Source: an optimization exercise on an open RTL-to-GDS flow (aim: small area, a short achievable clock period and few clock cycles). Production flows keep margins and buffers that such runs may drop. At most, simulation tests tie the RTL to the original design; equivalence was not proved. The series may have gaps, and a smaller design here may also do less where the tests do not look. The RTL of runs 2 and 5 to 9 was laid out without a check of its function.

<file path="flow/constraint.sdc">
create_clock -name core_clock -period 10.0 [get_ports {clk}]
set_input_delay 2.0000 -clock core_clock [delete_from_list [all_inputs] [get_ports {clk}]]
set_output_delay 2.0000 -clock core_clock [all_outputs]
set_load 0.01 [all_outputs]
</file>
<file path="flow/config.mk">
export PLATFORM = sky130hd
export DESIGN_NAME = matrix_mult_pipelined_10
export DESIGN_NICKNAME = matrix_mult_pipelined_10
export VERILOG_FILES = /design/flow/design.v
export SDC_FILE = /design/flow/constraint.sdc
export NUM_CORES = 4
export LEC_CHECK = 0
export CAP_MARGIN = 20
export CORE_MARGIN = 2
export CORE_UTILIZATION = 65
export CTS_CLUSTER_DIAMETER = 100
export CTS_CLUSTER_SIZE = 30
export PLACE_DENSITY = 0.75
export SLEW_MARGIN = 20
export SYNTH_HIERARCHICAL = 1
export SYNTH_MINIMUM_KEEP_SIZE = 0
</file>
<file path="flow/flow/run.sh">
#!/bin/bash
# Standard layout (standard.sh: unchanged synthesis and steps), with
# repair_timing asked to keep a larger setup slack than the default, so the
# resizer also speeds up paths that already meet the 10 ns clock.
bash standard.sh SETUP_SLACK_MARGIN=6.5 finish > standard.log 2>&1
</file>
<file path="flow/design.v">
module matrix_mult_pipelined_10 #(parameter DATA_WIDTH = 8)(
    input clk,
    input rst,
    input in_valid,
    input [7:0] in_data,
    output reg in_ready,
    output reg out_valid,
    output reg [2*DATA_WIDTH-1:0] out_data
);
    integer x, k;
    reg [3:0] ph_t, ph_u;      
    reg [3:0] ix_t, ix_u;      
    reg       half;            
    reg       cact;            
    reg       wr_a;            
    reg       wr_b;            
    reg       wr_last;         
    reg [7:0] din_r;
    wire fire = in_valid & in_ready;
    wire ph_u9 = (ph_u == 4'd9);
    wire ph_t9 = (ph_t == 4'd9);
    wire ph99  = ph_u9 & ph_t9;
    wire ix_u9 = (ix_u == 4'd9);
    wire ix_t9 = (ix_t == 4'd9);
    wire ix0   = (ix_u == 4'd0) & (ix_t == 4'd0);
    wire cact_n  = wr_last | (cact & ~ph99);
    wire idle_nf = ix0 & ~half & ~cact_n;           
    wire [3:0] p1_u = ph_u9 ? 4'd0 : ph_u + 4'd1;   
    wire [3:0] p1_t = ph_u9 ? (ph_t9 ? 4'd0 : ph_t + 4'd1) : ph_t;
    wire       p1_u9 = (p1_u == 4'd9);
    wire       p1_t9 = (p1_t == 4'd9);
    wire [3:0] p2_u = p1_u9 ? 4'd0 : p1_u + 4'd1;   
    wire [3:0] p2_t = p1_u9 ? (p1_t9 ? 4'd0 : p1_t + 4'd1) : p1_t;
    wire aligned_nf = (p2_u == ix_u) & (p2_t == ix_t);
    wire rdy_nf = idle_nf | aligned_nf;             
    wire [3:0] pn_u = idle_nf ? 4'd9 : p1_u;        
    wire [3:0] pn_t = idle_nf ? 4'd9 : p1_t;
    wire [3:0] i1_u = ix_u9 ? 4'd0 : ix_u + 4'd1;   
    wire [3:0] i1_t = ix_u9 ? (ix_t9 ? 4'd0 : ix_t + 4'd1) : ix_t;
    wire       i1_h = (ix_u9 & ix_t9) ? ~half : half;
    wire       last = half & ix_u9 & ix_t9;
    always @(posedge clk or posedge rst) begin
        if (rst) begin
            ph_t <= 4'd9; ph_u <= 4'd9;
            ix_t <= 4'd0; ix_u <= 4'd0;
            half <= 1'b0;
            cact <= 1'b0;
            wr_a <= 1'b0; wr_b <= 1'b0; wr_last <= 1'b0;
            in_ready <= 1'b0;
        end else begin
            in_ready <= fire | rdy_nf;
            ph_t <= fire ? p1_t : pn_t;
            ph_u <= fire ? p1_u : pn_u;
            wr_a <= fire & ~half;
            wr_b <= fire & half;
            wr_last <= fire & last;
            if (fire) begin
                ix_t <= i1_t; ix_u <= i1_u; half <= i1_h;
            end
            cact <= cact_n;
        end
    end
    always @(posedge clk) din_r <= in_data;
    reg [7:0] ra [0:99];
    always @(posedge clk) begin
        for (x = 99; x > 0; x = x - 1) ra[x] <= ra[x-1];
        ra[0] <= wr_a ? din_r : ra[99];
    end
    reg [7:0] rb [0:99];    
    always @(posedge clk) begin
        for (k = 0; k < 10; k = k + 1) begin
            for (x = 9; x > 0; x = x - 1) rb[10*k+x] <= rb[10*k+x-1];
            rb[10*k] <= (wr_b && ph_t == k) ? din_r : rb[10*k+9];
        end
    end
    reg [7:0] ah [0:9];
    wire ld_row = cact & (ph_u == 4'd0);
    always @(posedge clk) begin
        if (ld_row)
            for (k = 0; k < 10; k = k + 1) ah[k] <= ra[99-k];
    end
    wire [7:0] ah0 = ah[0], ah1 = ah[1], ah2 = ah[2], ah3 = ah[3], ah4 = ah[4],
               ah5 = ah[5], ah6 = ah[6], ah7 = ah[7], ah8 = ah[8], ah9 = ah[9];
    wire [7:0] bb0 = rb[0],  bb1 = rb[10], bb2 = rb[20], bb3 = rb[30], bb4 = rb[40],
               bb5 = rb[50], bb6 = rb[60], bb7 = rb[70], bb8 = rb[80], bb9 = rb[90];
    localparam NCUT = 2;
    reg q1597;
    reg q1598;
    reg q1599;
    reg q1600;
    reg q1601;
    reg q1602;
    reg q1603;
    reg q1604;
    reg q1605;
    reg q1606;
    reg q1607;
    reg q1608;
    reg q1609;
    reg q1610;
    reg q1611;
    reg q1612;
    reg q1613;
    reg q1614;
    reg q1615;
    reg q1616;
    reg q1617;
    reg q1618;
    reg q1619;
    reg q1620;
    reg q1621;
    reg q1622;
    reg q1623;
    reg q1624;
    reg q1625;
    reg q1626;
    reg q1627;
    reg q1628;
    reg q1629;
    reg q1630;
    reg q1631;
    reg q1632;
    reg q1633;
    reg q1634;
    reg q1635;
    reg q1636;
    reg q1637;
    reg q1638;
    reg q1639;
    reg q1640;
    reg q1641;
    reg q1642;
    reg q1643;
    reg q1644;
    reg q1645;
    reg q1646;
    reg q1647;
    reg q1648;
    reg q1649;
    reg q1650;
    reg q1651;
    reg q1652;
    reg q1653;
    reg q1654;
    reg q1655;
    reg q1656;
    reg q1657;
    reg q1658;
    reg q1659;
    reg q1660;
    reg q1661;
    reg q1662;
    reg q1663;
    reg q1664;
    reg q1665;
    reg q1666;
    reg q1667;
    reg q1668;
    reg q1669;
    reg q1670;
    reg q1671;
    reg q1672;
    reg q1673;
    reg q1674;
    reg q1675;
    reg q1676;
    reg q1677;
    reg q1678;
    reg q1679;
    reg q1680;
    reg q1681;
    reg q1682;
    reg q1683;
    reg q1684;
    reg q1685;
    reg q1686;
    reg q1687;
    reg q1688;
    reg q1689;
    reg q1690;
    reg q1691;
    reg q1692;
    reg q1693;
    reg q1694;
    reg q1695;
    reg q1696;
    reg q1697;
    reg q1698;
    reg q1699;
    reg q1700;
    reg q1701;
    reg q1702;
    reg q1703;
    reg q1704;
    reg q1705;
    reg q1706;
    reg q1707;
    reg q1708;
    reg q1709;
    reg q1710;
    reg q1711;
    reg q1712;
    reg q1713;
    reg q1714;
    reg q1715;
    reg q1716;
    reg q1717;
    reg q1718;
    reg q1719;
    reg q1720;
    reg q1721;
    reg q1722;
    reg q1723;
    reg q1724;
    reg q1725;
    reg q1726;
    reg q1727;
    reg q1728;
    reg q1729;
    reg q1730;
    reg q1731;
    reg q1732;
    reg q1733;
    reg q1734;
    reg q1735;
    reg q1736;
    reg q1737;
    reg q1738;
    reg q1739;
    reg q1740;
    reg q1741;
    reg q1742;
    reg q1743;
    reg q1744;
    reg q1745;
    reg q1746;
    reg q1747;
    reg q1748;
    reg q1749;
    reg q1750;
    reg q1751;
    reg q1752;
    reg q1753;
    reg q1754;
    reg q1755;
    reg q1756;
    reg q1757;
    reg q1758;
    reg q1759;
    reg q1760;
    reg q1762;
    reg q1996;
    reg q1997;
    reg q1998;
    reg q1999;
    reg q2000;
    reg q2001;
    reg q2002;
    reg q2003;
    reg q2004;
    reg q2005;
    reg q2006;
    reg q2007;
    reg q2008;
    reg q2009;
    reg q2010;
    reg q2011;
    reg q2012;
    reg q2013;
    reg q2014;
    reg q2015;
    reg q2016;
    reg q2017;
    reg q2018;
    reg q2019;
    reg q2020;
    reg q2021;
    reg q2022;
    reg q2023;
    reg q2024;
    reg q2025;
    reg q2026;
    reg q2027;
    reg q2028;
    reg q2029;
    reg q2030;
    reg q2031;
    reg q2032;
    reg q2033;
    reg q2034;
    reg q2035;
    reg q2036;
    reg q2037;
    reg q2038;
    reg q2039;
    reg q2040;
    reg q2042;
    wire p1 = ~(ah0[0] & bb0[0]);
    wire p2 = ~(ah0[0] & bb0[1]);
    wire p3 = ~(ah0[0] & bb0[2]);
    wire p4 = ~(ah0[0] & bb0[3]);
    wire p5 = ~(ah0[0] & bb0[4]);
    wire p6 = ~(ah0[0] & bb0[5]);
    wire p7 = ~(ah0[0] & bb0[6]);
    wire p8 = ~(ah0[0] & bb0[7]);
    wire p9 = ~(ah0[1] & bb0[0]);
    wire p10 = ~(ah0[1] & bb0[1]);
    wire p11 = ~(ah0[1] & bb0[2]);
    wire p12 = ~(ah0[1] & bb0[3]);
    wire p13 = ~(ah0[1] & bb0[4]);
    wire p14 = ~(ah0[1] & bb0[5]);
    wire p15 = ~(ah0[1] & bb0[6]);
    wire p16 = ~(ah0[1] & bb0[7]);
    wire p17 = ~(ah0[2] & bb0[0]);
    wire p18 = ~(ah0[2] & bb0[1]);
    wire p19 = ~(ah0[2] & bb0[2]);
    wire p20 = ~(ah0[2] & bb0[3]);
    wire p21 = ~(ah0[2] & bb0[4]);
    wire p22 = ~(ah0[2] & bb0[5]);
    wire p23 = ~(ah0[2] & bb0[6]);
    wire p24 = ~(ah0[2] & bb0[7]);
    wire p25 = ~(ah0[3] & bb0[0]);
    wire p26 = ~(ah0[3] & bb0[1]);
    wire p27 = ~(ah0[3] & bb0[2]);
    wire p28 = ~(ah0[3] & bb0[3]);
    wire p29 = ~(ah0[3] & bb0[4]);
    wire p30 = ~(ah0[3] & bb0[5]);
    wire p31 = ~(ah0[3] & bb0[6]);
    wire p32 = ~(ah0[3] & bb0[7]);
    wire p33 = ~(ah0[4] & bb0[0]);
    wire p34 = ~(ah0[4] & bb0[1]);
    wire p35 = ~(ah0[4] & bb0[2]);
    wire p36 = ~(ah0[4] & bb0[3]);
    wire p37 = ~(ah0[4] & bb0[4]);
    wire p38 = ~(ah0[4] & bb0[5]);
    wire p39 = ~(ah0[4] & bb0[6]);
    wire p40 = ~(ah0[4] & bb0[7]);
    wire p41 = ~(ah0[5] & bb0[0]);
    wire p42 = ~(ah0[5] & bb0[1]);
    wire p43 = ~(ah0[5] & bb0[2]);
    wire p44 = ~(ah0[5] & bb0[3]);
    wire p45 = ~(ah0[5] & bb0[4]);
    wire p46 = ~(ah0[5] & bb0[5]);
    wire p47 = ~(ah0[5] & bb0[6]);
    wire p48 = ~(ah0[5] & bb0[7]);
    wire p49 = ~(ah0[6] & bb0[0]);
    wire p50 = ~(ah0[6] & bb0[1]);
    wire p51 = ~(ah0[6] & bb0[2]);
    wire p52 = ~(ah0[6] & bb0[3]);
    wire p53 = ~(ah0[6] & bb0[4]);
    wire p54 = ~(ah0[6] & bb0[5]);
    wire p55 = ~(ah0[6] & bb0[6]);
    wire p56 = ~(ah0[6] & bb0[7]);
    wire p57 = ~(ah0[7] & bb0[0]);
    wire p58 = ~(ah0[7] & bb0[1]);
    wire p59 = ~(ah0[7] & bb0[2]);
    wire p60 = ~(ah0[7] & bb0[3]);
    wire p61 = ~(ah0[7] & bb0[4]);
    wire p62 = ~(ah0[7] & bb0[5]);
    wire p63 = ~(ah0[7] & bb0[6]);
    wire p64 = ~(ah0[7] & bb0[7]);
    wire p65 = ~(ah1[0] & bb1[0]);
    wire p66 = ~(ah1[0] & bb1[1]);
    wire p67 = ~(ah1[0] & bb1[2]);
    wire p68 = ~(ah1[0] & bb1[3]);
    wire p69 = ~(ah1[0] & bb1[4]);
    wire p70 = ~(ah1[0] & bb1[5]);
    wire p71 = ~(ah1[0] & bb1[6]);
    wire p72 = ~(ah1[0] & bb1[7]);
    wire p73 = ~(ah1[1] & bb1[0]);
    wire p74 = ~(ah1[1] & bb1[1]);
    wire p75 = ~(ah1[1] & bb1[2]);
    wire p76 = ~(ah1[1] & bb1[3]);
    wire p77 = ~(ah1[1] & bb1[4]);
    wire p78 = ~(ah1[1] & bb1[5]);
    wire p79 = ~(ah1[1] & bb1[6]);
    wire p80 = ~(ah1[1] & bb1[7]);
    wire p81 = ~(ah1[2] & bb1[0]);
    wire p82 = ~(ah1[2] & bb1[1]);
    wire p83 = ~(ah1[2] & bb1[2]);
    wire p84 = ~(ah1[2] & bb1[3]);
    wire p85 = ~(ah1[2] & bb1[4]);
    wire p86 = ~(ah1[2] & bb1[5]);
    wire p87 = ~(ah1[2] & bb1[6]);
    wire p88 = ~(ah1[2] & bb1[7]);
    wire p89 = ~(ah1[3] & bb1[0]);
    wire p90 = ~(ah1[3] & bb1[1]);
    wire p91 = ~(ah1[3] & bb1[2]);
    wire p92 = ~(ah1[3] & bb1[3]);
    wire p93 = ~(ah1[3] & bb1[4]);
    wire p94 = ~(ah1[3] & bb1[5]);
    wire p95 = ~(ah1[3] & bb1[6]);
    wire p96 = ~(ah1[3] & bb1[7]);
    wire p97 = ~(ah1[4] & bb1[0]);
    wire p98 = ~(ah1[4] & bb1[1]);
    wire p99 = ~(ah1[4] & bb1[2]);
    wire p100 = ~(ah1[4] & bb1[3]);
    wire p101 = ~(ah1[4] & bb1[4]);
    wire p102 = ~(ah1[4] & bb1[5]);
    wire p103 = ~(ah1[4] & bb1[6]);
    wire p104 = ~(ah1[4] & bb1[7]);
    wire p105 = ~(ah1[5] & bb1[0]);
    wire p106 = ~(ah1[5] & bb1[1]);
    wire p107 = ~(ah1[5] & bb1[2]);
    wire p108 = ~(ah1[5] & bb1[3]);
    wire p109 = ~(ah1[5] & bb1[4]);
    wire p110 = ~(ah1[5] & bb1[5]);
    wire p111 = ~(ah1[5] & bb1[6]);
    wire p112 = ~(ah1[5] & bb1[7]);
    wire p113 = ~(ah1[6] & bb1[0]);
    wire p114 = ~(ah1[6] & bb1[1]);
    wire p115 = ~(ah1[6] & bb1[2]);
    wire p116 = ~(ah1[6] & bb1[3]);
    wire p117 = ~(ah1[6] & bb1[4]);
    wire p118 = ~(ah1[6] & bb1[5]);
    wire p119 = ~(ah1[6] & bb1[6]);
    wire p120 = ~(ah1[6] & bb1[7]);
    wire p121 = ~(ah1[7] & bb1[0]);
    wire p122 = ~(ah1[7] & bb1[1]);
    wire p123 = ~(ah1[7] & bb1[2]);
    wire p124 = ~(ah1[7] & bb1[3]);
    wire p125 = ~(ah1[7] & bb1[4]);
    wire p126 = ~(ah1[7] & bb1[5]);
    wire p127 = ~(ah1[7] & bb1[6]);
    wire p128 = ~(ah1[7] & bb1[7]);
    wire p129 = ~(ah2[0] & bb2[0]);
    wire p130 = ~(ah2[0] & bb2[1]);
    wire p131 = ~(ah2[0] & bb2[2]);
    wire p132 = ~(ah2[0] & bb2[3]);
    wire p133 = ~(ah2[0] & bb2[4]);
    wire p134 = ~(ah2[0] & bb2[5]);
    wire p135 = ~(ah2[0] & bb2[6]);
    wire p136 = ~(ah2[0] & bb2[7]);
    wire p137 = ~(ah2[1] & bb2[0]);
    wire p138 = ~(ah2[1] & bb2[1]);
    wire p139 = ~(ah2[1] & bb2[2]);
    wire p140 = ~(ah2[1] & bb2[3]);
    wire p141 = ~(ah2[1] & bb2[4]);
    wire p142 = ~(ah2[1] & bb2[5]);
    wire p143 = ~(ah2[1] & bb2[6]);
    wire p144 = ~(ah2[1] & bb2[7]);
    wire p145 = ~(ah2[2] & bb2[0]);
    wire p146 = ~(ah2[2] & bb2[1]);
    wire p147 = ~(ah2[2] & bb2[2]);
    wire p148 = ~(ah2[2] & bb2[3]);
    wire p149 = ~(ah2[2] & bb2[4]);
    wire p150 = ~(ah2[2] & bb2[5]);
    wire p151 = ~(ah2[2] & bb2[6]);
    wire p152 = ~(ah2[2] & bb2[7]);
    wire p153 = ~(ah2[3] & bb2[0]);
    wire p154 = ~(ah2[3] & bb2[1]);
    wire p155 = ~(ah2[3] & bb2[2]);
    wire p156 = ~(ah2[3] & bb2[3]);
    wire p157 = ~(ah2[3] & bb2[4]);
    wire p158 = ~(ah2[3] & bb2[5]);
    wire p159 = ~(ah2[3] & bb2[6]);
    wire p160 = ~(ah2[3] & bb2[7]);
    wire p161 = ~(ah2[4] & bb2[0]);
    wire p162 = ~(ah2[4] & bb2[1]);
    wire p163 = ~(ah2[4] & bb2[2]);
    wire p164 = ~(ah2[4] & bb2[3]);
    wire p165 = ~(ah2[4] & bb2[4]);
    wire p166 = ~(ah2[4] & bb2[5]);
    wire p167 = ~(ah2[4] & bb2[6]);
    wire p168 = ~(ah2[4] & bb2[7]);
    wire p169 = ~(ah2[5] & bb2[0]);
    wire p170 = ~(ah2[5] & bb2[1]);
    wire p171 = ~(ah2[5] & bb2[2]);
    wire p172 = ~(ah2[5] & bb2[3]);
    wire p173 = ~(ah2[5] & bb2[4]);
    wire p174 = ~(ah2[5] & bb2[5]);
    wire p175 = ~(ah2[5] & bb2[6]);
    wire p176 = ~(ah2[5] & bb2[7]);
    wire p177 = ~(ah2[6] & bb2[0]);
    wire p178 = ~(ah2[6] & bb2[1]);
    wire p179 = ~(ah2[6] & bb2[2]);
    wire p180 = ~(ah2[6] & bb2[3]);
    wire p181 = ~(ah2[6] & bb2[4]);
    wire p182 = ~(ah2[6] & bb2[5]);
    wire p183 = ~(ah2[6] & bb2[6]);
    wire p184 = ~(ah2[6] & bb2[7]);
    wire p185 = ~(ah2[7] & bb2[0]);
    wire p186 = ~(ah2[7] & bb2[1]);
    wire p187 = ~(ah2[7] & bb2[2]);
    wire p188 = ~(ah2[7] & bb2[3]);
    wire p189 = ~(ah2[7] & bb2[4]);
    wire p190 = ~(ah2[7] & bb2[5]);
    wire p191 = ~(ah2[7] & bb2[6]);
    wire p192 = ~(ah2[7] & bb2[7]);
    wire p193 = ~(ah3[0] & bb3[0]);
    wire p194 = ~(ah3[0] & bb3[1]);
    wire p195 = ~(ah3[0] & bb3[2]);
    wire p196 = ~(ah3[0] & bb3[3]);
    wire p197 = ~(ah3[0] & bb3[4]);
    wire p198 = ~(ah3[0] & bb3[5]);
    wire p199 = ~(ah3[0] & bb3[6]);
    wire p200 = ~(ah3[0] & bb3[7]);
    wire p201 = ~(ah3[1] & bb3[0]);
    wire p202 = ~(ah3[1] & bb3[1]);
    wire p203 = ~(ah3[1] & bb3[2]);
    wire p204 = ~(ah3[1] & bb3[3]);
    wire p205 = ~(ah3[1] & bb3[4]);
    wire p206 = ~(ah3[1] & bb3[5]);
    wire p207 = ~(ah3[1] & bb3[6]);
    wire p208 = ~(ah3[1] & bb3[7]);
    wire p209 = ~(ah3[2] & bb3[0]);
    wire p210 = ~(ah3[2] & bb3[1]);
    wire p211 = ~(ah3[2] & bb3[2]);
    wire p212 = ~(ah3[2] & bb3[3]);
    wire p213 = ~(ah3[2] & bb3[4]);
    wire p214 = ~(ah3[2] & bb3[5]);
    wire p215 = ~(ah3[2] & bb3[6]);
    wire p216 = ~(ah3[2] & bb3[7]);
    wire p217 = ~(ah3[3] & bb3[0]);
    wire p218 = ~(ah3[3] & bb3[1]);
    wire p219 = ~(ah3[3] & bb3[2]);
    wire p220 = ~(ah3[3] & bb3[3]);
    wire p221 = ~(ah3[3] & bb3[4]);
    wire p222 = ~(ah3[3] & bb3[5]);
    wire p223 = ~(ah3[3] & bb3[6]);
    wire p224 = ~(ah3[3] & bb3[7]);
    wire p225 = ~(ah3[4] & bb3[0]);
    wire p226 = ~(ah3[4] & bb3[1]);
    wire p227 = ~(ah3[4] & bb3[2]);
    wire p228 = ~(ah3[4] & bb3[3]);
    wire p229 = ~(ah3[4] & bb3[4]);
    wire p230 = ~(ah3[4] & bb3[5]);
    wire p231 = ~(ah3[4] & bb3[6]);
    wire p232 = ~(ah3[4] & bb3[7]);
    wire p233 = ~(ah3[5] & bb3[0]);
    wire p234 = ~(ah3[5] & bb3[1]);
    wire p235 = ~(ah3[5] & bb3[2]);
    wire p236 = ~(ah3[5] & bb3[3]);
    wire p237 = ~(ah3[5] & bb3[4]);
    wire p238 = ~(ah3[5] & bb3[5]);
    wire p239 = ~(ah3[5] & bb3[6]);
    wire p240 = ~(ah3[5] & bb3[7]);
    wire p241 = ~(ah3[6] & bb3[0]);
    wire p242 = ~(ah3[6] & bb3[1]);
    wire p243 = ~(ah3[6] & bb3[2]);
    wire p244 = ~(ah3[6] & bb3[3]);
    wire p245 = ~(ah3[6] & bb3[4]);
    wire p246 = ~(ah3[6] & bb3[5]);
    wire p247 = ~(ah3[6] & bb3[6]);
    wire p248 = ~(ah3[6] & bb3[7]);
    wire p249 = ~(ah3[7] & bb3[0]);
    wire p250 = ~(ah3[7] & bb3[1]);
    wire p251 = ~(ah3[7] & bb3[2]);
    wire p252 = ~(ah3[7] & bb3[3]);
    wire p253 = ~(ah3[7] & bb3[4]);
    wire p254 = ~(ah3[7] & bb3[5]);
    wire p255 = ~(ah3[7] & bb3[6]);
    wire p256 = ~(ah3[7] & bb3[7]);
    wire p257 = ~(ah4[0] & bb4[0]);
    wire p258 = ~(ah4[0] & bb4[1]);
    wire p259 = ~(ah4[0] & bb4[2]);
    wire p260 = ~(ah4[0] & bb4[3]);
    wire p261 = ~(ah4[0] & bb4[4]);
    wire p262 = ~(ah4[0] & bb4[5]);
    wire p263 = ~(ah4[0] & bb4[6]);
    wire p264 = ~(ah4[0] & bb4[7]);
    wire p265 = ~(ah4[1] & bb4[0]);
    wire p266 = ~(ah4[1] & bb4[1]);
    wire p267 = ~(ah4[1] & bb4[2]);
    wire p268 = ~(ah4[1] & bb4[3]);
    wire p269 = ~(ah4[1] & bb4[4]);
    wire p270 = ~(ah4[1] & bb4[5]);
    wire p271 = ~(ah4[1] & bb4[6]);
    wire p272 = ~(ah4[1] & bb4[7]);
    wire p273 = ~(ah4[2] & bb4[0]);
    wire p274 = ~(ah4[2] & bb4[1]);
    wire p275 = ~(ah4[2] & bb4[2]);
    wire p276 = ~(ah4[2] & bb4[3]);
    wire p277 = ~(ah4[2] & bb4[4]);
    wire p278 = ~(ah4[2] & bb4[5]);
    wire p279 = ~(ah4[2] & bb4[6]);
    wire p280 = ~(ah4[2] & bb4[7]);
    wire p281 = ~(ah4[3] & bb4[0]);
    wire p282 = ~(ah4[3] & bb4[1]);
    wire p283 = ~(ah4[3] & bb4[2]);
    wire p284 = ~(ah4[3] & bb4[3]);
    wire p285 = ~(ah4[3] & bb4[4]);
    wire p286 = ~(ah4[3] & bb4[5]);
    wire p287 = ~(ah4[3] & bb4[6]);
    wire p288 = ~(ah4[3] & bb4[7]);
    wire p289 = ~(ah4[4] & bb4[0]);
    wire p290 = ~(ah4[4] & bb4[1]);
    wire p291 = ~(ah4[4] & bb4[2]);
    wire p292 = ~(ah4[4] & bb4[3]);
    wire p293 = ~(ah4[4] & bb4[4]);
    wire p294 = ~(ah4[4] & bb4[5]);
    wire p295 = ~(ah4[4] & bb4[6]);
    wire p296 = ~(ah4[4] & bb4[7]);
    wire p297 = ~(ah4[5] & bb4[0]);
    wire p298 = ~(ah4[5] & bb4[1]);
    wire p299 = ~(ah4[5] & bb4[2]);
    wire p300 = ~(ah4[5] & bb4[3]);
    wire p301 = ~(ah4[5] & bb4[4]);
    wire p302 = ~(ah4[5] & bb4[5]);
    wire p303 = ~(ah4[5] & bb4[6]);
    wire p304 = ~(ah4[5] & bb4[7]);
    wire p305 = ~(ah4[6] & bb4[0]);
    wire p306 = ~(ah4[6] & bb4[1]);
    wire p307 = ~(ah4[6] & bb4[2]);
    wire p308 = ~(ah4[6] & bb4[3]);
    wire p309 = ~(ah4[6] & bb4[4]);
    wire p310 = ~(ah4[6] & bb4[5]);
    wire p311 = ~(ah4[6] & bb4[6]);
    wire p312 = ~(ah4[6] & bb4[7]);
    wire p313 = ~(ah4[7] & bb4[0]);
    wire p314 = ~(ah4[7] & bb4[1]);
    wire p315 = ~(ah4[7] & bb4[2]);
    wire p316 = ~(ah4[7] & bb4[3]);
    wire p317 = ~(ah4[7] & bb4[4]);
    wire p318 = ~(ah4[7] & bb4[5]);
    wire p319 = ~(ah4[7] & bb4[6]);
    wire p320 = ~(ah4[7] & bb4[7]);
    wire p321 = ~(ah5[0] & bb5[0]);
    wire p322 = ~(ah5[0] & bb5[1]);
    wire p323 = ~(ah5[0] & bb5[2]);
    wire p324 = ~(ah5[0] & bb5[3]);
    wire p325 = ~(ah5[0] & bb5[4]);
    wire p326 = ~(ah5[0] & bb5[5]);
    wire p327 = ~(ah5[0] & bb5[6]);
    wire p328 = ~(ah5[0] & bb5[7]);
    wire p329 = ~(ah5[1] & bb5[0]);
    wire p330 = ~(ah5[1] & bb5[1]);
    wire p331 = ~(ah5[1] & bb5[2]);
    wire p332 = ~(ah5[1] & bb5[3]);
    wire p333 = ~(ah5[1] & bb5[4]);
    wire p334 = ~(ah5[1] & bb5[5]);
    wire p335 = ~(ah5[1] & bb5[6]);
    wire p336 = ~(ah5[1] & bb5[7]);
    wire p337 = ~(ah5[2] & bb5[0]);
    wire p338 = ~(ah5[2] & bb5[1]);
    wire p339 = ~(ah5[2] & bb5[2]);
    wire p340 = ~(ah5[2] & bb5[3]);
    wire p341 = ~(ah5[2] & bb5[4]);
    wire p342 = ~(ah5[2] & bb5[5]);
    wire p343 = ~(ah5[2] & bb5[6]);
    wire p344 = ~(ah5[2] & bb5[7]);
    wire p345 = ~(ah5[3] & bb5[0]);
    wire p346 = ~(ah5[3] & bb5[1]);
    wire p347 = ~(ah5[3] & bb5[2]);
    wire p348 = ~(ah5[3] & bb5[3]);
    wire p349 = ~(ah5[3] & bb5[4]);
    wire p350 = ~(ah5[3] & bb5[5]);
    wire p351 = ~(ah5[3] & bb5[6]);
    wire p352 = ~(ah5[3] & bb5[7]);
    wire p353 = ~(ah5[4] & bb5[0]);
    wire p354 = ~(ah5[4] & bb5[1]);
    wire p355 = ~(ah5[4] & bb5[2]);
    wire p356 = ~(ah5[4] & bb5[3]);
    wire p357 = ~(ah5[4] & bb5[4]);
    wire p358 = ~(ah5[4] & bb5[5]);
    wire p359 = ~(ah5[4] & bb5[6]);
    wire p360 = ~(ah5[4] & bb5[7]);
    wire p361 = ~(ah5[5] & bb5[0]);
    wire p362 = ~(ah5[5] & bb5[1]);
    wire p363 = ~(ah5[5] & bb5[2]);
    wire p364 = ~(ah5[5] & bb5[3]);
    wire p365 = ~(ah5[5] & bb5[4]);
    wire p366 = ~(ah5[5] & bb5[5]);
    wire p367 = ~(ah5[5] & bb5[6]);
    wire p368 = ~(ah5[5] & bb5[7]);
    wire p369 = ~(ah5[6] & bb5[0]);
    wire p370 = ~(ah5[6] & bb5[1]);
    wire p371 = ~(ah5[6] & bb5[2]);
    wire p372 = ~(ah5[6] & bb5[3]);
    wire p373 = ~(ah5[6] & bb5[4]);
    wire p374 = ~(ah5[6] & bb5[5]);
    wire p375 = ~(ah5[6] & bb5[6]);
    wire p376 = ~(ah5[6] & bb5[7]);
    wire p377 = ~(ah5[7] & bb5[0]);
    wire p378 = ~(ah5[7] & bb5[1]);
    wire p379 = ~(ah5[7] & bb5[2]);
    wire p380 = ~(ah5[7] & bb5[3]);
    wire p381 = ~(ah5[7] & bb5[4]);
    wire p382 = ~(ah5[7] & bb5[5]);
    wire p383 = ~(ah5[7] & bb5[6]);
    wire p384 = ~(ah5[7] & bb5[7]);
    wire p385 = ~(ah6[0] & bb6[0]);
    wire p386 = ~(ah6[0] & bb6[1]);
    wire p387 = ~(ah6[0] & bb6[2]);
    wire p388 = ~(ah6[0] & bb6[3]);
    wire p389 = ~(ah6[0] & bb6[4]);
    wire p390 = ~(ah6[0] & bb6[5]);
    wire p391 = ~(ah6[0] & bb6[6]);
    wire p392 = ~(ah6[0] & bb6[7]);
    wire p393 = ~(ah6[1] & bb6[0]);
    wire p394 = ~(ah6[1] & bb6[1]);
    wire p395 = ~(ah6[1] & bb6[2]);
    wire p396 = ~(ah6[1] & bb6[3]);
    wire p397 = ~(ah6[1] & bb6[4]);
    wire p398 = ~(ah6[1] & bb6[5]);
    wire p399 = ~(ah6[1] & bb6[6]);
    wire p400 = ~(ah6[1] & bb6[7]);
    wire p401 = ~(ah6[2] & bb6[0]);
    wire p402 = ~(ah6[2] & bb6[1]);
    wire p403 = ~(ah6[2] & bb6[2]);
    wire p404 = ~(ah6[2] & bb6[3]);
    wire p405 = ~(ah6[2] & bb6[4]);
    wire p406 = ~(ah6[2] & bb6[5]);
    wire p407 = ~(ah6[2] & bb6[6]);
    wire p408 = ~(ah6[2] & bb6[7]);
    wire p409 = ~(ah6[3] & bb6[0]);
    wire p410 = ~(ah6[3] & bb6[1]);
    wire p411 = ~(ah6[3] & bb6[2]);
    wire p412 = ~(ah6[3] & bb6[3]);
    wire p413 = ~(ah6[3] & bb6[4]);
    wire p414 = ~(ah6[3] & bb6[5]);
    wire p415 = ~(ah6[3] & bb6[6]);
    wire p416 = ~(ah6[3] & bb6[7]);
    wire p417 = ~(ah6[4] & bb6[0]);
    wire p418 = ~(ah6[4] & bb6[1]);
    wire p419 = ~(ah6[4] & bb6[2]);
    wire p420 = ~(ah6[4] & bb6[3]);
    wire p421 = ~(ah6[4] & bb6[4]);
    wire p422 = ~(ah6[4] & bb6[5]);
    wire p423 = ~(ah6[4] & bb6[6]);
    wire p424 = ~(ah6[4] & bb6[7]);
    wire p425 = ~(ah6[5] & bb6[0]);
    wire p426 = ~(ah6[5] & bb6[1]);
    wire p427 = ~(ah6[5] & bb6[2]);
    wire p428 = ~(ah6[5] & bb6[3]);
    wire p429 = ~(ah6[5] & bb6[4]);
    wire p430 = ~(ah6[5] & bb6[5]);
    wire p431 = ~(ah6[5] & bb6[6]);
    wire p432 = ~(ah6[5] & bb6[7]);
    wire p433 = ~(ah6[6] & bb6[0]);
    wire p434 = ~(ah6[6] & bb6[1]);
    wire p435 = ~(ah6[6] & bb6[2]);
    wire p436 = ~(ah6[6] & bb6[3]);
    wire p437 = ~(ah6[6] & bb6[4]);
    wire p438 = ~(ah6[6] & bb6[5]);
    wire p439 = ~(ah6[6] & bb6[6]);
    wire p440 = ~(ah6[6] & bb6[7]);
    wire p441 = ~(ah6[7] & bb6[0]);
    wire p442 = ~(ah6[7] & bb6[1]);
    wire p443 = ~(ah6[7] & bb6[2]);
    wire p444 = ~(ah6[7] & bb6[3]);
    wire p445 = ~(ah6[7] & bb6[4]);
    wire p446 = ~(ah6[7] & bb6[5]);
    wire p447 = ~(ah6[7] & bb6[6]);
    wire p448 = ~(ah6[7] & bb6[7]);
    wire p449 = ~(ah7[0] & bb7[0]);
    wire p450 = ~(ah7[0] & bb7[1]);
    wire p451 = ~(ah7[0] & bb7[2]);
    wire p452 = ~(ah7[0] & bb7[3]);
    wire p453 = ~(ah7[0] & bb7[4]);
    wire p454 = ~(ah7[0] & bb7[5]);
    wire p455 = ~(ah7[0] & bb7[6]);
    wire p456 = ~(ah7[0] & bb7[7]);
    wire p457 = ~(ah7[1] & bb7[0]);
    wire p458 = ~(ah7[1] & bb7[1]);
    wire p459 = ~(ah7[1] & bb7[2]);
    wire p460 = ~(ah7[1] & bb7[3]);
    wire p461 = ~(ah7[1] & bb7[4]);
    wire p462 = ~(ah7[1] & bb7[5]);
    wire p463 = ~(ah7[1] & bb7[6]);
    wire p464 = ~(ah7[1] & bb7[7]);
    wire p465 = ~(ah7[2] & bb7[0]);
    wire p466 = ~(ah7[2] & bb7[1]);
    wire p467 = ~(ah7[2] & bb7[2]);
    wire p468 = ~(ah7[2] & bb7[3]);
    wire p469 = ~(ah7[2] & bb7[4]);
    wire p470 = ~(ah7[2] & bb7[5]);
    wire p471 = ~(ah7[2] & bb7[6]);
    wire p472 = ~(ah7[2] & bb7[7]);
    wire p473 = ~(ah7[3] & bb7[0]);
    wire p474 = ~(ah7[3] & bb7[1]);
    wire p475 = ~(ah7[3] & bb7[2]);
    wire p476 = ~(ah7[3] & bb7[3]);
    wire p477 = ~(ah7[3] & bb7[4]);
    wire p478 = ~(ah7[3] & bb7[5]);
    wire p479 = ~(ah7[3] & bb7[6]);
    wire p480 = ~(ah7[3] & bb7[7]);
    wire p481 = ~(ah7[4] & bb7[0]);
    wire p482 = ~(ah7[4] & bb7[1]);
    wire p483 = ~(ah7[4] & bb7[2]);
    wire p484 = ~(ah7[4] & bb7[3]);
    wire p485 = ~(ah7[4] & bb7[4]);
    wire p486 = ~(ah7[4] & bb7[5]);
    wire p487 = ~(ah7[4] & bb7[6]);
    wire p488 = ~(ah7[4] & bb7[7]);
    wire p489 = ~(ah7[5] & bb7[0]);
    wire p490 = ~(ah7[5] & bb7[1]);
    wire p491 = ~(ah7[5] & bb7[2]);
    wire p492 = ~(ah7[5] & bb7[3]);
    wire p493 = ~(ah7[5] & bb7[4]);
    wire p494 = ~(ah7[5] & bb7[5]);
    wire p495 = ~(ah7[5] & bb7[6]);
    wire p496 = ~(ah7[5] & bb7[7]);
    wire p497 = ~(ah7[6] & bb7[0]);
    wire p498 = ~(ah7[6] & bb7[1]);
    wire p499 = ~(ah7[6] & bb7[2]);
    wire p500 = ~(ah7[6] & bb7[3]);
    wire p501 = ~(ah7[6] & bb7[4]);
    wire p502 = ~(ah7[6] & bb7[5]);
    wire p503 = ~(ah7[6] & bb7[6]);
    wire p504 = ~(ah7[6] & bb7[7]);
    wire p505 = ~(ah7[7] & bb7[0]);
    wire p506 = ~(ah7[7] & bb7[1]);
    wire p507 = ~(ah7[7] & bb7[2]);
    wire p508 = ~(ah7[7] & bb7[3]);
    wire p509 = ~(ah7[7] & bb7[4]);
    wire p510 = ~(ah7[7] & bb7[5]);
    wire p511 = ~(ah7[7] & bb7[6]);
    wire p512 = ~(ah7[7] & bb7[7]);
    wire p513 = ~(ah8[0] & bb8[0]);
    wire p514 = ~(ah8[0] & bb8[1]);
    wire p515 = ~(ah8[0] & bb8[2]);
    wire p516 = ~(ah8[0] & bb8[3]);
    wire p517 = ~(ah8[0] & bb8[4]);
    wire p518 = ~(ah8[0] & bb8[5]);
    wire p519 = ~(ah8[0] & bb8[6]);
    wire p520 = ~(ah8[0] & bb8[7]);
    wire p521 = ~(ah8[1] & bb8[0]);
    wire p522 = ~(ah8[1] & bb8[1]);
    wire p523 = ~(ah8[1] & bb8[2]);
    wire p524 = ~(ah8[1] & bb8[3]);
    wire p525 = ~(ah8[1] & bb8[4]);
    wire p526 = ~(ah8[1] & bb8[5]);
    wire p527 = ~(ah8[1] & bb8[6]);
    wire p528 = ~(ah8[1] & bb8[7]);
    wire p529 = ~(ah8[2] & bb8[0]);
    wire p530 = ~(ah8[2] & bb8[1]);
    wire p531 = ~(ah8[2] & bb8[2]);
    wire p532 = ~(ah8[2] & bb8[3]);
    wire p533 = ~(ah8[2] & bb8[4]);
    wire p534 = ~(ah8[2] & bb8[5]);
    wire p535 = ~(ah8[2] & bb8[6]);
    wire p536 = ~(ah8[2] & bb8[7]);
    wire p537 = ~(ah8[3] & bb8[0]);
    wire p538 = ~(ah8[3] & bb8[1]);
    wire p539 = ~(ah8[3] & bb8[2]);
    wire p540 = ~(ah8[3] & bb8[3]);
    wire p541 = ~(ah8[3] & bb8[4]);
    wire p542 = ~(ah8[3] & bb8[5]);
    wire p543 = ~(ah8[3] & bb8[6]);
    wire p544 = ~(ah8[3] & bb8[7]);
    wire p545 = ~(ah8[4] & bb8[0]);
    wire p546 = ~(ah8[4] & bb8[1]);
    wire p547 = ~(ah8[4] & bb8[2]);
    wire p548 = ~(ah8[4] & bb8[3]);
    wire p549 = ~(ah8[4] & bb8[4]);
    wire p550 = ~(ah8[4] & bb8[5]);
    wire p551 = ~(ah8[4] & bb8[6]);
    wire p552 = ~(ah8[4] & bb8[7]);
    wire p553 = ~(ah8[5] & bb8[0]);
    wire p554 = ~(ah8[5] & bb8[1]);
    wire p555 = ~(ah8[5] & bb8[2]);
    wire p556 = ~(ah8[5] & bb8[3]);
    wire p557 = ~(ah8[5] & bb8[4]);
    wire p558 = ~(ah8[5] & bb8[5]);
    wire p559 = ~(ah8[5] & bb8[6]);
    wire p560 = ~(ah8[5] & bb8[7]);
    wire p561 = ~(ah8[6] & bb8[0]);
    wire p562 = ~(ah8[6] & bb8[1]);
    wire p563 = ~(ah8[6] & bb8[2]);
    wire p564 = ~(ah8[6] & bb8[3]);
    wire p565 = ~(ah8[6] & bb8[4]);
    wire p566 = ~(ah8[6] & bb8[5]);
    wire p567 = ~(ah8[6] & bb8[6]);
    wire p568 = ~(ah8[6] & bb8[7]);
    wire p569 = ~(ah8[7] & bb8[0]);
    wire p570 = ~(ah8[7] & bb8[1]);
    wire p571 = ~(ah8[7] & bb8[2]);
    wire p572 = ~(ah8[7] & bb8[3]);
    wire p573 = ~(ah8[7] & bb8[4]);
    wire p574 = ~(ah8[7] & bb8[5]);
    wire p575 = ~(ah8[7] & bb8[6]);
    wire p576 = ~(ah8[7] & bb8[7]);
    wire p577 = ~(ah9[0] & bb9[0]);
    wire p578 = ~(ah9[0] & bb9[1]);
    wire p579 = ~(ah9[0] & bb9[2]);
    wire p580 = ~(ah9[0] & bb9[3]);
    wire p581 = ~(ah9[0] & bb9[4]);
    wire p582 = ~(ah9[0] & bb9[5]);
    wire p583 = ~(ah9[0] & bb9[6]);
    wire p584 = ~(ah9[0] & bb9[7]);
    wire p585 = ~(ah9[1] & bb9[0]);
    wire p586 = ~(ah9[1] & bb9[1]);
    wire p587 = ~(ah9[1] & bb9[2]);
    wire p588 = ~(ah9[1] & bb9[3]);
    wire p589 = ~(ah9[1] & bb9[4]);
    wire p590 = ~(ah9[1] & bb9[5]);
    wire p591 = ~(ah9[1] & bb9[6]);
    wire p592 = ~(ah9[1] & bb9[7]);
    wire p593 = ~(ah9[2] & bb9[0]);
    wire p594 = ~(ah9[2] & bb9[1]);
    wire p595 = ~(ah9[2] & bb9[2]);
    wire p596 = ~(ah9[2] & bb9[3]);
    wire p597 = ~(ah9[2] & bb9[4]);
    wire p598 = ~(ah9[2] & bb9[5]);
    wire p599 = ~(ah9[2] & bb9[6]);
    wire p600 = ~(ah9[2] & bb9[7]);
    wire p601 = ~(ah9[3] & bb9[0]);
    wire p602 = ~(ah9[3] & bb9[1]);
    wire p603 = ~(ah9[3] & bb9[2]);
    wire p604 = ~(ah9[3] & bb9[3]);
    wire p605 = ~(ah9[3] & bb9[4]);
    wire p606 = ~(ah9[3] & bb9[5]);
    wire p607 = ~(ah9[3] & bb9[6]);
    wire p608 = ~(ah9[3] & bb9[7]);
    wire p609 = ~(ah9[4] & bb9[0]);
    wire p610 = ~(ah9[4] & bb9[1]);
    wire p611 = ~(ah9[4] & bb9[2]);
    wire p612 = ~(ah9[4] & bb9[3]);
    wire p613 = ~(ah9[4] & bb9[4]);
    wire p614 = ~(ah9[4] & bb9[5]);
    wire p615 = ~(ah9[4] & bb9[6]);
    wire p616 = ~(ah9[4] & bb9[7]);
    wire p617 = ~(ah9[5] & bb9[0]);
    wire p618 = ~(ah9[5] & bb9[1]);
    wire p619 = ~(ah9[5] & bb9[2]);
    wire p620 = ~(ah9[5] & bb9[3]);
    wire p621 = ~(ah9[5] & bb9[4]);
    wire p622 = ~(ah9[5] & bb9[5]);
    wire p623 = ~(ah9[5] & bb9[6]);
    wire p624 = ~(ah9[5] & bb9[7]);
    wire p625 = ~(ah9[6] & bb9[0]);
    wire p626 = ~(ah9[6] & bb9[1]);
    wire p627 = ~(ah9[6] & bb9[2]);
    wire p628 = ~(ah9[6] & bb9[3]);
    wire p629 = ~(ah9[6] & bb9[4]);
    wire p630 = ~(ah9[6] & bb9[5]);
    wire p631 = ~(ah9[6] & bb9[6]);
    wire p632 = ~(ah9[6] & bb9[7]);
    wire p633 = ~(ah9[7] & bb9[0]);
    wire p634 = ~(ah9[7] & bb9[1]);
    wire p635 = ~(ah9[7] & bb9[2]);
    wire p636 = ~(ah9[7] & bb9[3]);
    wire p637 = ~(ah9[7] & bb9[4]);
    wire p638 = ~(ah9[7] & bb9[5]);
    wire p639 = ~(ah9[7] & bb9[6]);
    wire p640 = ~(ah9[7] & bb9[7]);
    wire s641, c642;
    wire s643, c644;
    wire s645, c646;
    wire s647, c648;
    wire s649, c650;
    wire s651, c652;
    wire s653, c654;
    wire s655, c656;
    wire s657, c658;
    wire s659, c660;
    wire s661, c662;
    wire s663, c664;
    wire s665 = ~(p241 ^ p263);
    wire c666 = p241 | p263;
    wire s667, c668;
    wire s669, c670;
    wire s671, c672;
    wire s673, c674;
    wire s675, c676;
    wire s677, c678;
    wire s679, c680;
    wire s681, c682;
    wire s683, c684;
    wire s685, c686;
    wire s687, c688;
    wire s689, c690;
    wire s691, c692;
    wire s693, c694;
    wire s695, c696;
    wire s697, c698;
    wire s699, c700;
    wire s701, c702;
    wire s703, c704;
    wire s705, c706;
    wire s707, c708;
    wire s709, c710;
    wire s711, c712;
    wire s713, c714;
    wire s715, c716;
    wire s717, c718;
    wire s719, c720;
    wire s721, c722;
    wire s723, c724;
    wire s725, c726;
    wire s727, c728;
    wire s729, c730;
    wire s731, c732;
    wire s733, c734;
    wire s735, c736;
    wire s737, c738;
    wire s739, c740;
    wire s741, c742;
    wire s743, c744;
    wire s745, c746;
    wire s747, c748;
    wire s749, c750;
    wire s751, c752;
    wire s753, c754;
    wire s755, c756;
    wire s757, c758;
    wire s759 = ~(p365 ^ p372);
    wire c760 = p365 | p372;
    wire s761, c762;
    wire s763, c764;
    wire s765, c766;
    wire s767, c768;
    wire s769, c770;
    wire s771, c772;
    wire s773, c774;
    wire s775, c776;
    wire s777, c778;
    wire s779, c780;
    wire s781, c782;
    wire s783, c784;
    wire s785, c786;
    wire s787, c788;
    wire s789, c790;
    wire s791, c792;
    wire s793, c794;
    wire s795, c796;
    wire s797, c798;
    wire s799, c800;
    wire s801, c802;
    wire s803, c804;
    wire s805, c806;
    wire s807, c808;
    wire s809, c810;
    wire s811, c812;
    wire s813, c814;
    wire s815, c816;
    wire s817, c818;
    wire s819, c820;
    wire s821, c822;
    wire s823, c824;
    wire s825, c826;
    wire s827, c828;
    wire s829, c830;
    wire s831, c832;
    wire s833, c834;
    wire s835, c836;
    wire s837, c838;
    wire s839, c840;
    wire s841, c842;
    wire s843, c844;
    wire s845 = ~(p590 ^ p597);
    wire c846 = p590 | p597;
    wire s847, c848;
    wire s849, c850;
    wire s851, c852;
    wire s853, c854;
    wire s855, c856;
    wire s857, c858;
    wire s859, c860;
    wire s861, c862;
    wire s863, c864;
    wire s865, c866;
    wire s867, c868;
    wire s869, c870;
    wire s871, c872;
    wire s873, c874;
    wire s875, c876;
    wire s877, c878;
    wire s879, c880;
    wire s881, c882;
    wire s883, c884;
    wire s885, c886;
    wire s887, c888;
    wire s889, c890;
    wire s891, c892;
    wire s893, c894;
    wire s895, c896;
    wire s897, c898;
    wire s899, c900;
    wire s901, c902;
    wire s903, c904;
    wire s905, c906;
    wire s907, c908;
    wire s909, c910;
    wire s911, c912;
    wire s913, c914;
    wire s915 = ~(c698 ^ c700);
    wire c916 = c698 | c700;
    wire s917, c918;
    wire s919, c920;
    wire s921, c922;
    wire s923, c924;
    wire s925, c926;
    wire s927, c928;
    wire s929, c930;
    wire s931, c932;
    wire s933, c934;
    wire s935, c936;
    wire s937, c938;
    wire s939, c940;
    wire s941, c942;
    wire s943, c944;
    wire s945, c946;
    wire s947, c948;
    wire s949, c950;
    wire s951, c952;
    wire s953, c954;
    wire s955, c956;
    wire s957, c958;
    wire s959, c960;
    wire s961, c962;
    wire s963, c964;
    wire s965, c966;
    wire s967, c968;
    wire s969, c970;
    wire s971, c972;
    wire s973, c974;
    wire s975, c976;
    wire s977, c978;
    wire s979, c980;
    wire s981, c982;
    wire s983, c984;
    wire s985, c986;
    wire s987, c988;
    wire s989, c990;
    wire s991, c992;
    wire s993, c994;
    wire s995, c996;
    wire s997, c998;
    wire s999, c1000;
    wire s1001, c1002;
    wire s1003, c1004;
    wire s1005, c1006;
    wire s1007, c1008;
    wire s1009, c1010;
    wire s1011, c1012;
    wire s1013, c1014;
    wire s1015, c1016;
    wire s1017, c1018;
    wire s1019, c1020;
    wire s1021 = ~(p240 ^ p247);
    wire c1022 = p240 | p247;
    wire s1023, c1024;
    wire s1025, c1026;
    wire s1027, c1028;
    wire s1029, c1030;
    wire s1031, c1032;
    wire s1033, c1034;
    wire s1035, c1036;
    wire s1037, c1038;
    wire s1039, c1040;
    wire s1041, c1042;
    wire s1043 = ~(p395 ^ p402);
    wire c1044 = p395 | p402;
    wire s1045, c1046;
    wire s1047, c1048;
    wire s1049, c1050;
    wire s1051, c1052;
    wire s1053, c1054;
    wire s1055, c1056;
    wire s1057, c1058;
    wire s1059, c1060;
    wire s1061, c1062;
    wire s1063, c1064;
    wire s1065, c1066;
    wire s1067, c1068;
    wire s1069, c1070;
    wire s1071, c1072;
    wire s1073, c1074;
    wire s1075, c1076;
    wire s1077, c1078;
    wire s1079, c1080;
    wire s1081, c1082;
    wire s1083, c1084;
    wire s1085, c1086;
    wire s1087, c1088;
    wire s1089, c1090;
    wire s1091, c1092;
    wire s1093, c1094;
    wire s1095, c1096;
    wire s1097, c1098;
    wire s1099, c1100;
    wire s1101, c1102;
    wire s1103, c1104;
    wire s1105, c1106;
    wire s1107, c1108;
    wire s1109 = ~(c810 ^ c812);
    wire c1110 = c810 | c812;
    wire s1111, c1112;
    wire s1113, c1114;
    wire s1115, c1116;
    wire s1117, c1118;
    wire s1119, c1120;
    wire s1121, c1122;
    wire s1123, c1124;
    wire s1125, c1126;
    wire s1127, c1128;
    wire s1129, c1130;
    wire s1131, c1132;
    wire s1133, c1134;
    wire s1135, c1136;
    wire s1137, c1138;
    wire s1139, c1140;
    wire s1141, c1142;
    wire s1143, c1144;
    wire s1145, c1146;
    wire s1147, c1148;
    wire s1149, c1150;
    wire s1151, c1152;
    wire s1153, c1154;
    wire s1155, c1156;
    wire s1157, c1158;
    wire s1159, c1160;
    wire s1161, c1162;
    wire s1163, c1164;
    wire s1165, c1166;
    wire s1167, c1168;
    wire s1169, c1170;
    wire s1171, c1172;
    wire s1173, c1174;
    wire s1175, c1176;
    wire s1177, c1178;
    wire s1179, c1180;
    wire s1181, c1182;
    wire s1183, c1184;
    wire s1185, c1186;
    wire s1187, c1188;
    wire s1189, c1190;
    wire s1191, c1192;
    wire s1193, c1194;
    wire s1195, c1196;
    wire s1197, c1198;
    wire s1199, c1200;
    wire s1201, c1202;
    wire s1203, c1204;
    wire s1205, c1206;
    wire s1207, c1208;
    wire s1209, c1210;
    wire s1211, c1212;
    wire s1213, c1214;
    wire s1215, c1216;
    wire s1217, c1218;
    wire s1219, c1220;
    wire s1221, c1222;
    wire s1223, c1224;
    wire s1225, c1226;
    wire s1227, c1228;
    wire s1229, c1230;
    wire s1231, c1232;
    wire s1233, c1234;
    wire s1235, c1236;
    wire s1237, c1238;
    wire s1239, c1240;
    wire s1241, c1242;
    wire s1243, c1244;
    wire s1245, c1246;
    wire s1247, c1248;
    wire s1249, c1250;
    wire s1251, c1252;
    wire s1253, c1254;
    wire s1255, c1256;
    wire s1257, c1258;
    wire s1259, c1260;
    wire s1261, c1262;
    wire s1263, c1264;
    wire s1265, c1266;
    wire s1267, c1268;
    wire s1269, c1270;
    wire s1271, c1272;
    wire s1273, c1274;
    wire s1275, c1276;
    wire s1277, c1278;
    wire s1279, c1280;
    wire s1281, c1282;
    wire s1283, c1284;
    wire s1285, c1286;
    wire s1287, c1288;
    wire s1289, c1290;
    wire s1291, c1292;
    wire s1293 = ~(p587 ^ p594);
    wire c1294 = p587 | p594;
    wire s1295, c1296;
    wire s1297, c1298;
    wire s1299, c1300;
    wire s1301, c1302;
    wire s1303, c1304;
    wire s1305, c1306;
    wire s1307, c1308;
    wire s1309 = ~(c1040 ^ c1042);
    wire c1310 = c1040 | c1042;
    wire s1311, c1312;
    wire s1313, c1314;
    wire s1315, c1316;
    wire s1317, c1318;
    wire s1319, c1320;
    wire s1321, c1322;
    wire s1323, c1324;
    wire s1325, c1326;
    wire s1327, c1328;
    wire s1329, c1330;
    wire s1331, c1332;
    wire s1333, c1334;
    wire s1335, c1336;
    wire s1337, c1338;
    wire s1339, c1340;
    wire s1341, c1342;
    wire s1343, c1344;
    wire s1345, c1346;
    wire s1347, c1348;
    wire s1349, c1350;
    wire s1351, c1352;
    wire s1353, c1354;
    wire s1355, c1356;
    wire s1357, c1358;
    wire s1359, c1360;
    wire s1361, c1362;
    wire s1363, c1364;
    wire s1365, c1366;
    wire s1367, c1368;
    wire s1369, c1370;
    wire s1371, c1372;
    wire s1373, c1374;
    wire s1375, c1376;
    wire s1377, c1378;
    wire s1379, c1380;
    wire s1381, c1382;
    wire s1383, c1384;
    wire s1385, c1386;
    wire s1387, c1388;
    wire s1389, c1390;
    wire s1391, c1392;
    wire s1393, c1394;
    wire s1395, c1396;
    wire s1397, c1398;
    wire s1399, c1400;
    wire s1401, c1402;
    wire s1403, c1404;
    wire s1405, c1406;
    wire s1407, c1408;
    wire s1409, c1410;
    wire s1411, c1412;
    wire s1413, c1414;
    wire s1415, c1416;
    wire s1417, c1418;
    wire s1419, c1420;
    wire s1421, c1422;
    wire s1423, c1424;
    wire s1425, c1426;
    wire s1427, c1428;
    wire s1429, c1430;
    wire s1431, c1432;
    wire s1433, c1434;
    wire s1435, c1436;
    wire s1437, c1438;
    wire s1439, c1440;
    wire s1441, c1442;
    wire s1443, c1444;
    wire s1445, c1446;
    wire s1447, c1448;
    wire s1449, c1450;
    wire s1451, c1452;
    wire s1453, c1454;
    wire s1455, c1456;
    wire s1457, c1458;
    wire s1459, c1460;
    wire s1461, c1462;
    wire s1463, c1464;
    wire s1465, c1466;
    wire s1467 = ~(p322 ^ p329);
    wire c1468 = p322 | p329;
    wire s1469, c1470;
    wire s1471, c1472;
    wire s1473, c1474;
    wire s1475, c1476;
    wire s1477, c1478;
    wire s1479, c1480;
    wire s1481, c1482;
    wire s1483, c1484;
    wire s1485 = ~(c1274 ^ c1276);
    wire c1486 = c1274 | c1276;
    wire s1487, c1488;
    wire s1489, c1490;
    wire s1491, c1492;
    wire s1493, c1494;
    wire s1495, c1496;
    wire s1497, c1498;
    wire s1499, c1500;
    wire s1501, c1502;
    wire s1503, c1504;
    wire s1505, c1506;
    wire s1507, c1508;
    wire s1509, c1510;
    wire s1511, c1512;
    wire s1513, c1514;
    wire s1515, c1516;
    wire s1517, c1518;
    wire s1519, c1520;
    wire s1521, c1522;
    wire s1523, c1524;
    wire s1525, c1526;
    wire s1527, c1528;
    wire s1529, c1530;
    wire s1531, c1532;
    wire s1533, c1534;
    wire s1535, c1536;
    wire s1537, c1538;
    wire s1539, c1540;
    wire s1541, c1542;
    wire s1543, c1544;
    wire s1545, c1546;
    wire s1547, c1548;
    wire s1549, c1550;
    wire s1551, c1552;
    wire s1553, c1554;
    wire s1555, c1556;
    wire s1557, c1558;
    wire s1559, c1560;
    wire s1561, c1562;
    wire s1563, c1564;
    wire s1565, c1566;
    wire s1567, c1568;
    wire s1569, c1570;
    wire s1571, c1572;
    wire s1573, c1574;
    wire s1575, c1576;
    wire s1577, c1578;
    wire s1579, c1580;
    wire s1581, c1582;
    wire s1583, c1584;
    wire s1585, c1586;
    wire s1587, c1588;
    wire s1589, c1590;
    wire s1591, c1592;
    wire s1593, c1594;
    wire s1595, c1596;
    wire x1761 = c1456 ^ c1458 ^ c1460 ^ c1462 ^ c1588 ^ c1590 ^ c1592 ^ c1594 ^ c1596;
    wire s1763, c1764;
    wire s1765, c1766;
    wire s1767, c1768;
    wire s1769, c1770;
    wire s1771, c1772;
    wire s1773 = ~(q1624 ^ q1625);
    wire c1774 = q1624 | q1625;
    wire s1775, c1776;
    wire s1777, c1778;
    wire s1779, c1780;
    wire s1781, c1782;
    wire s1783, c1784;
    wire s1785, c1786;
    wire s1787, c1788;
    wire s1789, c1790;
    wire s1791, c1792;
    wire s1793, c1794;
    wire s1795, c1796;
    wire s1797, c1798;
    wire s1799, c1800;
    wire s1801, c1802;
    wire s1803, c1804;
    wire s1805, c1806;
    wire s1807, c1808;
    wire s1809, c1810;
    wire s1811, c1812;
    wire s1813, c1814;
    wire s1815, c1816;
    wire s1817, c1818;
    wire s1819, c1820;
    wire s1821, c1822;
    wire s1823, c1824;
    wire s1825, c1826;
    wire s1827, c1828;
    wire s1829, c1830;
    wire s1831, c1832;
    wire s1833, c1834;
    wire s1835, c1836;
    wire s1837, c1838;
    wire s1839, c1840;
    wire s1841, c1842;
    wire s1843, c1844;
    wire s1845, c1846;
    wire s1847, c1848;
    wire s1849, c1850;
    wire s1851 = ~(q1614 ^ q1615);
    wire c1852 = q1614 | q1615;
    wire s1853, c1854;
    wire s1855, c1856;
    wire s1857, c1858;
    wire s1859, c1860;
    wire s1861, c1862;
    wire s1863, c1864;
    wire s1865, c1866;
    wire s1867, c1868;
    wire s1869, c1870;
    wire s1871, c1872;
    wire s1873, c1874;
    wire s1875, c1876;
    wire s1877, c1878;
    wire s1879, c1880;
    wire s1881, c1882;
    wire s1883, c1884;
    wire s1885, c1886;
    wire s1887, c1888;
    wire s1889, c1890;
    wire s1891, c1892;
    wire s1893, c1894;
    wire s1895, c1896;
    wire s1897, c1898;
    wire s1899, c1900;
    wire s1901, c1902;
    wire s1903, c1904;
    wire s1905, c1906;
    wire s1907, c1908;
    wire s1909 = ~(q1617 ^ c1764);
    wire c1910 = q1617 | c1764;
    wire s1911, c1912;
    wire s1913, c1914;
    wire s1915, c1916;
    wire s1917, c1918;
    wire s1919, c1920;
    wire s1921, c1922;
    wire s1923, c1924;
    wire s1925, c1926;
    wire s1927, c1928;
    wire s1929, c1930;
    wire s1931, c1932;
    wire s1933, c1934;
    wire s1935, c1936;
    wire s1937, c1938;
    wire s1939, c1940;
    wire s1941, c1942;
    wire s1943, c1944;
    wire s1945, c1946;
    wire s1947, c1948;
    wire s1949, c1950;
    wire s1951, c1952;
    wire s1953, c1954;
    wire s1955, c1956;
    wire s1957, c1958;
    wire s1959, c1960;
    wire s1961, c1962;
    wire x1963 = q1762 ^ c1842 ^ c1844;
    wire x1964 = c1846 ^ c1902 ^ c1904;
    wire s1965 = ~(s1905 ^ q1604);
    wire c1966 = s1905 | q1604;
    wire s1967, c1968;
    wire s1969, c1970;
    wire s1971, c1972;
    wire s1973, c1974;
    wire s1975, c1976;
    wire s1977, c1978;
    wire s1979, c1980;
    wire s1981, c1982;
    wire s1983, c1984;
    wire s1985, c1986;
    wire s1987, c1988;
    wire s1989, c1990;
    wire s1991, c1992;
    wire s1993, c1994;
    wire x1995 = x1963 ^ x1964 ^ c1960;
    wire x2041 = x1995 ^ c1962 ^ c1994;
    wire s2043 = ~(q1996 ^ q1997);
    wire c2044 = q1996 | q1997;
    wire s2045, c2046;
    wire s2047, c2048;
    wire s2049, c2050;
    wire s2051, c2052;
    wire s2053, c2054;
    wire s2055, c2056;
    wire s2057, c2058;
    wire s2059, c2060;
    wire s2061, c2062;
    wire s2063, c2064;
    wire s2065, c2066;
    wire s2067, c2068;
    wire s2069, c2070;
    wire s2071, c2072;
    wire v2073 = ~s2043;
    wire v2074 = ~q1998;
    wire v2075 = ~s2045;
    wire v2076 = ~c2044;
    wire v2077 = ~s2047;
    wire v2078 = ~c2046;
    wire v2079 = ~s2049;
    wire v2080 = ~c2048;
    wire v2081 = ~s2051;
    wire v2082 = ~c2050;
    wire v2083 = ~s2053;
    wire v2084 = ~c2052;
    wire v2085 = ~s2055;
    wire v2086 = ~c2054;
    wire v2087 = ~s2057;
    wire v2088 = ~c2056;
    wire v2089 = ~s2059;
    wire v2090 = ~c2058;
    wire v2091 = ~s2061;
    wire v2092 = ~c2060;
    wire v2093 = ~s2063;
    wire v2094 = ~c2062;
    wire v2095 = ~s2065;
    wire v2096 = ~c2064;
    wire v2097 = ~s2067;
    wire v2098 = ~c2066;
    wire v2099 = ~s2069;
    wire v2100 = ~c2068;
    wire v2101 = ~s2071;
    wire v2102 = ~c2070;
    wire v2103 = ~q2042;
    wire v2104 = ~c2072;
    mm10_fa u_s641 (.a(p6), .b(p13), .c(p20), .s(s641), .co(c642));
    mm10_fa u_s643 (.a(p27), .b(p34), .c(p41), .s(s643), .co(c644));
    mm10_fa u_s645 (.a(p70), .b(p77), .c(p84), .s(s645), .co(c646));
    mm10_fa u_s647 (.a(p7), .b(p14), .c(p21), .s(s647), .co(c648));
    mm10_fa u_s649 (.a(p28), .b(p35), .c(p42), .s(s649), .co(c650));
    mm10_fa u_s651 (.a(p49), .b(p71), .c(p78), .s(s651), .co(c652));
    mm10_fa u_s653 (.a(p85), .b(p92), .c(p99), .s(s653), .co(c654));
    mm10_fa u_s655 (.a(p106), .b(p113), .c(p135), .s(s655), .co(c656));
    mm10_fa u_s657 (.a(p142), .b(p149), .c(p156), .s(s657), .co(c658));
    mm10_fa u_s659 (.a(p163), .b(p170), .c(p177), .s(s659), .co(c660));
    mm10_fa u_s661 (.a(p199), .b(p206), .c(p213), .s(s661), .co(c662));
    mm10_fa u_s663 (.a(p220), .b(p227), .c(p234), .s(s663), .co(c664));
    mm10_fa u_s667 (.a(p8), .b(p15), .c(p22), .s(s667), .co(c668));
    mm10_fa u_s669 (.a(p29), .b(p36), .c(p43), .s(s669), .co(c670));
    mm10_fa u_s671 (.a(p50), .b(p57), .c(p72), .s(s671), .co(c672));
    mm10_fa u_s673 (.a(p79), .b(p86), .c(p93), .s(s673), .co(c674));
    mm10_fa u_s675 (.a(p100), .b(p107), .c(p114), .s(s675), .co(c676));
    mm10_fa u_s677 (.a(p121), .b(p136), .c(p143), .s(s677), .co(c678));
    mm10_fa u_s679 (.a(p150), .b(p157), .c(p164), .s(s679), .co(c680));
    mm10_fa u_s681 (.a(p171), .b(p178), .c(p185), .s(s681), .co(c682));
    mm10_fa u_s683 (.a(p200), .b(p207), .c(p214), .s(s683), .co(c684));
    mm10_fa u_s685 (.a(p221), .b(p228), .c(p235), .s(s685), .co(c686));
    mm10_fa u_s687 (.a(p242), .b(p249), .c(p264), .s(s687), .co(c688));
    mm10_fa u_s689 (.a(p271), .b(p278), .c(p285), .s(s689), .co(c690));
    mm10_fa u_s691 (.a(p292), .b(p299), .c(p306), .s(s691), .co(c692));
    mm10_fa u_s693 (.a(p313), .b(p328), .c(p335), .s(s693), .co(c694));
    mm10_fa u_s695 (.a(p342), .b(p349), .c(p356), .s(s695), .co(c696));
    mm10_fa u_s697 (.a(p363), .b(p370), .c(p377), .s(s697), .co(c698));
    mm10_fa u_s699 (.a(p392), .b(p399), .c(p406), .s(s699), .co(c700));
    mm10_fa u_s701 (.a(p413), .b(p420), .c(p427), .s(s701), .co(c702));
    mm10_fa u_s703 (.a(p16), .b(p23), .c(p30), .s(s703), .co(c704));
    mm10_fa u_s705 (.a(p37), .b(p44), .c(p51), .s(s705), .co(c706));
    mm10_fa u_s707 (.a(p58), .b(p80), .c(p87), .s(s707), .co(c708));
    mm10_fa u_s709 (.a(p94), .b(p101), .c(p108), .s(s709), .co(c710));
    mm10_fa u_s711 (.a(p115), .b(p122), .c(p144), .s(s711), .co(c712));
    mm10_fa u_s713 (.a(p151), .b(p158), .c(p165), .s(s713), .co(c714));
    mm10_fa u_s715 (.a(p172), .b(p179), .c(p186), .s(s715), .co(c716));
    mm10_fa u_s717 (.a(p208), .b(p215), .c(p222), .s(s717), .co(c718));
    mm10_fa u_s719 (.a(p229), .b(p236), .c(p243), .s(s719), .co(c720));
    mm10_fa u_s721 (.a(p250), .b(p272), .c(p279), .s(s721), .co(c722));
    mm10_fa u_s723 (.a(p286), .b(p293), .c(p300), .s(s723), .co(c724));
    mm10_fa u_s725 (.a(p307), .b(p314), .c(p336), .s(s725), .co(c726));
    mm10_fa u_s727 (.a(p343), .b(p350), .c(p357), .s(s727), .co(c728));
    mm10_fa u_s729 (.a(p364), .b(p371), .c(p378), .s(s729), .co(c730));
    mm10_fa u_s731 (.a(p400), .b(p407), .c(p414), .s(s731), .co(c732));
    mm10_fa u_s733 (.a(p421), .b(p428), .c(p435), .s(s733), .co(c734));
    mm10_fa u_s735 (.a(p442), .b(p464), .c(p471), .s(s735), .co(c736));
    mm10_fa u_s737 (.a(p24), .b(p31), .c(p38), .s(s737), .co(c738));
    mm10_fa u_s739 (.a(p45), .b(p52), .c(p59), .s(s739), .co(c740));
    mm10_fa u_s741 (.a(p88), .b(p95), .c(p102), .s(s741), .co(c742));
    mm10_fa u_s743 (.a(p109), .b(p116), .c(p123), .s(s743), .co(c744));
    mm10_fa u_s745 (.a(p152), .b(p159), .c(p166), .s(s745), .co(c746));
    mm10_fa u_s747 (.a(p173), .b(p180), .c(p187), .s(s747), .co(c748));
    mm10_fa u_s749 (.a(p216), .b(p223), .c(p230), .s(s749), .co(c750));
    mm10_fa u_s751 (.a(p237), .b(p244), .c(p251), .s(s751), .co(c752));
    mm10_fa u_s753 (.a(p280), .b(p287), .c(p294), .s(s753), .co(c754));
    mm10_fa u_s755 (.a(p301), .b(p308), .c(p315), .s(s755), .co(c756));
    mm10_fa u_s757 (.a(p344), .b(p351), .c(p358), .s(s757), .co(c758));
    mm10_fa u_s761 (.a(p32), .b(p39), .c(p46), .s(s761), .co(c762));
    mm10_fa u_s763 (.a(p53), .b(p60), .c(p96), .s(s763), .co(c764));
    mm10_fa u_s765 (.a(p103), .b(p110), .c(p117), .s(s765), .co(c766));
    mm10_fa u_s767 (.a(p124), .b(p160), .c(p167), .s(s767), .co(c768));
    mm10_fa u_s769 (.a(p4), .b(p11), .c(p18), .s(s769), .co(c770));
    mm10_fa u_s771 (.a(p25), .b(p68), .c(p75), .s(s771), .co(c772));
    mm10_fa u_s773 (.a(p5), .b(p12), .c(p19), .s(s773), .co(c774));
    mm10_fa u_s775 (.a(p26), .b(p33), .c(p69), .s(s775), .co(c776));
    mm10_fa u_s777 (.a(p76), .b(p83), .c(p90), .s(s777), .co(c778));
    mm10_fa u_s779 (.a(p97), .b(p133), .c(p140), .s(s779), .co(c780));
    mm10_fa u_s781 (.a(p147), .b(p154), .c(p161), .s(s781), .co(c782));
    mm10_fa u_s783 (.a(p197), .b(p204), .c(p211), .s(s783), .co(c784));
    mm10_fa u_s785 (.a(p218), .b(p225), .c(p261), .s(s785), .co(c786));
    mm10_fa u_s787 (.a(p268), .b(p275), .c(p282), .s(s787), .co(c788));
    mm10_fa u_s789 (.a(s641), .b(s643), .c(s645), .s(s789), .co(c790));
    mm10_fa u_s791 (.a(p91), .b(p98), .c(p105), .s(s791), .co(c792));
    mm10_fa u_s793 (.a(p134), .b(p141), .c(p148), .s(s793), .co(c794));
    mm10_fa u_s795 (.a(p155), .b(p162), .c(p169), .s(s795), .co(c796));
    mm10_fa u_s797 (.a(p198), .b(p205), .c(p212), .s(s797), .co(c798));
    mm10_fa u_s799 (.a(p219), .b(p226), .c(p233), .s(s799), .co(c800));
    mm10_fa u_s801 (.a(p262), .b(p269), .c(p276), .s(s801), .co(c802));
    mm10_fa u_s803 (.a(p283), .b(p290), .c(p297), .s(s803), .co(c804));
    mm10_fa u_s805 (.a(p326), .b(p333), .c(p340), .s(s805), .co(c806));
    mm10_fa u_s807 (.a(p347), .b(p354), .c(p361), .s(s807), .co(c808));
    mm10_fa u_s809 (.a(p390), .b(p397), .c(p404), .s(s809), .co(c810));
    mm10_fa u_s811 (.a(p411), .b(p418), .c(p425), .s(s811), .co(c812));
    mm10_fa u_s813 (.a(p454), .b(p461), .c(p468), .s(s813), .co(c814));
    mm10_fa u_s815 (.a(s647), .b(s649), .c(s651), .s(s815), .co(c816));
    mm10_fa u_s817 (.a(s653), .b(s655), .c(s657), .s(s817), .co(c818));
    mm10_fa u_s819 (.a(s659), .b(s661), .c(s663), .s(s819), .co(c820));
    mm10_fa u_s821 (.a(s665), .b(p270), .c(p277), .s(s821), .co(c822));
    mm10_fa u_s823 (.a(p284), .b(p291), .c(p298), .s(s823), .co(c824));
    mm10_fa u_s825 (.a(p305), .b(p327), .c(p334), .s(s825), .co(c826));
    mm10_fa u_s827 (.a(p341), .b(p348), .c(p355), .s(s827), .co(c828));
    mm10_fa u_s829 (.a(p362), .b(p369), .c(p391), .s(s829), .co(c830));
    mm10_fa u_s831 (.a(p398), .b(p405), .c(p412), .s(s831), .co(c832));
    mm10_fa u_s833 (.a(p419), .b(p426), .c(p433), .s(s833), .co(c834));
    mm10_fa u_s835 (.a(p455), .b(p462), .c(p469), .s(s835), .co(c836));
    mm10_fa u_s837 (.a(p476), .b(p483), .c(p490), .s(s837), .co(c838));
    mm10_fa u_s839 (.a(p497), .b(p519), .c(p526), .s(s839), .co(c840));
    mm10_fa u_s841 (.a(p533), .b(p540), .c(p547), .s(s841), .co(c842));
    mm10_fa u_s843 (.a(p554), .b(p561), .c(p583), .s(s843), .co(c844));
    mm10_fa u_s847 (.a(s667), .b(s669), .c(s671), .s(s847), .co(c848));
    mm10_fa u_s849 (.a(s673), .b(s675), .c(s677), .s(s849), .co(c850));
    mm10_fa u_s851 (.a(s679), .b(s681), .c(s683), .s(s851), .co(c852));
    mm10_fa u_s853 (.a(s685), .b(s687), .c(s689), .s(s853), .co(c854));
    mm10_fa u_s855 (.a(s691), .b(s693), .c(s695), .s(s855), .co(c856));
    mm10_fa u_s857 (.a(s697), .b(s699), .c(s701), .s(s857), .co(c858));
    mm10_fa u_s859 (.a(p434), .b(p441), .c(p456), .s(s859), .co(c860));
    mm10_fa u_s861 (.a(p463), .b(p470), .c(p477), .s(s861), .co(c862));
    mm10_fa u_s863 (.a(p484), .b(p491), .c(p498), .s(s863), .co(c864));
    mm10_fa u_s865 (.a(p505), .b(p520), .c(p527), .s(s865), .co(c866));
    mm10_fa u_s867 (.a(p534), .b(p541), .c(p548), .s(s867), .co(c868));
    mm10_fa u_s869 (.a(p555), .b(p562), .c(p569), .s(s869), .co(c870));
    mm10_fa u_s871 (.a(p584), .b(p591), .c(p598), .s(s871), .co(c872));
    mm10_fa u_s873 (.a(p605), .b(p612), .c(p619), .s(s873), .co(c874));
    mm10_fa u_s875 (.a(p626), .b(p633), .c(c648), .s(s875), .co(c876));
    mm10_fa u_s877 (.a(c650), .b(c652), .c(c654), .s(s877), .co(c878));
    mm10_fa u_s879 (.a(c656), .b(c658), .c(c660), .s(s879), .co(c880));
    mm10_fa u_s881 (.a(s703), .b(s705), .c(s707), .s(s881), .co(c882));
    mm10_fa u_s883 (.a(s709), .b(s711), .c(s713), .s(s883), .co(c884));
    mm10_fa u_s885 (.a(s715), .b(s717), .c(s719), .s(s885), .co(c886));
    mm10_fa u_s887 (.a(s721), .b(s723), .c(s725), .s(s887), .co(c888));
    mm10_fa u_s889 (.a(s727), .b(s729), .c(s731), .s(s889), .co(c890));
    mm10_fa u_s891 (.a(s733), .b(s735), .c(p478), .s(s891), .co(c892));
    mm10_fa u_s893 (.a(p485), .b(p492), .c(p499), .s(s893), .co(c894));
    mm10_fa u_s895 (.a(p506), .b(p528), .c(p535), .s(s895), .co(c896));
    mm10_fa u_s897 (.a(p542), .b(p549), .c(p556), .s(s897), .co(c898));
    mm10_fa u_s899 (.a(p563), .b(p570), .c(p592), .s(s899), .co(c900));
    mm10_fa u_s901 (.a(p599), .b(p606), .c(p613), .s(s901), .co(c902));
    mm10_fa u_s903 (.a(p620), .b(p627), .c(p634), .s(s903), .co(c904));
    mm10_fa u_s905 (.a(c668), .b(c670), .c(c672), .s(s905), .co(c906));
    mm10_fa u_s907 (.a(c674), .b(c676), .c(c678), .s(s907), .co(c908));
    mm10_fa u_s909 (.a(c680), .b(c682), .c(c684), .s(s909), .co(c910));
    mm10_fa u_s911 (.a(c686), .b(c688), .c(c690), .s(s911), .co(c912));
    mm10_fa u_s913 (.a(c692), .b(c694), .c(c696), .s(s913), .co(c914));
    mm10_fa u_s917 (.a(s737), .b(s739), .c(s741), .s(s917), .co(c918));
    mm10_fa u_s919 (.a(s743), .b(s745), .c(s747), .s(s919), .co(c920));
    mm10_fa u_s921 (.a(s749), .b(s751), .c(s753), .s(s921), .co(c922));
    mm10_fa u_s923 (.a(s755), .b(s757), .c(s759), .s(s923), .co(c924));
    mm10_fa u_s925 (.a(p379), .b(p408), .c(p415), .s(s925), .co(c926));
    mm10_fa u_s927 (.a(p422), .b(p429), .c(p436), .s(s927), .co(c928));
    mm10_fa u_s929 (.a(p443), .b(p472), .c(p479), .s(s929), .co(c930));
    mm10_fa u_s931 (.a(p486), .b(p493), .c(p500), .s(s931), .co(c932));
    mm10_fa u_s933 (.a(p507), .b(p536), .c(p543), .s(s933), .co(c934));
    mm10_fa u_s935 (.a(p550), .b(p557), .c(p564), .s(s935), .co(c936));
    mm10_fa u_s937 (.a(p571), .b(p600), .c(p607), .s(s937), .co(c938));
    mm10_fa u_s939 (.a(p614), .b(p621), .c(p628), .s(s939), .co(c940));
    mm10_fa u_s941 (.a(p635), .b(c704), .c(c706), .s(s941), .co(c942));
    mm10_fa u_s943 (.a(c708), .b(c710), .c(c712), .s(s943), .co(c944));
    mm10_fa u_s945 (.a(c714), .b(c716), .c(c718), .s(s945), .co(c946));
    mm10_fa u_s947 (.a(c720), .b(c722), .c(c724), .s(s947), .co(c948));
    mm10_fa u_s949 (.a(c726), .b(c728), .c(c730), .s(s949), .co(c950));
    mm10_fa u_s951 (.a(c732), .b(c734), .c(c736), .s(s951), .co(c952));
    mm10_fa u_s953 (.a(s761), .b(s763), .c(s765), .s(s953), .co(c954));
    mm10_fa u_s955 (.a(s767), .b(p174), .c(p181), .s(s955), .co(c956));
    mm10_fa u_s957 (.a(p188), .b(p224), .c(p231), .s(s957), .co(c958));
    mm10_fa u_s959 (.a(p238), .b(p245), .c(p252), .s(s959), .co(c960));
    mm10_fa u_s961 (.a(p288), .b(p295), .c(p302), .s(s961), .co(c962));
    mm10_fa u_s963 (.a(p309), .b(p316), .c(p352), .s(s963), .co(c964));
    mm10_fa u_s965 (.a(p359), .b(p366), .c(p373), .s(s965), .co(c966));
    mm10_fa u_s967 (.a(p380), .b(p416), .c(p423), .s(s967), .co(c968));
    mm10_fa u_s969 (.a(p430), .b(p437), .c(p444), .s(s969), .co(c970));
    mm10_fa u_s971 (.a(p480), .b(p487), .c(p494), .s(s971), .co(c972));
    mm10_fa u_s973 (.a(p501), .b(p508), .c(p544), .s(s973), .co(c974));
    mm10_fa u_s975 (.a(p551), .b(p558), .c(p565), .s(s975), .co(c976));
    mm10_fa u_s977 (.a(p572), .b(p608), .c(p615), .s(s977), .co(c978));
    mm10_fa u_s979 (.a(p622), .b(p629), .c(p636), .s(s979), .co(c980));
    mm10_fa u_s981 (.a(c738), .b(c740), .c(c742), .s(s981), .co(c982));
    mm10_fa u_s983 (.a(c744), .b(c746), .c(c748), .s(s983), .co(c984));
    mm10_fa u_s985 (.a(c750), .b(c752), .c(c754), .s(s985), .co(c986));
    mm10_fa u_s987 (.a(c756), .b(c758), .c(c760), .s(s987), .co(c988));
    mm10_fa u_s989 (.a(p40), .b(p47), .c(p54), .s(s989), .co(c990));
    mm10_fa u_s991 (.a(p61), .b(p104), .c(p111), .s(s991), .co(c992));
    mm10_fa u_s993 (.a(p118), .b(p125), .c(p168), .s(s993), .co(c994));
    mm10_fa u_s995 (.a(p175), .b(p182), .c(p189), .s(s995), .co(c996));
    mm10_fa u_s997 (.a(p232), .b(p239), .c(p246), .s(s997), .co(c998));
    mm10_fa u_s999 (.a(p253), .b(p296), .c(p303), .s(s999), .co(c1000));
    mm10_fa u_s1001 (.a(p310), .b(p317), .c(p360), .s(s1001), .co(c1002));
    mm10_fa u_s1003 (.a(p367), .b(p374), .c(p381), .s(s1003), .co(c1004));
    mm10_fa u_s1005 (.a(p424), .b(p431), .c(p438), .s(s1005), .co(c1006));
    mm10_fa u_s1007 (.a(p445), .b(p488), .c(p495), .s(s1007), .co(c1008));
    mm10_fa u_s1009 (.a(p502), .b(p509), .c(p552), .s(s1009), .co(c1010));
    mm10_fa u_s1011 (.a(p559), .b(p566), .c(p573), .s(s1011), .co(c1012));
    mm10_fa u_s1013 (.a(p616), .b(p623), .c(p630), .s(s1013), .co(c1014));
    mm10_fa u_s1015 (.a(p48), .b(p55), .c(p62), .s(s1015), .co(c1016));
    mm10_fa u_s1017 (.a(p112), .b(p119), .c(p126), .s(s1017), .co(c1018));
    mm10_fa u_s1019 (.a(p176), .b(p183), .c(p190), .s(s1019), .co(c1020));
    mm10_fa u_s1023 (.a(p3), .b(p10), .c(p17), .s(s1023), .co(c1024));
    mm10_fa u_s1025 (.a(p67), .b(p74), .c(p81), .s(s1025), .co(c1026));
    mm10_fa u_s1027 (.a(p131), .b(p138), .c(p145), .s(s1027), .co(c1028));
    mm10_fa u_s1029 (.a(s769), .b(s771), .c(p82), .s(s1029), .co(c1030));
    mm10_fa u_s1031 (.a(p89), .b(p132), .c(p139), .s(s1031), .co(c1032));
    mm10_fa u_s1033 (.a(p146), .b(p153), .c(p196), .s(s1033), .co(c1034));
    mm10_fa u_s1035 (.a(p203), .b(p210), .c(p217), .s(s1035), .co(c1036));
    mm10_fa u_s1037 (.a(p260), .b(p267), .c(p274), .s(s1037), .co(c1038));
    mm10_fa u_s1039 (.a(p281), .b(p324), .c(p331), .s(s1039), .co(c1040));
    mm10_fa u_s1041 (.a(p338), .b(p345), .c(p388), .s(s1041), .co(c1042));
    mm10_fa u_s1045 (.a(s773), .b(s775), .c(s777), .s(s1045), .co(c1046));
    mm10_fa u_s1047 (.a(s779), .b(s781), .c(s783), .s(s1047), .co(c1048));
    mm10_fa u_s1049 (.a(s785), .b(s787), .c(p289), .s(s1049), .co(c1050));
    mm10_fa u_s1051 (.a(p325), .b(p332), .c(p339), .s(s1051), .co(c1052));
    mm10_fa u_s1053 (.a(p346), .b(p353), .c(p389), .s(s1053), .co(c1054));
    mm10_fa u_s1055 (.a(p396), .b(p403), .c(p410), .s(s1055), .co(c1056));
    mm10_fa u_s1057 (.a(p417), .b(p453), .c(p460), .s(s1057), .co(c1058));
    mm10_fa u_s1059 (.a(p467), .b(p474), .c(p481), .s(s1059), .co(c1060));
    mm10_fa u_s1061 (.a(p517), .b(p524), .c(p531), .s(s1061), .co(c1062));
    mm10_fa u_s1063 (.a(p538), .b(p545), .c(p581), .s(s1063), .co(c1064));
    mm10_fa u_s1065 (.a(s789), .b(s791), .c(s793), .s(s1065), .co(c1066));
    mm10_fa u_s1067 (.a(s795), .b(s797), .c(s799), .s(s1067), .co(c1068));
    mm10_fa u_s1069 (.a(s801), .b(s803), .c(s805), .s(s1069), .co(c1070));
    mm10_fa u_s1071 (.a(s807), .b(s809), .c(s811), .s(s1071), .co(c1072));
    mm10_fa u_s1073 (.a(s813), .b(p475), .c(p482), .s(s1073), .co(c1074));
    mm10_fa u_s1075 (.a(p489), .b(p518), .c(p525), .s(s1075), .co(c1076));
    mm10_fa u_s1077 (.a(p532), .b(p539), .c(p546), .s(s1077), .co(c1078));
    mm10_fa u_s1079 (.a(p553), .b(p582), .c(p589), .s(s1079), .co(c1080));
    mm10_fa u_s1081 (.a(p596), .b(p603), .c(p610), .s(s1081), .co(c1082));
    mm10_fa u_s1083 (.a(p617), .b(c774), .c(c776), .s(s1083), .co(c1084));
    mm10_fa u_s1085 (.a(c778), .b(c780), .c(c782), .s(s1085), .co(c1086));
    mm10_fa u_s1087 (.a(s815), .b(s817), .c(s819), .s(s1087), .co(c1088));
    mm10_fa u_s1089 (.a(s821), .b(s823), .c(s825), .s(s1089), .co(c1090));
    mm10_fa u_s1091 (.a(s827), .b(s829), .c(s831), .s(s1091), .co(c1092));
    mm10_fa u_s1093 (.a(s833), .b(s835), .c(s837), .s(s1093), .co(c1094));
    mm10_fa u_s1095 (.a(s839), .b(s841), .c(s843), .s(s1095), .co(c1096));
    mm10_fa u_s1097 (.a(s845), .b(p604), .c(p611), .s(s1097), .co(c1098));
    mm10_fa u_s1099 (.a(p618), .b(p625), .c(c642), .s(s1099), .co(c1100));
    mm10_fa u_s1101 (.a(c644), .b(c646), .c(c790), .s(s1101), .co(c1102));
    mm10_fa u_s1103 (.a(c792), .b(c794), .c(c796), .s(s1103), .co(c1104));
    mm10_fa u_s1105 (.a(c798), .b(c800), .c(c802), .s(s1105), .co(c1106));
    mm10_fa u_s1107 (.a(c804), .b(c806), .c(c808), .s(s1107), .co(c1108));
    mm10_fa u_s1111 (.a(s847), .b(s849), .c(s851), .s(s1111), .co(c1112));
    mm10_fa u_s1113 (.a(s853), .b(s855), .c(s857), .s(s1113), .co(c1114));
    mm10_fa u_s1115 (.a(s859), .b(s861), .c(s863), .s(s1115), .co(c1116));
    mm10_fa u_s1117 (.a(s865), .b(s867), .c(s869), .s(s1117), .co(c1118));
    mm10_fa u_s1119 (.a(s871), .b(s873), .c(s875), .s(s1119), .co(c1120));
    mm10_fa u_s1121 (.a(s877), .b(s879), .c(c662), .s(s1121), .co(c1122));
    mm10_fa u_s1123 (.a(c664), .b(c666), .c(c816), .s(s1123), .co(c1124));
    mm10_fa u_s1125 (.a(c818), .b(c820), .c(c822), .s(s1125), .co(c1126));
    mm10_fa u_s1127 (.a(c824), .b(c826), .c(c828), .s(s1127), .co(c1128));
    mm10_fa u_s1129 (.a(c830), .b(c832), .c(c834), .s(s1129), .co(c1130));
    mm10_fa u_s1131 (.a(c836), .b(c838), .c(c840), .s(s1131), .co(c1132));
    mm10_fa u_s1133 (.a(c842), .b(c844), .c(c846), .s(s1133), .co(c1134));
    mm10_fa u_s1135 (.a(s881), .b(s883), .c(s885), .s(s1135), .co(c1136));
    mm10_fa u_s1137 (.a(s887), .b(s889), .c(s891), .s(s1137), .co(c1138));
    mm10_fa u_s1139 (.a(s893), .b(s895), .c(s897), .s(s1139), .co(c1140));
    mm10_fa u_s1141 (.a(s899), .b(s901), .c(s903), .s(s1141), .co(c1142));
    mm10_fa u_s1143 (.a(s905), .b(s907), .c(s909), .s(s1143), .co(c1144));
    mm10_fa u_s1145 (.a(s911), .b(s913), .c(s915), .s(s1145), .co(c1146));
    mm10_fa u_s1147 (.a(c702), .b(c848), .c(c850), .s(s1147), .co(c1148));
    mm10_fa u_s1149 (.a(c852), .b(c854), .c(c856), .s(s1149), .co(c1150));
    mm10_fa u_s1151 (.a(c858), .b(c860), .c(c862), .s(s1151), .co(c1152));
    mm10_fa u_s1153 (.a(c864), .b(c866), .c(c868), .s(s1153), .co(c1154));
    mm10_fa u_s1155 (.a(c870), .b(c872), .c(c874), .s(s1155), .co(c1156));
    mm10_fa u_s1157 (.a(c876), .b(c878), .c(c880), .s(s1157), .co(c1158));
    mm10_fa u_s1159 (.a(s917), .b(s919), .c(s921), .s(s1159), .co(c1160));
    mm10_fa u_s1161 (.a(s923), .b(s925), .c(s927), .s(s1161), .co(c1162));
    mm10_fa u_s1163 (.a(s929), .b(s931), .c(s933), .s(s1163), .co(c1164));
    mm10_fa u_s1165 (.a(s935), .b(s937), .c(s939), .s(s1165), .co(c1166));
    mm10_fa u_s1167 (.a(s941), .b(s943), .c(s945), .s(s1167), .co(c1168));
    mm10_fa u_s1169 (.a(s947), .b(s949), .c(s951), .s(s1169), .co(c1170));
    mm10_fa u_s1171 (.a(c882), .b(c884), .c(c886), .s(s1171), .co(c1172));
    mm10_fa u_s1173 (.a(c888), .b(c890), .c(c892), .s(s1173), .co(c1174));
    mm10_fa u_s1175 (.a(c894), .b(c896), .c(c898), .s(s1175), .co(c1176));
    mm10_fa u_s1177 (.a(c900), .b(c902), .c(c904), .s(s1177), .co(c1178));
    mm10_fa u_s1179 (.a(c906), .b(c908), .c(c910), .s(s1179), .co(c1180));
    mm10_fa u_s1181 (.a(c912), .b(c914), .c(c916), .s(s1181), .co(c1182));
    mm10_fa u_s1183 (.a(s953), .b(s955), .c(s957), .s(s1183), .co(c1184));
    mm10_fa u_s1185 (.a(s959), .b(s961), .c(s963), .s(s1185), .co(c1186));
    mm10_fa u_s1187 (.a(s965), .b(s967), .c(s969), .s(s1187), .co(c1188));
    mm10_fa u_s1189 (.a(s971), .b(s973), .c(s975), .s(s1189), .co(c1190));
    mm10_fa u_s1191 (.a(s977), .b(s979), .c(s981), .s(s1191), .co(c1192));
    mm10_fa u_s1193 (.a(s983), .b(s985), .c(s987), .s(s1193), .co(c1194));
    mm10_fa u_s1195 (.a(c918), .b(c920), .c(c922), .s(s1195), .co(c1196));
    mm10_fa u_s1197 (.a(c924), .b(c926), .c(c928), .s(s1197), .co(c1198));
    mm10_fa u_s1199 (.a(c930), .b(c932), .c(c934), .s(s1199), .co(c1200));
    mm10_fa u_s1201 (.a(c936), .b(c938), .c(c940), .s(s1201), .co(c1202));
    mm10_fa u_s1203 (.a(c942), .b(c944), .c(c946), .s(s1203), .co(c1204));
    mm10_fa u_s1205 (.a(c948), .b(c950), .c(c952), .s(s1205), .co(c1206));
    mm10_fa u_s1207 (.a(s989), .b(s991), .c(s993), .s(s1207), .co(c1208));
    mm10_fa u_s1209 (.a(s995), .b(s997), .c(s999), .s(s1209), .co(c1210));
    mm10_fa u_s1211 (.a(s1001), .b(s1003), .c(s1005), .s(s1211), .co(c1212));
    mm10_fa u_s1213 (.a(s1007), .b(s1009), .c(s1011), .s(s1213), .co(c1214));
    mm10_fa u_s1215 (.a(s1013), .b(p637), .c(c762), .s(s1215), .co(c1216));
    mm10_fa u_s1217 (.a(c764), .b(c766), .c(c768), .s(s1217), .co(c1218));
    mm10_fa u_s1219 (.a(c954), .b(c956), .c(c958), .s(s1219), .co(c1220));
    mm10_fa u_s1221 (.a(c960), .b(c962), .c(c964), .s(s1221), .co(c1222));
    mm10_fa u_s1223 (.a(c966), .b(c968), .c(c970), .s(s1223), .co(c1224));
    mm10_fa u_s1225 (.a(c972), .b(c974), .c(c976), .s(s1225), .co(c1226));
    mm10_fa u_s1227 (.a(c978), .b(c980), .c(c982), .s(s1227), .co(c1228));
    mm10_fa u_s1229 (.a(c984), .b(c986), .c(c988), .s(s1229), .co(c1230));
    mm10_fa u_s1231 (.a(s1015), .b(s1017), .c(s1019), .s(s1231), .co(c1232));
    mm10_fa u_s1233 (.a(s1021), .b(p254), .c(p304), .s(s1233), .co(c1234));
    mm10_fa u_s1235 (.a(p311), .b(p318), .c(p368), .s(s1235), .co(c1236));
    mm10_fa u_s1237 (.a(p375), .b(p382), .c(p432), .s(s1237), .co(c1238));
    mm10_fa u_s1239 (.a(p439), .b(p446), .c(p496), .s(s1239), .co(c1240));
    mm10_fa u_s1241 (.a(p503), .b(p510), .c(p560), .s(s1241), .co(c1242));
    mm10_fa u_s1243 (.a(p567), .b(p574), .c(p624), .s(s1243), .co(c1244));
    mm10_fa u_s1245 (.a(p631), .b(p638), .c(c990), .s(s1245), .co(c1246));
    mm10_fa u_s1247 (.a(c992), .b(c994), .c(c996), .s(s1247), .co(c1248));
    mm10_fa u_s1249 (.a(c998), .b(c1000), .c(c1002), .s(s1249), .co(c1250));
    mm10_fa u_s1251 (.a(c1004), .b(c1006), .c(c1008), .s(s1251), .co(c1252));
    mm10_fa u_s1253 (.a(c1010), .b(c1012), .c(c1014), .s(s1253), .co(c1254));
    mm10_fa u_s1255 (.a(p56), .b(p63), .c(p120), .s(s1255), .co(c1256));
    mm10_fa u_s1257 (.a(p127), .b(p184), .c(p191), .s(s1257), .co(c1258));
    mm10_fa u_s1259 (.a(p248), .b(p255), .c(p312), .s(s1259), .co(c1260));
    mm10_fa u_s1261 (.a(p319), .b(p376), .c(p383), .s(s1261), .co(c1262));
    mm10_fa u_s1263 (.a(p440), .b(p447), .c(p504), .s(s1263), .co(c1264));
    mm10_fa u_s1265 (.a(p511), .b(p568), .c(p575), .s(s1265), .co(c1266));
    mm10_fa u_s1267 (.a(p2), .b(p9), .c(p66), .s(s1267), .co(c1268));
    mm10_fa u_s1269 (.a(p73), .b(p130), .c(p137), .s(s1269), .co(c1270));
    mm10_fa u_s1271 (.a(s1023), .b(s1025), .c(s1027), .s(s1271), .co(c1272));
    mm10_fa u_s1273 (.a(p195), .b(p202), .c(p209), .s(s1273), .co(c1274));
    mm10_fa u_s1275 (.a(p259), .b(p266), .c(p273), .s(s1275), .co(c1276));
    mm10_fa u_s1277 (.a(p323), .b(p330), .c(p337), .s(s1277), .co(c1278));
    mm10_fa u_s1279 (.a(p387), .b(p394), .c(p401), .s(s1279), .co(c1280));
    mm10_fa u_s1281 (.a(s1029), .b(s1031), .c(s1033), .s(s1281), .co(c1282));
    mm10_fa u_s1283 (.a(s1035), .b(s1037), .c(s1039), .s(s1283), .co(c1284));
    mm10_fa u_s1285 (.a(s1041), .b(s1043), .c(p409), .s(s1285), .co(c1286));
    mm10_fa u_s1287 (.a(p452), .b(p459), .c(p466), .s(s1287), .co(c1288));
    mm10_fa u_s1289 (.a(p473), .b(p516), .c(p523), .s(s1289), .co(c1290));
    mm10_fa u_s1291 (.a(p530), .b(p537), .c(p580), .s(s1291), .co(c1292));
    mm10_fa u_s1295 (.a(s1045), .b(s1047), .c(s1049), .s(s1295), .co(c1296));
    mm10_fa u_s1297 (.a(s1051), .b(s1053), .c(s1055), .s(s1297), .co(c1298));
    mm10_fa u_s1299 (.a(s1057), .b(s1059), .c(s1061), .s(s1299), .co(c1300));
    mm10_fa u_s1301 (.a(s1063), .b(p588), .c(p595), .s(s1301), .co(c1302));
    mm10_fa u_s1303 (.a(p602), .b(p609), .c(c770), .s(s1303), .co(c1304));
    mm10_fa u_s1305 (.a(c772), .b(c1030), .c(c1032), .s(s1305), .co(c1306));
    mm10_fa u_s1307 (.a(c1034), .b(c1036), .c(c1038), .s(s1307), .co(c1308));
    mm10_fa u_s1311 (.a(s1065), .b(s1067), .c(s1069), .s(s1311), .co(c1312));
    mm10_fa u_s1313 (.a(s1071), .b(s1073), .c(s1075), .s(s1313), .co(c1314));
    mm10_fa u_s1315 (.a(s1077), .b(s1079), .c(s1081), .s(s1315), .co(c1316));
    mm10_fa u_s1317 (.a(s1083), .b(s1085), .c(c784), .s(s1317), .co(c1318));
    mm10_fa u_s1319 (.a(c786), .b(c788), .c(c1046), .s(s1319), .co(c1320));
    mm10_fa u_s1321 (.a(c1048), .b(c1050), .c(c1052), .s(s1321), .co(c1322));
    mm10_fa u_s1323 (.a(c1054), .b(c1056), .c(c1058), .s(s1323), .co(c1324));
    mm10_fa u_s1325 (.a(c1060), .b(c1062), .c(c1064), .s(s1325), .co(c1326));
    mm10_fa u_s1327 (.a(s1087), .b(s1089), .c(s1091), .s(s1327), .co(c1328));
    mm10_fa u_s1329 (.a(s1093), .b(s1095), .c(s1097), .s(s1329), .co(c1330));
    mm10_fa u_s1331 (.a(s1099), .b(s1101), .c(s1103), .s(s1331), .co(c1332));
    mm10_fa u_s1333 (.a(s1105), .b(s1107), .c(s1109), .s(s1333), .co(c1334));
    mm10_fa u_s1335 (.a(c814), .b(c1066), .c(c1068), .s(s1335), .co(c1336));
    mm10_fa u_s1337 (.a(c1070), .b(c1072), .c(c1074), .s(s1337), .co(c1338));
    mm10_fa u_s1339 (.a(c1076), .b(c1078), .c(c1080), .s(s1339), .co(c1340));
    mm10_fa u_s1341 (.a(c1082), .b(c1084), .c(c1086), .s(s1341), .co(c1342));
    mm10_fa u_s1343 (.a(s1111), .b(s1113), .c(s1115), .s(s1343), .co(c1344));
    mm10_fa u_s1345 (.a(s1117), .b(s1119), .c(s1121), .s(s1345), .co(c1346));
    mm10_fa u_s1347 (.a(s1123), .b(s1125), .c(s1127), .s(s1347), .co(c1348));
    mm10_fa u_s1349 (.a(s1129), .b(s1131), .c(s1133), .s(s1349), .co(c1350));
    mm10_fa u_s1351 (.a(c1088), .b(c1090), .c(c1092), .s(s1351), .co(c1352));
    mm10_fa u_s1353 (.a(c1094), .b(c1096), .c(c1098), .s(s1353), .co(c1354));
    mm10_fa u_s1355 (.a(c1100), .b(c1102), .c(c1104), .s(s1355), .co(c1356));
    mm10_fa u_s1357 (.a(c1106), .b(c1108), .c(c1110), .s(s1357), .co(c1358));
    mm10_fa u_s1359 (.a(s1135), .b(s1137), .c(s1139), .s(s1359), .co(c1360));
    mm10_fa u_s1361 (.a(s1141), .b(s1143), .c(s1145), .s(s1361), .co(c1362));
    mm10_fa u_s1363 (.a(s1147), .b(s1149), .c(s1151), .s(s1363), .co(c1364));
    mm10_fa u_s1365 (.a(s1153), .b(s1155), .c(s1157), .s(s1365), .co(c1366));
    mm10_fa u_s1367 (.a(c1112), .b(c1114), .c(c1116), .s(s1367), .co(c1368));
    mm10_fa u_s1369 (.a(c1118), .b(c1120), .c(c1122), .s(s1369), .co(c1370));
    mm10_fa u_s1371 (.a(c1124), .b(c1126), .c(c1128), .s(s1371), .co(c1372));
    mm10_fa u_s1373 (.a(c1130), .b(c1132), .c(c1134), .s(s1373), .co(c1374));
    mm10_fa u_s1375 (.a(s1159), .b(s1161), .c(s1163), .s(s1375), .co(c1376));
    mm10_fa u_s1377 (.a(s1165), .b(s1167), .c(s1169), .s(s1377), .co(c1378));
    mm10_fa u_s1379 (.a(s1171), .b(s1173), .c(s1175), .s(s1379), .co(c1380));
    mm10_fa u_s1381 (.a(s1177), .b(s1179), .c(s1181), .s(s1381), .co(c1382));
    mm10_fa u_s1383 (.a(c1136), .b(c1138), .c(c1140), .s(s1383), .co(c1384));
    mm10_fa u_s1385 (.a(c1142), .b(c1144), .c(c1146), .s(s1385), .co(c1386));
    mm10_fa u_s1387 (.a(c1148), .b(c1150), .c(c1152), .s(s1387), .co(c1388));
    mm10_fa u_s1389 (.a(c1154), .b(c1156), .c(c1158), .s(s1389), .co(c1390));
    mm10_fa u_s1391 (.a(s1183), .b(s1185), .c(s1187), .s(s1391), .co(c1392));
    mm10_fa u_s1393 (.a(s1189), .b(s1191), .c(s1193), .s(s1393), .co(c1394));
    mm10_fa u_s1395 (.a(s1195), .b(s1197), .c(s1199), .s(s1395), .co(c1396));
    mm10_fa u_s1397 (.a(s1201), .b(s1203), .c(s1205), .s(s1397), .co(c1398));
    mm10_fa u_s1399 (.a(c1160), .b(c1162), .c(c1164), .s(s1399), .co(c1400));
    mm10_fa u_s1401 (.a(c1166), .b(c1168), .c(c1170), .s(s1401), .co(c1402));
    mm10_fa u_s1403 (.a(c1172), .b(c1174), .c(c1176), .s(s1403), .co(c1404));
    mm10_fa u_s1405 (.a(c1178), .b(c1180), .c(c1182), .s(s1405), .co(c1406));
    mm10_fa u_s1407 (.a(s1207), .b(s1209), .c(s1211), .s(s1407), .co(c1408));
    mm10_fa u_s1409 (.a(s1213), .b(s1215), .c(s1217), .s(s1409), .co(c1410));
    mm10_fa u_s1411 (.a(s1219), .b(s1221), .c(s1223), .s(s1411), .co(c1412));
    mm10_fa u_s1413 (.a(s1225), .b(s1227), .c(s1229), .s(s1413), .co(c1414));
    mm10_fa u_s1415 (.a(c1184), .b(c1186), .c(c1188), .s(s1415), .co(c1416));
    mm10_fa u_s1417 (.a(c1190), .b(c1192), .c(c1194), .s(s1417), .co(c1418));
    mm10_fa u_s1419 (.a(c1196), .b(c1198), .c(c1200), .s(s1419), .co(c1420));
    mm10_fa u_s1421 (.a(c1202), .b(c1204), .c(c1206), .s(s1421), .co(c1422));
    mm10_fa u_s1423 (.a(s1231), .b(s1233), .c(s1235), .s(s1423), .co(c1424));
    mm10_fa u_s1425 (.a(s1237), .b(s1239), .c(s1241), .s(s1425), .co(c1426));
    mm10_fa u_s1427 (.a(s1243), .b(s1245), .c(s1247), .s(s1427), .co(c1428));
    mm10_fa u_s1429 (.a(s1249), .b(s1251), .c(s1253), .s(s1429), .co(c1430));
    mm10_fa u_s1431 (.a(c1208), .b(c1210), .c(c1212), .s(s1431), .co(c1432));
    mm10_fa u_s1433 (.a(c1214), .b(c1216), .c(c1218), .s(s1433), .co(c1434));
    mm10_fa u_s1435 (.a(c1220), .b(c1222), .c(c1224), .s(s1435), .co(c1436));
    mm10_fa u_s1437 (.a(c1226), .b(c1228), .c(c1230), .s(s1437), .co(c1438));
    mm10_fa u_s1439 (.a(s1255), .b(s1257), .c(s1259), .s(s1439), .co(c1440));
    mm10_fa u_s1441 (.a(s1261), .b(s1263), .c(s1265), .s(s1441), .co(c1442));
    mm10_fa u_s1443 (.a(p632), .b(p639), .c(c1016), .s(s1443), .co(c1444));
    mm10_fa u_s1445 (.a(c1018), .b(c1020), .c(c1022), .s(s1445), .co(c1446));
    mm10_fa u_s1447 (.a(c1232), .b(c1234), .c(c1236), .s(s1447), .co(c1448));
    mm10_fa u_s1449 (.a(c1238), .b(c1240), .c(c1242), .s(s1449), .co(c1450));
    mm10_fa u_s1451 (.a(c1244), .b(c1246), .c(c1248), .s(s1451), .co(c1452));
    mm10_fa u_s1453 (.a(c1250), .b(c1252), .c(c1254), .s(s1453), .co(c1454));
    mm10_fa u_s1455 (.a(p64), .b(p128), .c(p192), .s(s1455), .co(c1456));
    mm10_fa u_s1457 (.a(p256), .b(p320), .c(p384), .s(s1457), .co(c1458));
    mm10_fa u_s1459 (.a(p448), .b(p512), .c(p576), .s(s1459), .co(c1460));
    mm10_fa u_s1461 (.a(p640), .b(c1256), .c(c1258), .s(s1461), .co(c1462));
    mm10_fa u_s1463 (.a(s1267), .b(s1269), .c(p194), .s(s1463), .co(c1464));
    mm10_fa u_s1465 (.a(p201), .b(p258), .c(p265), .s(s1465), .co(c1466));
    mm10_fa u_s1469 (.a(s1271), .b(s1273), .c(s1275), .s(s1469), .co(c1470));
    mm10_fa u_s1471 (.a(s1277), .b(s1279), .c(p451), .s(s1471), .co(c1472));
    mm10_fa u_s1473 (.a(p458), .b(p465), .c(p515), .s(s1473), .co(c1474));
    mm10_fa u_s1475 (.a(p522), .b(p529), .c(p579), .s(s1475), .co(c1476));
    mm10_fa u_s1477 (.a(s1281), .b(s1283), .c(s1285), .s(s1477), .co(c1478));
    mm10_fa u_s1479 (.a(s1287), .b(s1289), .c(s1291), .s(s1479), .co(c1480));
    mm10_fa u_s1481 (.a(s1293), .b(p601), .c(c1024), .s(s1481), .co(c1482));
    mm10_fa u_s1483 (.a(c1026), .b(c1028), .c(c1272), .s(s1483), .co(c1484));
    mm10_fa u_s1487 (.a(s1295), .b(s1297), .c(s1299), .s(s1487), .co(c1488));
    mm10_fa u_s1489 (.a(s1301), .b(s1303), .c(s1305), .s(s1489), .co(c1490));
    mm10_fa u_s1491 (.a(s1307), .b(s1309), .c(c1044), .s(s1491), .co(c1492));
    mm10_fa u_s1493 (.a(c1282), .b(c1284), .c(c1286), .s(s1493), .co(c1494));
    mm10_fa u_s1495 (.a(c1288), .b(c1290), .c(c1292), .s(s1495), .co(c1496));
    mm10_fa u_s1497 (.a(s1311), .b(s1313), .c(s1315), .s(s1497), .co(c1498));
    mm10_fa u_s1499 (.a(s1317), .b(s1319), .c(s1321), .s(s1499), .co(c1500));
    mm10_fa u_s1501 (.a(s1323), .b(s1325), .c(c1296), .s(s1501), .co(c1502));
    mm10_fa u_s1503 (.a(c1298), .b(c1300), .c(c1302), .s(s1503), .co(c1504));
    mm10_fa u_s1505 (.a(c1304), .b(c1306), .c(c1308), .s(s1505), .co(c1506));
    mm10_fa u_s1507 (.a(s1327), .b(s1329), .c(s1331), .s(s1507), .co(c1508));
    mm10_fa u_s1509 (.a(s1333), .b(s1335), .c(s1337), .s(s1509), .co(c1510));
    mm10_fa u_s1511 (.a(s1339), .b(s1341), .c(c1312), .s(s1511), .co(c1512));
    mm10_fa u_s1513 (.a(c1314), .b(c1316), .c(c1318), .s(s1513), .co(c1514));
    mm10_fa u_s1515 (.a(c1320), .b(c1322), .c(c1324), .s(s1515), .co(c1516));
    mm10_fa u_s1517 (.a(s1343), .b(s1345), .c(s1347), .s(s1517), .co(c1518));
    mm10_fa u_s1519 (.a(s1349), .b(s1351), .c(s1353), .s(s1519), .co(c1520));
    mm10_fa u_s1521 (.a(s1355), .b(s1357), .c(c1328), .s(s1521), .co(c1522));
    mm10_fa u_s1523 (.a(c1330), .b(c1332), .c(c1334), .s(s1523), .co(c1524));
    mm10_fa u_s1525 (.a(c1336), .b(c1338), .c(c1340), .s(s1525), .co(c1526));
    mm10_fa u_s1527 (.a(s1359), .b(s1361), .c(s1363), .s(s1527), .co(c1528));
    mm10_fa u_s1529 (.a(s1365), .b(s1367), .c(s1369), .s(s1529), .co(c1530));
    mm10_fa u_s1531 (.a(s1371), .b(s1373), .c(c1344), .s(s1531), .co(c1532));
    mm10_fa u_s1533 (.a(c1346), .b(c1348), .c(c1350), .s(s1533), .co(c1534));
    mm10_fa u_s1535 (.a(c1352), .b(c1354), .c(c1356), .s(s1535), .co(c1536));
    mm10_fa u_s1537 (.a(s1375), .b(s1377), .c(s1379), .s(s1537), .co(c1538));
    mm10_fa u_s1539 (.a(s1381), .b(s1383), .c(s1385), .s(s1539), .co(c1540));
    mm10_fa u_s1541 (.a(s1387), .b(s1389), .c(c1360), .s(s1541), .co(c1542));
    mm10_fa u_s1543 (.a(c1362), .b(c1364), .c(c1366), .s(s1543), .co(c1544));
    mm10_fa u_s1545 (.a(c1368), .b(c1370), .c(c1372), .s(s1545), .co(c1546));
    mm10_fa u_s1547 (.a(s1391), .b(s1393), .c(s1395), .s(s1547), .co(c1548));
    mm10_fa u_s1549 (.a(s1397), .b(s1399), .c(s1401), .s(s1549), .co(c1550));
    mm10_fa u_s1551 (.a(s1403), .b(s1405), .c(c1376), .s(s1551), .co(c1552));
    mm10_fa u_s1553 (.a(c1378), .b(c1380), .c(c1382), .s(s1553), .co(c1554));
    mm10_fa u_s1555 (.a(c1384), .b(c1386), .c(c1388), .s(s1555), .co(c1556));
    mm10_fa u_s1557 (.a(s1407), .b(s1409), .c(s1411), .s(s1557), .co(c1558));
    mm10_fa u_s1559 (.a(s1413), .b(s1415), .c(s1417), .s(s1559), .co(c1560));
    mm10_fa u_s1561 (.a(s1419), .b(s1421), .c(c1392), .s(s1561), .co(c1562));
    mm10_fa u_s1563 (.a(c1394), .b(c1396), .c(c1398), .s(s1563), .co(c1564));
    mm10_fa u_s1565 (.a(c1400), .b(c1402), .c(c1404), .s(s1565), .co(c1566));
    mm10_fa u_s1567 (.a(s1423), .b(s1425), .c(s1427), .s(s1567), .co(c1568));
    mm10_fa u_s1569 (.a(s1429), .b(s1431), .c(s1433), .s(s1569), .co(c1570));
    mm10_fa u_s1571 (.a(s1435), .b(s1437), .c(c1408), .s(s1571), .co(c1572));
    mm10_fa u_s1573 (.a(c1410), .b(c1412), .c(c1414), .s(s1573), .co(c1574));
    mm10_fa u_s1575 (.a(c1416), .b(c1418), .c(c1420), .s(s1575), .co(c1576));
    mm10_fa u_s1577 (.a(s1439), .b(s1441), .c(s1443), .s(s1577), .co(c1578));
    mm10_fa u_s1579 (.a(s1445), .b(s1447), .c(s1449), .s(s1579), .co(c1580));
    mm10_fa u_s1581 (.a(s1451), .b(s1453), .c(c1424), .s(s1581), .co(c1582));
    mm10_fa u_s1583 (.a(c1426), .b(c1428), .c(c1430), .s(s1583), .co(c1584));
    mm10_fa u_s1585 (.a(c1432), .b(c1434), .c(c1436), .s(s1585), .co(c1586));
    mm10_fa u_s1587 (.a(s1455), .b(s1457), .c(s1459), .s(s1587), .co(c1588));
    mm10_fa u_s1589 (.a(s1461), .b(c1260), .c(c1262), .s(s1589), .co(c1590));
    mm10_fa u_s1591 (.a(c1264), .b(c1266), .c(c1440), .s(s1591), .co(c1592));
    mm10_fa u_s1593 (.a(c1442), .b(c1444), .c(c1446), .s(s1593), .co(c1594));
    mm10_fa u_s1595 (.a(c1448), .b(c1450), .c(c1452), .s(s1595), .co(c1596));
    mm10_fa u_s1763 (.a(q1597), .b(q1598), .c(q1599), .s(s1763), .co(c1764));
    mm10_fa u_s1765 (.a(q1607), .b(q1608), .c(q1609), .s(s1765), .co(c1766));
    mm10_fa u_s1767 (.a(q1610), .b(q1611), .c(q1612), .s(s1767), .co(c1768));
    mm10_fa u_s1769 (.a(q1618), .b(q1619), .c(q1620), .s(s1769), .co(c1770));
    mm10_fa u_s1771 (.a(q1621), .b(q1622), .c(q1623), .s(s1771), .co(c1772));
    mm10_fa u_s1775 (.a(q1629), .b(q1630), .c(q1631), .s(s1775), .co(c1776));
    mm10_fa u_s1777 (.a(q1632), .b(q1633), .c(q1634), .s(s1777), .co(c1778));
    mm10_fa u_s1779 (.a(q1635), .b(q1636), .c(q1637), .s(s1779), .co(c1780));
    mm10_fa u_s1781 (.a(q1640), .b(q1641), .c(q1642), .s(s1781), .co(c1782));
    mm10_fa u_s1783 (.a(q1643), .b(q1644), .c(q1645), .s(s1783), .co(c1784));
    mm10_fa u_s1785 (.a(q1646), .b(q1647), .c(q1648), .s(s1785), .co(c1786));
    mm10_fa u_s1787 (.a(q1651), .b(q1652), .c(q1653), .s(s1787), .co(c1788));
    mm10_fa u_s1789 (.a(q1654), .b(q1655), .c(q1656), .s(s1789), .co(c1790));
    mm10_fa u_s1791 (.a(q1657), .b(q1658), .c(q1659), .s(s1791), .co(c1792));
    mm10_fa u_s1793 (.a(q1662), .b(q1663), .c(q1664), .s(s1793), .co(c1794));
    mm10_fa u_s1795 (.a(q1665), .b(q1666), .c(q1667), .s(s1795), .co(c1796));
    mm10_fa u_s1797 (.a(q1668), .b(q1669), .c(q1670), .s(s1797), .co(c1798));
    mm10_fa u_s1799 (.a(q1673), .b(q1674), .c(q1675), .s(s1799), .co(c1800));
    mm10_fa u_s1801 (.a(q1676), .b(q1677), .c(q1678), .s(s1801), .co(c1802));
    mm10_fa u_s1803 (.a(q1679), .b(q1680), .c(q1681), .s(s1803), .co(c1804));
    mm10_fa u_s1805 (.a(q1684), .b(q1685), .c(q1686), .s(s1805), .co(c1806));
    mm10_fa u_s1807 (.a(q1687), .b(q1688), .c(q1689), .s(s1807), .co(c1808));
    mm10_fa u_s1809 (.a(q1690), .b(q1691), .c(q1692), .s(s1809), .co(c1810));
    mm10_fa u_s1811 (.a(q1695), .b(q1696), .c(q1697), .s(s1811), .co(c1812));
    mm10_fa u_s1813 (.a(q1698), .b(q1699), .c(q1700), .s(s1813), .co(c1814));
    mm10_fa u_s1815 (.a(q1701), .b(q1702), .c(q1703), .s(s1815), .co(c1816));
    mm10_fa u_s1817 (.a(q1706), .b(q1707), .c(q1708), .s(s1817), .co(c1818));
    mm10_fa u_s1819 (.a(q1709), .b(q1710), .c(q1711), .s(s1819), .co(c1820));
    mm10_fa u_s1821 (.a(q1712), .b(q1713), .c(q1714), .s(s1821), .co(c1822));
    mm10_fa u_s1823 (.a(q1717), .b(q1718), .c(q1719), .s(s1823), .co(c1824));
    mm10_fa u_s1825 (.a(q1720), .b(q1721), .c(q1722), .s(s1825), .co(c1826));
    mm10_fa u_s1827 (.a(q1723), .b(q1724), .c(q1725), .s(s1827), .co(c1828));
    mm10_fa u_s1829 (.a(q1728), .b(q1729), .c(q1730), .s(s1829), .co(c1830));
    mm10_fa u_s1831 (.a(q1731), .b(q1732), .c(q1733), .s(s1831), .co(c1832));
    mm10_fa u_s1833 (.a(q1734), .b(q1735), .c(q1736), .s(s1833), .co(c1834));
    mm10_fa u_s1835 (.a(q1739), .b(q1740), .c(q1741), .s(s1835), .co(c1836));
    mm10_fa u_s1837 (.a(q1742), .b(q1743), .c(q1744), .s(s1837), .co(c1838));
    mm10_fa u_s1839 (.a(q1745), .b(q1746), .c(q1747), .s(s1839), .co(c1840));
    mm10_fa u_s1841 (.a(q1750), .b(q1751), .c(q1752), .s(s1841), .co(c1842));
    mm10_fa u_s1843 (.a(q1753), .b(q1754), .c(q1755), .s(s1843), .co(c1844));
    mm10_fa u_s1845 (.a(q1756), .b(q1757), .c(q1758), .s(s1845), .co(c1846));
    mm10_fa u_s1847 (.a(s1763), .b(q1600), .c(q1601), .s(s1847), .co(c1848));
    mm10_fa u_s1849 (.a(s1765), .b(s1767), .c(q1613), .s(s1849), .co(c1850));
    mm10_fa u_s1853 (.a(s1769), .b(s1771), .c(s1773), .s(s1853), .co(c1854));
    mm10_fa u_s1855 (.a(q1626), .b(q1627), .c(q1628), .s(s1855), .co(c1856));
    mm10_fa u_s1857 (.a(s1775), .b(s1777), .c(s1779), .s(s1857), .co(c1858));
    mm10_fa u_s1859 (.a(q1638), .b(q1639), .c(c1770), .s(s1859), .co(c1860));
    mm10_fa u_s1861 (.a(s1781), .b(s1783), .c(s1785), .s(s1861), .co(c1862));
    mm10_fa u_s1863 (.a(q1649), .b(q1650), .c(c1776), .s(s1863), .co(c1864));
    mm10_fa u_s1865 (.a(s1787), .b(s1789), .c(s1791), .s(s1865), .co(c1866));
    mm10_fa u_s1867 (.a(q1660), .b(q1661), .c(c1782), .s(s1867), .co(c1868));
    mm10_fa u_s1869 (.a(s1793), .b(s1795), .c(s1797), .s(s1869), .co(c1870));
    mm10_fa u_s1871 (.a(q1671), .b(q1672), .c(c1788), .s(s1871), .co(c1872));
    mm10_fa u_s1873 (.a(s1799), .b(s1801), .c(s1803), .s(s1873), .co(c1874));
    mm10_fa u_s1875 (.a(q1682), .b(q1683), .c(c1794), .s(s1875), .co(c1876));
    mm10_fa u_s1877 (.a(s1805), .b(s1807), .c(s1809), .s(s1877), .co(c1878));
    mm10_fa u_s1879 (.a(q1693), .b(q1694), .c(c1800), .s(s1879), .co(c1880));
    mm10_fa u_s1881 (.a(s1811), .b(s1813), .c(s1815), .s(s1881), .co(c1882));
    mm10_fa u_s1883 (.a(q1704), .b(q1705), .c(c1806), .s(s1883), .co(c1884));
    mm10_fa u_s1885 (.a(s1817), .b(s1819), .c(s1821), .s(s1885), .co(c1886));
    mm10_fa u_s1887 (.a(q1715), .b(q1716), .c(c1812), .s(s1887), .co(c1888));
    mm10_fa u_s1889 (.a(s1823), .b(s1825), .c(s1827), .s(s1889), .co(c1890));
    mm10_fa u_s1891 (.a(q1726), .b(q1727), .c(c1818), .s(s1891), .co(c1892));
    mm10_fa u_s1893 (.a(s1829), .b(s1831), .c(s1833), .s(s1893), .co(c1894));
    mm10_fa u_s1895 (.a(q1737), .b(q1738), .c(c1824), .s(s1895), .co(c1896));
    mm10_fa u_s1897 (.a(s1835), .b(s1837), .c(s1839), .s(s1897), .co(c1898));
    mm10_fa u_s1899 (.a(q1748), .b(q1749), .c(c1830), .s(s1899), .co(c1900));
    mm10_fa u_s1901 (.a(s1841), .b(s1843), .c(s1845), .s(s1901), .co(c1902));
    mm10_fa u_s1903 (.a(q1759), .b(q1760), .c(c1836), .s(s1903), .co(c1904));
    mm10_fa u_s1905 (.a(s1847), .b(q1602), .c(q1603), .s(s1905), .co(c1906));
    mm10_fa u_s1907 (.a(s1849), .b(s1851), .c(q1616), .s(s1907), .co(c1908));
    mm10_fa u_s1911 (.a(s1853), .b(s1855), .c(c1766), .s(s1911), .co(c1912));
    mm10_fa u_s1913 (.a(c1768), .b(c1850), .c(c1852), .s(s1913), .co(c1914));
    mm10_fa u_s1915 (.a(s1857), .b(s1859), .c(c1772), .s(s1915), .co(c1916));
    mm10_fa u_s1917 (.a(c1774), .b(c1854), .c(c1856), .s(s1917), .co(c1918));
    mm10_fa u_s1919 (.a(s1861), .b(s1863), .c(c1778), .s(s1919), .co(c1920));
    mm10_fa u_s1921 (.a(c1780), .b(c1858), .c(c1860), .s(s1921), .co(c1922));
    mm10_fa u_s1923 (.a(s1865), .b(s1867), .c(c1784), .s(s1923), .co(c1924));
    mm10_fa u_s1925 (.a(c1786), .b(c1862), .c(c1864), .s(s1925), .co(c1926));
    mm10_fa u_s1927 (.a(s1869), .b(s1871), .c(c1790), .s(s1927), .co(c1928));
    mm10_fa u_s1929 (.a(c1792), .b(c1866), .c(c1868), .s(s1929), .co(c1930));
    mm10_fa u_s1931 (.a(s1873), .b(s1875), .c(c1796), .s(s1931), .co(c1932));
    mm10_fa u_s1933 (.a(c1798), .b(c1870), .c(c1872), .s(s1933), .co(c1934));
    mm10_fa u_s1935 (.a(s1877), .b(s1879), .c(c1802), .s(s1935), .co(c1936));
    mm10_fa u_s1937 (.a(c1804), .b(c1874), .c(c1876), .s(s1937), .co(c1938));
    mm10_fa u_s1939 (.a(s1881), .b(s1883), .c(c1808), .s(s1939), .co(c1940));
    mm10_fa u_s1941 (.a(c1810), .b(c1878), .c(c1880), .s(s1941), .co(c1942));
    mm10_fa u_s1943 (.a(s1885), .b(s1887), .c(c1814), .s(s1943), .co(c1944));
    mm10_fa u_s1945 (.a(c1816), .b(c1882), .c(c1884), .s(s1945), .co(c1946));
    mm10_fa u_s1947 (.a(s1889), .b(s1891), .c(c1820), .s(s1947), .co(c1948));
    mm10_fa u_s1949 (.a(c1822), .b(c1886), .c(c1888), .s(s1949), .co(c1950));
    mm10_fa u_s1951 (.a(s1893), .b(s1895), .c(c1826), .s(s1951), .co(c1952));
    mm10_fa u_s1953 (.a(c1828), .b(c1890), .c(c1892), .s(s1953), .co(c1954));
    mm10_fa u_s1955 (.a(s1897), .b(s1899), .c(c1832), .s(s1955), .co(c1956));
    mm10_fa u_s1957 (.a(c1834), .b(c1894), .c(c1896), .s(s1957), .co(c1958));
    mm10_fa u_s1959 (.a(s1901), .b(s1903), .c(c1838), .s(s1959), .co(c1960));
    mm10_fa u_s1961 (.a(c1840), .b(c1898), .c(c1900), .s(s1961), .co(c1962));
    mm10_fa u_s1967 (.a(s1907), .b(s1909), .c(c1848), .s(s1967), .co(c1968));
    mm10_fa u_s1969 (.a(s1911), .b(s1913), .c(c1908), .s(s1969), .co(c1970));
    mm10_fa u_s1971 (.a(s1915), .b(s1917), .c(c1912), .s(s1971), .co(c1972));
    mm10_fa u_s1973 (.a(s1919), .b(s1921), .c(c1916), .s(s1973), .co(c1974));
    mm10_fa u_s1975 (.a(s1923), .b(s1925), .c(c1920), .s(s1975), .co(c1976));
    mm10_fa u_s1977 (.a(s1927), .b(s1929), .c(c1924), .s(s1977), .co(c1978));
    mm10_fa u_s1979 (.a(s1931), .b(s1933), .c(c1928), .s(s1979), .co(c1980));
    mm10_fa u_s1981 (.a(s1935), .b(s1937), .c(c1932), .s(s1981), .co(c1982));
    mm10_fa u_s1983 (.a(s1939), .b(s1941), .c(c1936), .s(s1983), .co(c1984));
    mm10_fa u_s1985 (.a(s1943), .b(s1945), .c(c1940), .s(s1985), .co(c1986));
    mm10_fa u_s1987 (.a(s1947), .b(s1949), .c(c1944), .s(s1987), .co(c1988));
    mm10_fa u_s1989 (.a(s1951), .b(s1953), .c(c1948), .s(s1989), .co(c1990));
    mm10_fa u_s1991 (.a(s1955), .b(s1957), .c(c1952), .s(s1991), .co(c1992));
    mm10_fa u_s1993 (.a(s1959), .b(s1961), .c(c1956), .s(s1993), .co(c1994));
    mm10_fa u_s2045 (.a(q1999), .b(q2000), .c(q2001), .s(s2045), .co(c2046));
    mm10_fa u_s2047 (.a(q2002), .b(q2003), .c(q2004), .s(s2047), .co(c2048));
    mm10_fa u_s2049 (.a(q2005), .b(q2006), .c(q2007), .s(s2049), .co(c2050));
    mm10_fa u_s2051 (.a(q2008), .b(q2009), .c(q2010), .s(s2051), .co(c2052));
    mm10_fa u_s2053 (.a(q2011), .b(q2012), .c(q2013), .s(s2053), .co(c2054));
    mm10_fa u_s2055 (.a(q2014), .b(q2015), .c(q2016), .s(s2055), .co(c2056));
    mm10_fa u_s2057 (.a(q2017), .b(q2018), .c(q2019), .s(s2057), .co(c2058));
    mm10_fa u_s2059 (.a(q2020), .b(q2021), .c(q2022), .s(s2059), .co(c2060));
    mm10_fa u_s2061 (.a(q2023), .b(q2024), .c(q2025), .s(s2061), .co(c2062));
    mm10_fa u_s2063 (.a(q2026), .b(q2027), .c(q2028), .s(s2063), .co(c2064));
    mm10_fa u_s2065 (.a(q2029), .b(q2030), .c(q2031), .s(s2065), .co(c2066));
    mm10_fa u_s2067 (.a(q2032), .b(q2033), .c(q2034), .s(s2067), .co(c2068));
    mm10_fa u_s2069 (.a(q2035), .b(q2036), .c(q2037), .s(s2069), .co(c2070));
    mm10_fa u_s2071 (.a(q2038), .b(q2039), .c(q2040), .s(s2071), .co(c2072));
    always @(posedge clk) begin
        q1597 <= p1;
        q1598 <= p65;
        q1599 <= p129;
        q1600 <= p193;
        q1601 <= p257;
        q1602 <= p321;
        q1603 <= p385;
        q1604 <= p449;
        q1605 <= p513;
        q1606 <= p577;
        q1607 <= s1463;
        q1608 <= s1465;
        q1609 <= s1467;
        q1610 <= p386;
        q1611 <= p393;
        q1612 <= p450;
        q1613 <= p457;
        q1614 <= p514;
        q1615 <= p521;
        q1616 <= p578;
        q1617 <= p585;
        q1618 <= s1469;
        q1619 <= s1471;
        q1620 <= s1473;
        q1621 <= s1475;
        q1622 <= p586;
        q1623 <= p593;
        q1624 <= c1268;
        q1625 <= c1270;
        q1626 <= c1464;
        q1627 <= c1466;
        q1628 <= c1468;
        q1629 <= s1477;
        q1630 <= s1479;
        q1631 <= s1481;
        q1632 <= s1483;
        q1633 <= s1485;
        q1634 <= c1278;
        q1635 <= c1280;
        q1636 <= c1470;
        q1637 <= c1472;
        q1638 <= c1474;
        q1639 <= c1476;
        q1640 <= s1487;
        q1641 <= s1489;
        q1642 <= s1491;
        q1643 <= s1493;
        q1644 <= s1495;
        q1645 <= c1294;
        q1646 <= c1478;
        q1647 <= c1480;
        q1648 <= c1482;
        q1649 <= c1484;
        q1650 <= c1486;
        q1651 <= s1497;
        q1652 <= s1499;
        q1653 <= s1501;
        q1654 <= s1503;
        q1655 <= s1505;
        q1656 <= c1310;
        q1657 <= c1488;
        q1658 <= c1490;
        q1659 <= c1492;
        q1660 <= c1494;
        q1661 <= c1496;
        q1662 <= s1507;
        q1663 <= s1509;
        q1664 <= s1511;
        q1665 <= s1513;
        q1666 <= s1515;
        q1667 <= c1326;
        q1668 <= c1498;
        q1669 <= c1500;
        q1670 <= c1502;
        q1671 <= c1504;
        q1672 <= c1506;
        q1673 <= s1517;
        q1674 <= s1519;
        q1675 <= s1521;
        q1676 <= s1523;
        q1677 <= s1525;
        q1678 <= c1342;
        q1679 <= c1508;
        q1680 <= c1510;
        q1681 <= c1512;
        q1682 <= c1514;
        q1683 <= c1516;
        q1684 <= s1527;
        q1685 <= s1529;
        q1686 <= s1531;
        q1687 <= s1533;
        q1688 <= s1535;
        q1689 <= c1358;
        q1690 <= c1518;
        q1691 <= c1520;
        q1692 <= c1522;
        q1693 <= c1524;
        q1694 <= c1526;
        q1695 <= s1537;
        q1696 <= s1539;
        q1697 <= s1541;
        q1698 <= s1543;
        q1699 <= s1545;
        q1700 <= c1374;
        q1701 <= c1528;
        q1702 <= c1530;
        q1703 <= c1532;
        q1704 <= c1534;
        q1705 <= c1536;
        q1706 <= s1547;
        q1707 <= s1549;
        q1708 <= s1551;
        q1709 <= s1553;
        q1710 <= s1555;
        q1711 <= c1390;
        q1712 <= c1538;
        q1713 <= c1540;
        q1714 <= c1542;
        q1715 <= c1544;
        q1716 <= c1546;
        q1717 <= s1557;
        q1718 <= s1559;
        q1719 <= s1561;
        q1720 <= s1563;
        q1721 <= s1565;
        q1722 <= c1406;
        q1723 <= c1548;
        q1724 <= c1550;
        q1725 <= c1552;
        q1726 <= c1554;
        q1727 <= c1556;
        q1728 <= s1567;
        q1729 <= s1569;
        q1730 <= s1571;
        q1731 <= s1573;
        q1732 <= s1575;
        q1733 <= c1422;
        q1734 <= c1558;
        q1735 <= c1560;
        q1736 <= c1562;
        q1737 <= c1564;
        q1738 <= c1566;
        q1739 <= s1577;
        q1740 <= s1579;
        q1741 <= s1581;
        q1742 <= s1583;
        q1743 <= s1585;
        q1744 <= c1438;
        q1745 <= c1568;
        q1746 <= c1570;
        q1747 <= c1572;
        q1748 <= c1574;
        q1749 <= c1576;
        q1750 <= s1587;
        q1751 <= s1589;
        q1752 <= s1591;
        q1753 <= s1593;
        q1754 <= s1595;
        q1755 <= c1454;
        q1756 <= c1578;
        q1757 <= c1580;
        q1758 <= c1582;
        q1759 <= c1584;
        q1760 <= c1586;
        q1762 <= x1761;
        q1996 <= s1965;
        q1997 <= q1605;
        q1998 <= q1606;
        q1999 <= s1967;
        q2000 <= c1906;
        q2001 <= c1966;
        q2002 <= s1969;
        q2003 <= c1910;
        q2004 <= c1968;
        q2005 <= s1971;
        q2006 <= c1914;
        q2007 <= c1970;
        q2008 <= s1973;
        q2009 <= c1918;
        q2010 <= c1972;
        q2011 <= s1975;
        q2012 <= c1922;
        q2013 <= c1974;
        q2014 <= s1977;
        q2015 <= c1926;
        q2016 <= c1976;
        q2017 <= s1979;
        q2018 <= c1930;
        q2019 <= c1978;
        q2020 <= s1981;
        q2021 <= c1934;
        q2022 <= c1980;
        q2023 <= s1983;
        q2024 <= c1938;
        q2025 <= c1982;
        q2026 <= s1985;
        q2027 <= c1942;
        q2028 <= c1984;
        q2029 <= s1987;
        q2030 <= c1946;
        q2031 <= c1986;
        q2032 <= s1989;
        q2033 <= c1950;
        q2034 <= c1988;
        q2035 <= s1991;
        q2036 <= c1954;
        q2037 <= c1990;
        q2038 <= s1993;
        q2039 <= c1958;
        q2040 <= c1992;
        q2042 <= x2041;
    end
    wire [15:0] s_x = {v2103, v2101, v2099, v2097, v2095, v2093, v2091, v2089, v2087, v2085, v2083, v2081, v2079, v2077, v2075, v2073};
    wire [15:0] s_y = {v2104, v2102, v2100, v2098, v2096, v2094, v2092, v2090, v2088, v2086, v2084, v2082, v2080, v2078, v2076, v2074};
    always @(posedge clk) out_data <= s_x + s_y;
    reg [NCUT:0] vp;
    always @(posedge clk or posedge rst) begin
        if (rst) begin
            vp <= 0; out_valid <= 1'b0;
        end else begin
            vp <= {vp[NCUT-1:0], cact};
            out_valid <= vp[NCUT];
        end
    end
endmodule
module mm10_fa(input a, input b, input c, output s, output co);
    assign s = a ^ b ^ c;
    assign co = (a & b) | (a & c) | (b & c);
endmodule
</file>
<file path="flow/standard.sh">
#!/bin/bash
# synth_recipe.tcl (not shown) runs the flow's synth.tcl, then flattens the netlist and writes it again
# the make line also repeats each setting of config.mk as NAME=value (left out here)
make -C /OpenROAD-flow-scripts/flow DESIGN_CONFIG=/design/flow/config.mk WORK_HOME=/design/flow/orfs CLKGATE_MAP_FILE= SYNTH_SCRIPT=/design/flow/synth_recipe.tcl "${@:-finish}"
</file>
==> flow_metrics.env, run 1 <==
export IMPL_grt_max_degree=57
export IMPL_ys_ff_latch=1941
export IMPL_fin_cells=4963
export IMPL_clock_path_buffers=3
export IMPL_hold_viol=0
export IMPL_reg2reg_setup_slack_ns=6.56
export IMPL_io_pins=29
export IMPL_syn_cell_area_mm2=0.0579
export IMPL_multi_input_area_mm2=0.0172
export IMPL_synth_area_top_cells="dfxtp_1 63%, fa_1 20%, nand2_1 4.2%"
export IMPL_track_usage_pct=26.2
export IMPL_met1_usage_pct=34.5
export IMPL_synthAdderAreaFrac_pct=21.2
export IMPL_status="complete, no violations"
export IMPL_fin_skew_ns=0.0428
export IMPL_relSlewSlack_pct=22.4
export IMPL_insertion_delay_ns=0.72
export IMPL_non_clock_inverter_count=87
export IMPL_grt_pass1_wl_mm=172
export IMPL_drv_cap=0
export IMPL_dieArea_mm2=0.0915
export IMPL_place_inst=4803
export IMPL_fp_dieH_um=303
export IMPL_fill_cells=5650
export IMPL_fin_nets=4404
export IMPL_ctsRootBufferMaster="clkbuf_16"
export IMPL_synth_simple_area_share_pct=5.16
export IMPL_n_clock_buffer=101
export IMPL_hold_depth=0
export IMPL_critPathArrivalTime_ns=4.03
export IMPL_nFlopsAndLatches=1941
export IMPL_top_layer_used="met4"
export IMPL_rsz0062_at_grt="true"
export IMPL_clkTransAtPathRegs_ns=0.12
export IMPL_regArea_mm2=0.0398
export IMPL_hold_path_endpoint="rb[94][5]$_DFF_P_"
export IMPL_period_share_pct=34.4
export IMPL_pre_cts_ws_ns=6.37
export IMPL_worst_slew_pin_slew_ns=1.16
export IMPL_clkCellAreaFrac_pct=3.60
export IMPL_slew_violations=0
export IMPL_layout_commonest_cell="dfxtp_1"
export IMPL_drt_met1_wl_mm=47.1
Testbench counts for the RTL of run 1, summed over its fixed seeds: cycles 10,440.
==> run 1: Yosys cell counts, types with 3 or more instances <==
library cell and instances:
nor2_1 27, ha_1 35, xnor2_1 32, xor2_1 14
o21ai_0 14, inv_1 87, nor2b_1 6, nand3_1 11
nor3_1 8, nand2b_1 8, and2_1 16, nand3b_1 4
fa_1 593, dfrtp_1 22, edfxtp_1 80, o21bai_1 3
mux2_2 88, dfstp_2 4, and3_1 3, a21oi_1 18
dfxtp_1 1835, nor3b_1 3, a31oi_1 6, clkbuf_1 173
a21o_1 11, nand2_1 647
==> run 1: metrics by stage <==
| step | instance area (µm²) | util, % | hold WS [ns] |
|---|---|---|---|
| 3_3_place_gp | 59100 | 66.9 | 0.310 |
| 6_report | 61800 | 69.9 | 0.311 |
| 3_5_place_dp | 59100 | 66.9 | 0.312 |
| 5_1_grt | 61800 | 69.9 | 0.325 |
| 4_1_cts | 61300 | 69.4 | 0.318 |
| 2_1_floorplan | 58000 | - | 0.310 |
run_1/power_grid.png
Pins as bars on the die edge.
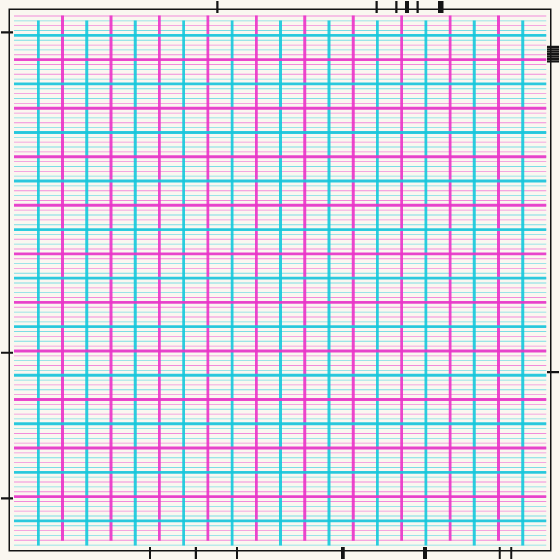
VSS: in cyan. VDD: in magenta.
29 signal pins sit on the boundary. 21 straps on met4.

run_1/placement_by_type.png
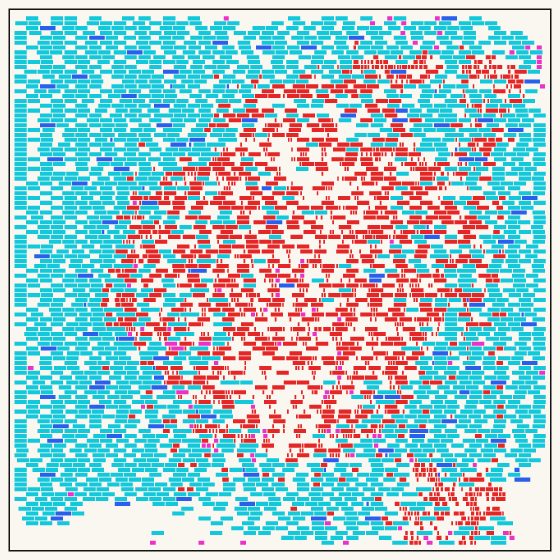
clock drivers and dummy loads: in blue, cells 111, share of their area 3.7%. flops: in cyan, cells 1941, share of their area 66%. other buffers and delay cells: in magenta, cells 84, share of their area 1.2%. combinational and other logic: in red, cells 1662, share of their area 29%.

run_1/clk_routes.png
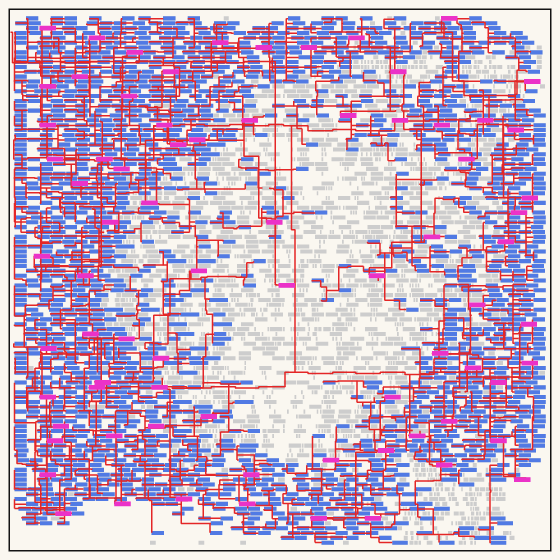
clock wires: in red, length 16700 µm. clock drivers: in magenta, count 76. flip-flops: in blue, count 1941.
Position of the flops: all over the die. There are 77 routed clock nets.

run_1/wires.png
Bar = 100 µm.
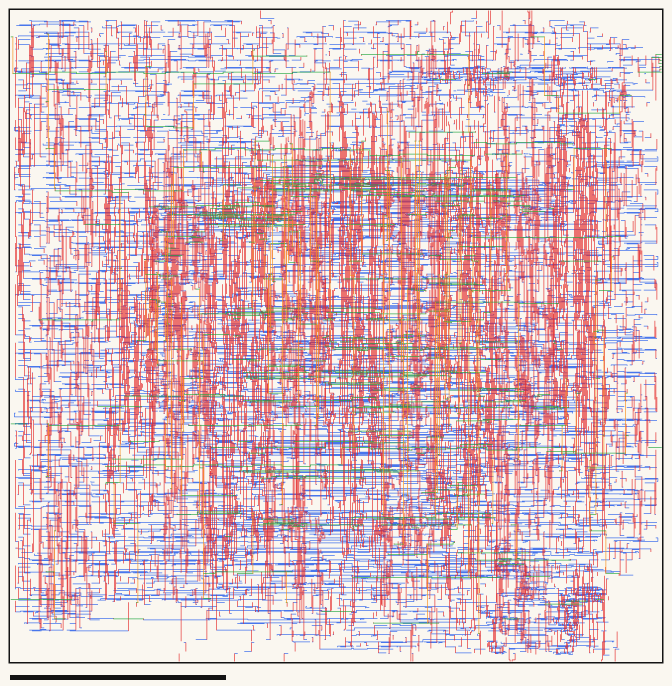
metal 3: in green, wire length 5880 µm. metal 4: in orange, wire length 5160 µm. metal 1: in blue, wire length 47.1 mm. metal 2: in red, wire length 57.2 mm.

run_1/layout.png
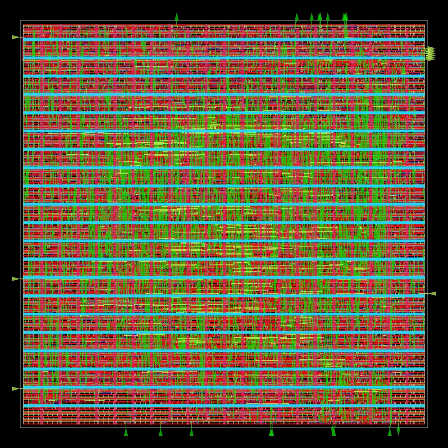

## Run 2: what changed since run 1
--- a/flow/design.v
+++ b/flow/design.v
@@ -13,4 +13,6 @@
     reg       half;            
     reg       cact;            
+    reg       trl;             
+    reg [3:0] e;               
     reg       wr_a;            
     reg       wr_b;            
@@ -24,5 +26,12 @@
     wire ix_t9 = (ix_t == 4'd9);
     wire ix0   = (ix_u == 4'd0) & (ix_t == 4'd0);
-    wire cact_n  = wr_last | (cact & ~ph99);
+    wire ph_t9u0 = ph_t9 & (ph_u == 4'd0);
+    wire ph89  = (ph_t == 4'd8) & ph_u9;
+    wire present = ph_u9 ? wr_last : (half & ix_t9 & (ix_u > ph_u));
+    wire start90 = ph_t9u0 & half & ix_t9 & (ix_u != 4'd0);
+    wire okc = ph_t9 & (ph_t9u0 ? start90 : (trl & present));    
+    wire fail = ph_t9 & ~ph_t9u0 & trl & ~present;
+    wire row0_v = okc & (ph_u >= e);                             
+    wire cact_n  = (okc & ph_u9) | (cact & ~ph89);
     wire idle_nf = ix0 & ~half & ~cact_n;           
     wire [3:0] p1_u = ph_u9 ? 4'd0 : ph_u + 4'd1;   
@@ -46,4 +55,6 @@
             half <= 1'b0;
             cact <= 1'b0;
+            trl <= 1'b0;
+            e <= 4'd0;
             wr_a <= 1'b0; wr_b <= 1'b0; wr_last <= 1'b0;
             in_ready <= 1'b0;
@@ -59,4 +70,9 @@
             end
             cact <= cact_n;
+            trl <= okc;
+            if (okc & ph_u9)
+                e <= 4'd0;
+            else if (fail)
+                e <= ph_u;
         end
     end
@@ -75,8 +91,8 @@
     end
     reg [7:0] ah [0:9];
-    wire ld_row = cact & (ph_u == 4'd0);
+    wire ld_row = (cact & (ph_u == 4'd0)) | start90;
     always @(posedge clk) begin
         if (ld_row)
-            for (k = 0; k < 10; k = k + 1) ah[k] <= ra[99-k];
+            for (k = 0; k < 10; k = k + 1) ah[k] <= ra[89-k];
     end
     wire [7:0] ah0 = ah[0], ah1 = ah[1], ah2 = ah[2], ah3 = ah[3], ah4 = ah[4],
@@ -2410,5 +2426,5 @@
             vp <= 0; out_valid <= 1'b0;
         end else begin
-            vp <= {vp[NCUT-1:0], cact};
+            vp <= {vp[NCUT-1:0], cact | row0_v};
             out_valid <= vp[NCUT];
         end
run_2/layout.png
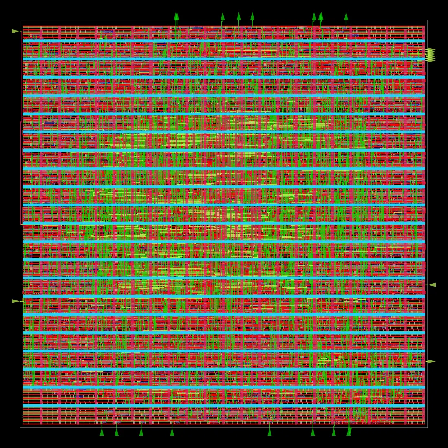
routed wire length: 110 mm
Layout Cells excl Fill: 5020
Finished Cell Area: 0.0625 mm²
die width: 304 µm

run_2/wires.png
Bar = 100 µm.
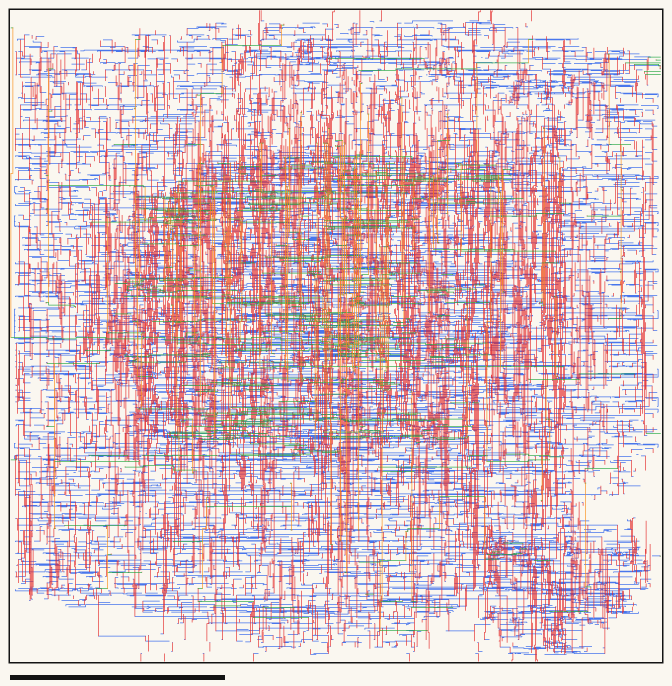
drt wl/cell: 22.0 µm
detailed-route via count: 25963
Total GRT Usage: 24.6%

==> flow_metrics.env, run 2 <==
export IMPL_status="complete, no violations"
export IMPL_grt_pass1_wl_mm=167
export IMPL_io_pins=29
export IMPL_ys_ff_latch=1946
export IMPL_pre_cts_ws_ns=6.24
export IMPL_period_share_pct=34.6
export IMPL_clock_path_buffers=3
export IMPL_fin_nets=4470
export IMPL_finalHoldWorstSlack_ns=0.319
export IMPL_synth_area_top_cells="dfxtp_1 63%, fa_1 20%, nand2_1 4.2%"
export IMPL_yosysMostFrequentCell="dfxtp_1"
export IMPL_fill_cells=5633
export IMPL_hold_viol=0
export IMPL_fin_skew_ns=0.0343
export IMPL_hold_path_endpoint="rb[25][2]$_DFF_P_"
export IMPL_clkTransAtPathRegs_ns=0.11
export IMPL_insertion_delay_ns=0.69
export IMPL_critPathArrivalTime_ns=4.01
export IMPL_hold_depth=0
export IMPL_drv_cap=0
export IMPL_grt_max_degree=55
export IMPL_relSlewSlack_pct=29.3
export IMPL_synth_simple_area_share_pct=5.30
export IMPL_rsz0062_at_grt="false"
export IMPL_syn_cell_area_mm2=0.0584
export IMPL_slew_violations=0
export IMPL_synth_common_cells="1835 x dfxtp_1, 653 x nand2_1, 593 x fa_1"
run_2/placement_by_type.png
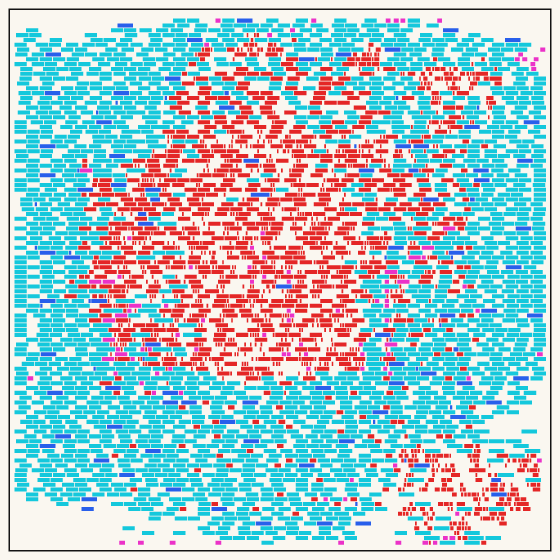
combinational and other logic: in red, cells 1697, share of their area 29%. flops: in cyan, cells 1946, share of their area 66%. clock drivers and dummy loads: in blue, cells 111, share of their area 3.6%. other buffers and delay cells: in magenta, cells 101, share of their area 1.6%.

run_2/clk_routes.png
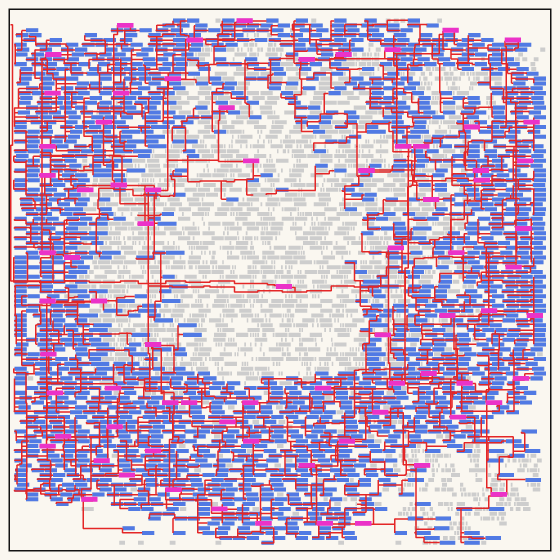
clock wires: in red, length 16200 µm. flip-flops: in blue, count 1946. clock drivers: in magenta, count 76.
Position of the flops: all over the die.

-- run 2: changes by cell type in the layout (fill, tap and decap cells not counted), moves of 5 or more --
cell     delta
buf_12     +10
buf_4       +7
dfrtp_1     +5
dfxtp_1     -9
dfxtp_2     +5
ha_1       +10
inv_1       +6
mux2i_1     +5
nand2_1     +5
o21a_1      +5
-- run 2: final cells by class --
cell class / instances / area, µm² / share of cell area, %
Clock buffer: 103 / 2080 / 3.32
Clock inverter: 8 / 124 / 0.198
Inverter: 91 / 342 / 0.547
Multi-Input combinational cell: 1606 / 17500 / 28.0
Sequential cell: 1946 / 40000 / 64.0
Tap cell: 1165 / 1460 / 2.33
Timing Repair Buffer: 101 / 993 / 1.59
-- run 2: routing by layer --
metal | part of all wire (%) | wire, µm
met1 | 43 | 47000
met4 | 5.5 | 6120
met5 | 0 | 0
met3 | 5.5 | 6090
met2 | 46 | 51000
run_2/placement.png
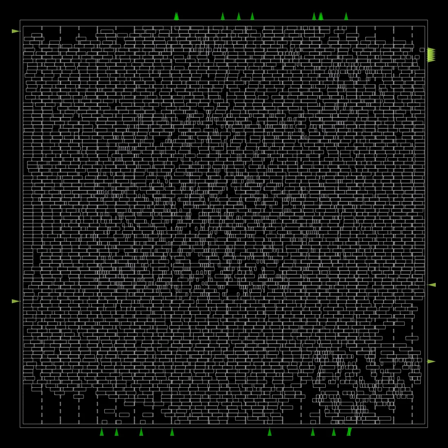

## Run 3: what changed since run 2
--- a/flow/design.v
+++ b/flow/design.v
@@ -28,9 +28,10 @@
     wire ph_t9u0 = ph_t9 & (ph_u == 4'd0);
     wire ph89  = (ph_t == 4'd8) & ph_u9;
-    wire present = ph_u9 ? wr_last : (half & ix_t9 & (ix_u > ph_u));
-    wire start90 = ph_t9u0 & half & ix_t9 & (ix_u != 4'd0);
-    wire okc = ph_t9 & (ph_t9u0 ? start90 : (trl & present));    
+    wire lt_e  = (ph_u < e);                                     
+    wire present = wr_b | lt_e;
+    wire start90 = ph_t9u0 & present;
+    wire okc = ph_t9 & (ph_t9u0 | trl) & present;                
     wire fail = ph_t9 & ~ph_t9u0 & trl & ~present;
-    wire row0_v = okc & (ph_u >= e);                             
+    wire row0_v = okc & ~lt_e;                                   
     wire cact_n  = (okc & ph_u9) | (cact & ~ph89);
     wire idle_nf = ix0 & ~half & ~cact_n;           
run_3/placement.png
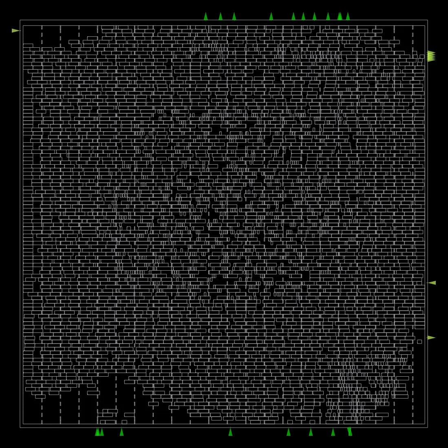
utilization after layout: 70.2%
FP Rows: 109
seq_cells: 1945
fillers: 5723

run_3/power_grid.png
Pins as bars on the die edge.
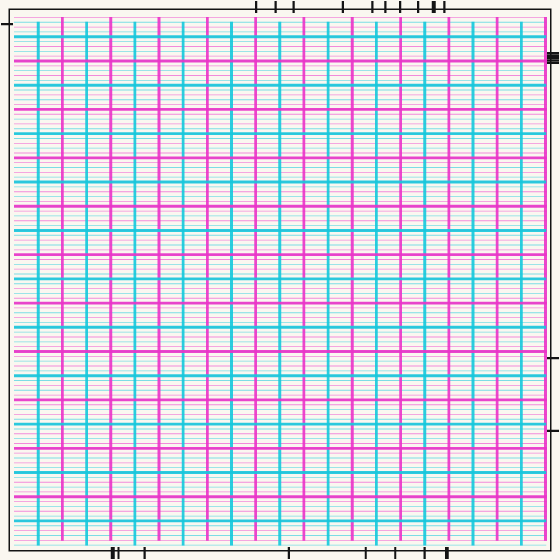
Core Region: 0.0886 mm²
die height: 303 µm
die width: 303 µm

run_3/placement_by_type.png
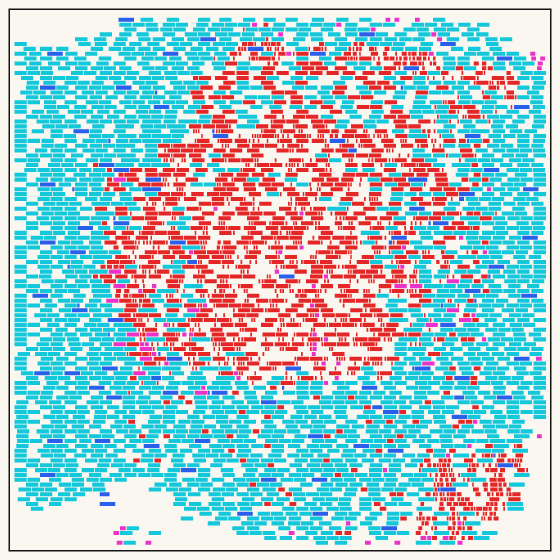
combinational and other logic: in red, cells 1688, share of their area 29%. other buffers and delay cells: in magenta, cells 93, share of their area 1.6%. flops: in cyan, cells 1945, share of their area 66%. clock drivers and dummy loads: in blue, cells 106, share of their area 3.5%.

run_3/wires.png
Bar = 100 µm.
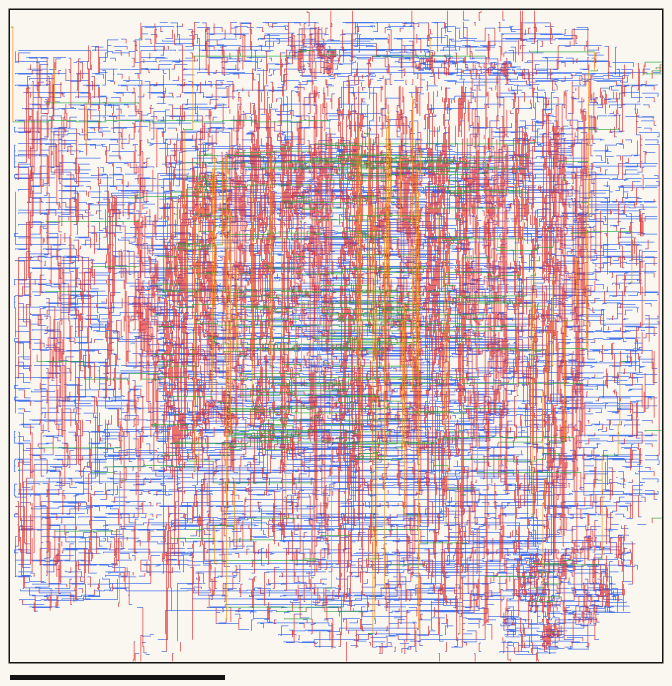
metal 1: in blue, wire length 46.4 mm. metal 3: in green, wire length 6630 µm. metal 4: in orange, wire length 5740 µm. metal 2: in red, wire length 51.8 mm.

==> flow_metrics.env, run 3 <==
export IMPL_status="complete, no violations"
export IMPL_fin_cells=4997
export IMPL_wl_mm=111
export IMPL_clock_path_buffers=3
export IMPL_yosysMostFrequentCell="dfxtp_1"
export IMPL_insertion_delay_ns=0.70
export IMPL_hold_viol=0
export IMPL_pre_cts_ws_ns=6.19
export IMPL_track_usage_pct=24.9
export IMPL_synth_common_cells="1835 x dfxtp_1, 658 x nand2_1, 593 x fa_1"
export IMPL_synth_area_top_cells="dfxtp_1 63%, fa_1 20%, nand2_1 4.2%"
export IMPL_syn_cell_area_mm2=0.0583
export IMPL_ys_ff_latch=1945
export IMPL_grt_pass1_wl_mm=165
export IMPL_critPathArrivalTime_ns=4.12
export IMPL_fin_skew_ns=0.0345
export IMPL_drv_cap=0
export IMPL_fin_nets=4446
export IMPL_drt_met1_wl_mm=46.4
export IMPL_rsz0062_at_grt="true"
export IMPL_io_pins=29
export IMPL_top_layer_used="met4"
export IMPL_met2_length_mm=51.8
export IMPL_synth_simple_area_share_pct=5.33
export IMPL_hold_path_endpoint="rb[7][3]$_DFF_P_"
Testbench counts for the RTL of run 3, summed over its fixed seeds: cycles 10,360.
-- run 3: changes by cell type in the layout (fill, tap and decap cells not counted), moves of 4 or more --
cell,before,now
dfxtp_4,4,0
buf_12,15,19
a21o_1,10,4
inv_1,89,85
xnor2_1,33,27
buf_4,58,46
nand2_1,651,657
o211ai_1,0,4
dfxtp_2,47,53
ha_1,44,39
-- run 3: layout make-up --
class	count	area, µm²	area share, %
flip-flops and latches	1945	40000	64.2
multi-input cells	1603	17400	27.9
clock buffers	97	1990	3.20
well taps	1165	1460	2.34
repair buffers	93	983	1.58
inverters	85	319	0.513
clock inverters	9	156	0.251
-- run 3: through the flow --
stage / hold WS [ns]
after floorplan: 0.310
after global placement: 0.309
after detailed placement: 0.312
after CTS: 0.322
after global routing: 0.326
final: 0.319
-- run 3: metal layers --
| metal | vias to the layer above | GRT usage [%] |
|---|---|---|
| li1 | 11609 | - |
| met1 | 13211 | 34.4 |
| met2 | 900 | 40.0 |
| met3 | 214 | 3.59 |
| met4 | 0 | 11.1 |
| met5 | - | 0 |
run_3/clk_routes.png
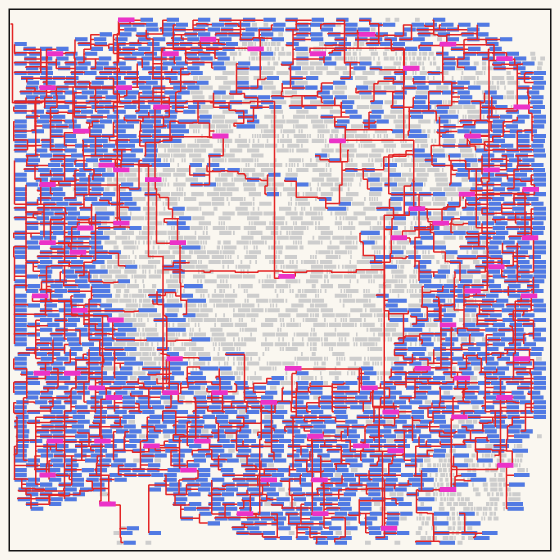

## Run 4: what changed since run 3
==> flow/flow/run.sh (replaced) <==
#!/bin/bash
# Standard layout (standard.sh: unchanged synthesis and steps), with
# repair_timing asked to keep a larger setup slack than the default, so the
# resizer also speeds up paths that already meet the 10 ns clock.
bash standard.sh SETUP_SLACK_MARGIN=6.65 finish > standard.log 2>&1
run_4/clk_routes.png
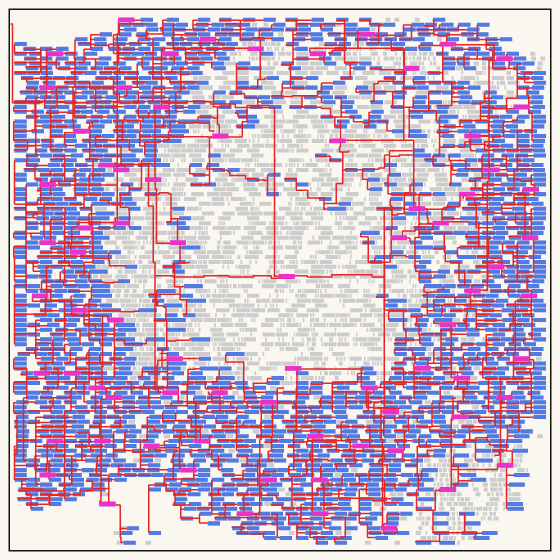
Worst Skew: 0.0348 ns
clock latency (worst-skew pair): 0.70 ns

run_4/wires.png
Bar = 100 µm.
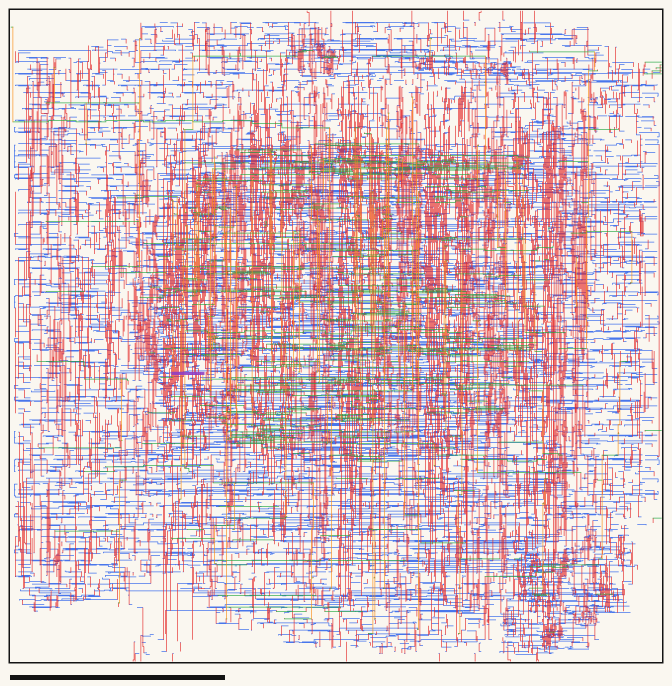
detailed-route via count: 26095
Total GRT Usage: 25.4%
routed wire length: 112 mm
drt wl/cell: 22.2 µm

run_4/placement.png
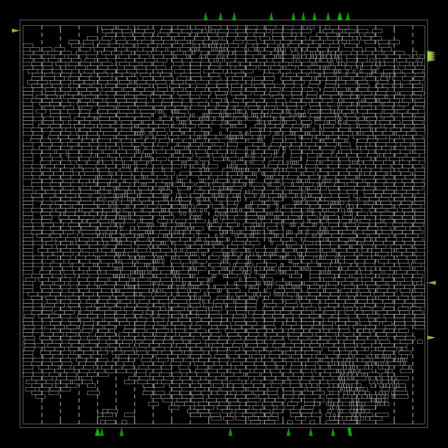
fillers: 5659
tapcells inserted: 1165
Layout Cells excl Fill: 5039
Seq/total area: 63.9%

run_4/layout.png
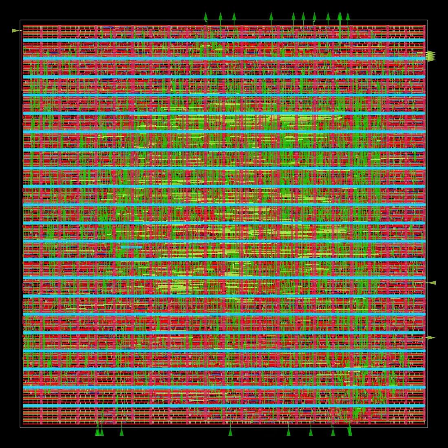
Ports: 29
utilization after layout: 70.7%

==> flow_metrics.env, run 4 <==
export IMPL_status="complete, no violations"
export IMPL_top_regs="ra x800, rb x800, ah x80"
export IMPL_start_util_pct=65.7
export IMPL_finalHoldWorstSlack_ns=0.316
export IMPL_fp_dieH_um=303
export IMPL_crit_path_end_kind="flip-flop"
export IMPL_use_met2_pct=40.5
export IMPL_hold_viol=0
export IMPL_critPathCapture="q1673$_DFF_P_"
export IMPL_start_kind="flip-flop"
export IMPL_fin_nets=4488
export IMPL_drive_gt1_share_pct=10.1
export IMPL_drv_cap=0
export IMPL_top_layer_used="met5"
export IMPL_syn_cell_area_mm2=0.0583
export IMPL_critPathArrivalTime_ns=4.05
export IMPL_synth_top_family_by_area="adder cells"
export IMPL_yosysMostFrequentCell="dfxtp_1"
export IMPL_ff2ff_path_depth=6
export IMPL_syn_instance_count=3811
export IMPL_drt_met1_wl_mm=47.0
export IMPL_synth_common_cells="1835 x dfxtp_1, 658 x nand2_1, 593 x fa_1"
export IMPL_met2_length_mm=52.2
export IMPL_rsz0062_at_grt="true"
export IMPL_synth_simple_area_share_pct=5.33
export IMPL_synth_net_count=4454
export IMPL_core_mm2=0.0886
export IMPL_clock_path_buffers=3
export IMPL_die_w_um=303
export IMPL_met3_usage_pct=4.11
export IMPL_met1_usage_pct=34.9
export IMPL_synth_area_top_cells="dfxtp_1 63%, fa_1 20%, nand2_1 4.2%"
export IMPL_reg2reg_setup_slack_ns=6.60
export IMPL_grt_pass1_wl_mm=168
export IMPL_place_inst=4837
export IMPL_num_rows=109
export IMPL_critPathLaunch="ah[4][1]$_DFFE_PP_"
export IMPL_synthAdderAreaFrac_pct=21.2
-- run 4: cell counts after synthesis --
No cell type changed its count.
-- run 4: through the flow --
step                setup WS [ns]  area, µm²
finish                       6.60      62600
CTS                          6.58      62300
global route                 6.54      62600
detailed placement           6.19      59400
global placement             6.22      59400
floorplan                    6.74      58300
-- run 4: how the worst min path moves through the flow --
stage,startpoint,to,slack (ns),cells after the start
global route,rb[38][2]$_DFF_P_,rb[39][2]$_DFF_P_,0.33,0
detailed placement,ra[10][1]$_DFF_P_,ra[11][1]$_DFF_P_,0.31,0
global placement,ra[67][1]$_DFF_P_,ra[68][1]$_DFF_P_,0.31,0
finish,rb[55][4]$_DFF_P_,rb[56][4]$_DFF_P_,0.32,0
floorplan,q1605$_DFF_P_,q1997$_DFF_P_,0.31,0
CTS,rb[68][6]$_DFF_P_,rb[69][6]$_DFF_P_,0.32,0
-- run 4: layout make-up --
type                       instances  area, µm²
clock buffer                      97       1990
clock inverter                     9        156
fill                            5659      26000
inverter                          85        319
multi-input combinational       1603      17500
sequential                      1945      40000
tap                             1165       1460
timing repair buffer             135       1180
run_4/placement_by_type.png
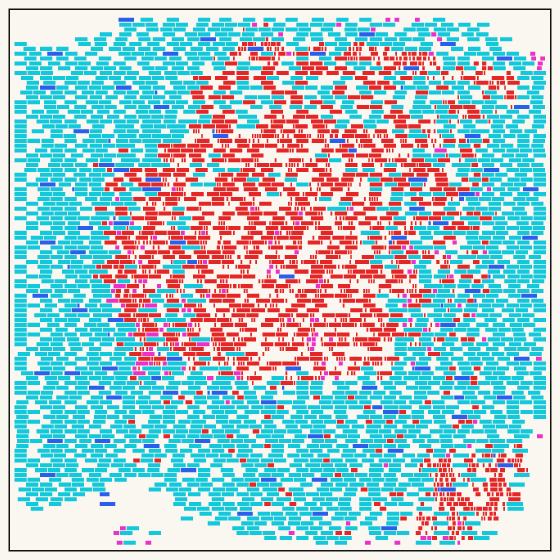

## Run 5: what changed since run 4
--- a/flow/design.v
+++ b/flow/design.v
@@ -15,9 +15,7 @@
     reg       trl;             
     reg [3:0] e;               
-    reg       wr_a;            
-    reg       wr_b;            
-    reg       wr_last;         
-    reg [7:0] din_r;
     wire fire = in_valid & in_ready;
+    wire wr_a = fire & ~half;   
+    wire wr_b = fire & half;    
     wire ph_u9 = (ph_u == 4'd9);
     wire ph_t9 = (ph_t == 4'd9);
@@ -35,22 +33,17 @@
     wire row0_v = okc & ~lt_e;                                   
     wire cact_n  = (okc & ph_u9) | (cact & ~ph89);
-    wire idle_nf = ix0 & ~half & ~cact_n;           
+    wire idle_nf = ix0 & ~half & ~(cact & ~ph89);
     wire [3:0] p1_u = ph_u9 ? 4'd0 : ph_u + 4'd1;   
     wire [3:0] p1_t = ph_u9 ? (ph_t9 ? 4'd0 : ph_t + 4'd1) : ph_t;
-    wire       p1_u9 = (p1_u == 4'd9);
-    wire       p1_t9 = (p1_t == 4'd9);
-    wire [3:0] p2_u = p1_u9 ? 4'd0 : p1_u + 4'd1;   
-    wire [3:0] p2_t = p1_u9 ? (p1_t9 ? 4'd0 : p1_t + 4'd1) : p1_t;
-    wire aligned_nf = (p2_u == ix_u) & (p2_t == ix_t);
+    wire aligned_nf = (p1_u == ix_u) & (p1_t == ix_t);
     wire rdy_nf = idle_nf | aligned_nf;             
-    wire [3:0] pn_u = idle_nf ? 4'd9 : p1_u;        
-    wire [3:0] pn_t = idle_nf ? 4'd9 : p1_t;
+    wire [3:0] pn_u = idle_nf ? 4'd0 : p1_u;        
+    wire [3:0] pn_t = idle_nf ? 4'd0 : p1_t;
     wire [3:0] i1_u = ix_u9 ? 4'd0 : ix_u + 4'd1;   
     wire [3:0] i1_t = ix_u9 ? (ix_t9 ? 4'd0 : ix_t + 4'd1) : ix_t;
     wire       i1_h = (ix_u9 & ix_t9) ? ~half : half;
-    wire       last = half & ix_u9 & ix_t9;
     always @(posedge clk or posedge rst) begin
         if (rst) begin
-            ph_t <= 4'd9; ph_u <= 4'd9;
+            ph_t <= 4'd0; ph_u <= 4'd0;
             ix_t <= 4'd0; ix_u <= 4'd0;
             half <= 1'b0;
@@ -58,5 +51,4 @@
             trl <= 1'b0;
             e <= 4'd0;
-            wr_a <= 1'b0; wr_b <= 1'b0; wr_last <= 1'b0;
             in_ready <= 1'b0;
         end else begin
@@ -64,7 +56,4 @@
             ph_t <= fire ? p1_t : pn_t;
             ph_u <= fire ? p1_u : pn_u;
-            wr_a <= fire & ~half;
-            wr_b <= fire & half;
-            wr_last <= fire & last;
             if (fire) begin
                 ix_t <= i1_t; ix_u <= i1_u; half <= i1_h;
@@ -78,9 +67,8 @@
         end
     end
-    always @(posedge clk) din_r <= in_data;
     reg [7:0] ra [0:99];
     always @(posedge clk) begin
         for (x = 99; x > 0; x = x - 1) ra[x] <= ra[x-1];
-        ra[0] <= wr_a ? din_r : ra[99];
+        ra[0] <= wr_a ? in_data : ra[99];
     end
     reg [7:0] rb [0:99];    
@@ -88,9 +76,9 @@
         for (k = 0; k < 10; k = k + 1) begin
             for (x = 9; x > 0; x = x - 1) rb[10*k+x] <= rb[10*k+x-1];
-            rb[10*k] <= (wr_b && ph_t == k) ? din_r : rb[10*k+9];
+            rb[10*k] <= (wr_b && ph_t == k) ? in_data : rb[10*k+9];
         end
     end
     reg [7:0] ah [0:9];
-    wire ld_row = (cact & (ph_u == 4'd0)) | start90;
+    wire ld_row = (cact & (ph_u == 4'd0)) | (ph_t9u0 & half);
     always @(posedge clk) begin
         if (ld_row)
run_5/placement_by_type.png
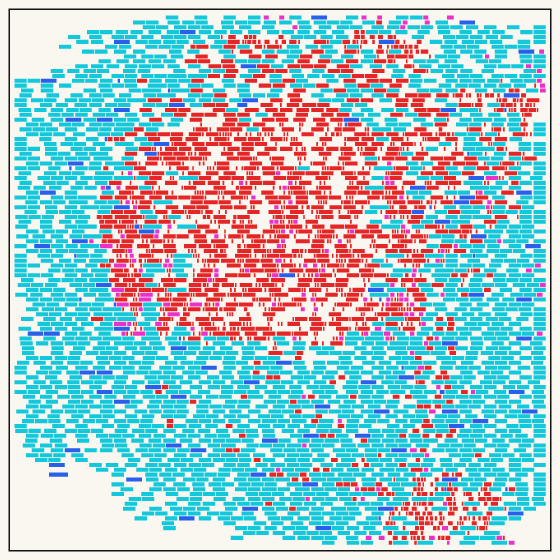
combinational and other logic: in red, cells 1652, share of their area 29%. flops: in cyan, cells 1935, share of their area 65%. clock drivers and dummy loads: in blue, cells 102, share of their area 3.4%. other buffers and delay cells: in magenta, cells 157, share of their area 2.3%.

run_5/clk_routes.png
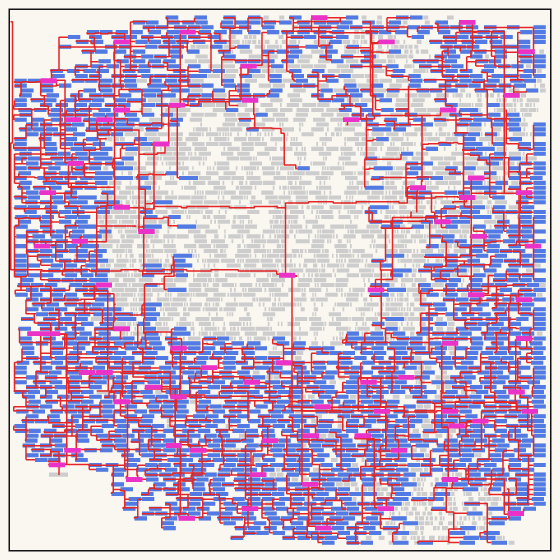
clock drivers: in magenta, count 75. flip-flops: in blue, count 1935. clock wires: in red, length 16000 µm.
There are 76 routed clock nets.

run_5/layout.png
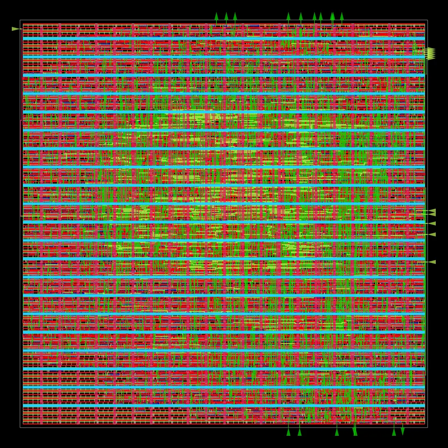
Finished Cell Area: 0.0626 mm²
Layout Cells excl Fill: 5012
routed wire length: 111 mm
die height: 302 µm
utilization after layout: 70.9%

run_5/power_grid.png
Pins as bars on the die edge.
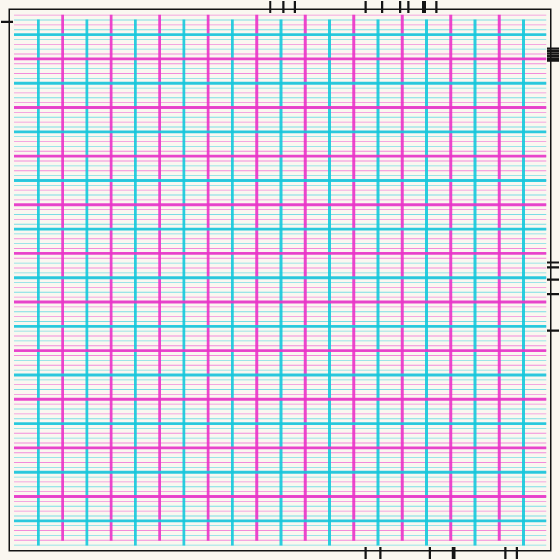
VSS: in cyan. VDD: in magenta.
29 signal pins sit on the boundary. The core has 109 rows.

==> flow_metrics.env, run 5 <==
export IMPL_synth_top_family_by_area="adder cells"
export IMPL_crit_path_end_kind="flip-flop"
export IMPL_insertion_delay_ns=0.70
export IMPL_fin_nets=4459
export IMPL_critPathLaunch="ah[3][5]$_DFFE_PP_"
export IMPL_synth_net_count=4399
export IMPL_grt_pass1_wl_mm=165
export IMPL_top_regs="ra x800, rb x800, ah x80"
export IMPL_synth_common_cells="1827 x dfxtp_1, 642 x nand2_1, 593 x fa_1"
export IMPL_dr_total_vias=25935
export IMPL_routedWlPerCell_um=22.1
export IMPL_hold_start="ra[19][6]$_DFF_P_"
export IMPL_synth_area_top_cells="dfxtp_1 63%, fa_1 21%, nand2_1 4.2%"
export IMPL_hold_path_endpoint="ra[20][6]$_DFF_P_"
export IMPL_hold_depth=0
export IMPL_fill_cells=5614
export IMPL_met3_usage_pct=4.86
export IMPL_met1_usage_pct=34.8
export IMPL_regArea_mm2=0.0399
export IMPL_io_pins=29
export IMPL_start_util_pct=65.4
export IMPL_status="complete, no violations"
export IMPL_critPathArrivalTime_ns=4.10
export IMPL_synthAdderAreaFrac_pct=21.3
export IMPL_core_mm2=0.0882
export IMPL_syn_cell_area_mm2=0.0577
export IMPL_track_usage_pct=25.1
run 5: cell types whose count changed after synthesis, moves of 5 or more:
cell	previous run	this run
ha_1	39	34
nand2_1	658	642
a21o_1	4	9
dfxtp_1	1835	1827
nand3_1	12	4
run 5: metrics by stage:
stage | setup slack [ns] | hold slack, ns
floorplan | 6.70 | 0.310
global placement | 5.72 | 0.309
detailed placement | 5.65 | 0.312
CTS | 6.55 | 0.312
global route | 6.51 | 0.312
finish | 6.54 | 0.315
run 5: area by class of cell:
class,instances,area share [%]
repair buffers,157,2.24
multi-input cells,1566,27.8
flip-flops and latches,1935,63.7
clock buffers,95,3.19
diodes,1,0.00400
clock inverters,7,0.180
well taps,1165,2.33
inverters,86,0.516
run 5: metal layers:
| layer | wire (µm) | vias to the layer above | share of wire (%) |
|---|---|---|---|
| met5 | 0 | - | 0 |
| met4 | 5650 | 0 | 5.1 |
| met3 | 7910 | 264 | 7.1 |
| met2 | 50800 | 1081 | 46 |
| met1 | 46500 | 13022 | 42 |
| li1 | - | 11568 | - |
run_5/placement.png
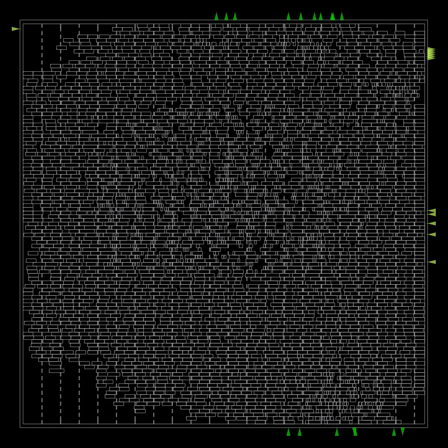

## Run 6: what changed since run 5
--- a/flow/config.mk
+++ b/flow/config.mk
@@ -10,5 +10,5 @@
 export CORE_UTILIZATION = 65
 export CTS_CLUSTER_DIAMETER = 100
-export CTS_CLUSTER_SIZE = 30
+export CTS_CLUSTER_SIZE = 25
 export PLACE_DENSITY = 0.75
 export SLEW_MARGIN = 20
run_6/placement.png
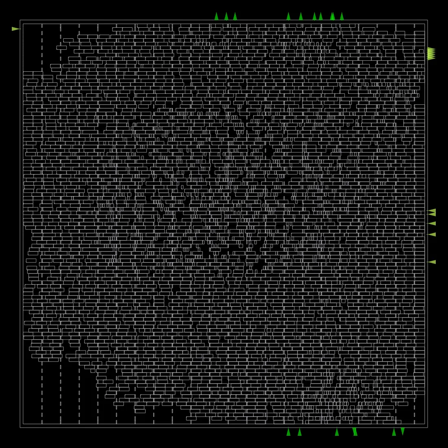
Seq/total area: 63.6%
Layout Cells excl Fill: 5013
fillers: 5577

run_6/wires.png
Bar = 100 µm.
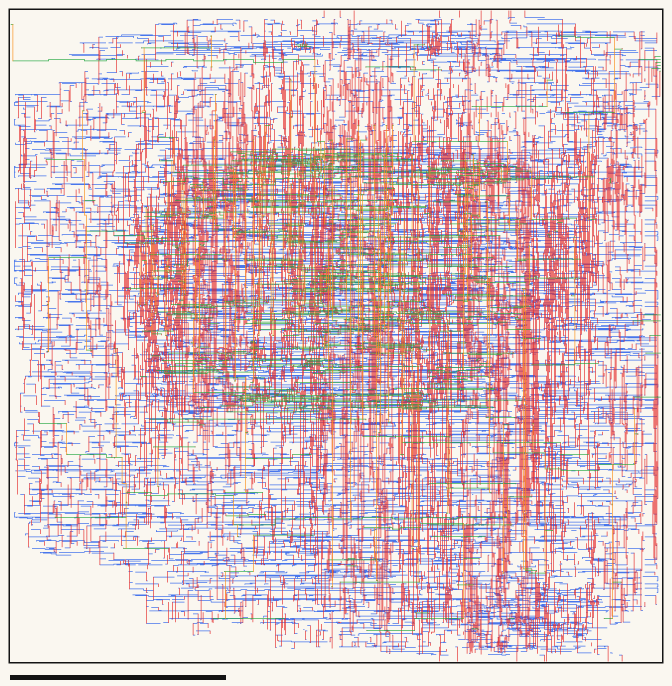
metal 4: in orange, wire length 5950 µm. metal 1: in blue, wire length 46.3 mm. metal 2: in red, wire length 50.8 mm. metal 3: in green, wire length 8230 µm.

==> flow_metrics.env, run 6 <==
export IMPL_status="complete, no violations"
export IMPL_syn_cell_area_mm2=0.0577
export IMPL_ctsRootBufferMaster="clkbuf_16"
export IMPL_synth_area_top_cells="dfxtp_1 63%, fa_1 21%, nand2_1 4.2%"
export IMPL_pre_cts_ws_ns=5.65
export IMPL_synthXorXnorAreaFrac_pct=0.713
export IMPL_dr_total_vias=26007
export IMPL_top_regs="ra x800, rb x800, ah x80"
export IMPL_routedWlPerCell_um=22.2
export IMPL_track_usage_pct=25.3
export IMPL_wl_met3_mm=8.23
export IMPL_met3_usage_pct=4.96
export IMPL_io_pins=29
export IMPL_synth_top_cell_area_share_pct=63.3
export IMPL_rsz0062_at_grt="true"
export IMPL_grt_pass1_wl_mm=166
export IMPL_wl_mm=111
export IMPL_synth_top_family_by_area="adder cells"
export IMPL_critPathArrivalTime_ns=4.11
export IMPL_crit_type="reg -> reg"
export IMPL_insertion_delay_ns=0.70
export IMPL_via_per_inst=5.19
export IMPL_layout_common_cells="1774 x dfxtp_1, 632 x nand2_1, 560 x fa_1"
export IMPL_synthAdderAreaFrac_pct=21.3
export IMPL_fin_nets=4461
export IMPL_finalHoldWorstSlack_ns=0.320
export IMPL_top_layer_used="met4"
export IMPL_crit_path_end_kind="flip-flop"
export IMPL_synth_simple_area_share_pct=5.13
export IMPL_final_critical_path_setup_slack_ns=6.53
export IMPL_synth_net_count=4399
export IMPL_met1_usage_pct=34.8
export IMPL_syn_instance_count=3761
export IMPL_met2_length_mm=50.8
export IMPL_synth_area_mux_share_pct=1.80
export IMPL_start_util_pct=65.4
export IMPL_synth_common_cells="1827 x dfxtp_1, 642 x nand2_1, 593 x fa_1"
run_6/placement_by_type.png
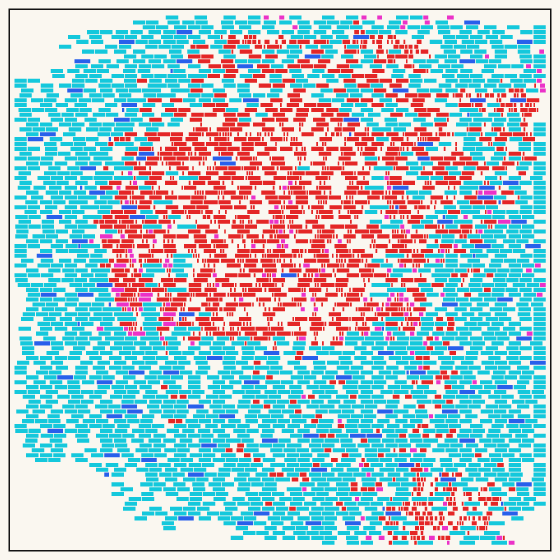
Core Region: 0.0882 mm²
utilization after layout: 71.0%
Finished Cell Area: 0.0627 mm²

run_6/layout.png
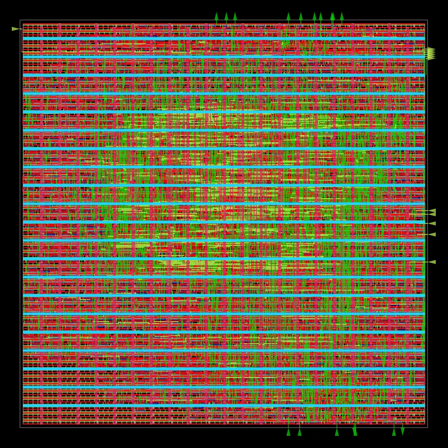
Total Die Area: 0.0912 mm²
die width: 302 µm

## run 6: layout make-up
class,instances,area [µm²]
diodes,1,2.50
clock buffers,108,2340
clock inverters,6,86.3
fillers,5577,25600
inverters,86,323
multi-input cells,1566,17300
flip-flops and latches,1935,39800
well taps,1165,1460
repair buffers,146,1310
## run 6: critical path: stages (launching register included)
cell and delay, ns:
edfxtp_1 0.51, nand2_1 0.15, fa_1 0.54, fa_1 0.56
fa_1 0.60, fa_2 0.49, fa_2 0.57
## run 6: final timing paths
| kind | startpoint | end | slack (ns) | cells past startpoint |
|---|---|---|---|---|
| min in group asynchronous | rst | out_valid$_DFF_PP0_ | 1.67 | 2 |
| max | ah[4][1]$_DFFE_PP_ | q1673$_DFF_P_ | 6.53 | 6 |
| min | ra[14][3]$_DFF_P_ | ra[15][3]$_DFF_P_ | 0.32 | 0 |
| max in group asynchronous | rst | ix_t[0]$_DFFE_PP0P_ | 7.96 | 2 |
| max reg2reg | ah[4][1]$_DFFE_PP_ | q1673$_DFF_P_ | 6.53 | 6 |
| min reg2reg | ra[14][3]$_DFF_P_ | ra[15][3]$_DFF_P_ | 0.32 | 0 |
run_6/clk_routes.png
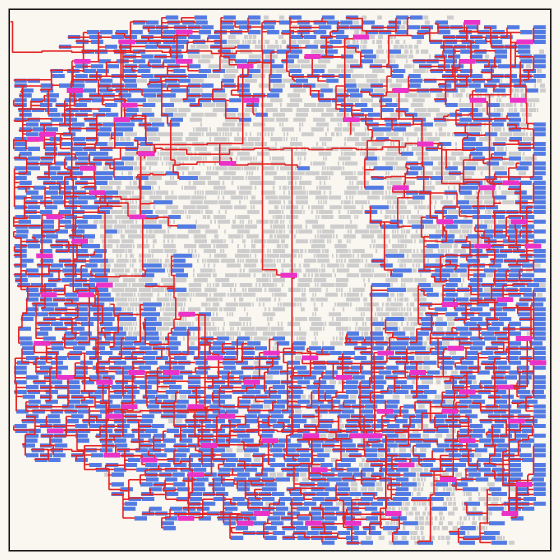

==> run 7: too many edits to list; what changed since run 6 <==
flow/design.v: 2425 -> 2460 lines; modules unchanged: 1
  matrix_mult_pipelined_10: edited, 2421 -> 2456 lines
run_7/clk_routes.png
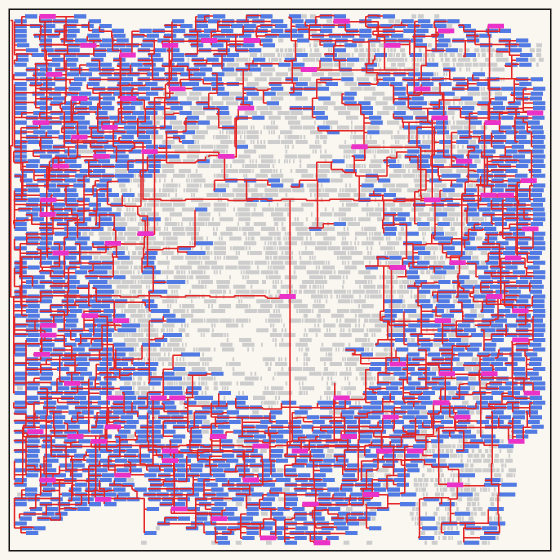
flip-flops: in blue, count 1955. clock drivers: in magenta, count 88. clock wires: in red, length 17000 µm.
Position of the flops: all over the die.

run_7/placement_by_type.png
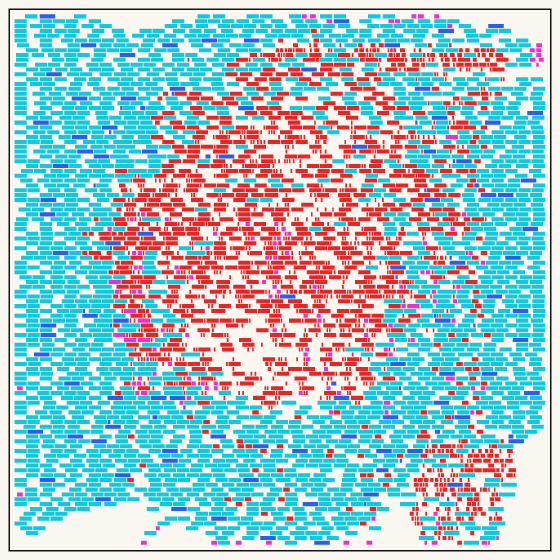
flops: in cyan, cells 1955, share of their area 65%. other buffers and delay cells: in magenta, cells 131, share of their area 1.9%. combinational and other logic: in red, cells 1691, share of their area 29%. clock drivers and dummy loads: in blue, cells 121, share of their area 3.9%.

run_7/wires.png
Bar = 100 µm.
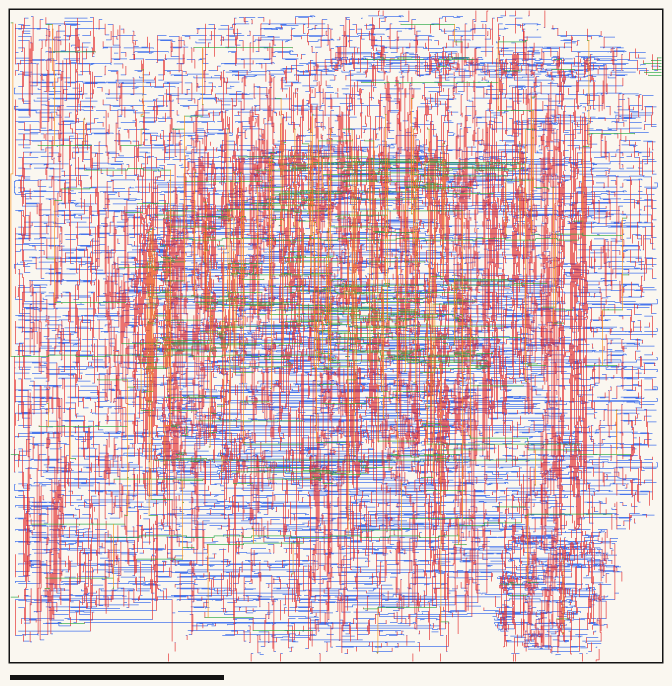
metal 2: in red, wire length 54.0 mm. metal 1: in blue, wire length 48.5 mm. metal 4: in orange, wire length 6350 µm. metal 3: in green, wire length 6360 µm.

run_7/placement.png
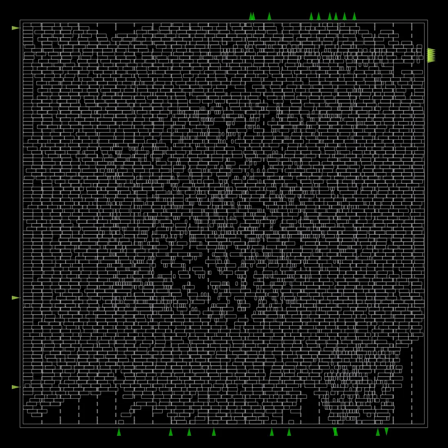
seq_cells: 1955
tapcells inserted: 1176

==> flow_metrics.env, run 7 <==
export IMPL_status="complete, no violations"
export IMPL_critPathCapture="q1651$_DFF_P_"
export IMPL_signal_buffers=131
export IMPL_top_regs="ra x800, rb x800, ah x80"
export IMPL_multi_input_area_share_pct=27.8
export IMPL_post_route_util_pct=70.5
export IMPL_seq_share_pct=63.7
export IMPL_hold_path_endpoint="rb[98][5]$_DFF_P_"
export IMPL_n_clock_buffer=112
export IMPL_critPathBufInv=1
export IMPL_routedWlPerCell_um=22.7
export IMPL_buffer_area_share_pct=1.81
export IMPL_fin_nets=4505
export IMPL_cpMostUsedCell="fa_1"
export IMPL_design_area_mm2=0.0631
export IMPL_max_stage_delay_ns=0.56
export IMPL_ff2ff_path_depth=7
export IMPL_crit_path_end_kind="flip-flop"
export IMPL_r2r_start="ah[1][1]$_DFFE_PP_"
export IMPL_fill_cells=5711
export IMPL_synth_net_count=4464
export IMPL_syn_cell_area_mm2=0.0586
export IMPL_pre_cts_ws_ns=6.32
export IMPL_critPathLaunch="ah[1][1]$_DFFE_PP_"
export IMPL_largest_class="registers"
export IMPL_dieArea_mm2=0.0925
export IMPL_insertion_delay_ns=0.72
export IMPL_track_usage_pct=25.8
export IMPL_hold_depth=0
export IMPL_reg2reg_setup_slack_ns=6.63
export IMPL_clkCellAreaFrac_pct=3.83
export IMPL_grt_pass1_wl_mm=174
export IMPL_hold_start="rb[97][5]$_DFF_P_"
export IMPL_crit_type="reg -> reg"
run 7: changes by cell type after synthesis, moves of 5 or more:
cell     before   now
nand2_1     642   655
buf_2         0     5
a211o_1       0     5
nor2_1       27    22
nand3_1       4    10
dfxtp_1    1827  1845
run 7: modules after synthesis, one instance, submodules excluded:
module                    cells inside  flops+latches
matrix_mult_pipelined_10          3234           1955
mm10_fa                              1              0
run 7: metal layers:
layer	global-route usage, %	wire length [µm]	vias to the layer above
met1	34.8	48500	13364
li1	-	-	11790
met4	12.7	6350	0
met5	0	0	-
met3	4.35	6360	255
met2	41.2	54000	893
run 7: cell families (layout without fill, tap and decap cells):
| family | count (synthesis) | after routing | synth area share (%) |
|---|---|---|---|
| and+or+nand+nor | 759 | 759 | 5.34 |
| xor gates and xnor gates | 39 | 39 | 0.583 |
| DFF | 1955 | 1955 | 68.5 |
| adders and majority gates | 627 | 627 | 21.0 |
| buffers and inverters | 269 | 341 | 1.77 |
| muxes | 95 | 95 | 1.81 |
| AOI/OAI and AO/OA | 82 | 82 | 1.03 |
| other | 0 | 1 | 0 |
run_7/power_grid.png
Pins as bars on the die edge.
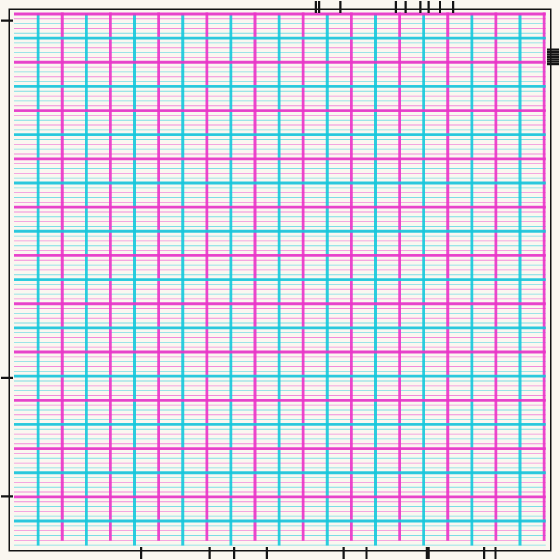

--- run 8: outline of the changes from run 7 ---
flow/design.v: 2460 -> 2580 lines; modules unchanged: 1
  matrix_mult_pipelined_10: edited, 2456 -> 2576 lines
run_8/power_grid.png
Pins as bars on the die edge.
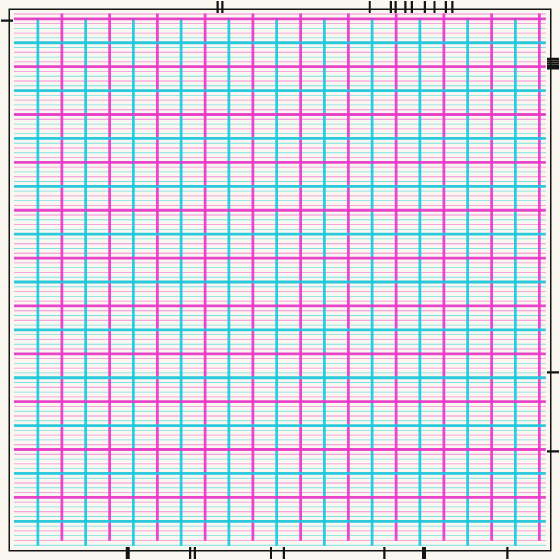
VSS: in cyan. VDD: in magenta.
The core has 111 rows. 22 straps on met5. 29 signal pins sit on the boundary. 22 straps on met4.

run_8/layout.png
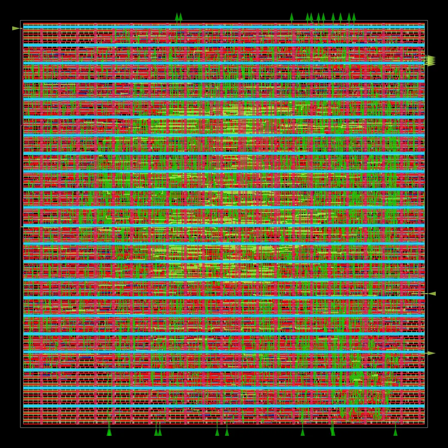
Layout Cells excl Fill: 5058
die width: 307 µm
Total Die Area: 0.0942 mm²

run_8/wires.png
Bar = 100 µm.
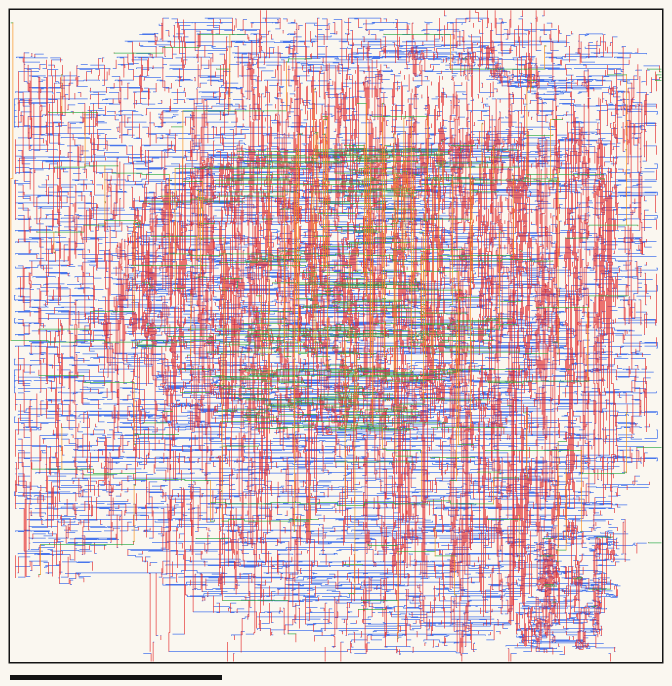
Total GRT Usage: 24.8%
drt wl/cell: 22.1 µm

run_8/placement.png
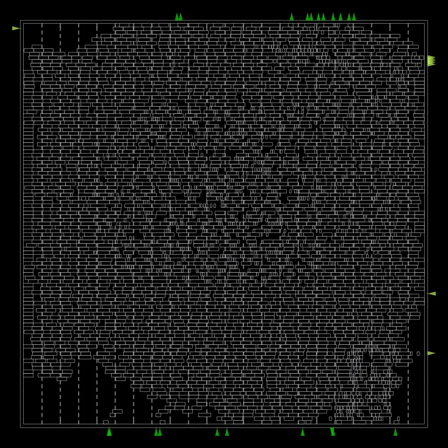
Seq/total area: 65.2%
utilization after layout: 69.4%
tapcells inserted: 1186
seq_cells: 2015
FP Rows: 111

==> flow_metrics.env, run 8 <==
export IMPL_synthXorXnorAreaFrac_pct=0.673
export IMPL_place_inst=4925
export IMPL_fill_cells=5984
export IMPL_status="complete, no violations"
export IMPL_fin_skew_ns=0.0479
export IMPL_n_clock_buffer=120
export IMPL_crit_path_end_kind="flip-flop"
export IMPL_cts_resized=24
export IMPL_top_usage_layer="met2"
export IMPL_syn_cell_area_mm2=0.0596
export IMPL_multi_input_area_share_pct=27.4
export IMPL_met2_length_mm=53.0
export IMPL_regArea_mm2=0.0413
export IMPL_grt_pass1_wl_mm=169
export IMPL_fin_nets=4476
export IMPL_holdBufCountCts=0
export IMPL_top_layer_used="met4"
export IMPL_synth_simple_area_share_pct=5.13
export IMPL_non_clock_inverter_count=90
export IMPL_hold_viol=0
export IMPL_synth_compound_area_share_pct=0.782
export IMPL_drt_met1_wl_mm=47.1
export IMPL_synth_area_top_cells="dfxtp_1 64%, fa_1 20%, nand2_1 4.1%"
export IMPL_synthAdderAreaFrac_pct=20.7
export IMPL_cpMostUsedCell="fa_1"
export IMPL_use_met2_pct=40.1
export IMPL_grt_pass1_vias=27459
export IMPL_post_cts_buffers=1
export IMPL_clkCellAreaFrac_pct=4.00
export IMPL_met1_usage_pct=34.0
export IMPL_largest_class="registers"
export IMPL_crit_type="reg -> reg"
export IMPL_design_area_mm2=0.0634
export IMPL_met3_usage_pct=4.04
export IMPL_wl_met3_mm=6.95
export IMPL_synth_top_family_by_area="adder cells"
export IMPL_synth_area_mux_share_pct=1.75
export IMPL_top_regs="ra x800, rb x800, ah x80"
export IMPL_max_stage_delay_ns=0.61
export IMPL_signal_buffers=39
## run 8: cell families after synthesis
kind of cell	count (synthesis)
buf+inv	268
mux	93
fa+ha+maj	632
flops	2015
compound gates	71
xor+xnor	45
simple gates	755
## run 8: critical path: cells and delay by family, from the launching register on
family	cells	cell delay [ns]
xor gates and xnor gates	4	0.60
adders and majority gates	5	2.40
DFF	1	0.33
## run 8: modules after synthesis (local to each module, per instance)
module	copies in the design	flops+latches
matrix_mult_pipelined_10	1	2015
mm10_fa	592	0
## run 8: worst paths after layout
path	start	end	slack, ns	depth (start not counted)
setup / recovery	q1689$_DFF_P_	q2115$_DFF_P_	6.59	9
hold / removal	ra[26][6]$_DFF_P_	ra[27][6]$_DFF_P_	0.31	0
setup reg to reg	q1689$_DFF_P_	q2115$_DFF_P_	6.59	9
hold reg to reg	ra[26][6]$_DFF_P_	ra[27][6]$_DFF_P_	0.31	0
max in group asynchronous	rst	e[3]$_DFFE_PP0P_	7.90	2
min in group asynchronous	rst	ix_u[1]$_DFFE_PP0P_	1.68	2
run_8/clk_routes.png
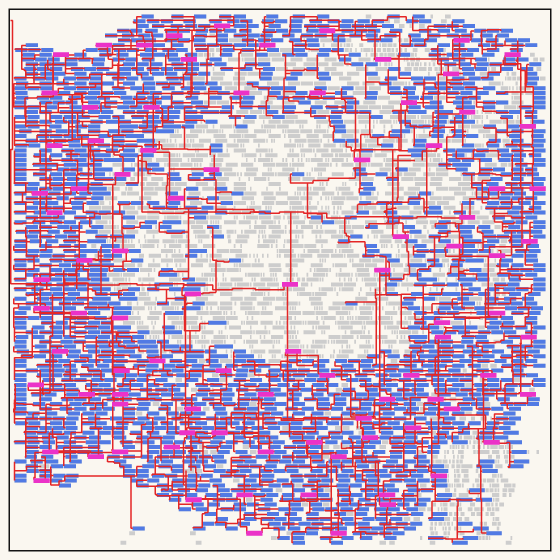

## Run 9: what changed since run 8
==> flow/flow/run.sh (replaced) <==
#!/bin/bash
# Standard layout (standard.sh: unchanged synthesis and steps), with
# repair_timing asked to keep a larger setup slack than the default, so the
# resizer also speeds up paths that already meet the 10 ns clock.
bash standard.sh SETUP_SLACK_MARGIN=6.8 finish > standard.log 2>&1
run_9/clk_routes.png
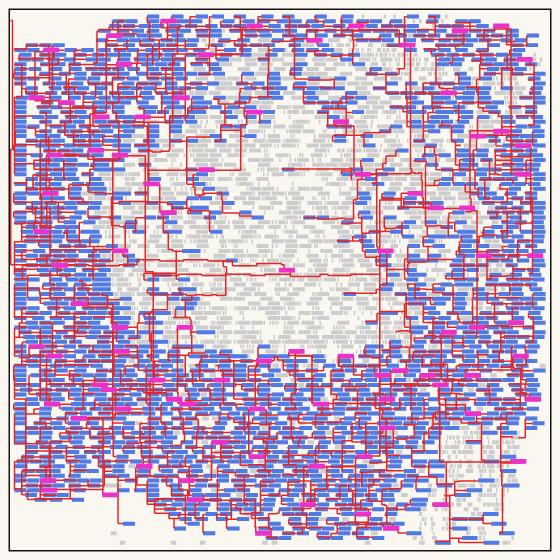
clock wires: in red, length 17100 µm. flip-flops: in blue, count 2015. clock drivers: in magenta, count 91.
Position of the flops: all over the die. There are 92 routed clock nets.

run_9/placement.png
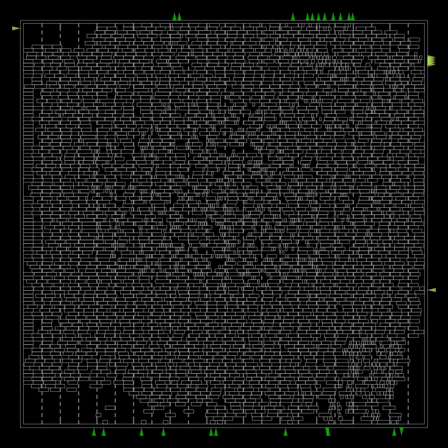
fillers: 6000
Layout Cells excl Fill: 5053
utilization after layout: 69.5%
Core Region: 0.0912 mm²
Seq/total area: 65.2%

run_9/power_grid.png
Pins as bars on the die edge.
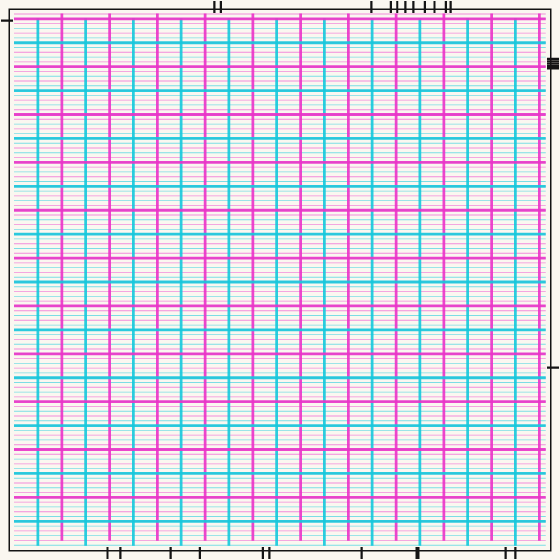
die height: 307 µm

run_9/wires.png
Bar = 100 µm.
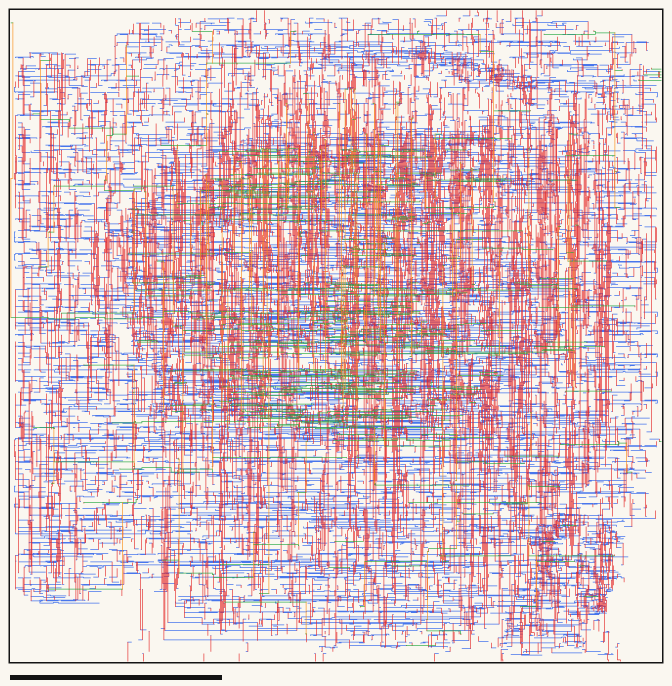
Total GRT Usage: 25.0%
detailed-route via count: 26084
drt wl/cell: 22.4 µm
routed wire length: 113 mm

==> flow_metrics.env, run 9 <==
export IMPL_syn_cell_area_mm2=0.0596
export IMPL_crit_path_end_kind="flip-flop"
export IMPL_critPathTopFamily="adder cells"
export IMPL_die_w_um=307
export IMPL_ff2ff_path_depth=9
export IMPL_num_rows=111
export IMPL_grt_pass1_wl_mm=170
export IMPL_synth_top_family_by_area="adder cells"
export IMPL_hold_viol=0
export IMPL_r2r_end="q2115$_DFF_P_"
export IMPL_fin_nets=4475
export IMPL_grt_pass1_vias=27696
export IMPL_place_inst=4924
export IMPL_synthXorXnorAreaFrac_pct=0.673
export IMPL_hold_path_endpoint="ra[40][5]$_DFF_P_"
export IMPL_synth_area_mux_share_pct=1.75
export IMPL_status="complete, no violations"
export IMPL_crit_cells=9
export IMPL_synthAdderAreaFrac_pct=20.7
export IMPL_hold_start="ra[39][5]$_DFF_P_"
export IMPL_cts_resized=78
export IMPL_r2r_start="q1695$_DFF_P_"
export IMPL_hold_depth=0
export IMPL_synth_compound_area_share_pct=0.782
export IMPL_synth_simple_area_share_pct=5.13
export IMPL_reg2reg_setup_slack_ns=6.60
==> run 9: metrics by stage <==
step           setup slack, ns  instance area (µm²)  hold WS, ns
2_1_floorplan             6.77                59700        0.310
3_3_place_gp              6.43                60800        0.309
3_5_place_dp              6.39                60800        0.312
4_1_cts                   6.59                63300        0.323
5_1_grt                   6.48                63400        0.327
6_report                  6.60                63400        0.318
==> run 9: layout make-up <==
type | count | area [µm²]
antenna | 2 | 5.00
tap | 1186 | 1480
inverter | 90 | 338
timing repair buffer | 38 | 278
clock buffer | 120 | 2460
sequential | 2015 | 41300
multi-input combinational | 1596 | 17400
fill | 6000 | 27900
clock inverter | 6 | 123
==> run 9: worst reg2reg max path, cell delays in order (launching register included) <==
cell     delay, ns
dfxtp_2       0.34
fa_1          0.55
fa_1          0.45
fa_1          0.55
fa_1          0.45
fa_2          0.37
xor2_2        0.16
xnor2_1       0.17
xnor2_1       0.16
xnor2_1       0.14
==> run 9: routing by layer <==
metal	GRT usage, %	vias up	wire length (µm)
li1	-	11744	-
met1	33.7	13244	47000
met2	40.9	887	54100
met3	4.09	209	7010
met4	10.4	0	5210
met5	0	-	0
run_9/placement_by_type.png
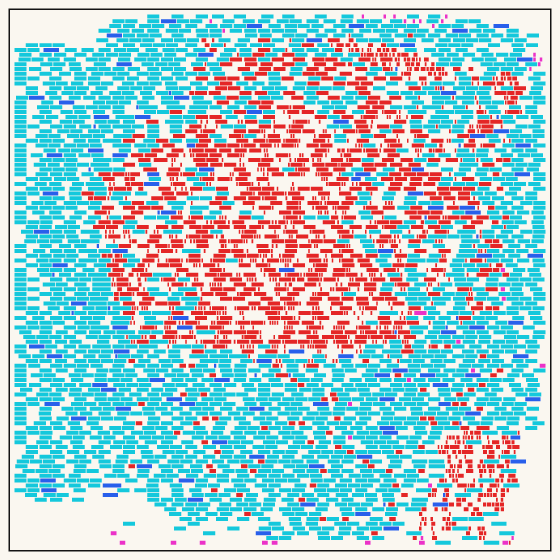

==> run 10: too many edits to list; what changed since run 9 <==
flow/design.v: 2580 -> 2589 lines; modules unchanged: 1
  matrix_mult_pipelined_10: edited, 2576 -> 2585 lines
--- a/flow/config.mk
+++ b/flow/config.mk
@@ -8,8 +8,8 @@
 export CAP_MARGIN = 20
 export CORE_MARGIN = 2
-export CORE_UTILIZATION = 65
+export CORE_UTILIZATION = 72
 export CTS_CLUSTER_DIAMETER = 100
 export CTS_CLUSTER_SIZE = 25
-export PLACE_DENSITY = 0.75
+export PLACE_DENSITY = 0.8
 export SLEW_MARGIN = 20
 export SYNTH_HIERARCHICAL = 1
run_10/placement_by_type.png
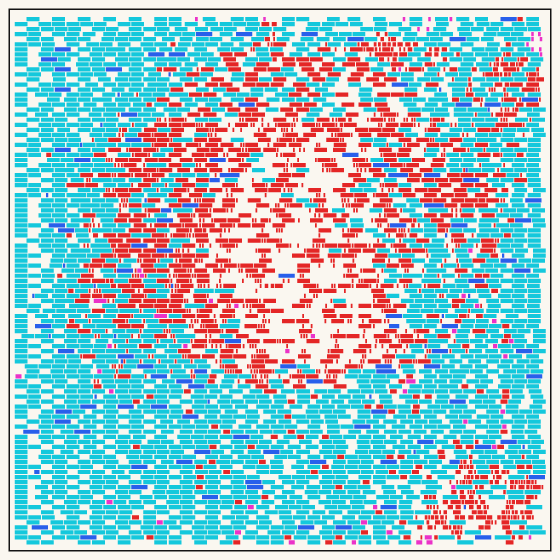
other buffers and delay cells: in magenta, cells 57, share of their area 0.72%. clock drivers and dummy loads: in blue, cells 128, share of their area 4.2%. combinational and other logic: in red, cells 1670, share of their area 28%. flops: in cyan, cells 2020, share of their area 67%.

run_10/clk_routes.png
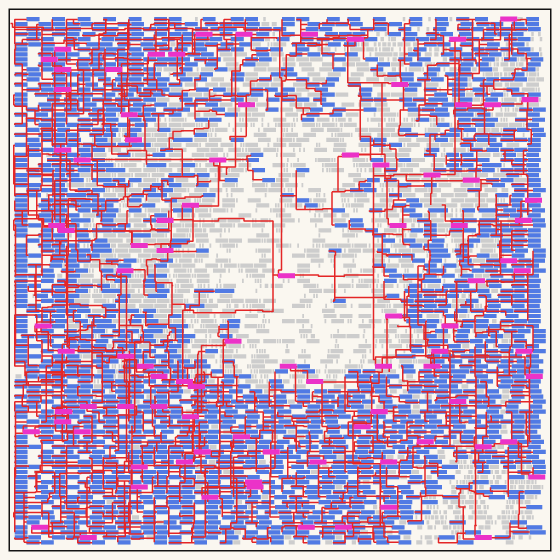
flip-flops: in blue, count 2020. clock wires: in red, length 18500 µm. clock drivers: in magenta, count 91.
There are 92 routed clock nets.

run_10/layout.png
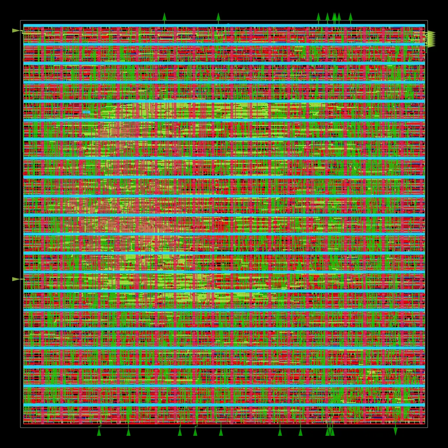
routed wire length: 141 mm
Total Die Area: 0.0852 mm²
die height: 292 µm

run_10/power_grid.png
Pins as bars on the die edge.
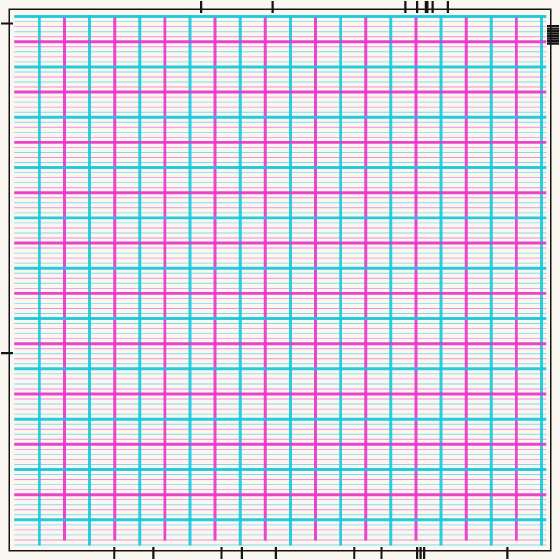
die width: 292 µm
Core Region: 0.0821 mm²

==> flow_metrics.env, run 10 <==
export IMPL_hold_start="rb[81][1]$_DFF_P_"
export IMPL_status="complete, no violations"
export IMPL_top_usage_layer="met2"
export IMPL_finalHoldWorstSlack_ns=0.298
export IMPL_r2r_start="q1684$_DFF_P_"
export IMPL_pre_cts_ws_ns=6.31
export IMPL_design_area_mm2=0.0635
export IMPL_crit_cells=8
export IMPL_fin_nets=4483
export IMPL_wl_met3_mm=10.9
export IMPL_use_met2_pct=56.1
export IMPL_met3_usage_pct=6.68
export IMPL_hold_path_endpoint="rb[82][1]$_DFF_P_"
export IMPL_met2_length_mm=68.5
export IMPL_final_critical_path_setup_slack_ns=6.43
export IMPL_r2r_end="q2117$_DFF_P_"
export IMPL_place_area_mm2=0.0607
export IMPL_hold_depth=0
export IMPL_dr_total_vias=28170
export IMPL_hold_viol=0
export IMPL_syn_cell_area_mm2=0.0597
export IMPL_fin_cells=4947
export IMPL_reg2reg_setup_slack_ns=6.43
export IMPL_fill_cells=4297
export IMPL_place_inst=4804
Testbench counts for the RTL of run 10, summed over its fixed seeds: cycles 10,360.
[run 10: cell type report]
type | instances | area [µm²] | area share (%)
diodes | 2 | 5.00 | 0.00788
repair buffers | 57 | 447 | 0.703
flip-flops and latches | 2020 | 41400 | 65.3
clock buffers | 118 | 2380 | 3.75
well taps | 1070 | 1340 | 2.11
clock inverters | 10 | 214 | 0.337
inverters | 92 | 345 | 0.544
multi-input cells | 1578 | 17300 | 27.3
[run 10: kinds of logic (layout without fill, tap and decap cells)]
| kind of cell | count (synthesis) | after routing | synth area share (%) |
|---|---|---|---|
| buffers and inverters | 270 | 277 | 1.72 |
| flip-flops | 2020 | 2020 | 69.4 |
| adder cells (fa/ha/maj) | 632 | 632 | 20.7 |
| multiplexers | 94 | 94 | 1.76 |
| XOR/XNOR | 47 | 47 | 0.702 |
| AO/OA/AOI/OAI | 66 | 66 | 0.778 |
| AND/OR/NAND/NOR | 739 | 739 | 4.96 |
| other | 0 | 2 | 0 |
[run 10: modules after synthesis, one instance, submodules excluded]
module,cells inside,flops+latches
mm10_fa,1,0
matrix_mult_pipelined_10,3276,2020
[run 10: what timing repair did]
action                     CTS  global route
gates resized for setup     94            37
setup endpoints to repair   84            82
buffers inserted             1            12
pin swaps                   11            14
run_10/placement.png
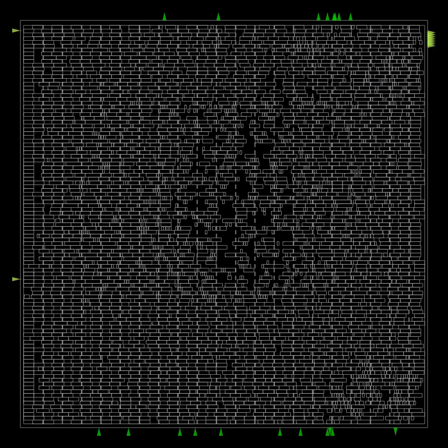

## Run 11: what changed since run 10
--- a/flow/config.mk
+++ b/flow/config.mk
@@ -8,8 +8,8 @@
 export CAP_MARGIN = 20
 export CORE_MARGIN = 2
-export CORE_UTILIZATION = 72
+export CORE_UTILIZATION = 65
 export CTS_CLUSTER_DIAMETER = 100
 export CTS_CLUSTER_SIZE = 25
-export PLACE_DENSITY = 0.8
+export PLACE_DENSITY = 0.75
 export SLEW_MARGIN = 20
 export SYNTH_HIERARCHICAL = 1
run_11/placement.png
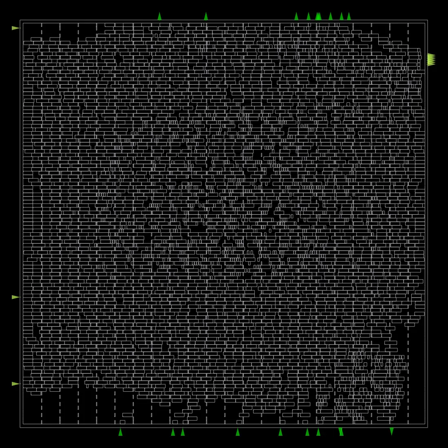
utilization after layout: 69.2%
Seq/total area: 65.5%
Core Region: 0.0914 mm²

run_11/placement_by_type.png
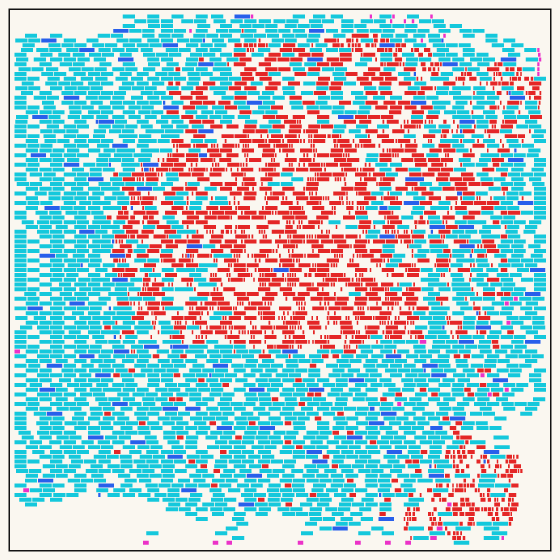
flops: in cyan, cells 2020, share of their area 67%. clock drivers and dummy loads: in blue, cells 123, share of their area 4.0%. other buffers and delay cells: in magenta, cells 37, share of their area 0.43%. combinational and other logic: in red, cells 1670, share of their area 29%.

==> flow_metrics.env, run 11 <==
export IMPL_hold_start="rb[11][0]$_DFF_P_"
export IMPL_pre_cts_ws_ns=6.41
export IMPL_nFlopsAndLatches=2020
export IMPL_status="complete, no violations"
export IMPL_routedWlPerCell_um=22.5
export IMPL_multi_input_area_share_pct=27.3
export IMPL_place_area_mm2=0.0608
export IMPL_met2_length_mm=53.7
export IMPL_start_kind="flip-flop"
export IMPL_finalHoldWorstSlack_ns=0.316
export IMPL_period_share_pct=31.9
export IMPL_n_clock_buffer=118
export IMPL_post_cts_buffers=1
export IMPL_final_critical_path_setup_slack_ns=6.81
export IMPL_dr_total_vias=26131
export IMPL_fill_cells=5911
export IMPL_taps=1186
export IMPL_multi_input_area_mm2=0.0173
export IMPL_syn_cell_area_mm2=0.0597
export IMPL_synth_largest_area_cell="dfxtp_1"
export IMPL_design_area_mm2=0.0633
export IMPL_largest_class="registers"
export IMPL_diodes=1
export IMPL_num_multi_input_gates=1578
export IMPL_non_clock_inverter_count=92
export IMPL_synth_top_flop_cell="dfxtp_1"
export IMPL_buffer_area_share_pct=0.423
export IMPL_hold_viol=0
export IMPL_r2r_end="q1593$_DFF_P_"
export IMPL_first_pass_iters=5
export IMPL_r2r_start="rb[0][1]$_DFF_P_"
export IMPL_dieArea_mm2=0.0942
export IMPL_cts_resized=78
export IMPL_reg2reg_setup_slack_ns=6.81
export IMPL_top_regs="ra x800, rb x800, ah x80"
export IMPL_regArea_mm2=0.0414
export IMPL_place_inst=4912
export IMPL_hold_path_endpoint="rb[12][0]$_DFF_P_"
export IMPL_hold_depth=0
export IMPL_use_met2_pct=40.8
export IMPL_top_usage_layer="met2"
export IMPL_met3_usage_pct=4.45
export IMPL_clkCellAreaFrac_pct=3.88
export IMPL_critPathArrivalTime_ns=3.73
run_11/clk_routes.png
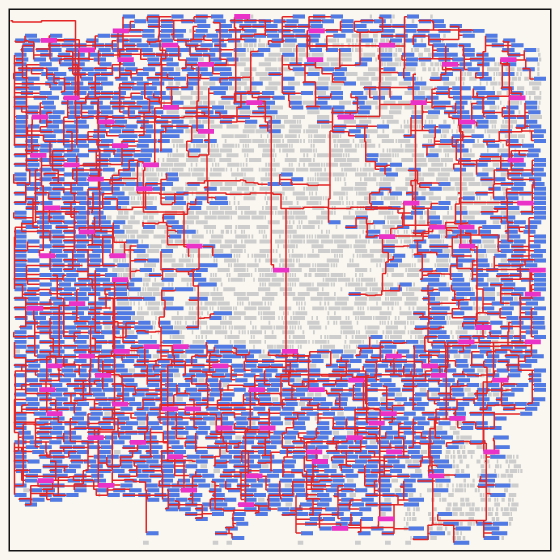
flip-flops: in blue, count 2020. clock wires: in red, length 17100 µm. clock drivers: in magenta, count 90.
Position of the flops: all over the die. There are 91 routed clock nets.

run_11/layout.png
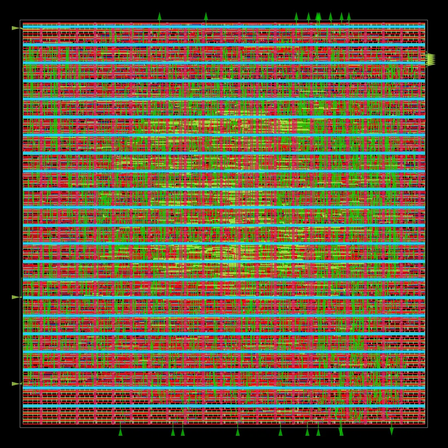
die width: 307 µm
routed wire length: 114 mm
Layout Cells excl Fill: 5037
die height: 307 µm

==> run 11: cell counts after synthesis <==
Identical to the previous run, type by type.
==> run 11: modules after synthesis, one instance, submodules excluded <==
| module | times used | cells |
|---|---|---|
| matrix_mult_pipelined_10 | 1 | 3276 |
| mm10_fa | 592 | 1 |
==> run 11: critical path, cell delays in order (launching register included) <==
cell and delay (ns):
dfxtp_1 0.74, nand2_1 0.17, fa_1 0.59, fa_1 0.46, fa_1 0.56, fa_1 0.52
==> run 11: kinds of logic (layout without fill, tap and decap cells) <==
family / Yosys count / count (layout) / synth area share (%)
fa+ha+maj: 632 / 632 / 20.7
simple gates: 739 / 739 / 4.96
compound gates: 66 / 66 / 0.778
mux: 94 / 94 / 1.76
buf+inv: 270 / 252 / 1.72
xor+xnor: 47 / 47 / 0.702
flops: 2020 / 2020 / 69.4
other cells: 0 / 1 / 0
run_11/wires.png
Bar = 100 µm.
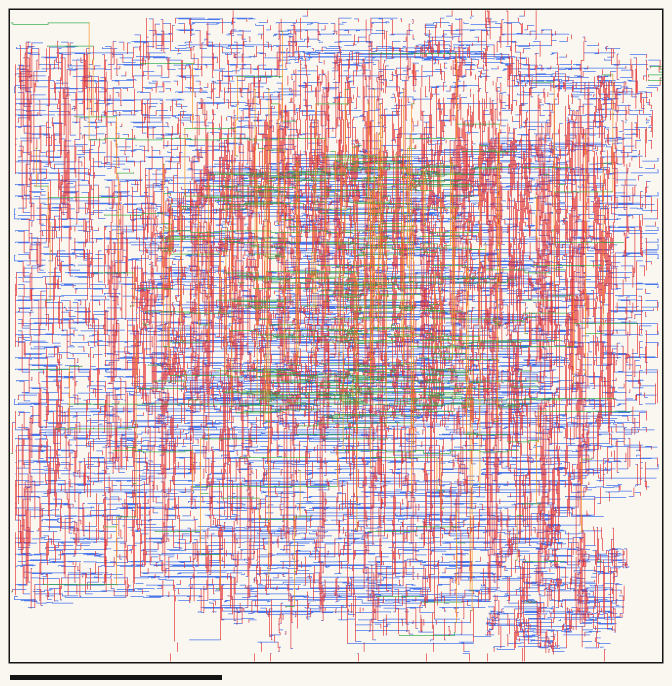

## Run 12: what changed since run 11
--- a/flow/design.v
+++ b/flow/design.v
@@ -59,5 +59,7 @@
             e <= 4'd0;
             wr_a <= 1'b0; wr_b <= 1'b0; wr_last <= 1'b0;
+            in_ready <= 1'b0;
         end else begin
+            in_ready <= fire | rdy_nf;
             ph_t <= fire ? p1_t : pn_t;
             ph_u <= fire ? p1_u : pn_u;
@@ -77,5 +79,4 @@
     end
     always @(posedge clk) din_r <= in_data;
-    always @(posedge clk) in_ready <= fire | rdy_nf;
     reg [7:0] ra [0:99];
     always @(posedge clk) begin
run_12/wires.png
Bar = 100 µm.
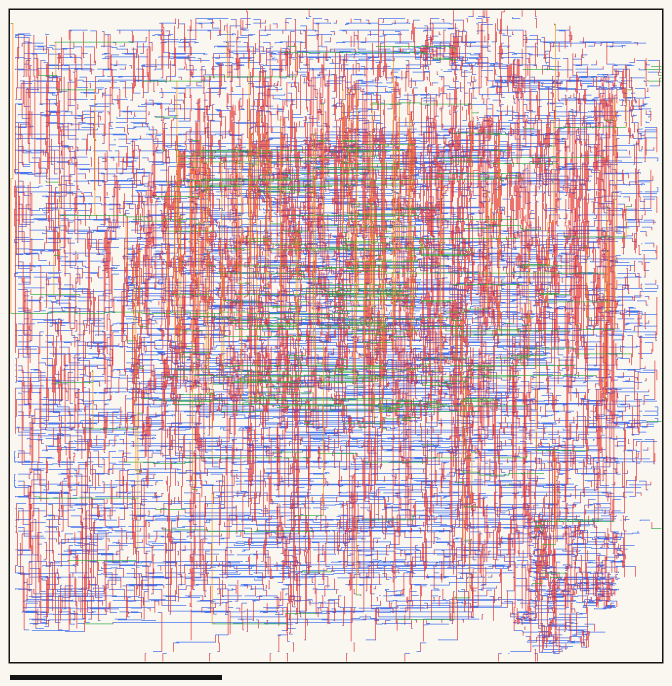
metal 2: in red, wire length 54.5 mm. metal 1: in blue, wire length 47.8 mm. metal 4: in orange, wire length 5330 µm. metal 3: in green, wire length 6590 µm.

run_12/power_grid.png
Pins as bars on the die edge.
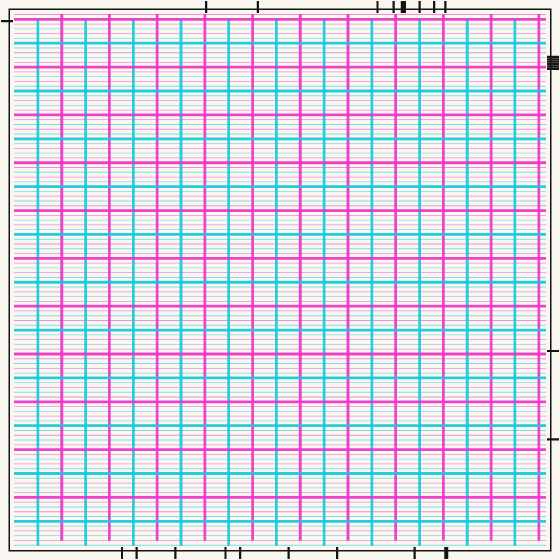
VDD: in magenta. VSS: in cyan.
The core has 111 rows. 22 straps on met5. 112 met1 rails follow the rows. 22 straps on met4. 29 signal pins sit on the boundary.

==> flow_metrics.env, run 12 <==
export IMPL_n_clock_buffer=118
export IMPL_max_stage_delay_ns=0.42
export IMPL_synth_compound_area_share_pct=0.823
export IMPL_critPathTopFamily="flip-flops"
export IMPL_synthAdderAreaFrac_pct=20.7
export IMPL_multi_input_area_mm2=0.0174
export IMPL_start_kind="flip-flop"
export IMPL_first_pass_iters=7
export IMPL_regArea_mm2=0.0414
export IMPL_use_met2_pct=41.3
export IMPL_dieArea_mm2=0.0944
export IMPL_wl_mm=114
export IMPL_synth_area_mux_share_pct=1.71
export IMPL_pre_cts_ws_ns=6.49
export IMPL_routedWlPerCell_um=22.5
export IMPL_buffer_area_share_pct=0.507
export IMPL_critPathBufInv=1
export IMPL_place_inst=4938
export IMPL_critPathArrivalTime_ns=1.28
export IMPL_dr_total_vias=26066
export IMPL_crit_type="reg -> out"
export IMPL_clkCellAreaFrac_pct=3.99
export IMPL_diodes=1
export IMPL_hold_viol=0
export IMPL_hp_class="reg -> reg"
export IMPL_cp_cell_sequence="buf_2"
export IMPL_top_regs="ra x800, rb x800, ah x80"
export IMPL_top_usage_layer="met2"
export IMPL_fp_dieH_um=307
export IMPL_final_critical_path_setup_slack_ns=6.72
export IMPL_num_multi_input_gates=1596
export IMPL_met3_usage_pct=4.03
export IMPL_setup_viol=0
export IMPL_syn_cell_area_mm2=0.0598
export IMPL_track_usage_pct=25.3
export IMPL_synthXorXnorAreaFrac_pct=0.718
export IMPL_synth_top_flop_cell="dfxtp_1"
export IMPL_place_area_mm2=0.0610
export IMPL_largest_class="registers"
export IMPL_status="complete, no violations"
export IMPL_period_share_pct=32.8
export IMPL_ctsRootBufferMaster="clkbuf_16"
export IMPL_core_mm2=0.0914
export IMPL_synth_top_family_by_area="adder cells"
export IMPL_met2_length_mm=54.5
export IMPL_die_w_um=307
export IMPL_finalHoldWorstSlack_ns=0.302
export IMPL_slowest_stage="dfrtp_1"
Testbench counts for the RTL of run 12, summed over its fixed seeds: cycles 10,360.
run_12/layout.png
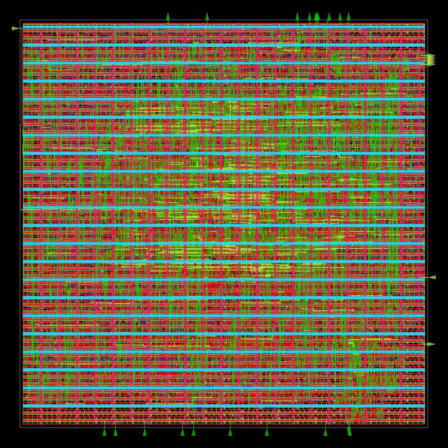
Layout Cells excl Fill: 5066
Finished Cell Area: 0.0635 mm²
utilization after layout: 69.5%

run_12/placement.png
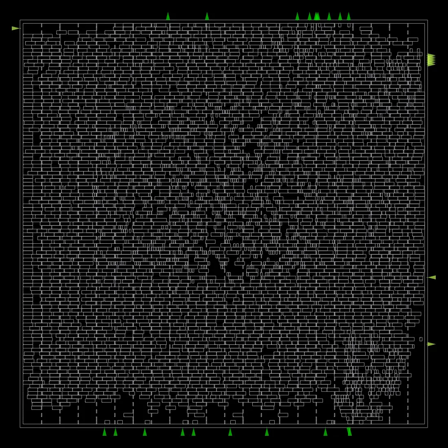
fillers: 5975
seq_cells: 2020
Seq/total area: 65.3%

-- run 12: cell count changes in the layout (fill, tap and decap cells not counted), moves of 3 or more --
| cell | change |
|---|---|
| buf_4 | +8 |
| nand3_1 | +7 |
| nor2_1 | +7 |
| xnor2_1 | +5 |
| dfxtp_1 | -4 |
| dfxtp_2 | +4 |
| mux2i_1 | -3 |
-- run 12: per-module statistics from Yosys (local to each module, per instance) --
module                    copies in the design  cells
matrix_mult_pipelined_10                     1   3296
mm10_fa                                    592      1
-- run 12: worst paths after layout --
kind                                    start                   to  slack (ns)  cells past startpoint
setup / recovery           in_ready$_DFF_PP0_             in_ready        6.72                      1
hold / removal              ra[77][1]$_DFF_P_    ra[78][1]$_DFF_P_        0.30                      0
setup reg to reg            rb[40][6]$_DFF_P_        q1589$_DFF_P_        6.85                      5
hold reg to reg             ra[77][1]$_DFF_P_    ra[78][1]$_DFF_P_        0.30                      0
max in group asynchronous                 rst  out_valid$_DFF_PP0_        7.90                      2
min in group asynchronous                 rst  ix_u[2]$_DFFE_PP0P_        1.67                      2
-- run 12: what timing repair did --
item,CTS,global route
pin swaps,4,3
setup endpoints to repair,31,22
resized for setup,79,22
setup buffers,1,0
endpoints found under the hold margin,0,0
run_12/clk_routes.png
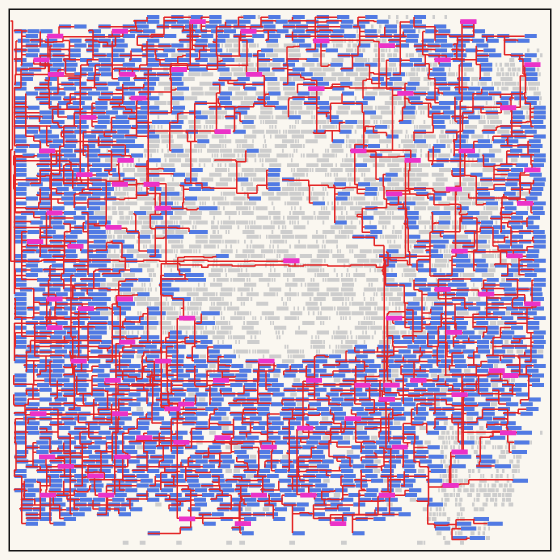

## Run 13: what changed since run 12
--- a/flow/design.v
+++ b/flow/design.v
@@ -59,7 +59,5 @@
             e <= 4'd0;
             wr_a <= 1'b0; wr_b <= 1'b0; wr_last <= 1'b0;
-            in_ready <= 1'b0;
         end else begin
-            in_ready <= fire | rdy_nf;
             ph_t <= fire ? p1_t : pn_t;
             ph_u <= fire ? p1_u : pn_u;
@@ -79,4 +77,5 @@
     end
     always @(posedge clk) din_r <= in_data;
+    always @(posedge clk) in_ready <= fire | rdy_nf;
     reg [7:0] ra [0:99];
     always @(posedge clk) begin
==> flow/flow/run.sh (replaced) <==
#!/bin/bash
# Standard layout (standard.sh: unchanged synthesis and steps), with
# repair_timing asked to keep a larger setup slack than the default, so the
# resizer also speeds up paths that already meet the 10 ns clock.
bash standard.sh SETUP_SLACK_MARGIN=6.95 finish > standard.log 2>&1
run_13/clk_routes.png
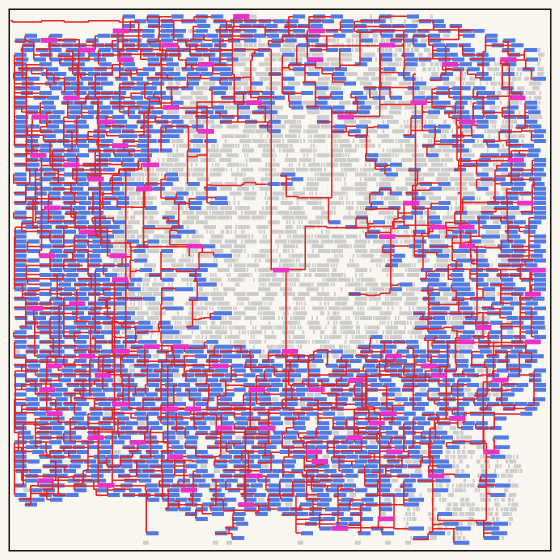
Worst Skew: 0.0319 ns

run_13/placement.png
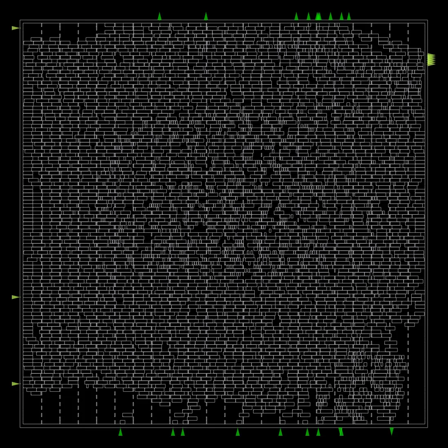
Seq/total area: 65.0%
fillers: 5839
Layout Cells excl Fill: 5073
utilization after layout: 69.8%

run_13/wires.png
Bar = 100 µm.
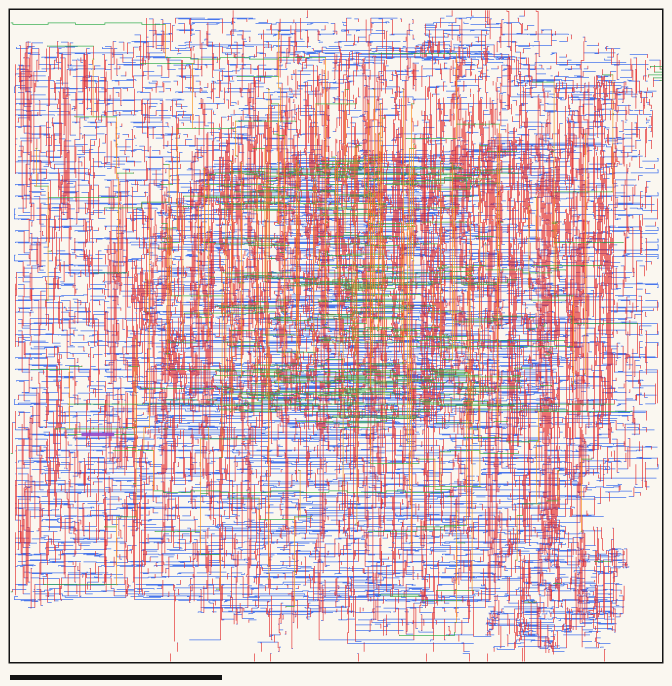
metal 3: in green, wire length 6870 µm. metal 1: in blue, wire length 47.1 mm. metal 5: in purple, wire length 13.8 µm. metal 4: in orange, wire length 6240 µm. metal 2: in red, wire length 54.3 mm.

run_13/placement_by_type.png
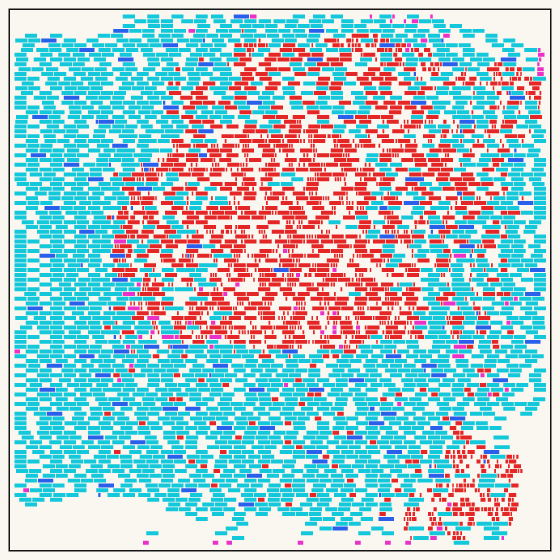
other buffers and delay cells: in magenta, cells 74, share of their area 1.2%. combinational and other logic: in red, cells 1670, share of their area 28%. flops: in cyan, cells 2020, share of their area 67%. clock drivers and dummy loads: in blue, cells 123, share of their area 3.9%.

==> flow_metrics.env, run 13 <==
export IMPL_r2r_end="q2078$_DFF_P_"
export IMPL_synth_area_mux_share_pct=1.76
export IMPL_status="complete, no violations"
export IMPL_top_usage_layer="met2"
export IMPL_die_w_um=307
export IMPL_ff2ff_path_depth=5
export IMPL_diodes=0
export IMPL_top_regs="ra x800, rb x800, ah x80"
export IMPL_ctsRootBufferMaster="clkbuf_16"
export IMPL_met2_length_mm=54.3
export IMPL_hp_class="reg -> reg"
export IMPL_drive_gt1_share_pct=9.03
export IMPL_fp_dieH_um=307
export IMPL_synth_net_count=4511
export IMPL_hold_start="rb[7][1]$_DFF_P_"
export IMPL_use_met2_pct=40.9
export IMPL_dieArea_mm2=0.0942
export IMPL_place_inst=4912
export IMPL_crit_type="reg -> out"
export IMPL_hold_path_endpoint="rb[8][1]$_DFF_P_"
export IMPL_critPathMaxFanout=1
export IMPL_setup_viol=0
export IMPL_wl_mm=114
export IMPL_routedWlPerCell_um=22.6
export IMPL_critPathArrivalTime_ns=1.19
export IMPL_critPathTopFamily="flip-flops"
export IMPL_met3_usage_pct=4.16
export IMPL_syn_instance_count=3868
export IMPL_track_usage_pct=25.3
export IMPL_critPathBufInv=1
export IMPL_critPathCapture="out_valid"
export IMPL_crit_cells=1
export IMPL_first_pass_iters=5
export IMPL_hold_depth=0
export IMPL_start_kind="flip-flop"
export IMPL_synthXorXnorAreaFrac_pct=0.702
export IMPL_core_mm2=0.0914
export IMPL_antenna_left=0
export IMPL_period_share_pct=31.9
export IMPL_synthAdderAreaFrac_pct=20.7
export IMPL_syn_cell_area_mm2=0.0597
export IMPL_synth_top_flop_cell="dfxtp_1"
export IMPL_r2r_start="q1491$_DFF_P_"
export IMPL_cts_resized=119
export IMPL_critPathLaunch="out_valid$_DFF_PP0_"
export IMPL_synth_top_family_by_area="adder cells"
Testbench counts for the RTL of run 13, summed over its fixed seeds: cycles 10,360.
[run 13: layout make-up]
cell class              count  area [µm²]  share of cell area (%)
flip-flops and latches   2020       41500                    65.0
repair buffers             74         729                    1.14
clock inverters             5        76.3                   0.120
well taps                1186        1480                    2.33
inverters                  92         345                   0.541
multi-input cells        1578       17300                    27.1
clock buffers             118        2380                    3.73
[run 13: stage by stage]
stage | utilization [%] | hold WS [ns] | cell area, µm² | setup WS, ns
2_1_floorplan | - | 0.310 | 59700 | 7.08
3_3_place_gp | 66.6 | 0.309 | 60800 | 6.45
3_5_place_dp | 66.6 | 0.312 | 60800 | 6.41
4_1_cts | 69.3 | 0.315 | 63300 | 6.77
5_1_grt | 69.8 | 0.323 | 63800 | 6.75
6_report | 69.8 | 0.315 | 63800 | 6.81
run_13/power_grid.png
Pins as bars on the die edge.
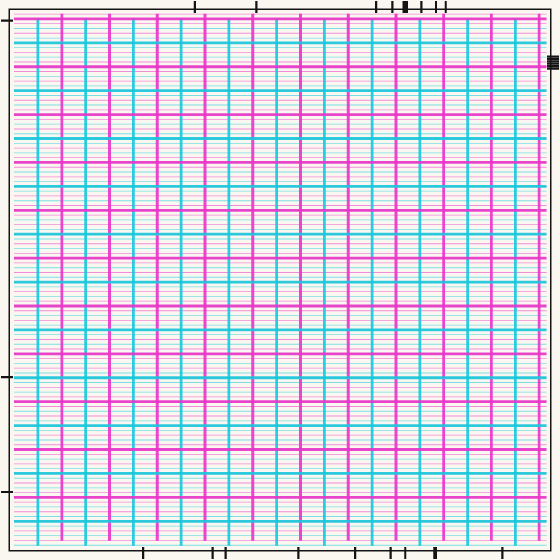

## Run 14: what changed since run 13
--- a/flow/config.mk
+++ b/flow/config.mk
@@ -6,9 +6,10 @@
 export NUM_CORES = 4
 export LEC_CHECK = 0
+export ABC_AREA = 1
 export CAP_MARGIN = 20
 export CORE_MARGIN = 2
 export CORE_UTILIZATION = 65
 export CTS_CLUSTER_DIAMETER = 100
-export CTS_CLUSTER_SIZE = 25
+export CTS_CLUSTER_SIZE = 28
 export PLACE_DENSITY = 0.75
 export SLEW_MARGIN = 20
run_14/power_grid.png
Pins as bars on the die edge.
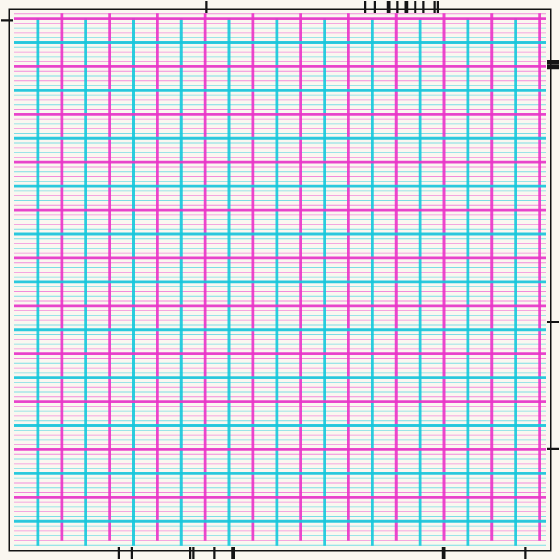
VDD: in magenta. VSS: in cyan.
29 signal pins sit on the boundary. 22 straps on met5.

run_14/placement.png
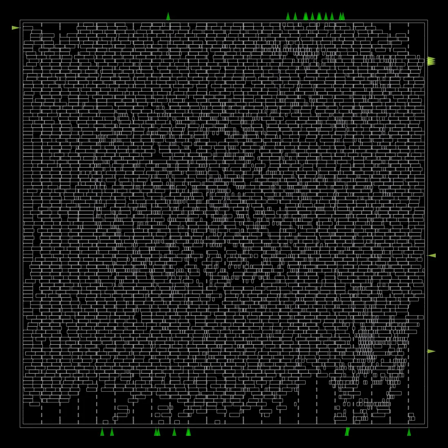
Layout Cells excl Fill: 5262
fillers: 5939
Seq/total area: 65.3%
utilization after layout: 69.6%
Core Region: 0.0912 mm²

==> flow_metrics.env, run 14 <==
export IMPL_status="complete, no violations"
export IMPL_start_kind="flip-flop"
export IMPL_ctsRootBufferMaster="clkbuf_16"
export IMPL_wl_mm=116
export IMPL_pre_cts_ws_ns=6.28
export IMPL_period_share_pct=31.9
export IMPL_place_area_mm2=0.0608
export IMPL_cts_resized=122
export IMPL_setup_viol=0
export IMPL_critPathTopFamily="flip-flops"
export IMPL_antenna_left=0
export IMPL_finalHoldWorstSlack_ns=0.316
export IMPL_first_pass_iters=5
export IMPL_clock_path_buffers=3
export IMPL_layout_commonest_cell="dfxtp_1"
export IMPL_critPathArrivalTime_ns=1.19
export IMPL_wl_met3_mm=6.62
export IMPL_drive_gt1_share_pct=6.06
export IMPL_syn_cell_area_mm2=0.0596
export IMPL_track_usage_pct=25.5
export IMPL_met3_usage_pct=3.52
export IMPL_cts_sinks=2020
export IMPL_max_freq_ghz=0.314
export IMPL_htreeDepth=3
export IMPL_hp_class="reg -> reg"
export IMPL_critPathMaxFanout=1
export IMPL_critPathBufInv=1
export IMPL_slew_violations=0
export IMPL_design_area_mm2=0.0635
export IMPL_dieArea_mm2=0.0941
export IMPL_fin_skew_ns=0.0208
export IMPL_drv_cap=0
export IMPL_routedWlPerCell_um=22.0
export IMPL_use_met2_pct=41.4
export IMPL_yosysWarnings=10
export IMPL_syn_instance_count=4073
export IMPL_place_inst=5115
export IMPL_final_critical_path_setup_slack_ns=6.81
export IMPL_fp_dieH_um=307
export IMPL_synth_net_count=4716
export IMPL_die_w_um=307
export IMPL_synth_top_flop_cell="dfxtp_1"
export IMPL_ys_seq_area_share_pct=69.5
export IMPL_top_usage_layer="met2"
export IMPL_met1_usage_pct=34.8
export IMPL_regArea_mm2=0.0415
export IMPL_top_regs="ra x800, rb x800, ah x80"
export IMPL_met2_length_mm=55.4
export IMPL_crit_type="reg -> out"
export IMPL_ys_ff_latch=2020
export IMPL_multi_input_area_mm2=0.0170
run_14/wires.png
Bar = 100 µm.
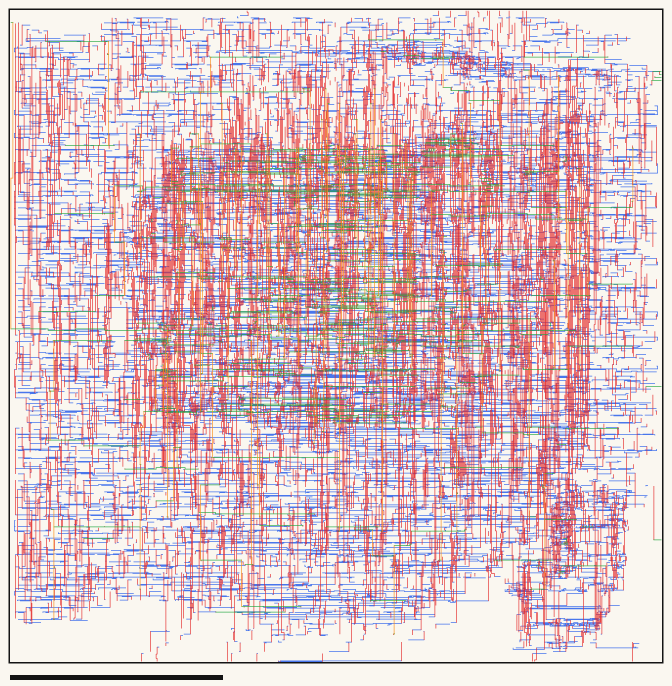
metal 2: in red, wire length 55.4 mm. metal 4: in orange, wire length 5770 µm. metal 1: in blue, wire length 47.9 mm. metal 3: in green, wire length 6620 µm.

run_14/clk_routes.png
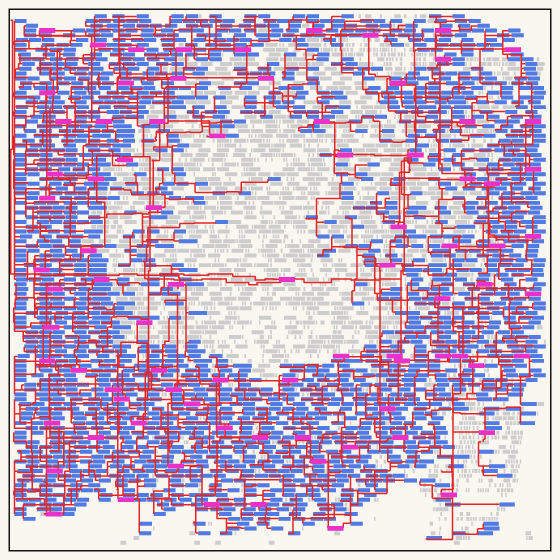
clock drivers: in magenta, count 83. flip-flops: in blue, count 2020. clock wires: in red, length 17100 µm.
There are 84 routed clock nets.

-- run 14: worst paths after layout --
path	from	end	slack, ns	cells after the start
worst min register to register	rb[45][0]$_DFF_P_	rb[46][0]$_DFF_P_	0.32	0
min in group asynchronous	rst	ix_u[0]$_DFFE_PP0P_	1.67	3
max in group asynchronous	rst	ph_u[3]$_DFF_PP1_	7.98	3
worst min-delay path	rb[45][0]$_DFF_P_	rb[46][0]$_DFF_P_	0.32	0
worst max register to register	q1683$_DFF_P_	q2117$_DFF_P_	6.89	8
worst max-delay path	out_valid$_DFF_PP0_	out_valid	6.81	1
-- run 14: final cells by class --
| cell class | count | area share, % |
|---|---|---|
| antenna | 3 | 0.0118 |
| clock buffer | 107 | 3.50 |
| clock inverter | 11 | 0.262 |
| inverter | 147 | 0.869 |
| multi-input combinational | 1724 | 26.8 |
| sequential | 2020 | 65.3 |
| tap | 1186 | 2.34 |
| timing repair buffer | 64 | 0.948 |
-- run 14: cell families after synthesis --
kind of cell / after synthesis / synth area share (%)
buffers and inverters: 330 / 2.10
and+or+nand+nor: 924 / 6.04
DFF: 2020 / 69.5
adders and majority gates: 632 / 20.7
AOI/OAI and AO/OA: 133 / 1.15
xor gates and xnor gates: 34 / 0.500
run_14/layout.png
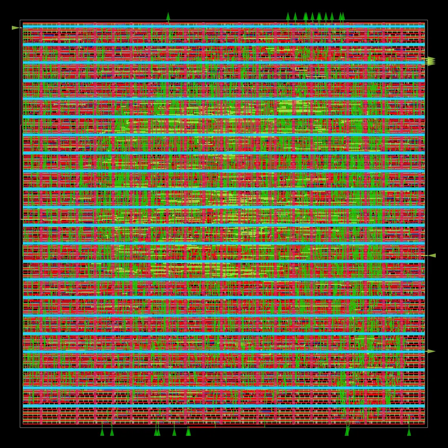

## Run 15: what changed since run 14
--- a/flow/config.mk
+++ b/flow/config.mk
@@ -6,10 +6,9 @@
 export NUM_CORES = 4
 export LEC_CHECK = 0
-export ABC_AREA = 1
 export CAP_MARGIN = 20
 export CORE_MARGIN = 2
 export CORE_UTILIZATION = 65
-export CTS_CLUSTER_DIAMETER = 100
-export CTS_CLUSTER_SIZE = 28
+export CTS_CLUSTER_DIAMETER = 60
+export CTS_CLUSTER_SIZE = 32
 export PLACE_DENSITY = 0.75
 export SLEW_MARGIN = 20
run_15/layout.png
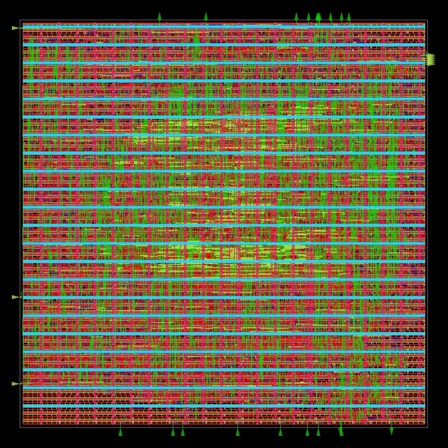
Total Die Area: 0.0942 mm²
Finished Cell Area: 0.0650 mm²

run_15/wires.png
Bar = 100 µm.
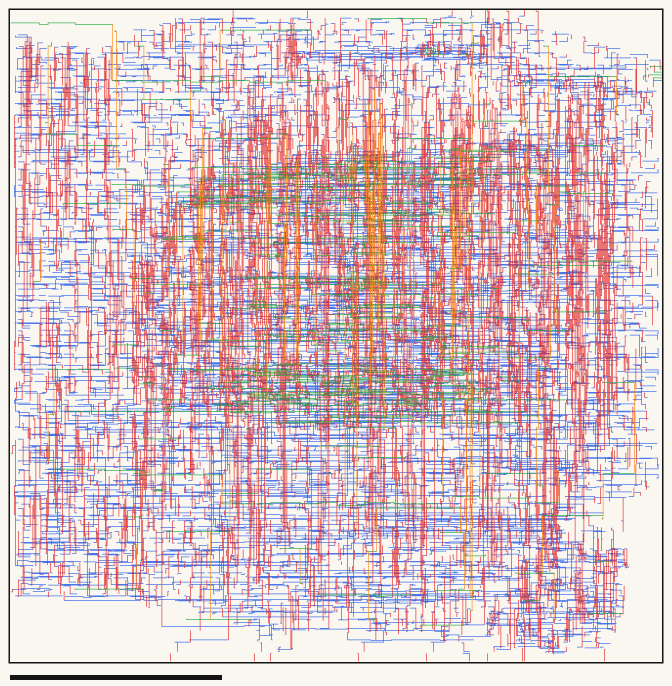
metal 1: in blue, wire length 47.5 mm. metal 4: in orange, wire length 6570 µm. metal 3: in green, wire length 7260 µm. metal 2: in red, wire length 54.3 mm.

==> flow_metrics.env, run 15 <==
export IMPL_status="complete, no violations"
export IMPL_critPathBufInv=1
export IMPL_drive_gt1_share_pct=10.9
export IMPL_clkCellAreaFrac_pct=5.64
export IMPL_routedWlPerCell_um=22.6
export IMPL_layout_commonest_cell="dfxtp_1"
export IMPL_signal_buffers=72
export IMPL_wl_mm=116
export IMPL_max_freq_ghz=0.314
export IMPL_crit_type="reg -> out"
export IMPL_num_multi_input_gates=1578
export IMPL_slew_violations=0
export IMPL_top_usage_layer="met2"
export IMPL_non_clock_inverter_count=92
export IMPL_diodes=0
export IMPL_hp_class="reg -> reg"
export IMPL_start_kind="flip-flop"
export IMPL_ff2ff_path_depth=8
export IMPL_hold_path_endpoint="rb[47][7]$_DFF_P_"
export IMPL_syn_instance_count=3868
export IMPL_track_usage_pct=25.4
export IMPL_top_regs="ra x800, rb x800, ah x80"
export IMPL_period_share_pct=31.8
export IMPL_critPathCapture="out_valid"
export IMPL_critPathLaunch="out_valid$_DFF_PP0_"
export IMPL_first_pass_iters=5
export IMPL_yosysWarnings=10
export IMPL_r2r_start="q1695$_DFF_P_"
export IMPL_ys_ff_latch=2020
export IMPL_cts_sinks=2020
export IMPL_n_clock_buffer=107
export IMPL_antenna_left=0
export IMPL_hold_depth=0
export IMPL_taps=1186
export IMPL_r2r_end="q2117$_DFF_P_"
export IMPL_syn_cell_area_mm2=0.0597
export IMPL_largest_class="registers"
export IMPL_multi_input_area_mm2=0.0173
export IMPL_drv_cap=0
export IMPL_crit_cells=1
export IMPL_ys_seq_area_share_pct=69.4
export IMPL_reg2reg_setup_slack_ns=6.90
export IMPL_use_met2_pct=40.9
export IMPL_htreeDepth=3
export IMPL_core_mm2=0.0914
export IMPL_ctsRootBufferMaster="clkbuf_16"
run_15/placement.png
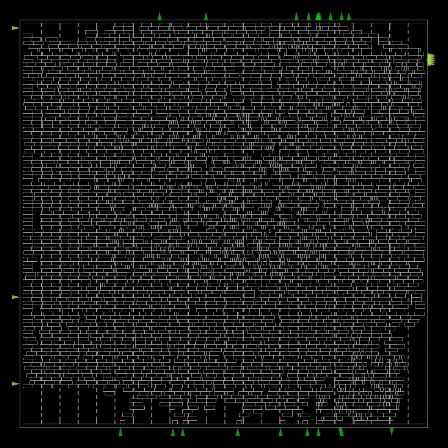
Layout Cells excl Fill: 5122
fillers: 5701

run_15/placement_by_type.png
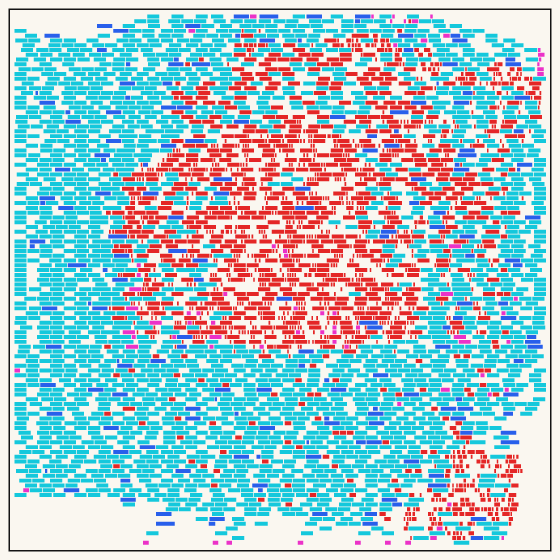
flops: in cyan, cells 2020, share of their area 65%. clock drivers and dummy loads: in blue, cells 174, share of their area 5.8%. other buffers and delay cells: in magenta, cells 72, share of their area 1.1%. combinational and other logic: in red, cells 1670, share of their area 28%.

-- run 15: stage by stage --
stage	util, %	instances	hold WS, ns	setup WS, ns
floorplan	-	3868	0.310	7.08
global placement	66.6	4912	0.309	6.45
detailed placement	66.6	4912	0.312	6.41
CTS	70.6	5089	0.294	6.77
global route	71.2	5122	0.306	6.76
finish	71.2	5122	0.293	6.82
-- run 15: logic make-up after synthesis --
logic type | count (synthesis) | synth area share, %
flip-flops | 2020 | 69.4
AND/OR/NAND/NOR | 739 | 4.96
adder cells (fa/ha/maj) | 632 | 20.7
buffers and inverters | 270 | 1.72
multiplexers | 94 | 1.76
AO/OA/AOI/OAI | 66 | 0.778
XOR/XNOR | 47 | 0.702
-- run 15: layer usage --
metal / vias up / part of all wire, %
met5: - / 0
met4: 0 / 5.7
met3: 279 / 6.3
met2: 1027 / 47
met1: 13368 / 41
li1: 11817 / -
run_15/clk_routes.png
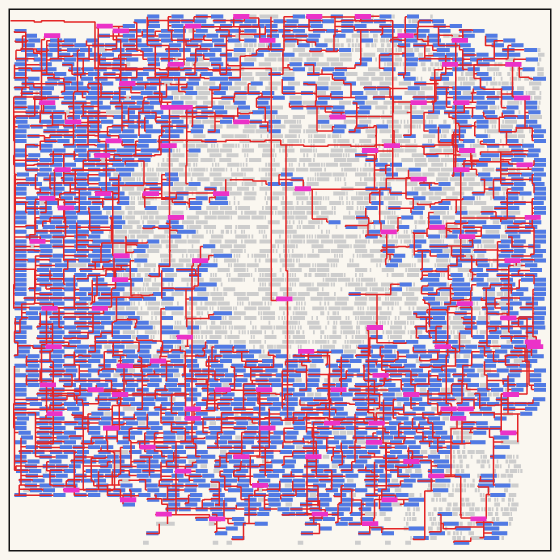

## Run 16: what changed since run 15
--- a/flow/config.mk
+++ b/flow/config.mk
@@ -8,8 +8,8 @@
 export CAP_MARGIN = 20
 export CORE_MARGIN = 2
-export CORE_UTILIZATION = 65
-export CTS_CLUSTER_DIAMETER = 60
-export CTS_CLUSTER_SIZE = 32
-export PLACE_DENSITY = 0.75
+export CORE_UTILIZATION = 60
+export CTS_CLUSTER_DIAMETER = 100
+export CTS_CLUSTER_SIZE = 28
+export PLACE_DENSITY = 0.7
 export SLEW_MARGIN = 20
 export SYNTH_HIERARCHICAL = 1
run_16/clk_routes.png
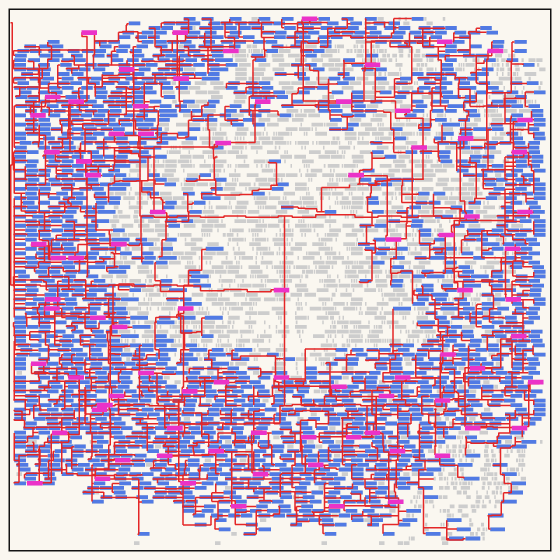
clock latency (worst-skew pair): 0.72 ns

run_16/placement.png
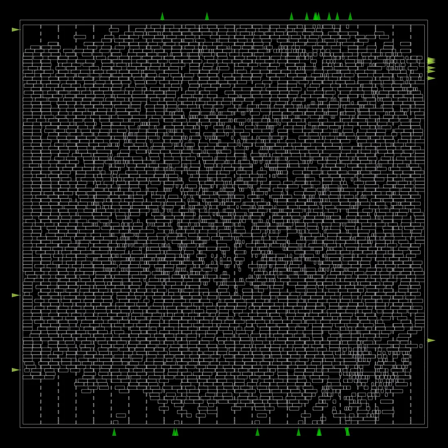
tapcells inserted: 1287
FP Rows: 115
utilization after layout: 64.8%

==> flow_metrics.env, run 16 <==
export IMPL_top_usage_layer="met2"
export IMPL_r2r_start="q1507$_DFF_P_"
export IMPL_first_pass_iters=5
export IMPL_layout_commonest_cell="dfxtp_1"
export IMPL_htreeDepth=3
export IMPL_fill_cells=7090
export IMPL_use_met2_pct=36.3
export IMPL_met2_length_mm=51.4
export IMPL_top_layer_used="met4"
export IMPL_place_inst=5018
export IMPL_ys_seq_area_share_pct=69.4
export IMPL_cts_sinks=2020
export IMPL_yosysWarnings=10
export IMPL_diodes=0
export IMPL_start_kind="flip-flop"
export IMPL_antenna_left=0
export IMPL_routedWlPerCell_um=21.8
export IMPL_crit_type="reg -> out"
export IMPL_hold_depth=0
export IMPL_fin_cells=5168
export IMPL_status="complete, no violations"
export IMPL_wl_met3_mm=6.42
export IMPL_critPathBufInv=1
export IMPL_hp_class="reg -> reg"
export IMPL_wl_mm=113
export IMPL_finalHoldWorstSlack_ns=0.313
export IMPL_slew_violations=0
export IMPL_ff2ff_path_depth=5
run_16/placement_by_type.png
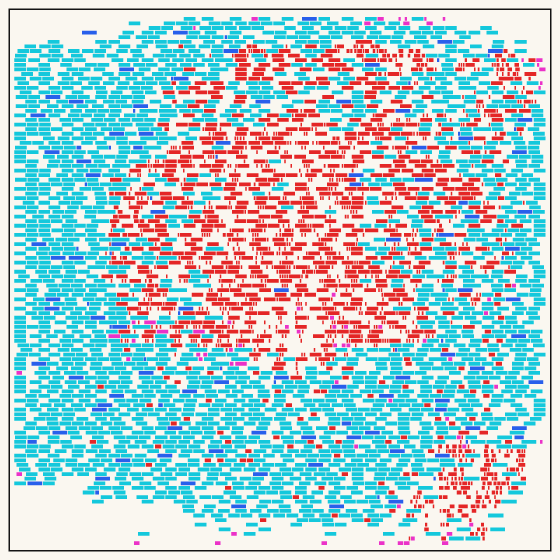
Finished Cell Area: 0.0637 mm²
Core Region: 0.0984 mm²

run_16/power_grid.png
Pins as bars on the die edge.
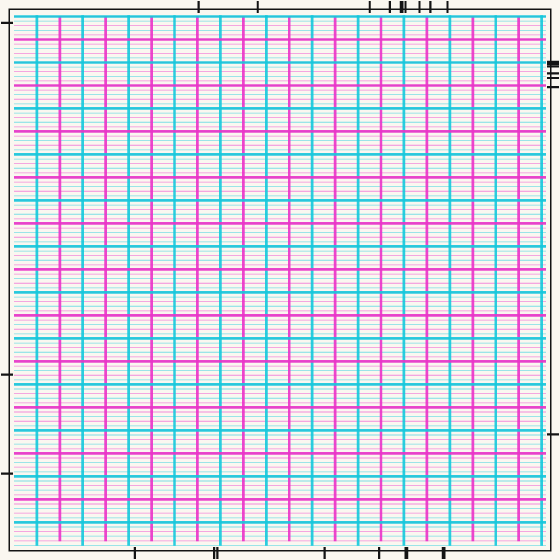
VDD: in magenta. VSS: in cyan.
The core has 115 rows. 23 straps on met5. 29 signal pins sit on the boundary. 23 straps on met4.

run 16: layout make-up:
| class | instances | area [µm²] | area share (%) |
|---|---|---|---|
| tap | 1287 | 1610 | 2.53 |
| timing repair buffer | 69 | 611 | 0.958 |
| clock buffer | 110 | 2180 | 3.42 |
| clock inverter | 12 | 181 | 0.285 |
| inverter | 92 | 345 | 0.542 |
| sequential | 2020 | 41500 | 65.1 |
| multi-input combinational | 1578 | 17300 | 27.2 |
run 16: cells by family (layout without fill, tap and decap cells):
logic type	after synthesis	after routing	share of synthesized area [%]
AND/OR/NAND/NOR	739	739	4.96
multiplexers	94	94	1.76
XOR/XNOR	47	47	0.702
buffers and inverters	270	283	1.72
adder cells (fa/ha/maj)	632	632	20.7
AO/OA/AOI/OAI	66	66	0.778
flip-flops	2020	2020	69.4
run 16: path summary, 6_finish.rpt:
| path | end | slack, ns |
|---|---|---|
| max | out_valid | 6.82 |
| min | ra[71][5]$_DFF_P_ | 0.31 |
| max reg2reg | q2081$_DFF_P_ | 6.97 |
| min reg2reg | ra[71][5]$_DFF_P_ | 0.31 |
| max in group asynchronous | ph_u[3]$_DFF_PP1_ | 8.01 |
| min in group asynchronous | ix_t[0]$_DFFE_PP0P_ | 1.66 |

## Gallery

Routed metal, one colour a layer.
Bar = 100 µm.
(a)
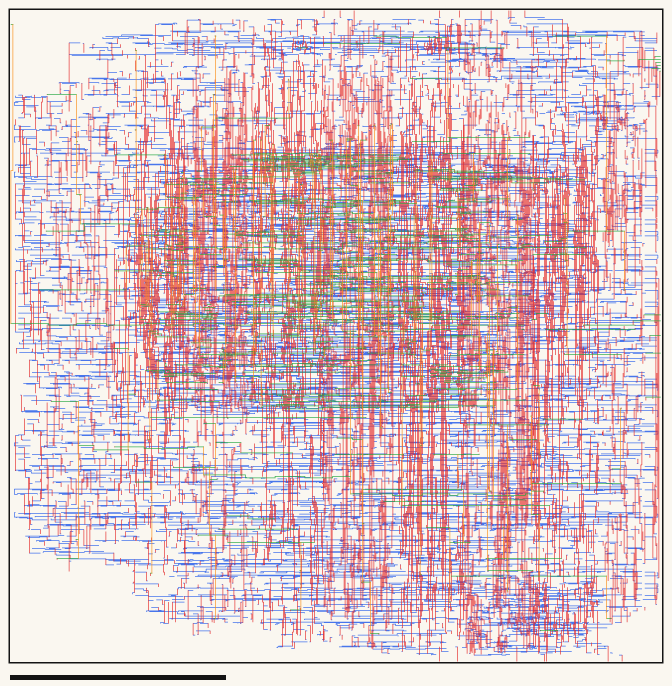
(b)
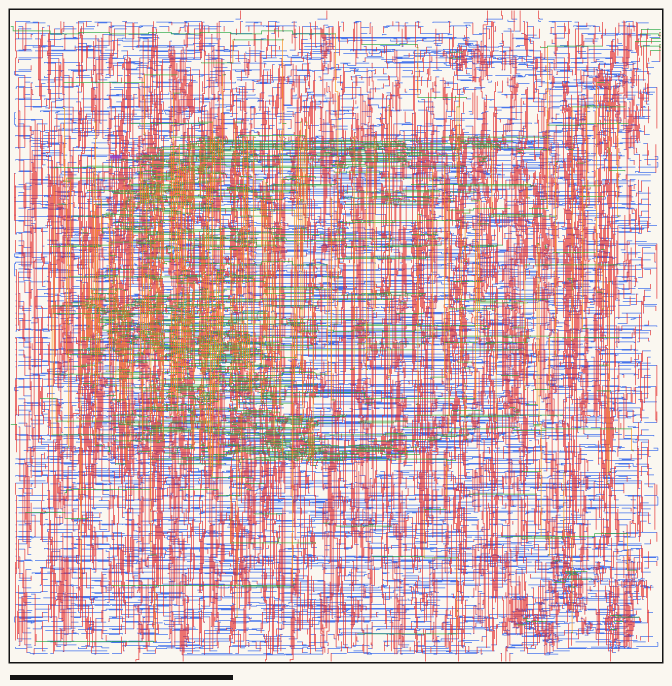
(c)
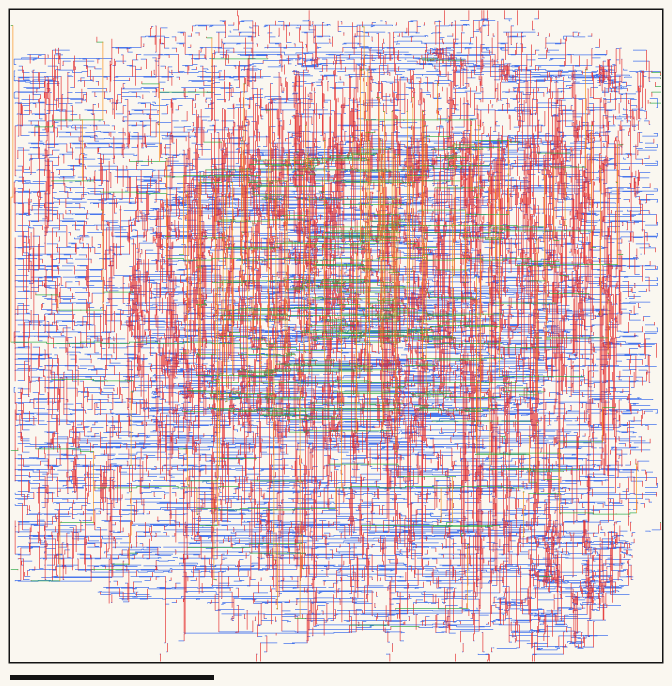
- run 10 = (b)
- run 5 = (a)
- run 16 = (c)

Key to (c):
metal 4: in orange, wire length 6240 µm. metal 3: in green, wire length 6420 µm. metal 1: in blue, wire length 48.5 mm. metal 2: in red, wire length 51.4 mm.

## what the ideal ports hide
How much do the figures lean on ideal ports? The routed layouts below were timed once more, with nothing changed but the port constraints.
Step 1: set_driving_cell puts a clkbuf_16 on clk and a buf_2 on each other input, an assumption about the parent block.
Step 2, shift: input delay + t, output delay - t, t = (earliest + latest rising clock arrival at the registers) / 2. This alone moves slack from input paths to output paths.
a / b / c = ideal ports / drivers / drivers and shift; a / b = the first two.
run	t (ns)	slack for setup (ns)	worst register clock-pin slew, ns
run 1	0.770	6.555 / 6.545 / 6.555	0.12 / 0.12
run 2	0.743	6.545 / 6.545 / 6.269	0.12 / 0.12
run 3	0.750	6.531 / 6.531 / 6.190	0.12 / 0.12
run 4	0.748	6.601 / 6.601 / 6.195	0.12 / 0.12
run 5	0.736	6.539 / 6.539 / 5.921	0.12 / 0.12
run 6	0.758	6.534 / 6.534 / 5.990	0.10 / 0.10
run 7	0.768	6.626 / 6.626 / 6.314	0.11 / 0.11
run 8	0.780	6.595 / 6.595 / 6.395	0.11 / 0.11
run 9	0.748	6.599 / 6.599 / 6.376	0.11 / 0.11
run 10	0.760	6.427 / 6.427 / 6.286	0.12 / 0.12
run 11	0.756	6.811 / 6.741 / 6.395	0.10 / 0.10
run 12	0.758	6.719 / 6.649 / 6.527	0.11 / 0.11
run 13	0.755	6.812 / 6.743 / 6.399	0.11 / 0.11
run 14	0.760	6.814 / 6.744 / 6.317	0.11 / 0.11
run 15	0.759	6.818 / 6.746 / 6.405	0.12 / 0.12
run 16	0.770	6.820 / 6.750 / 6.420	0.11 / 0.11
After both steps setup and hold are still met in every run listed. For run 5, which loses most, drivers alone change the setup slack by 0.000 ns; drivers and shift together by -0.618 ns.
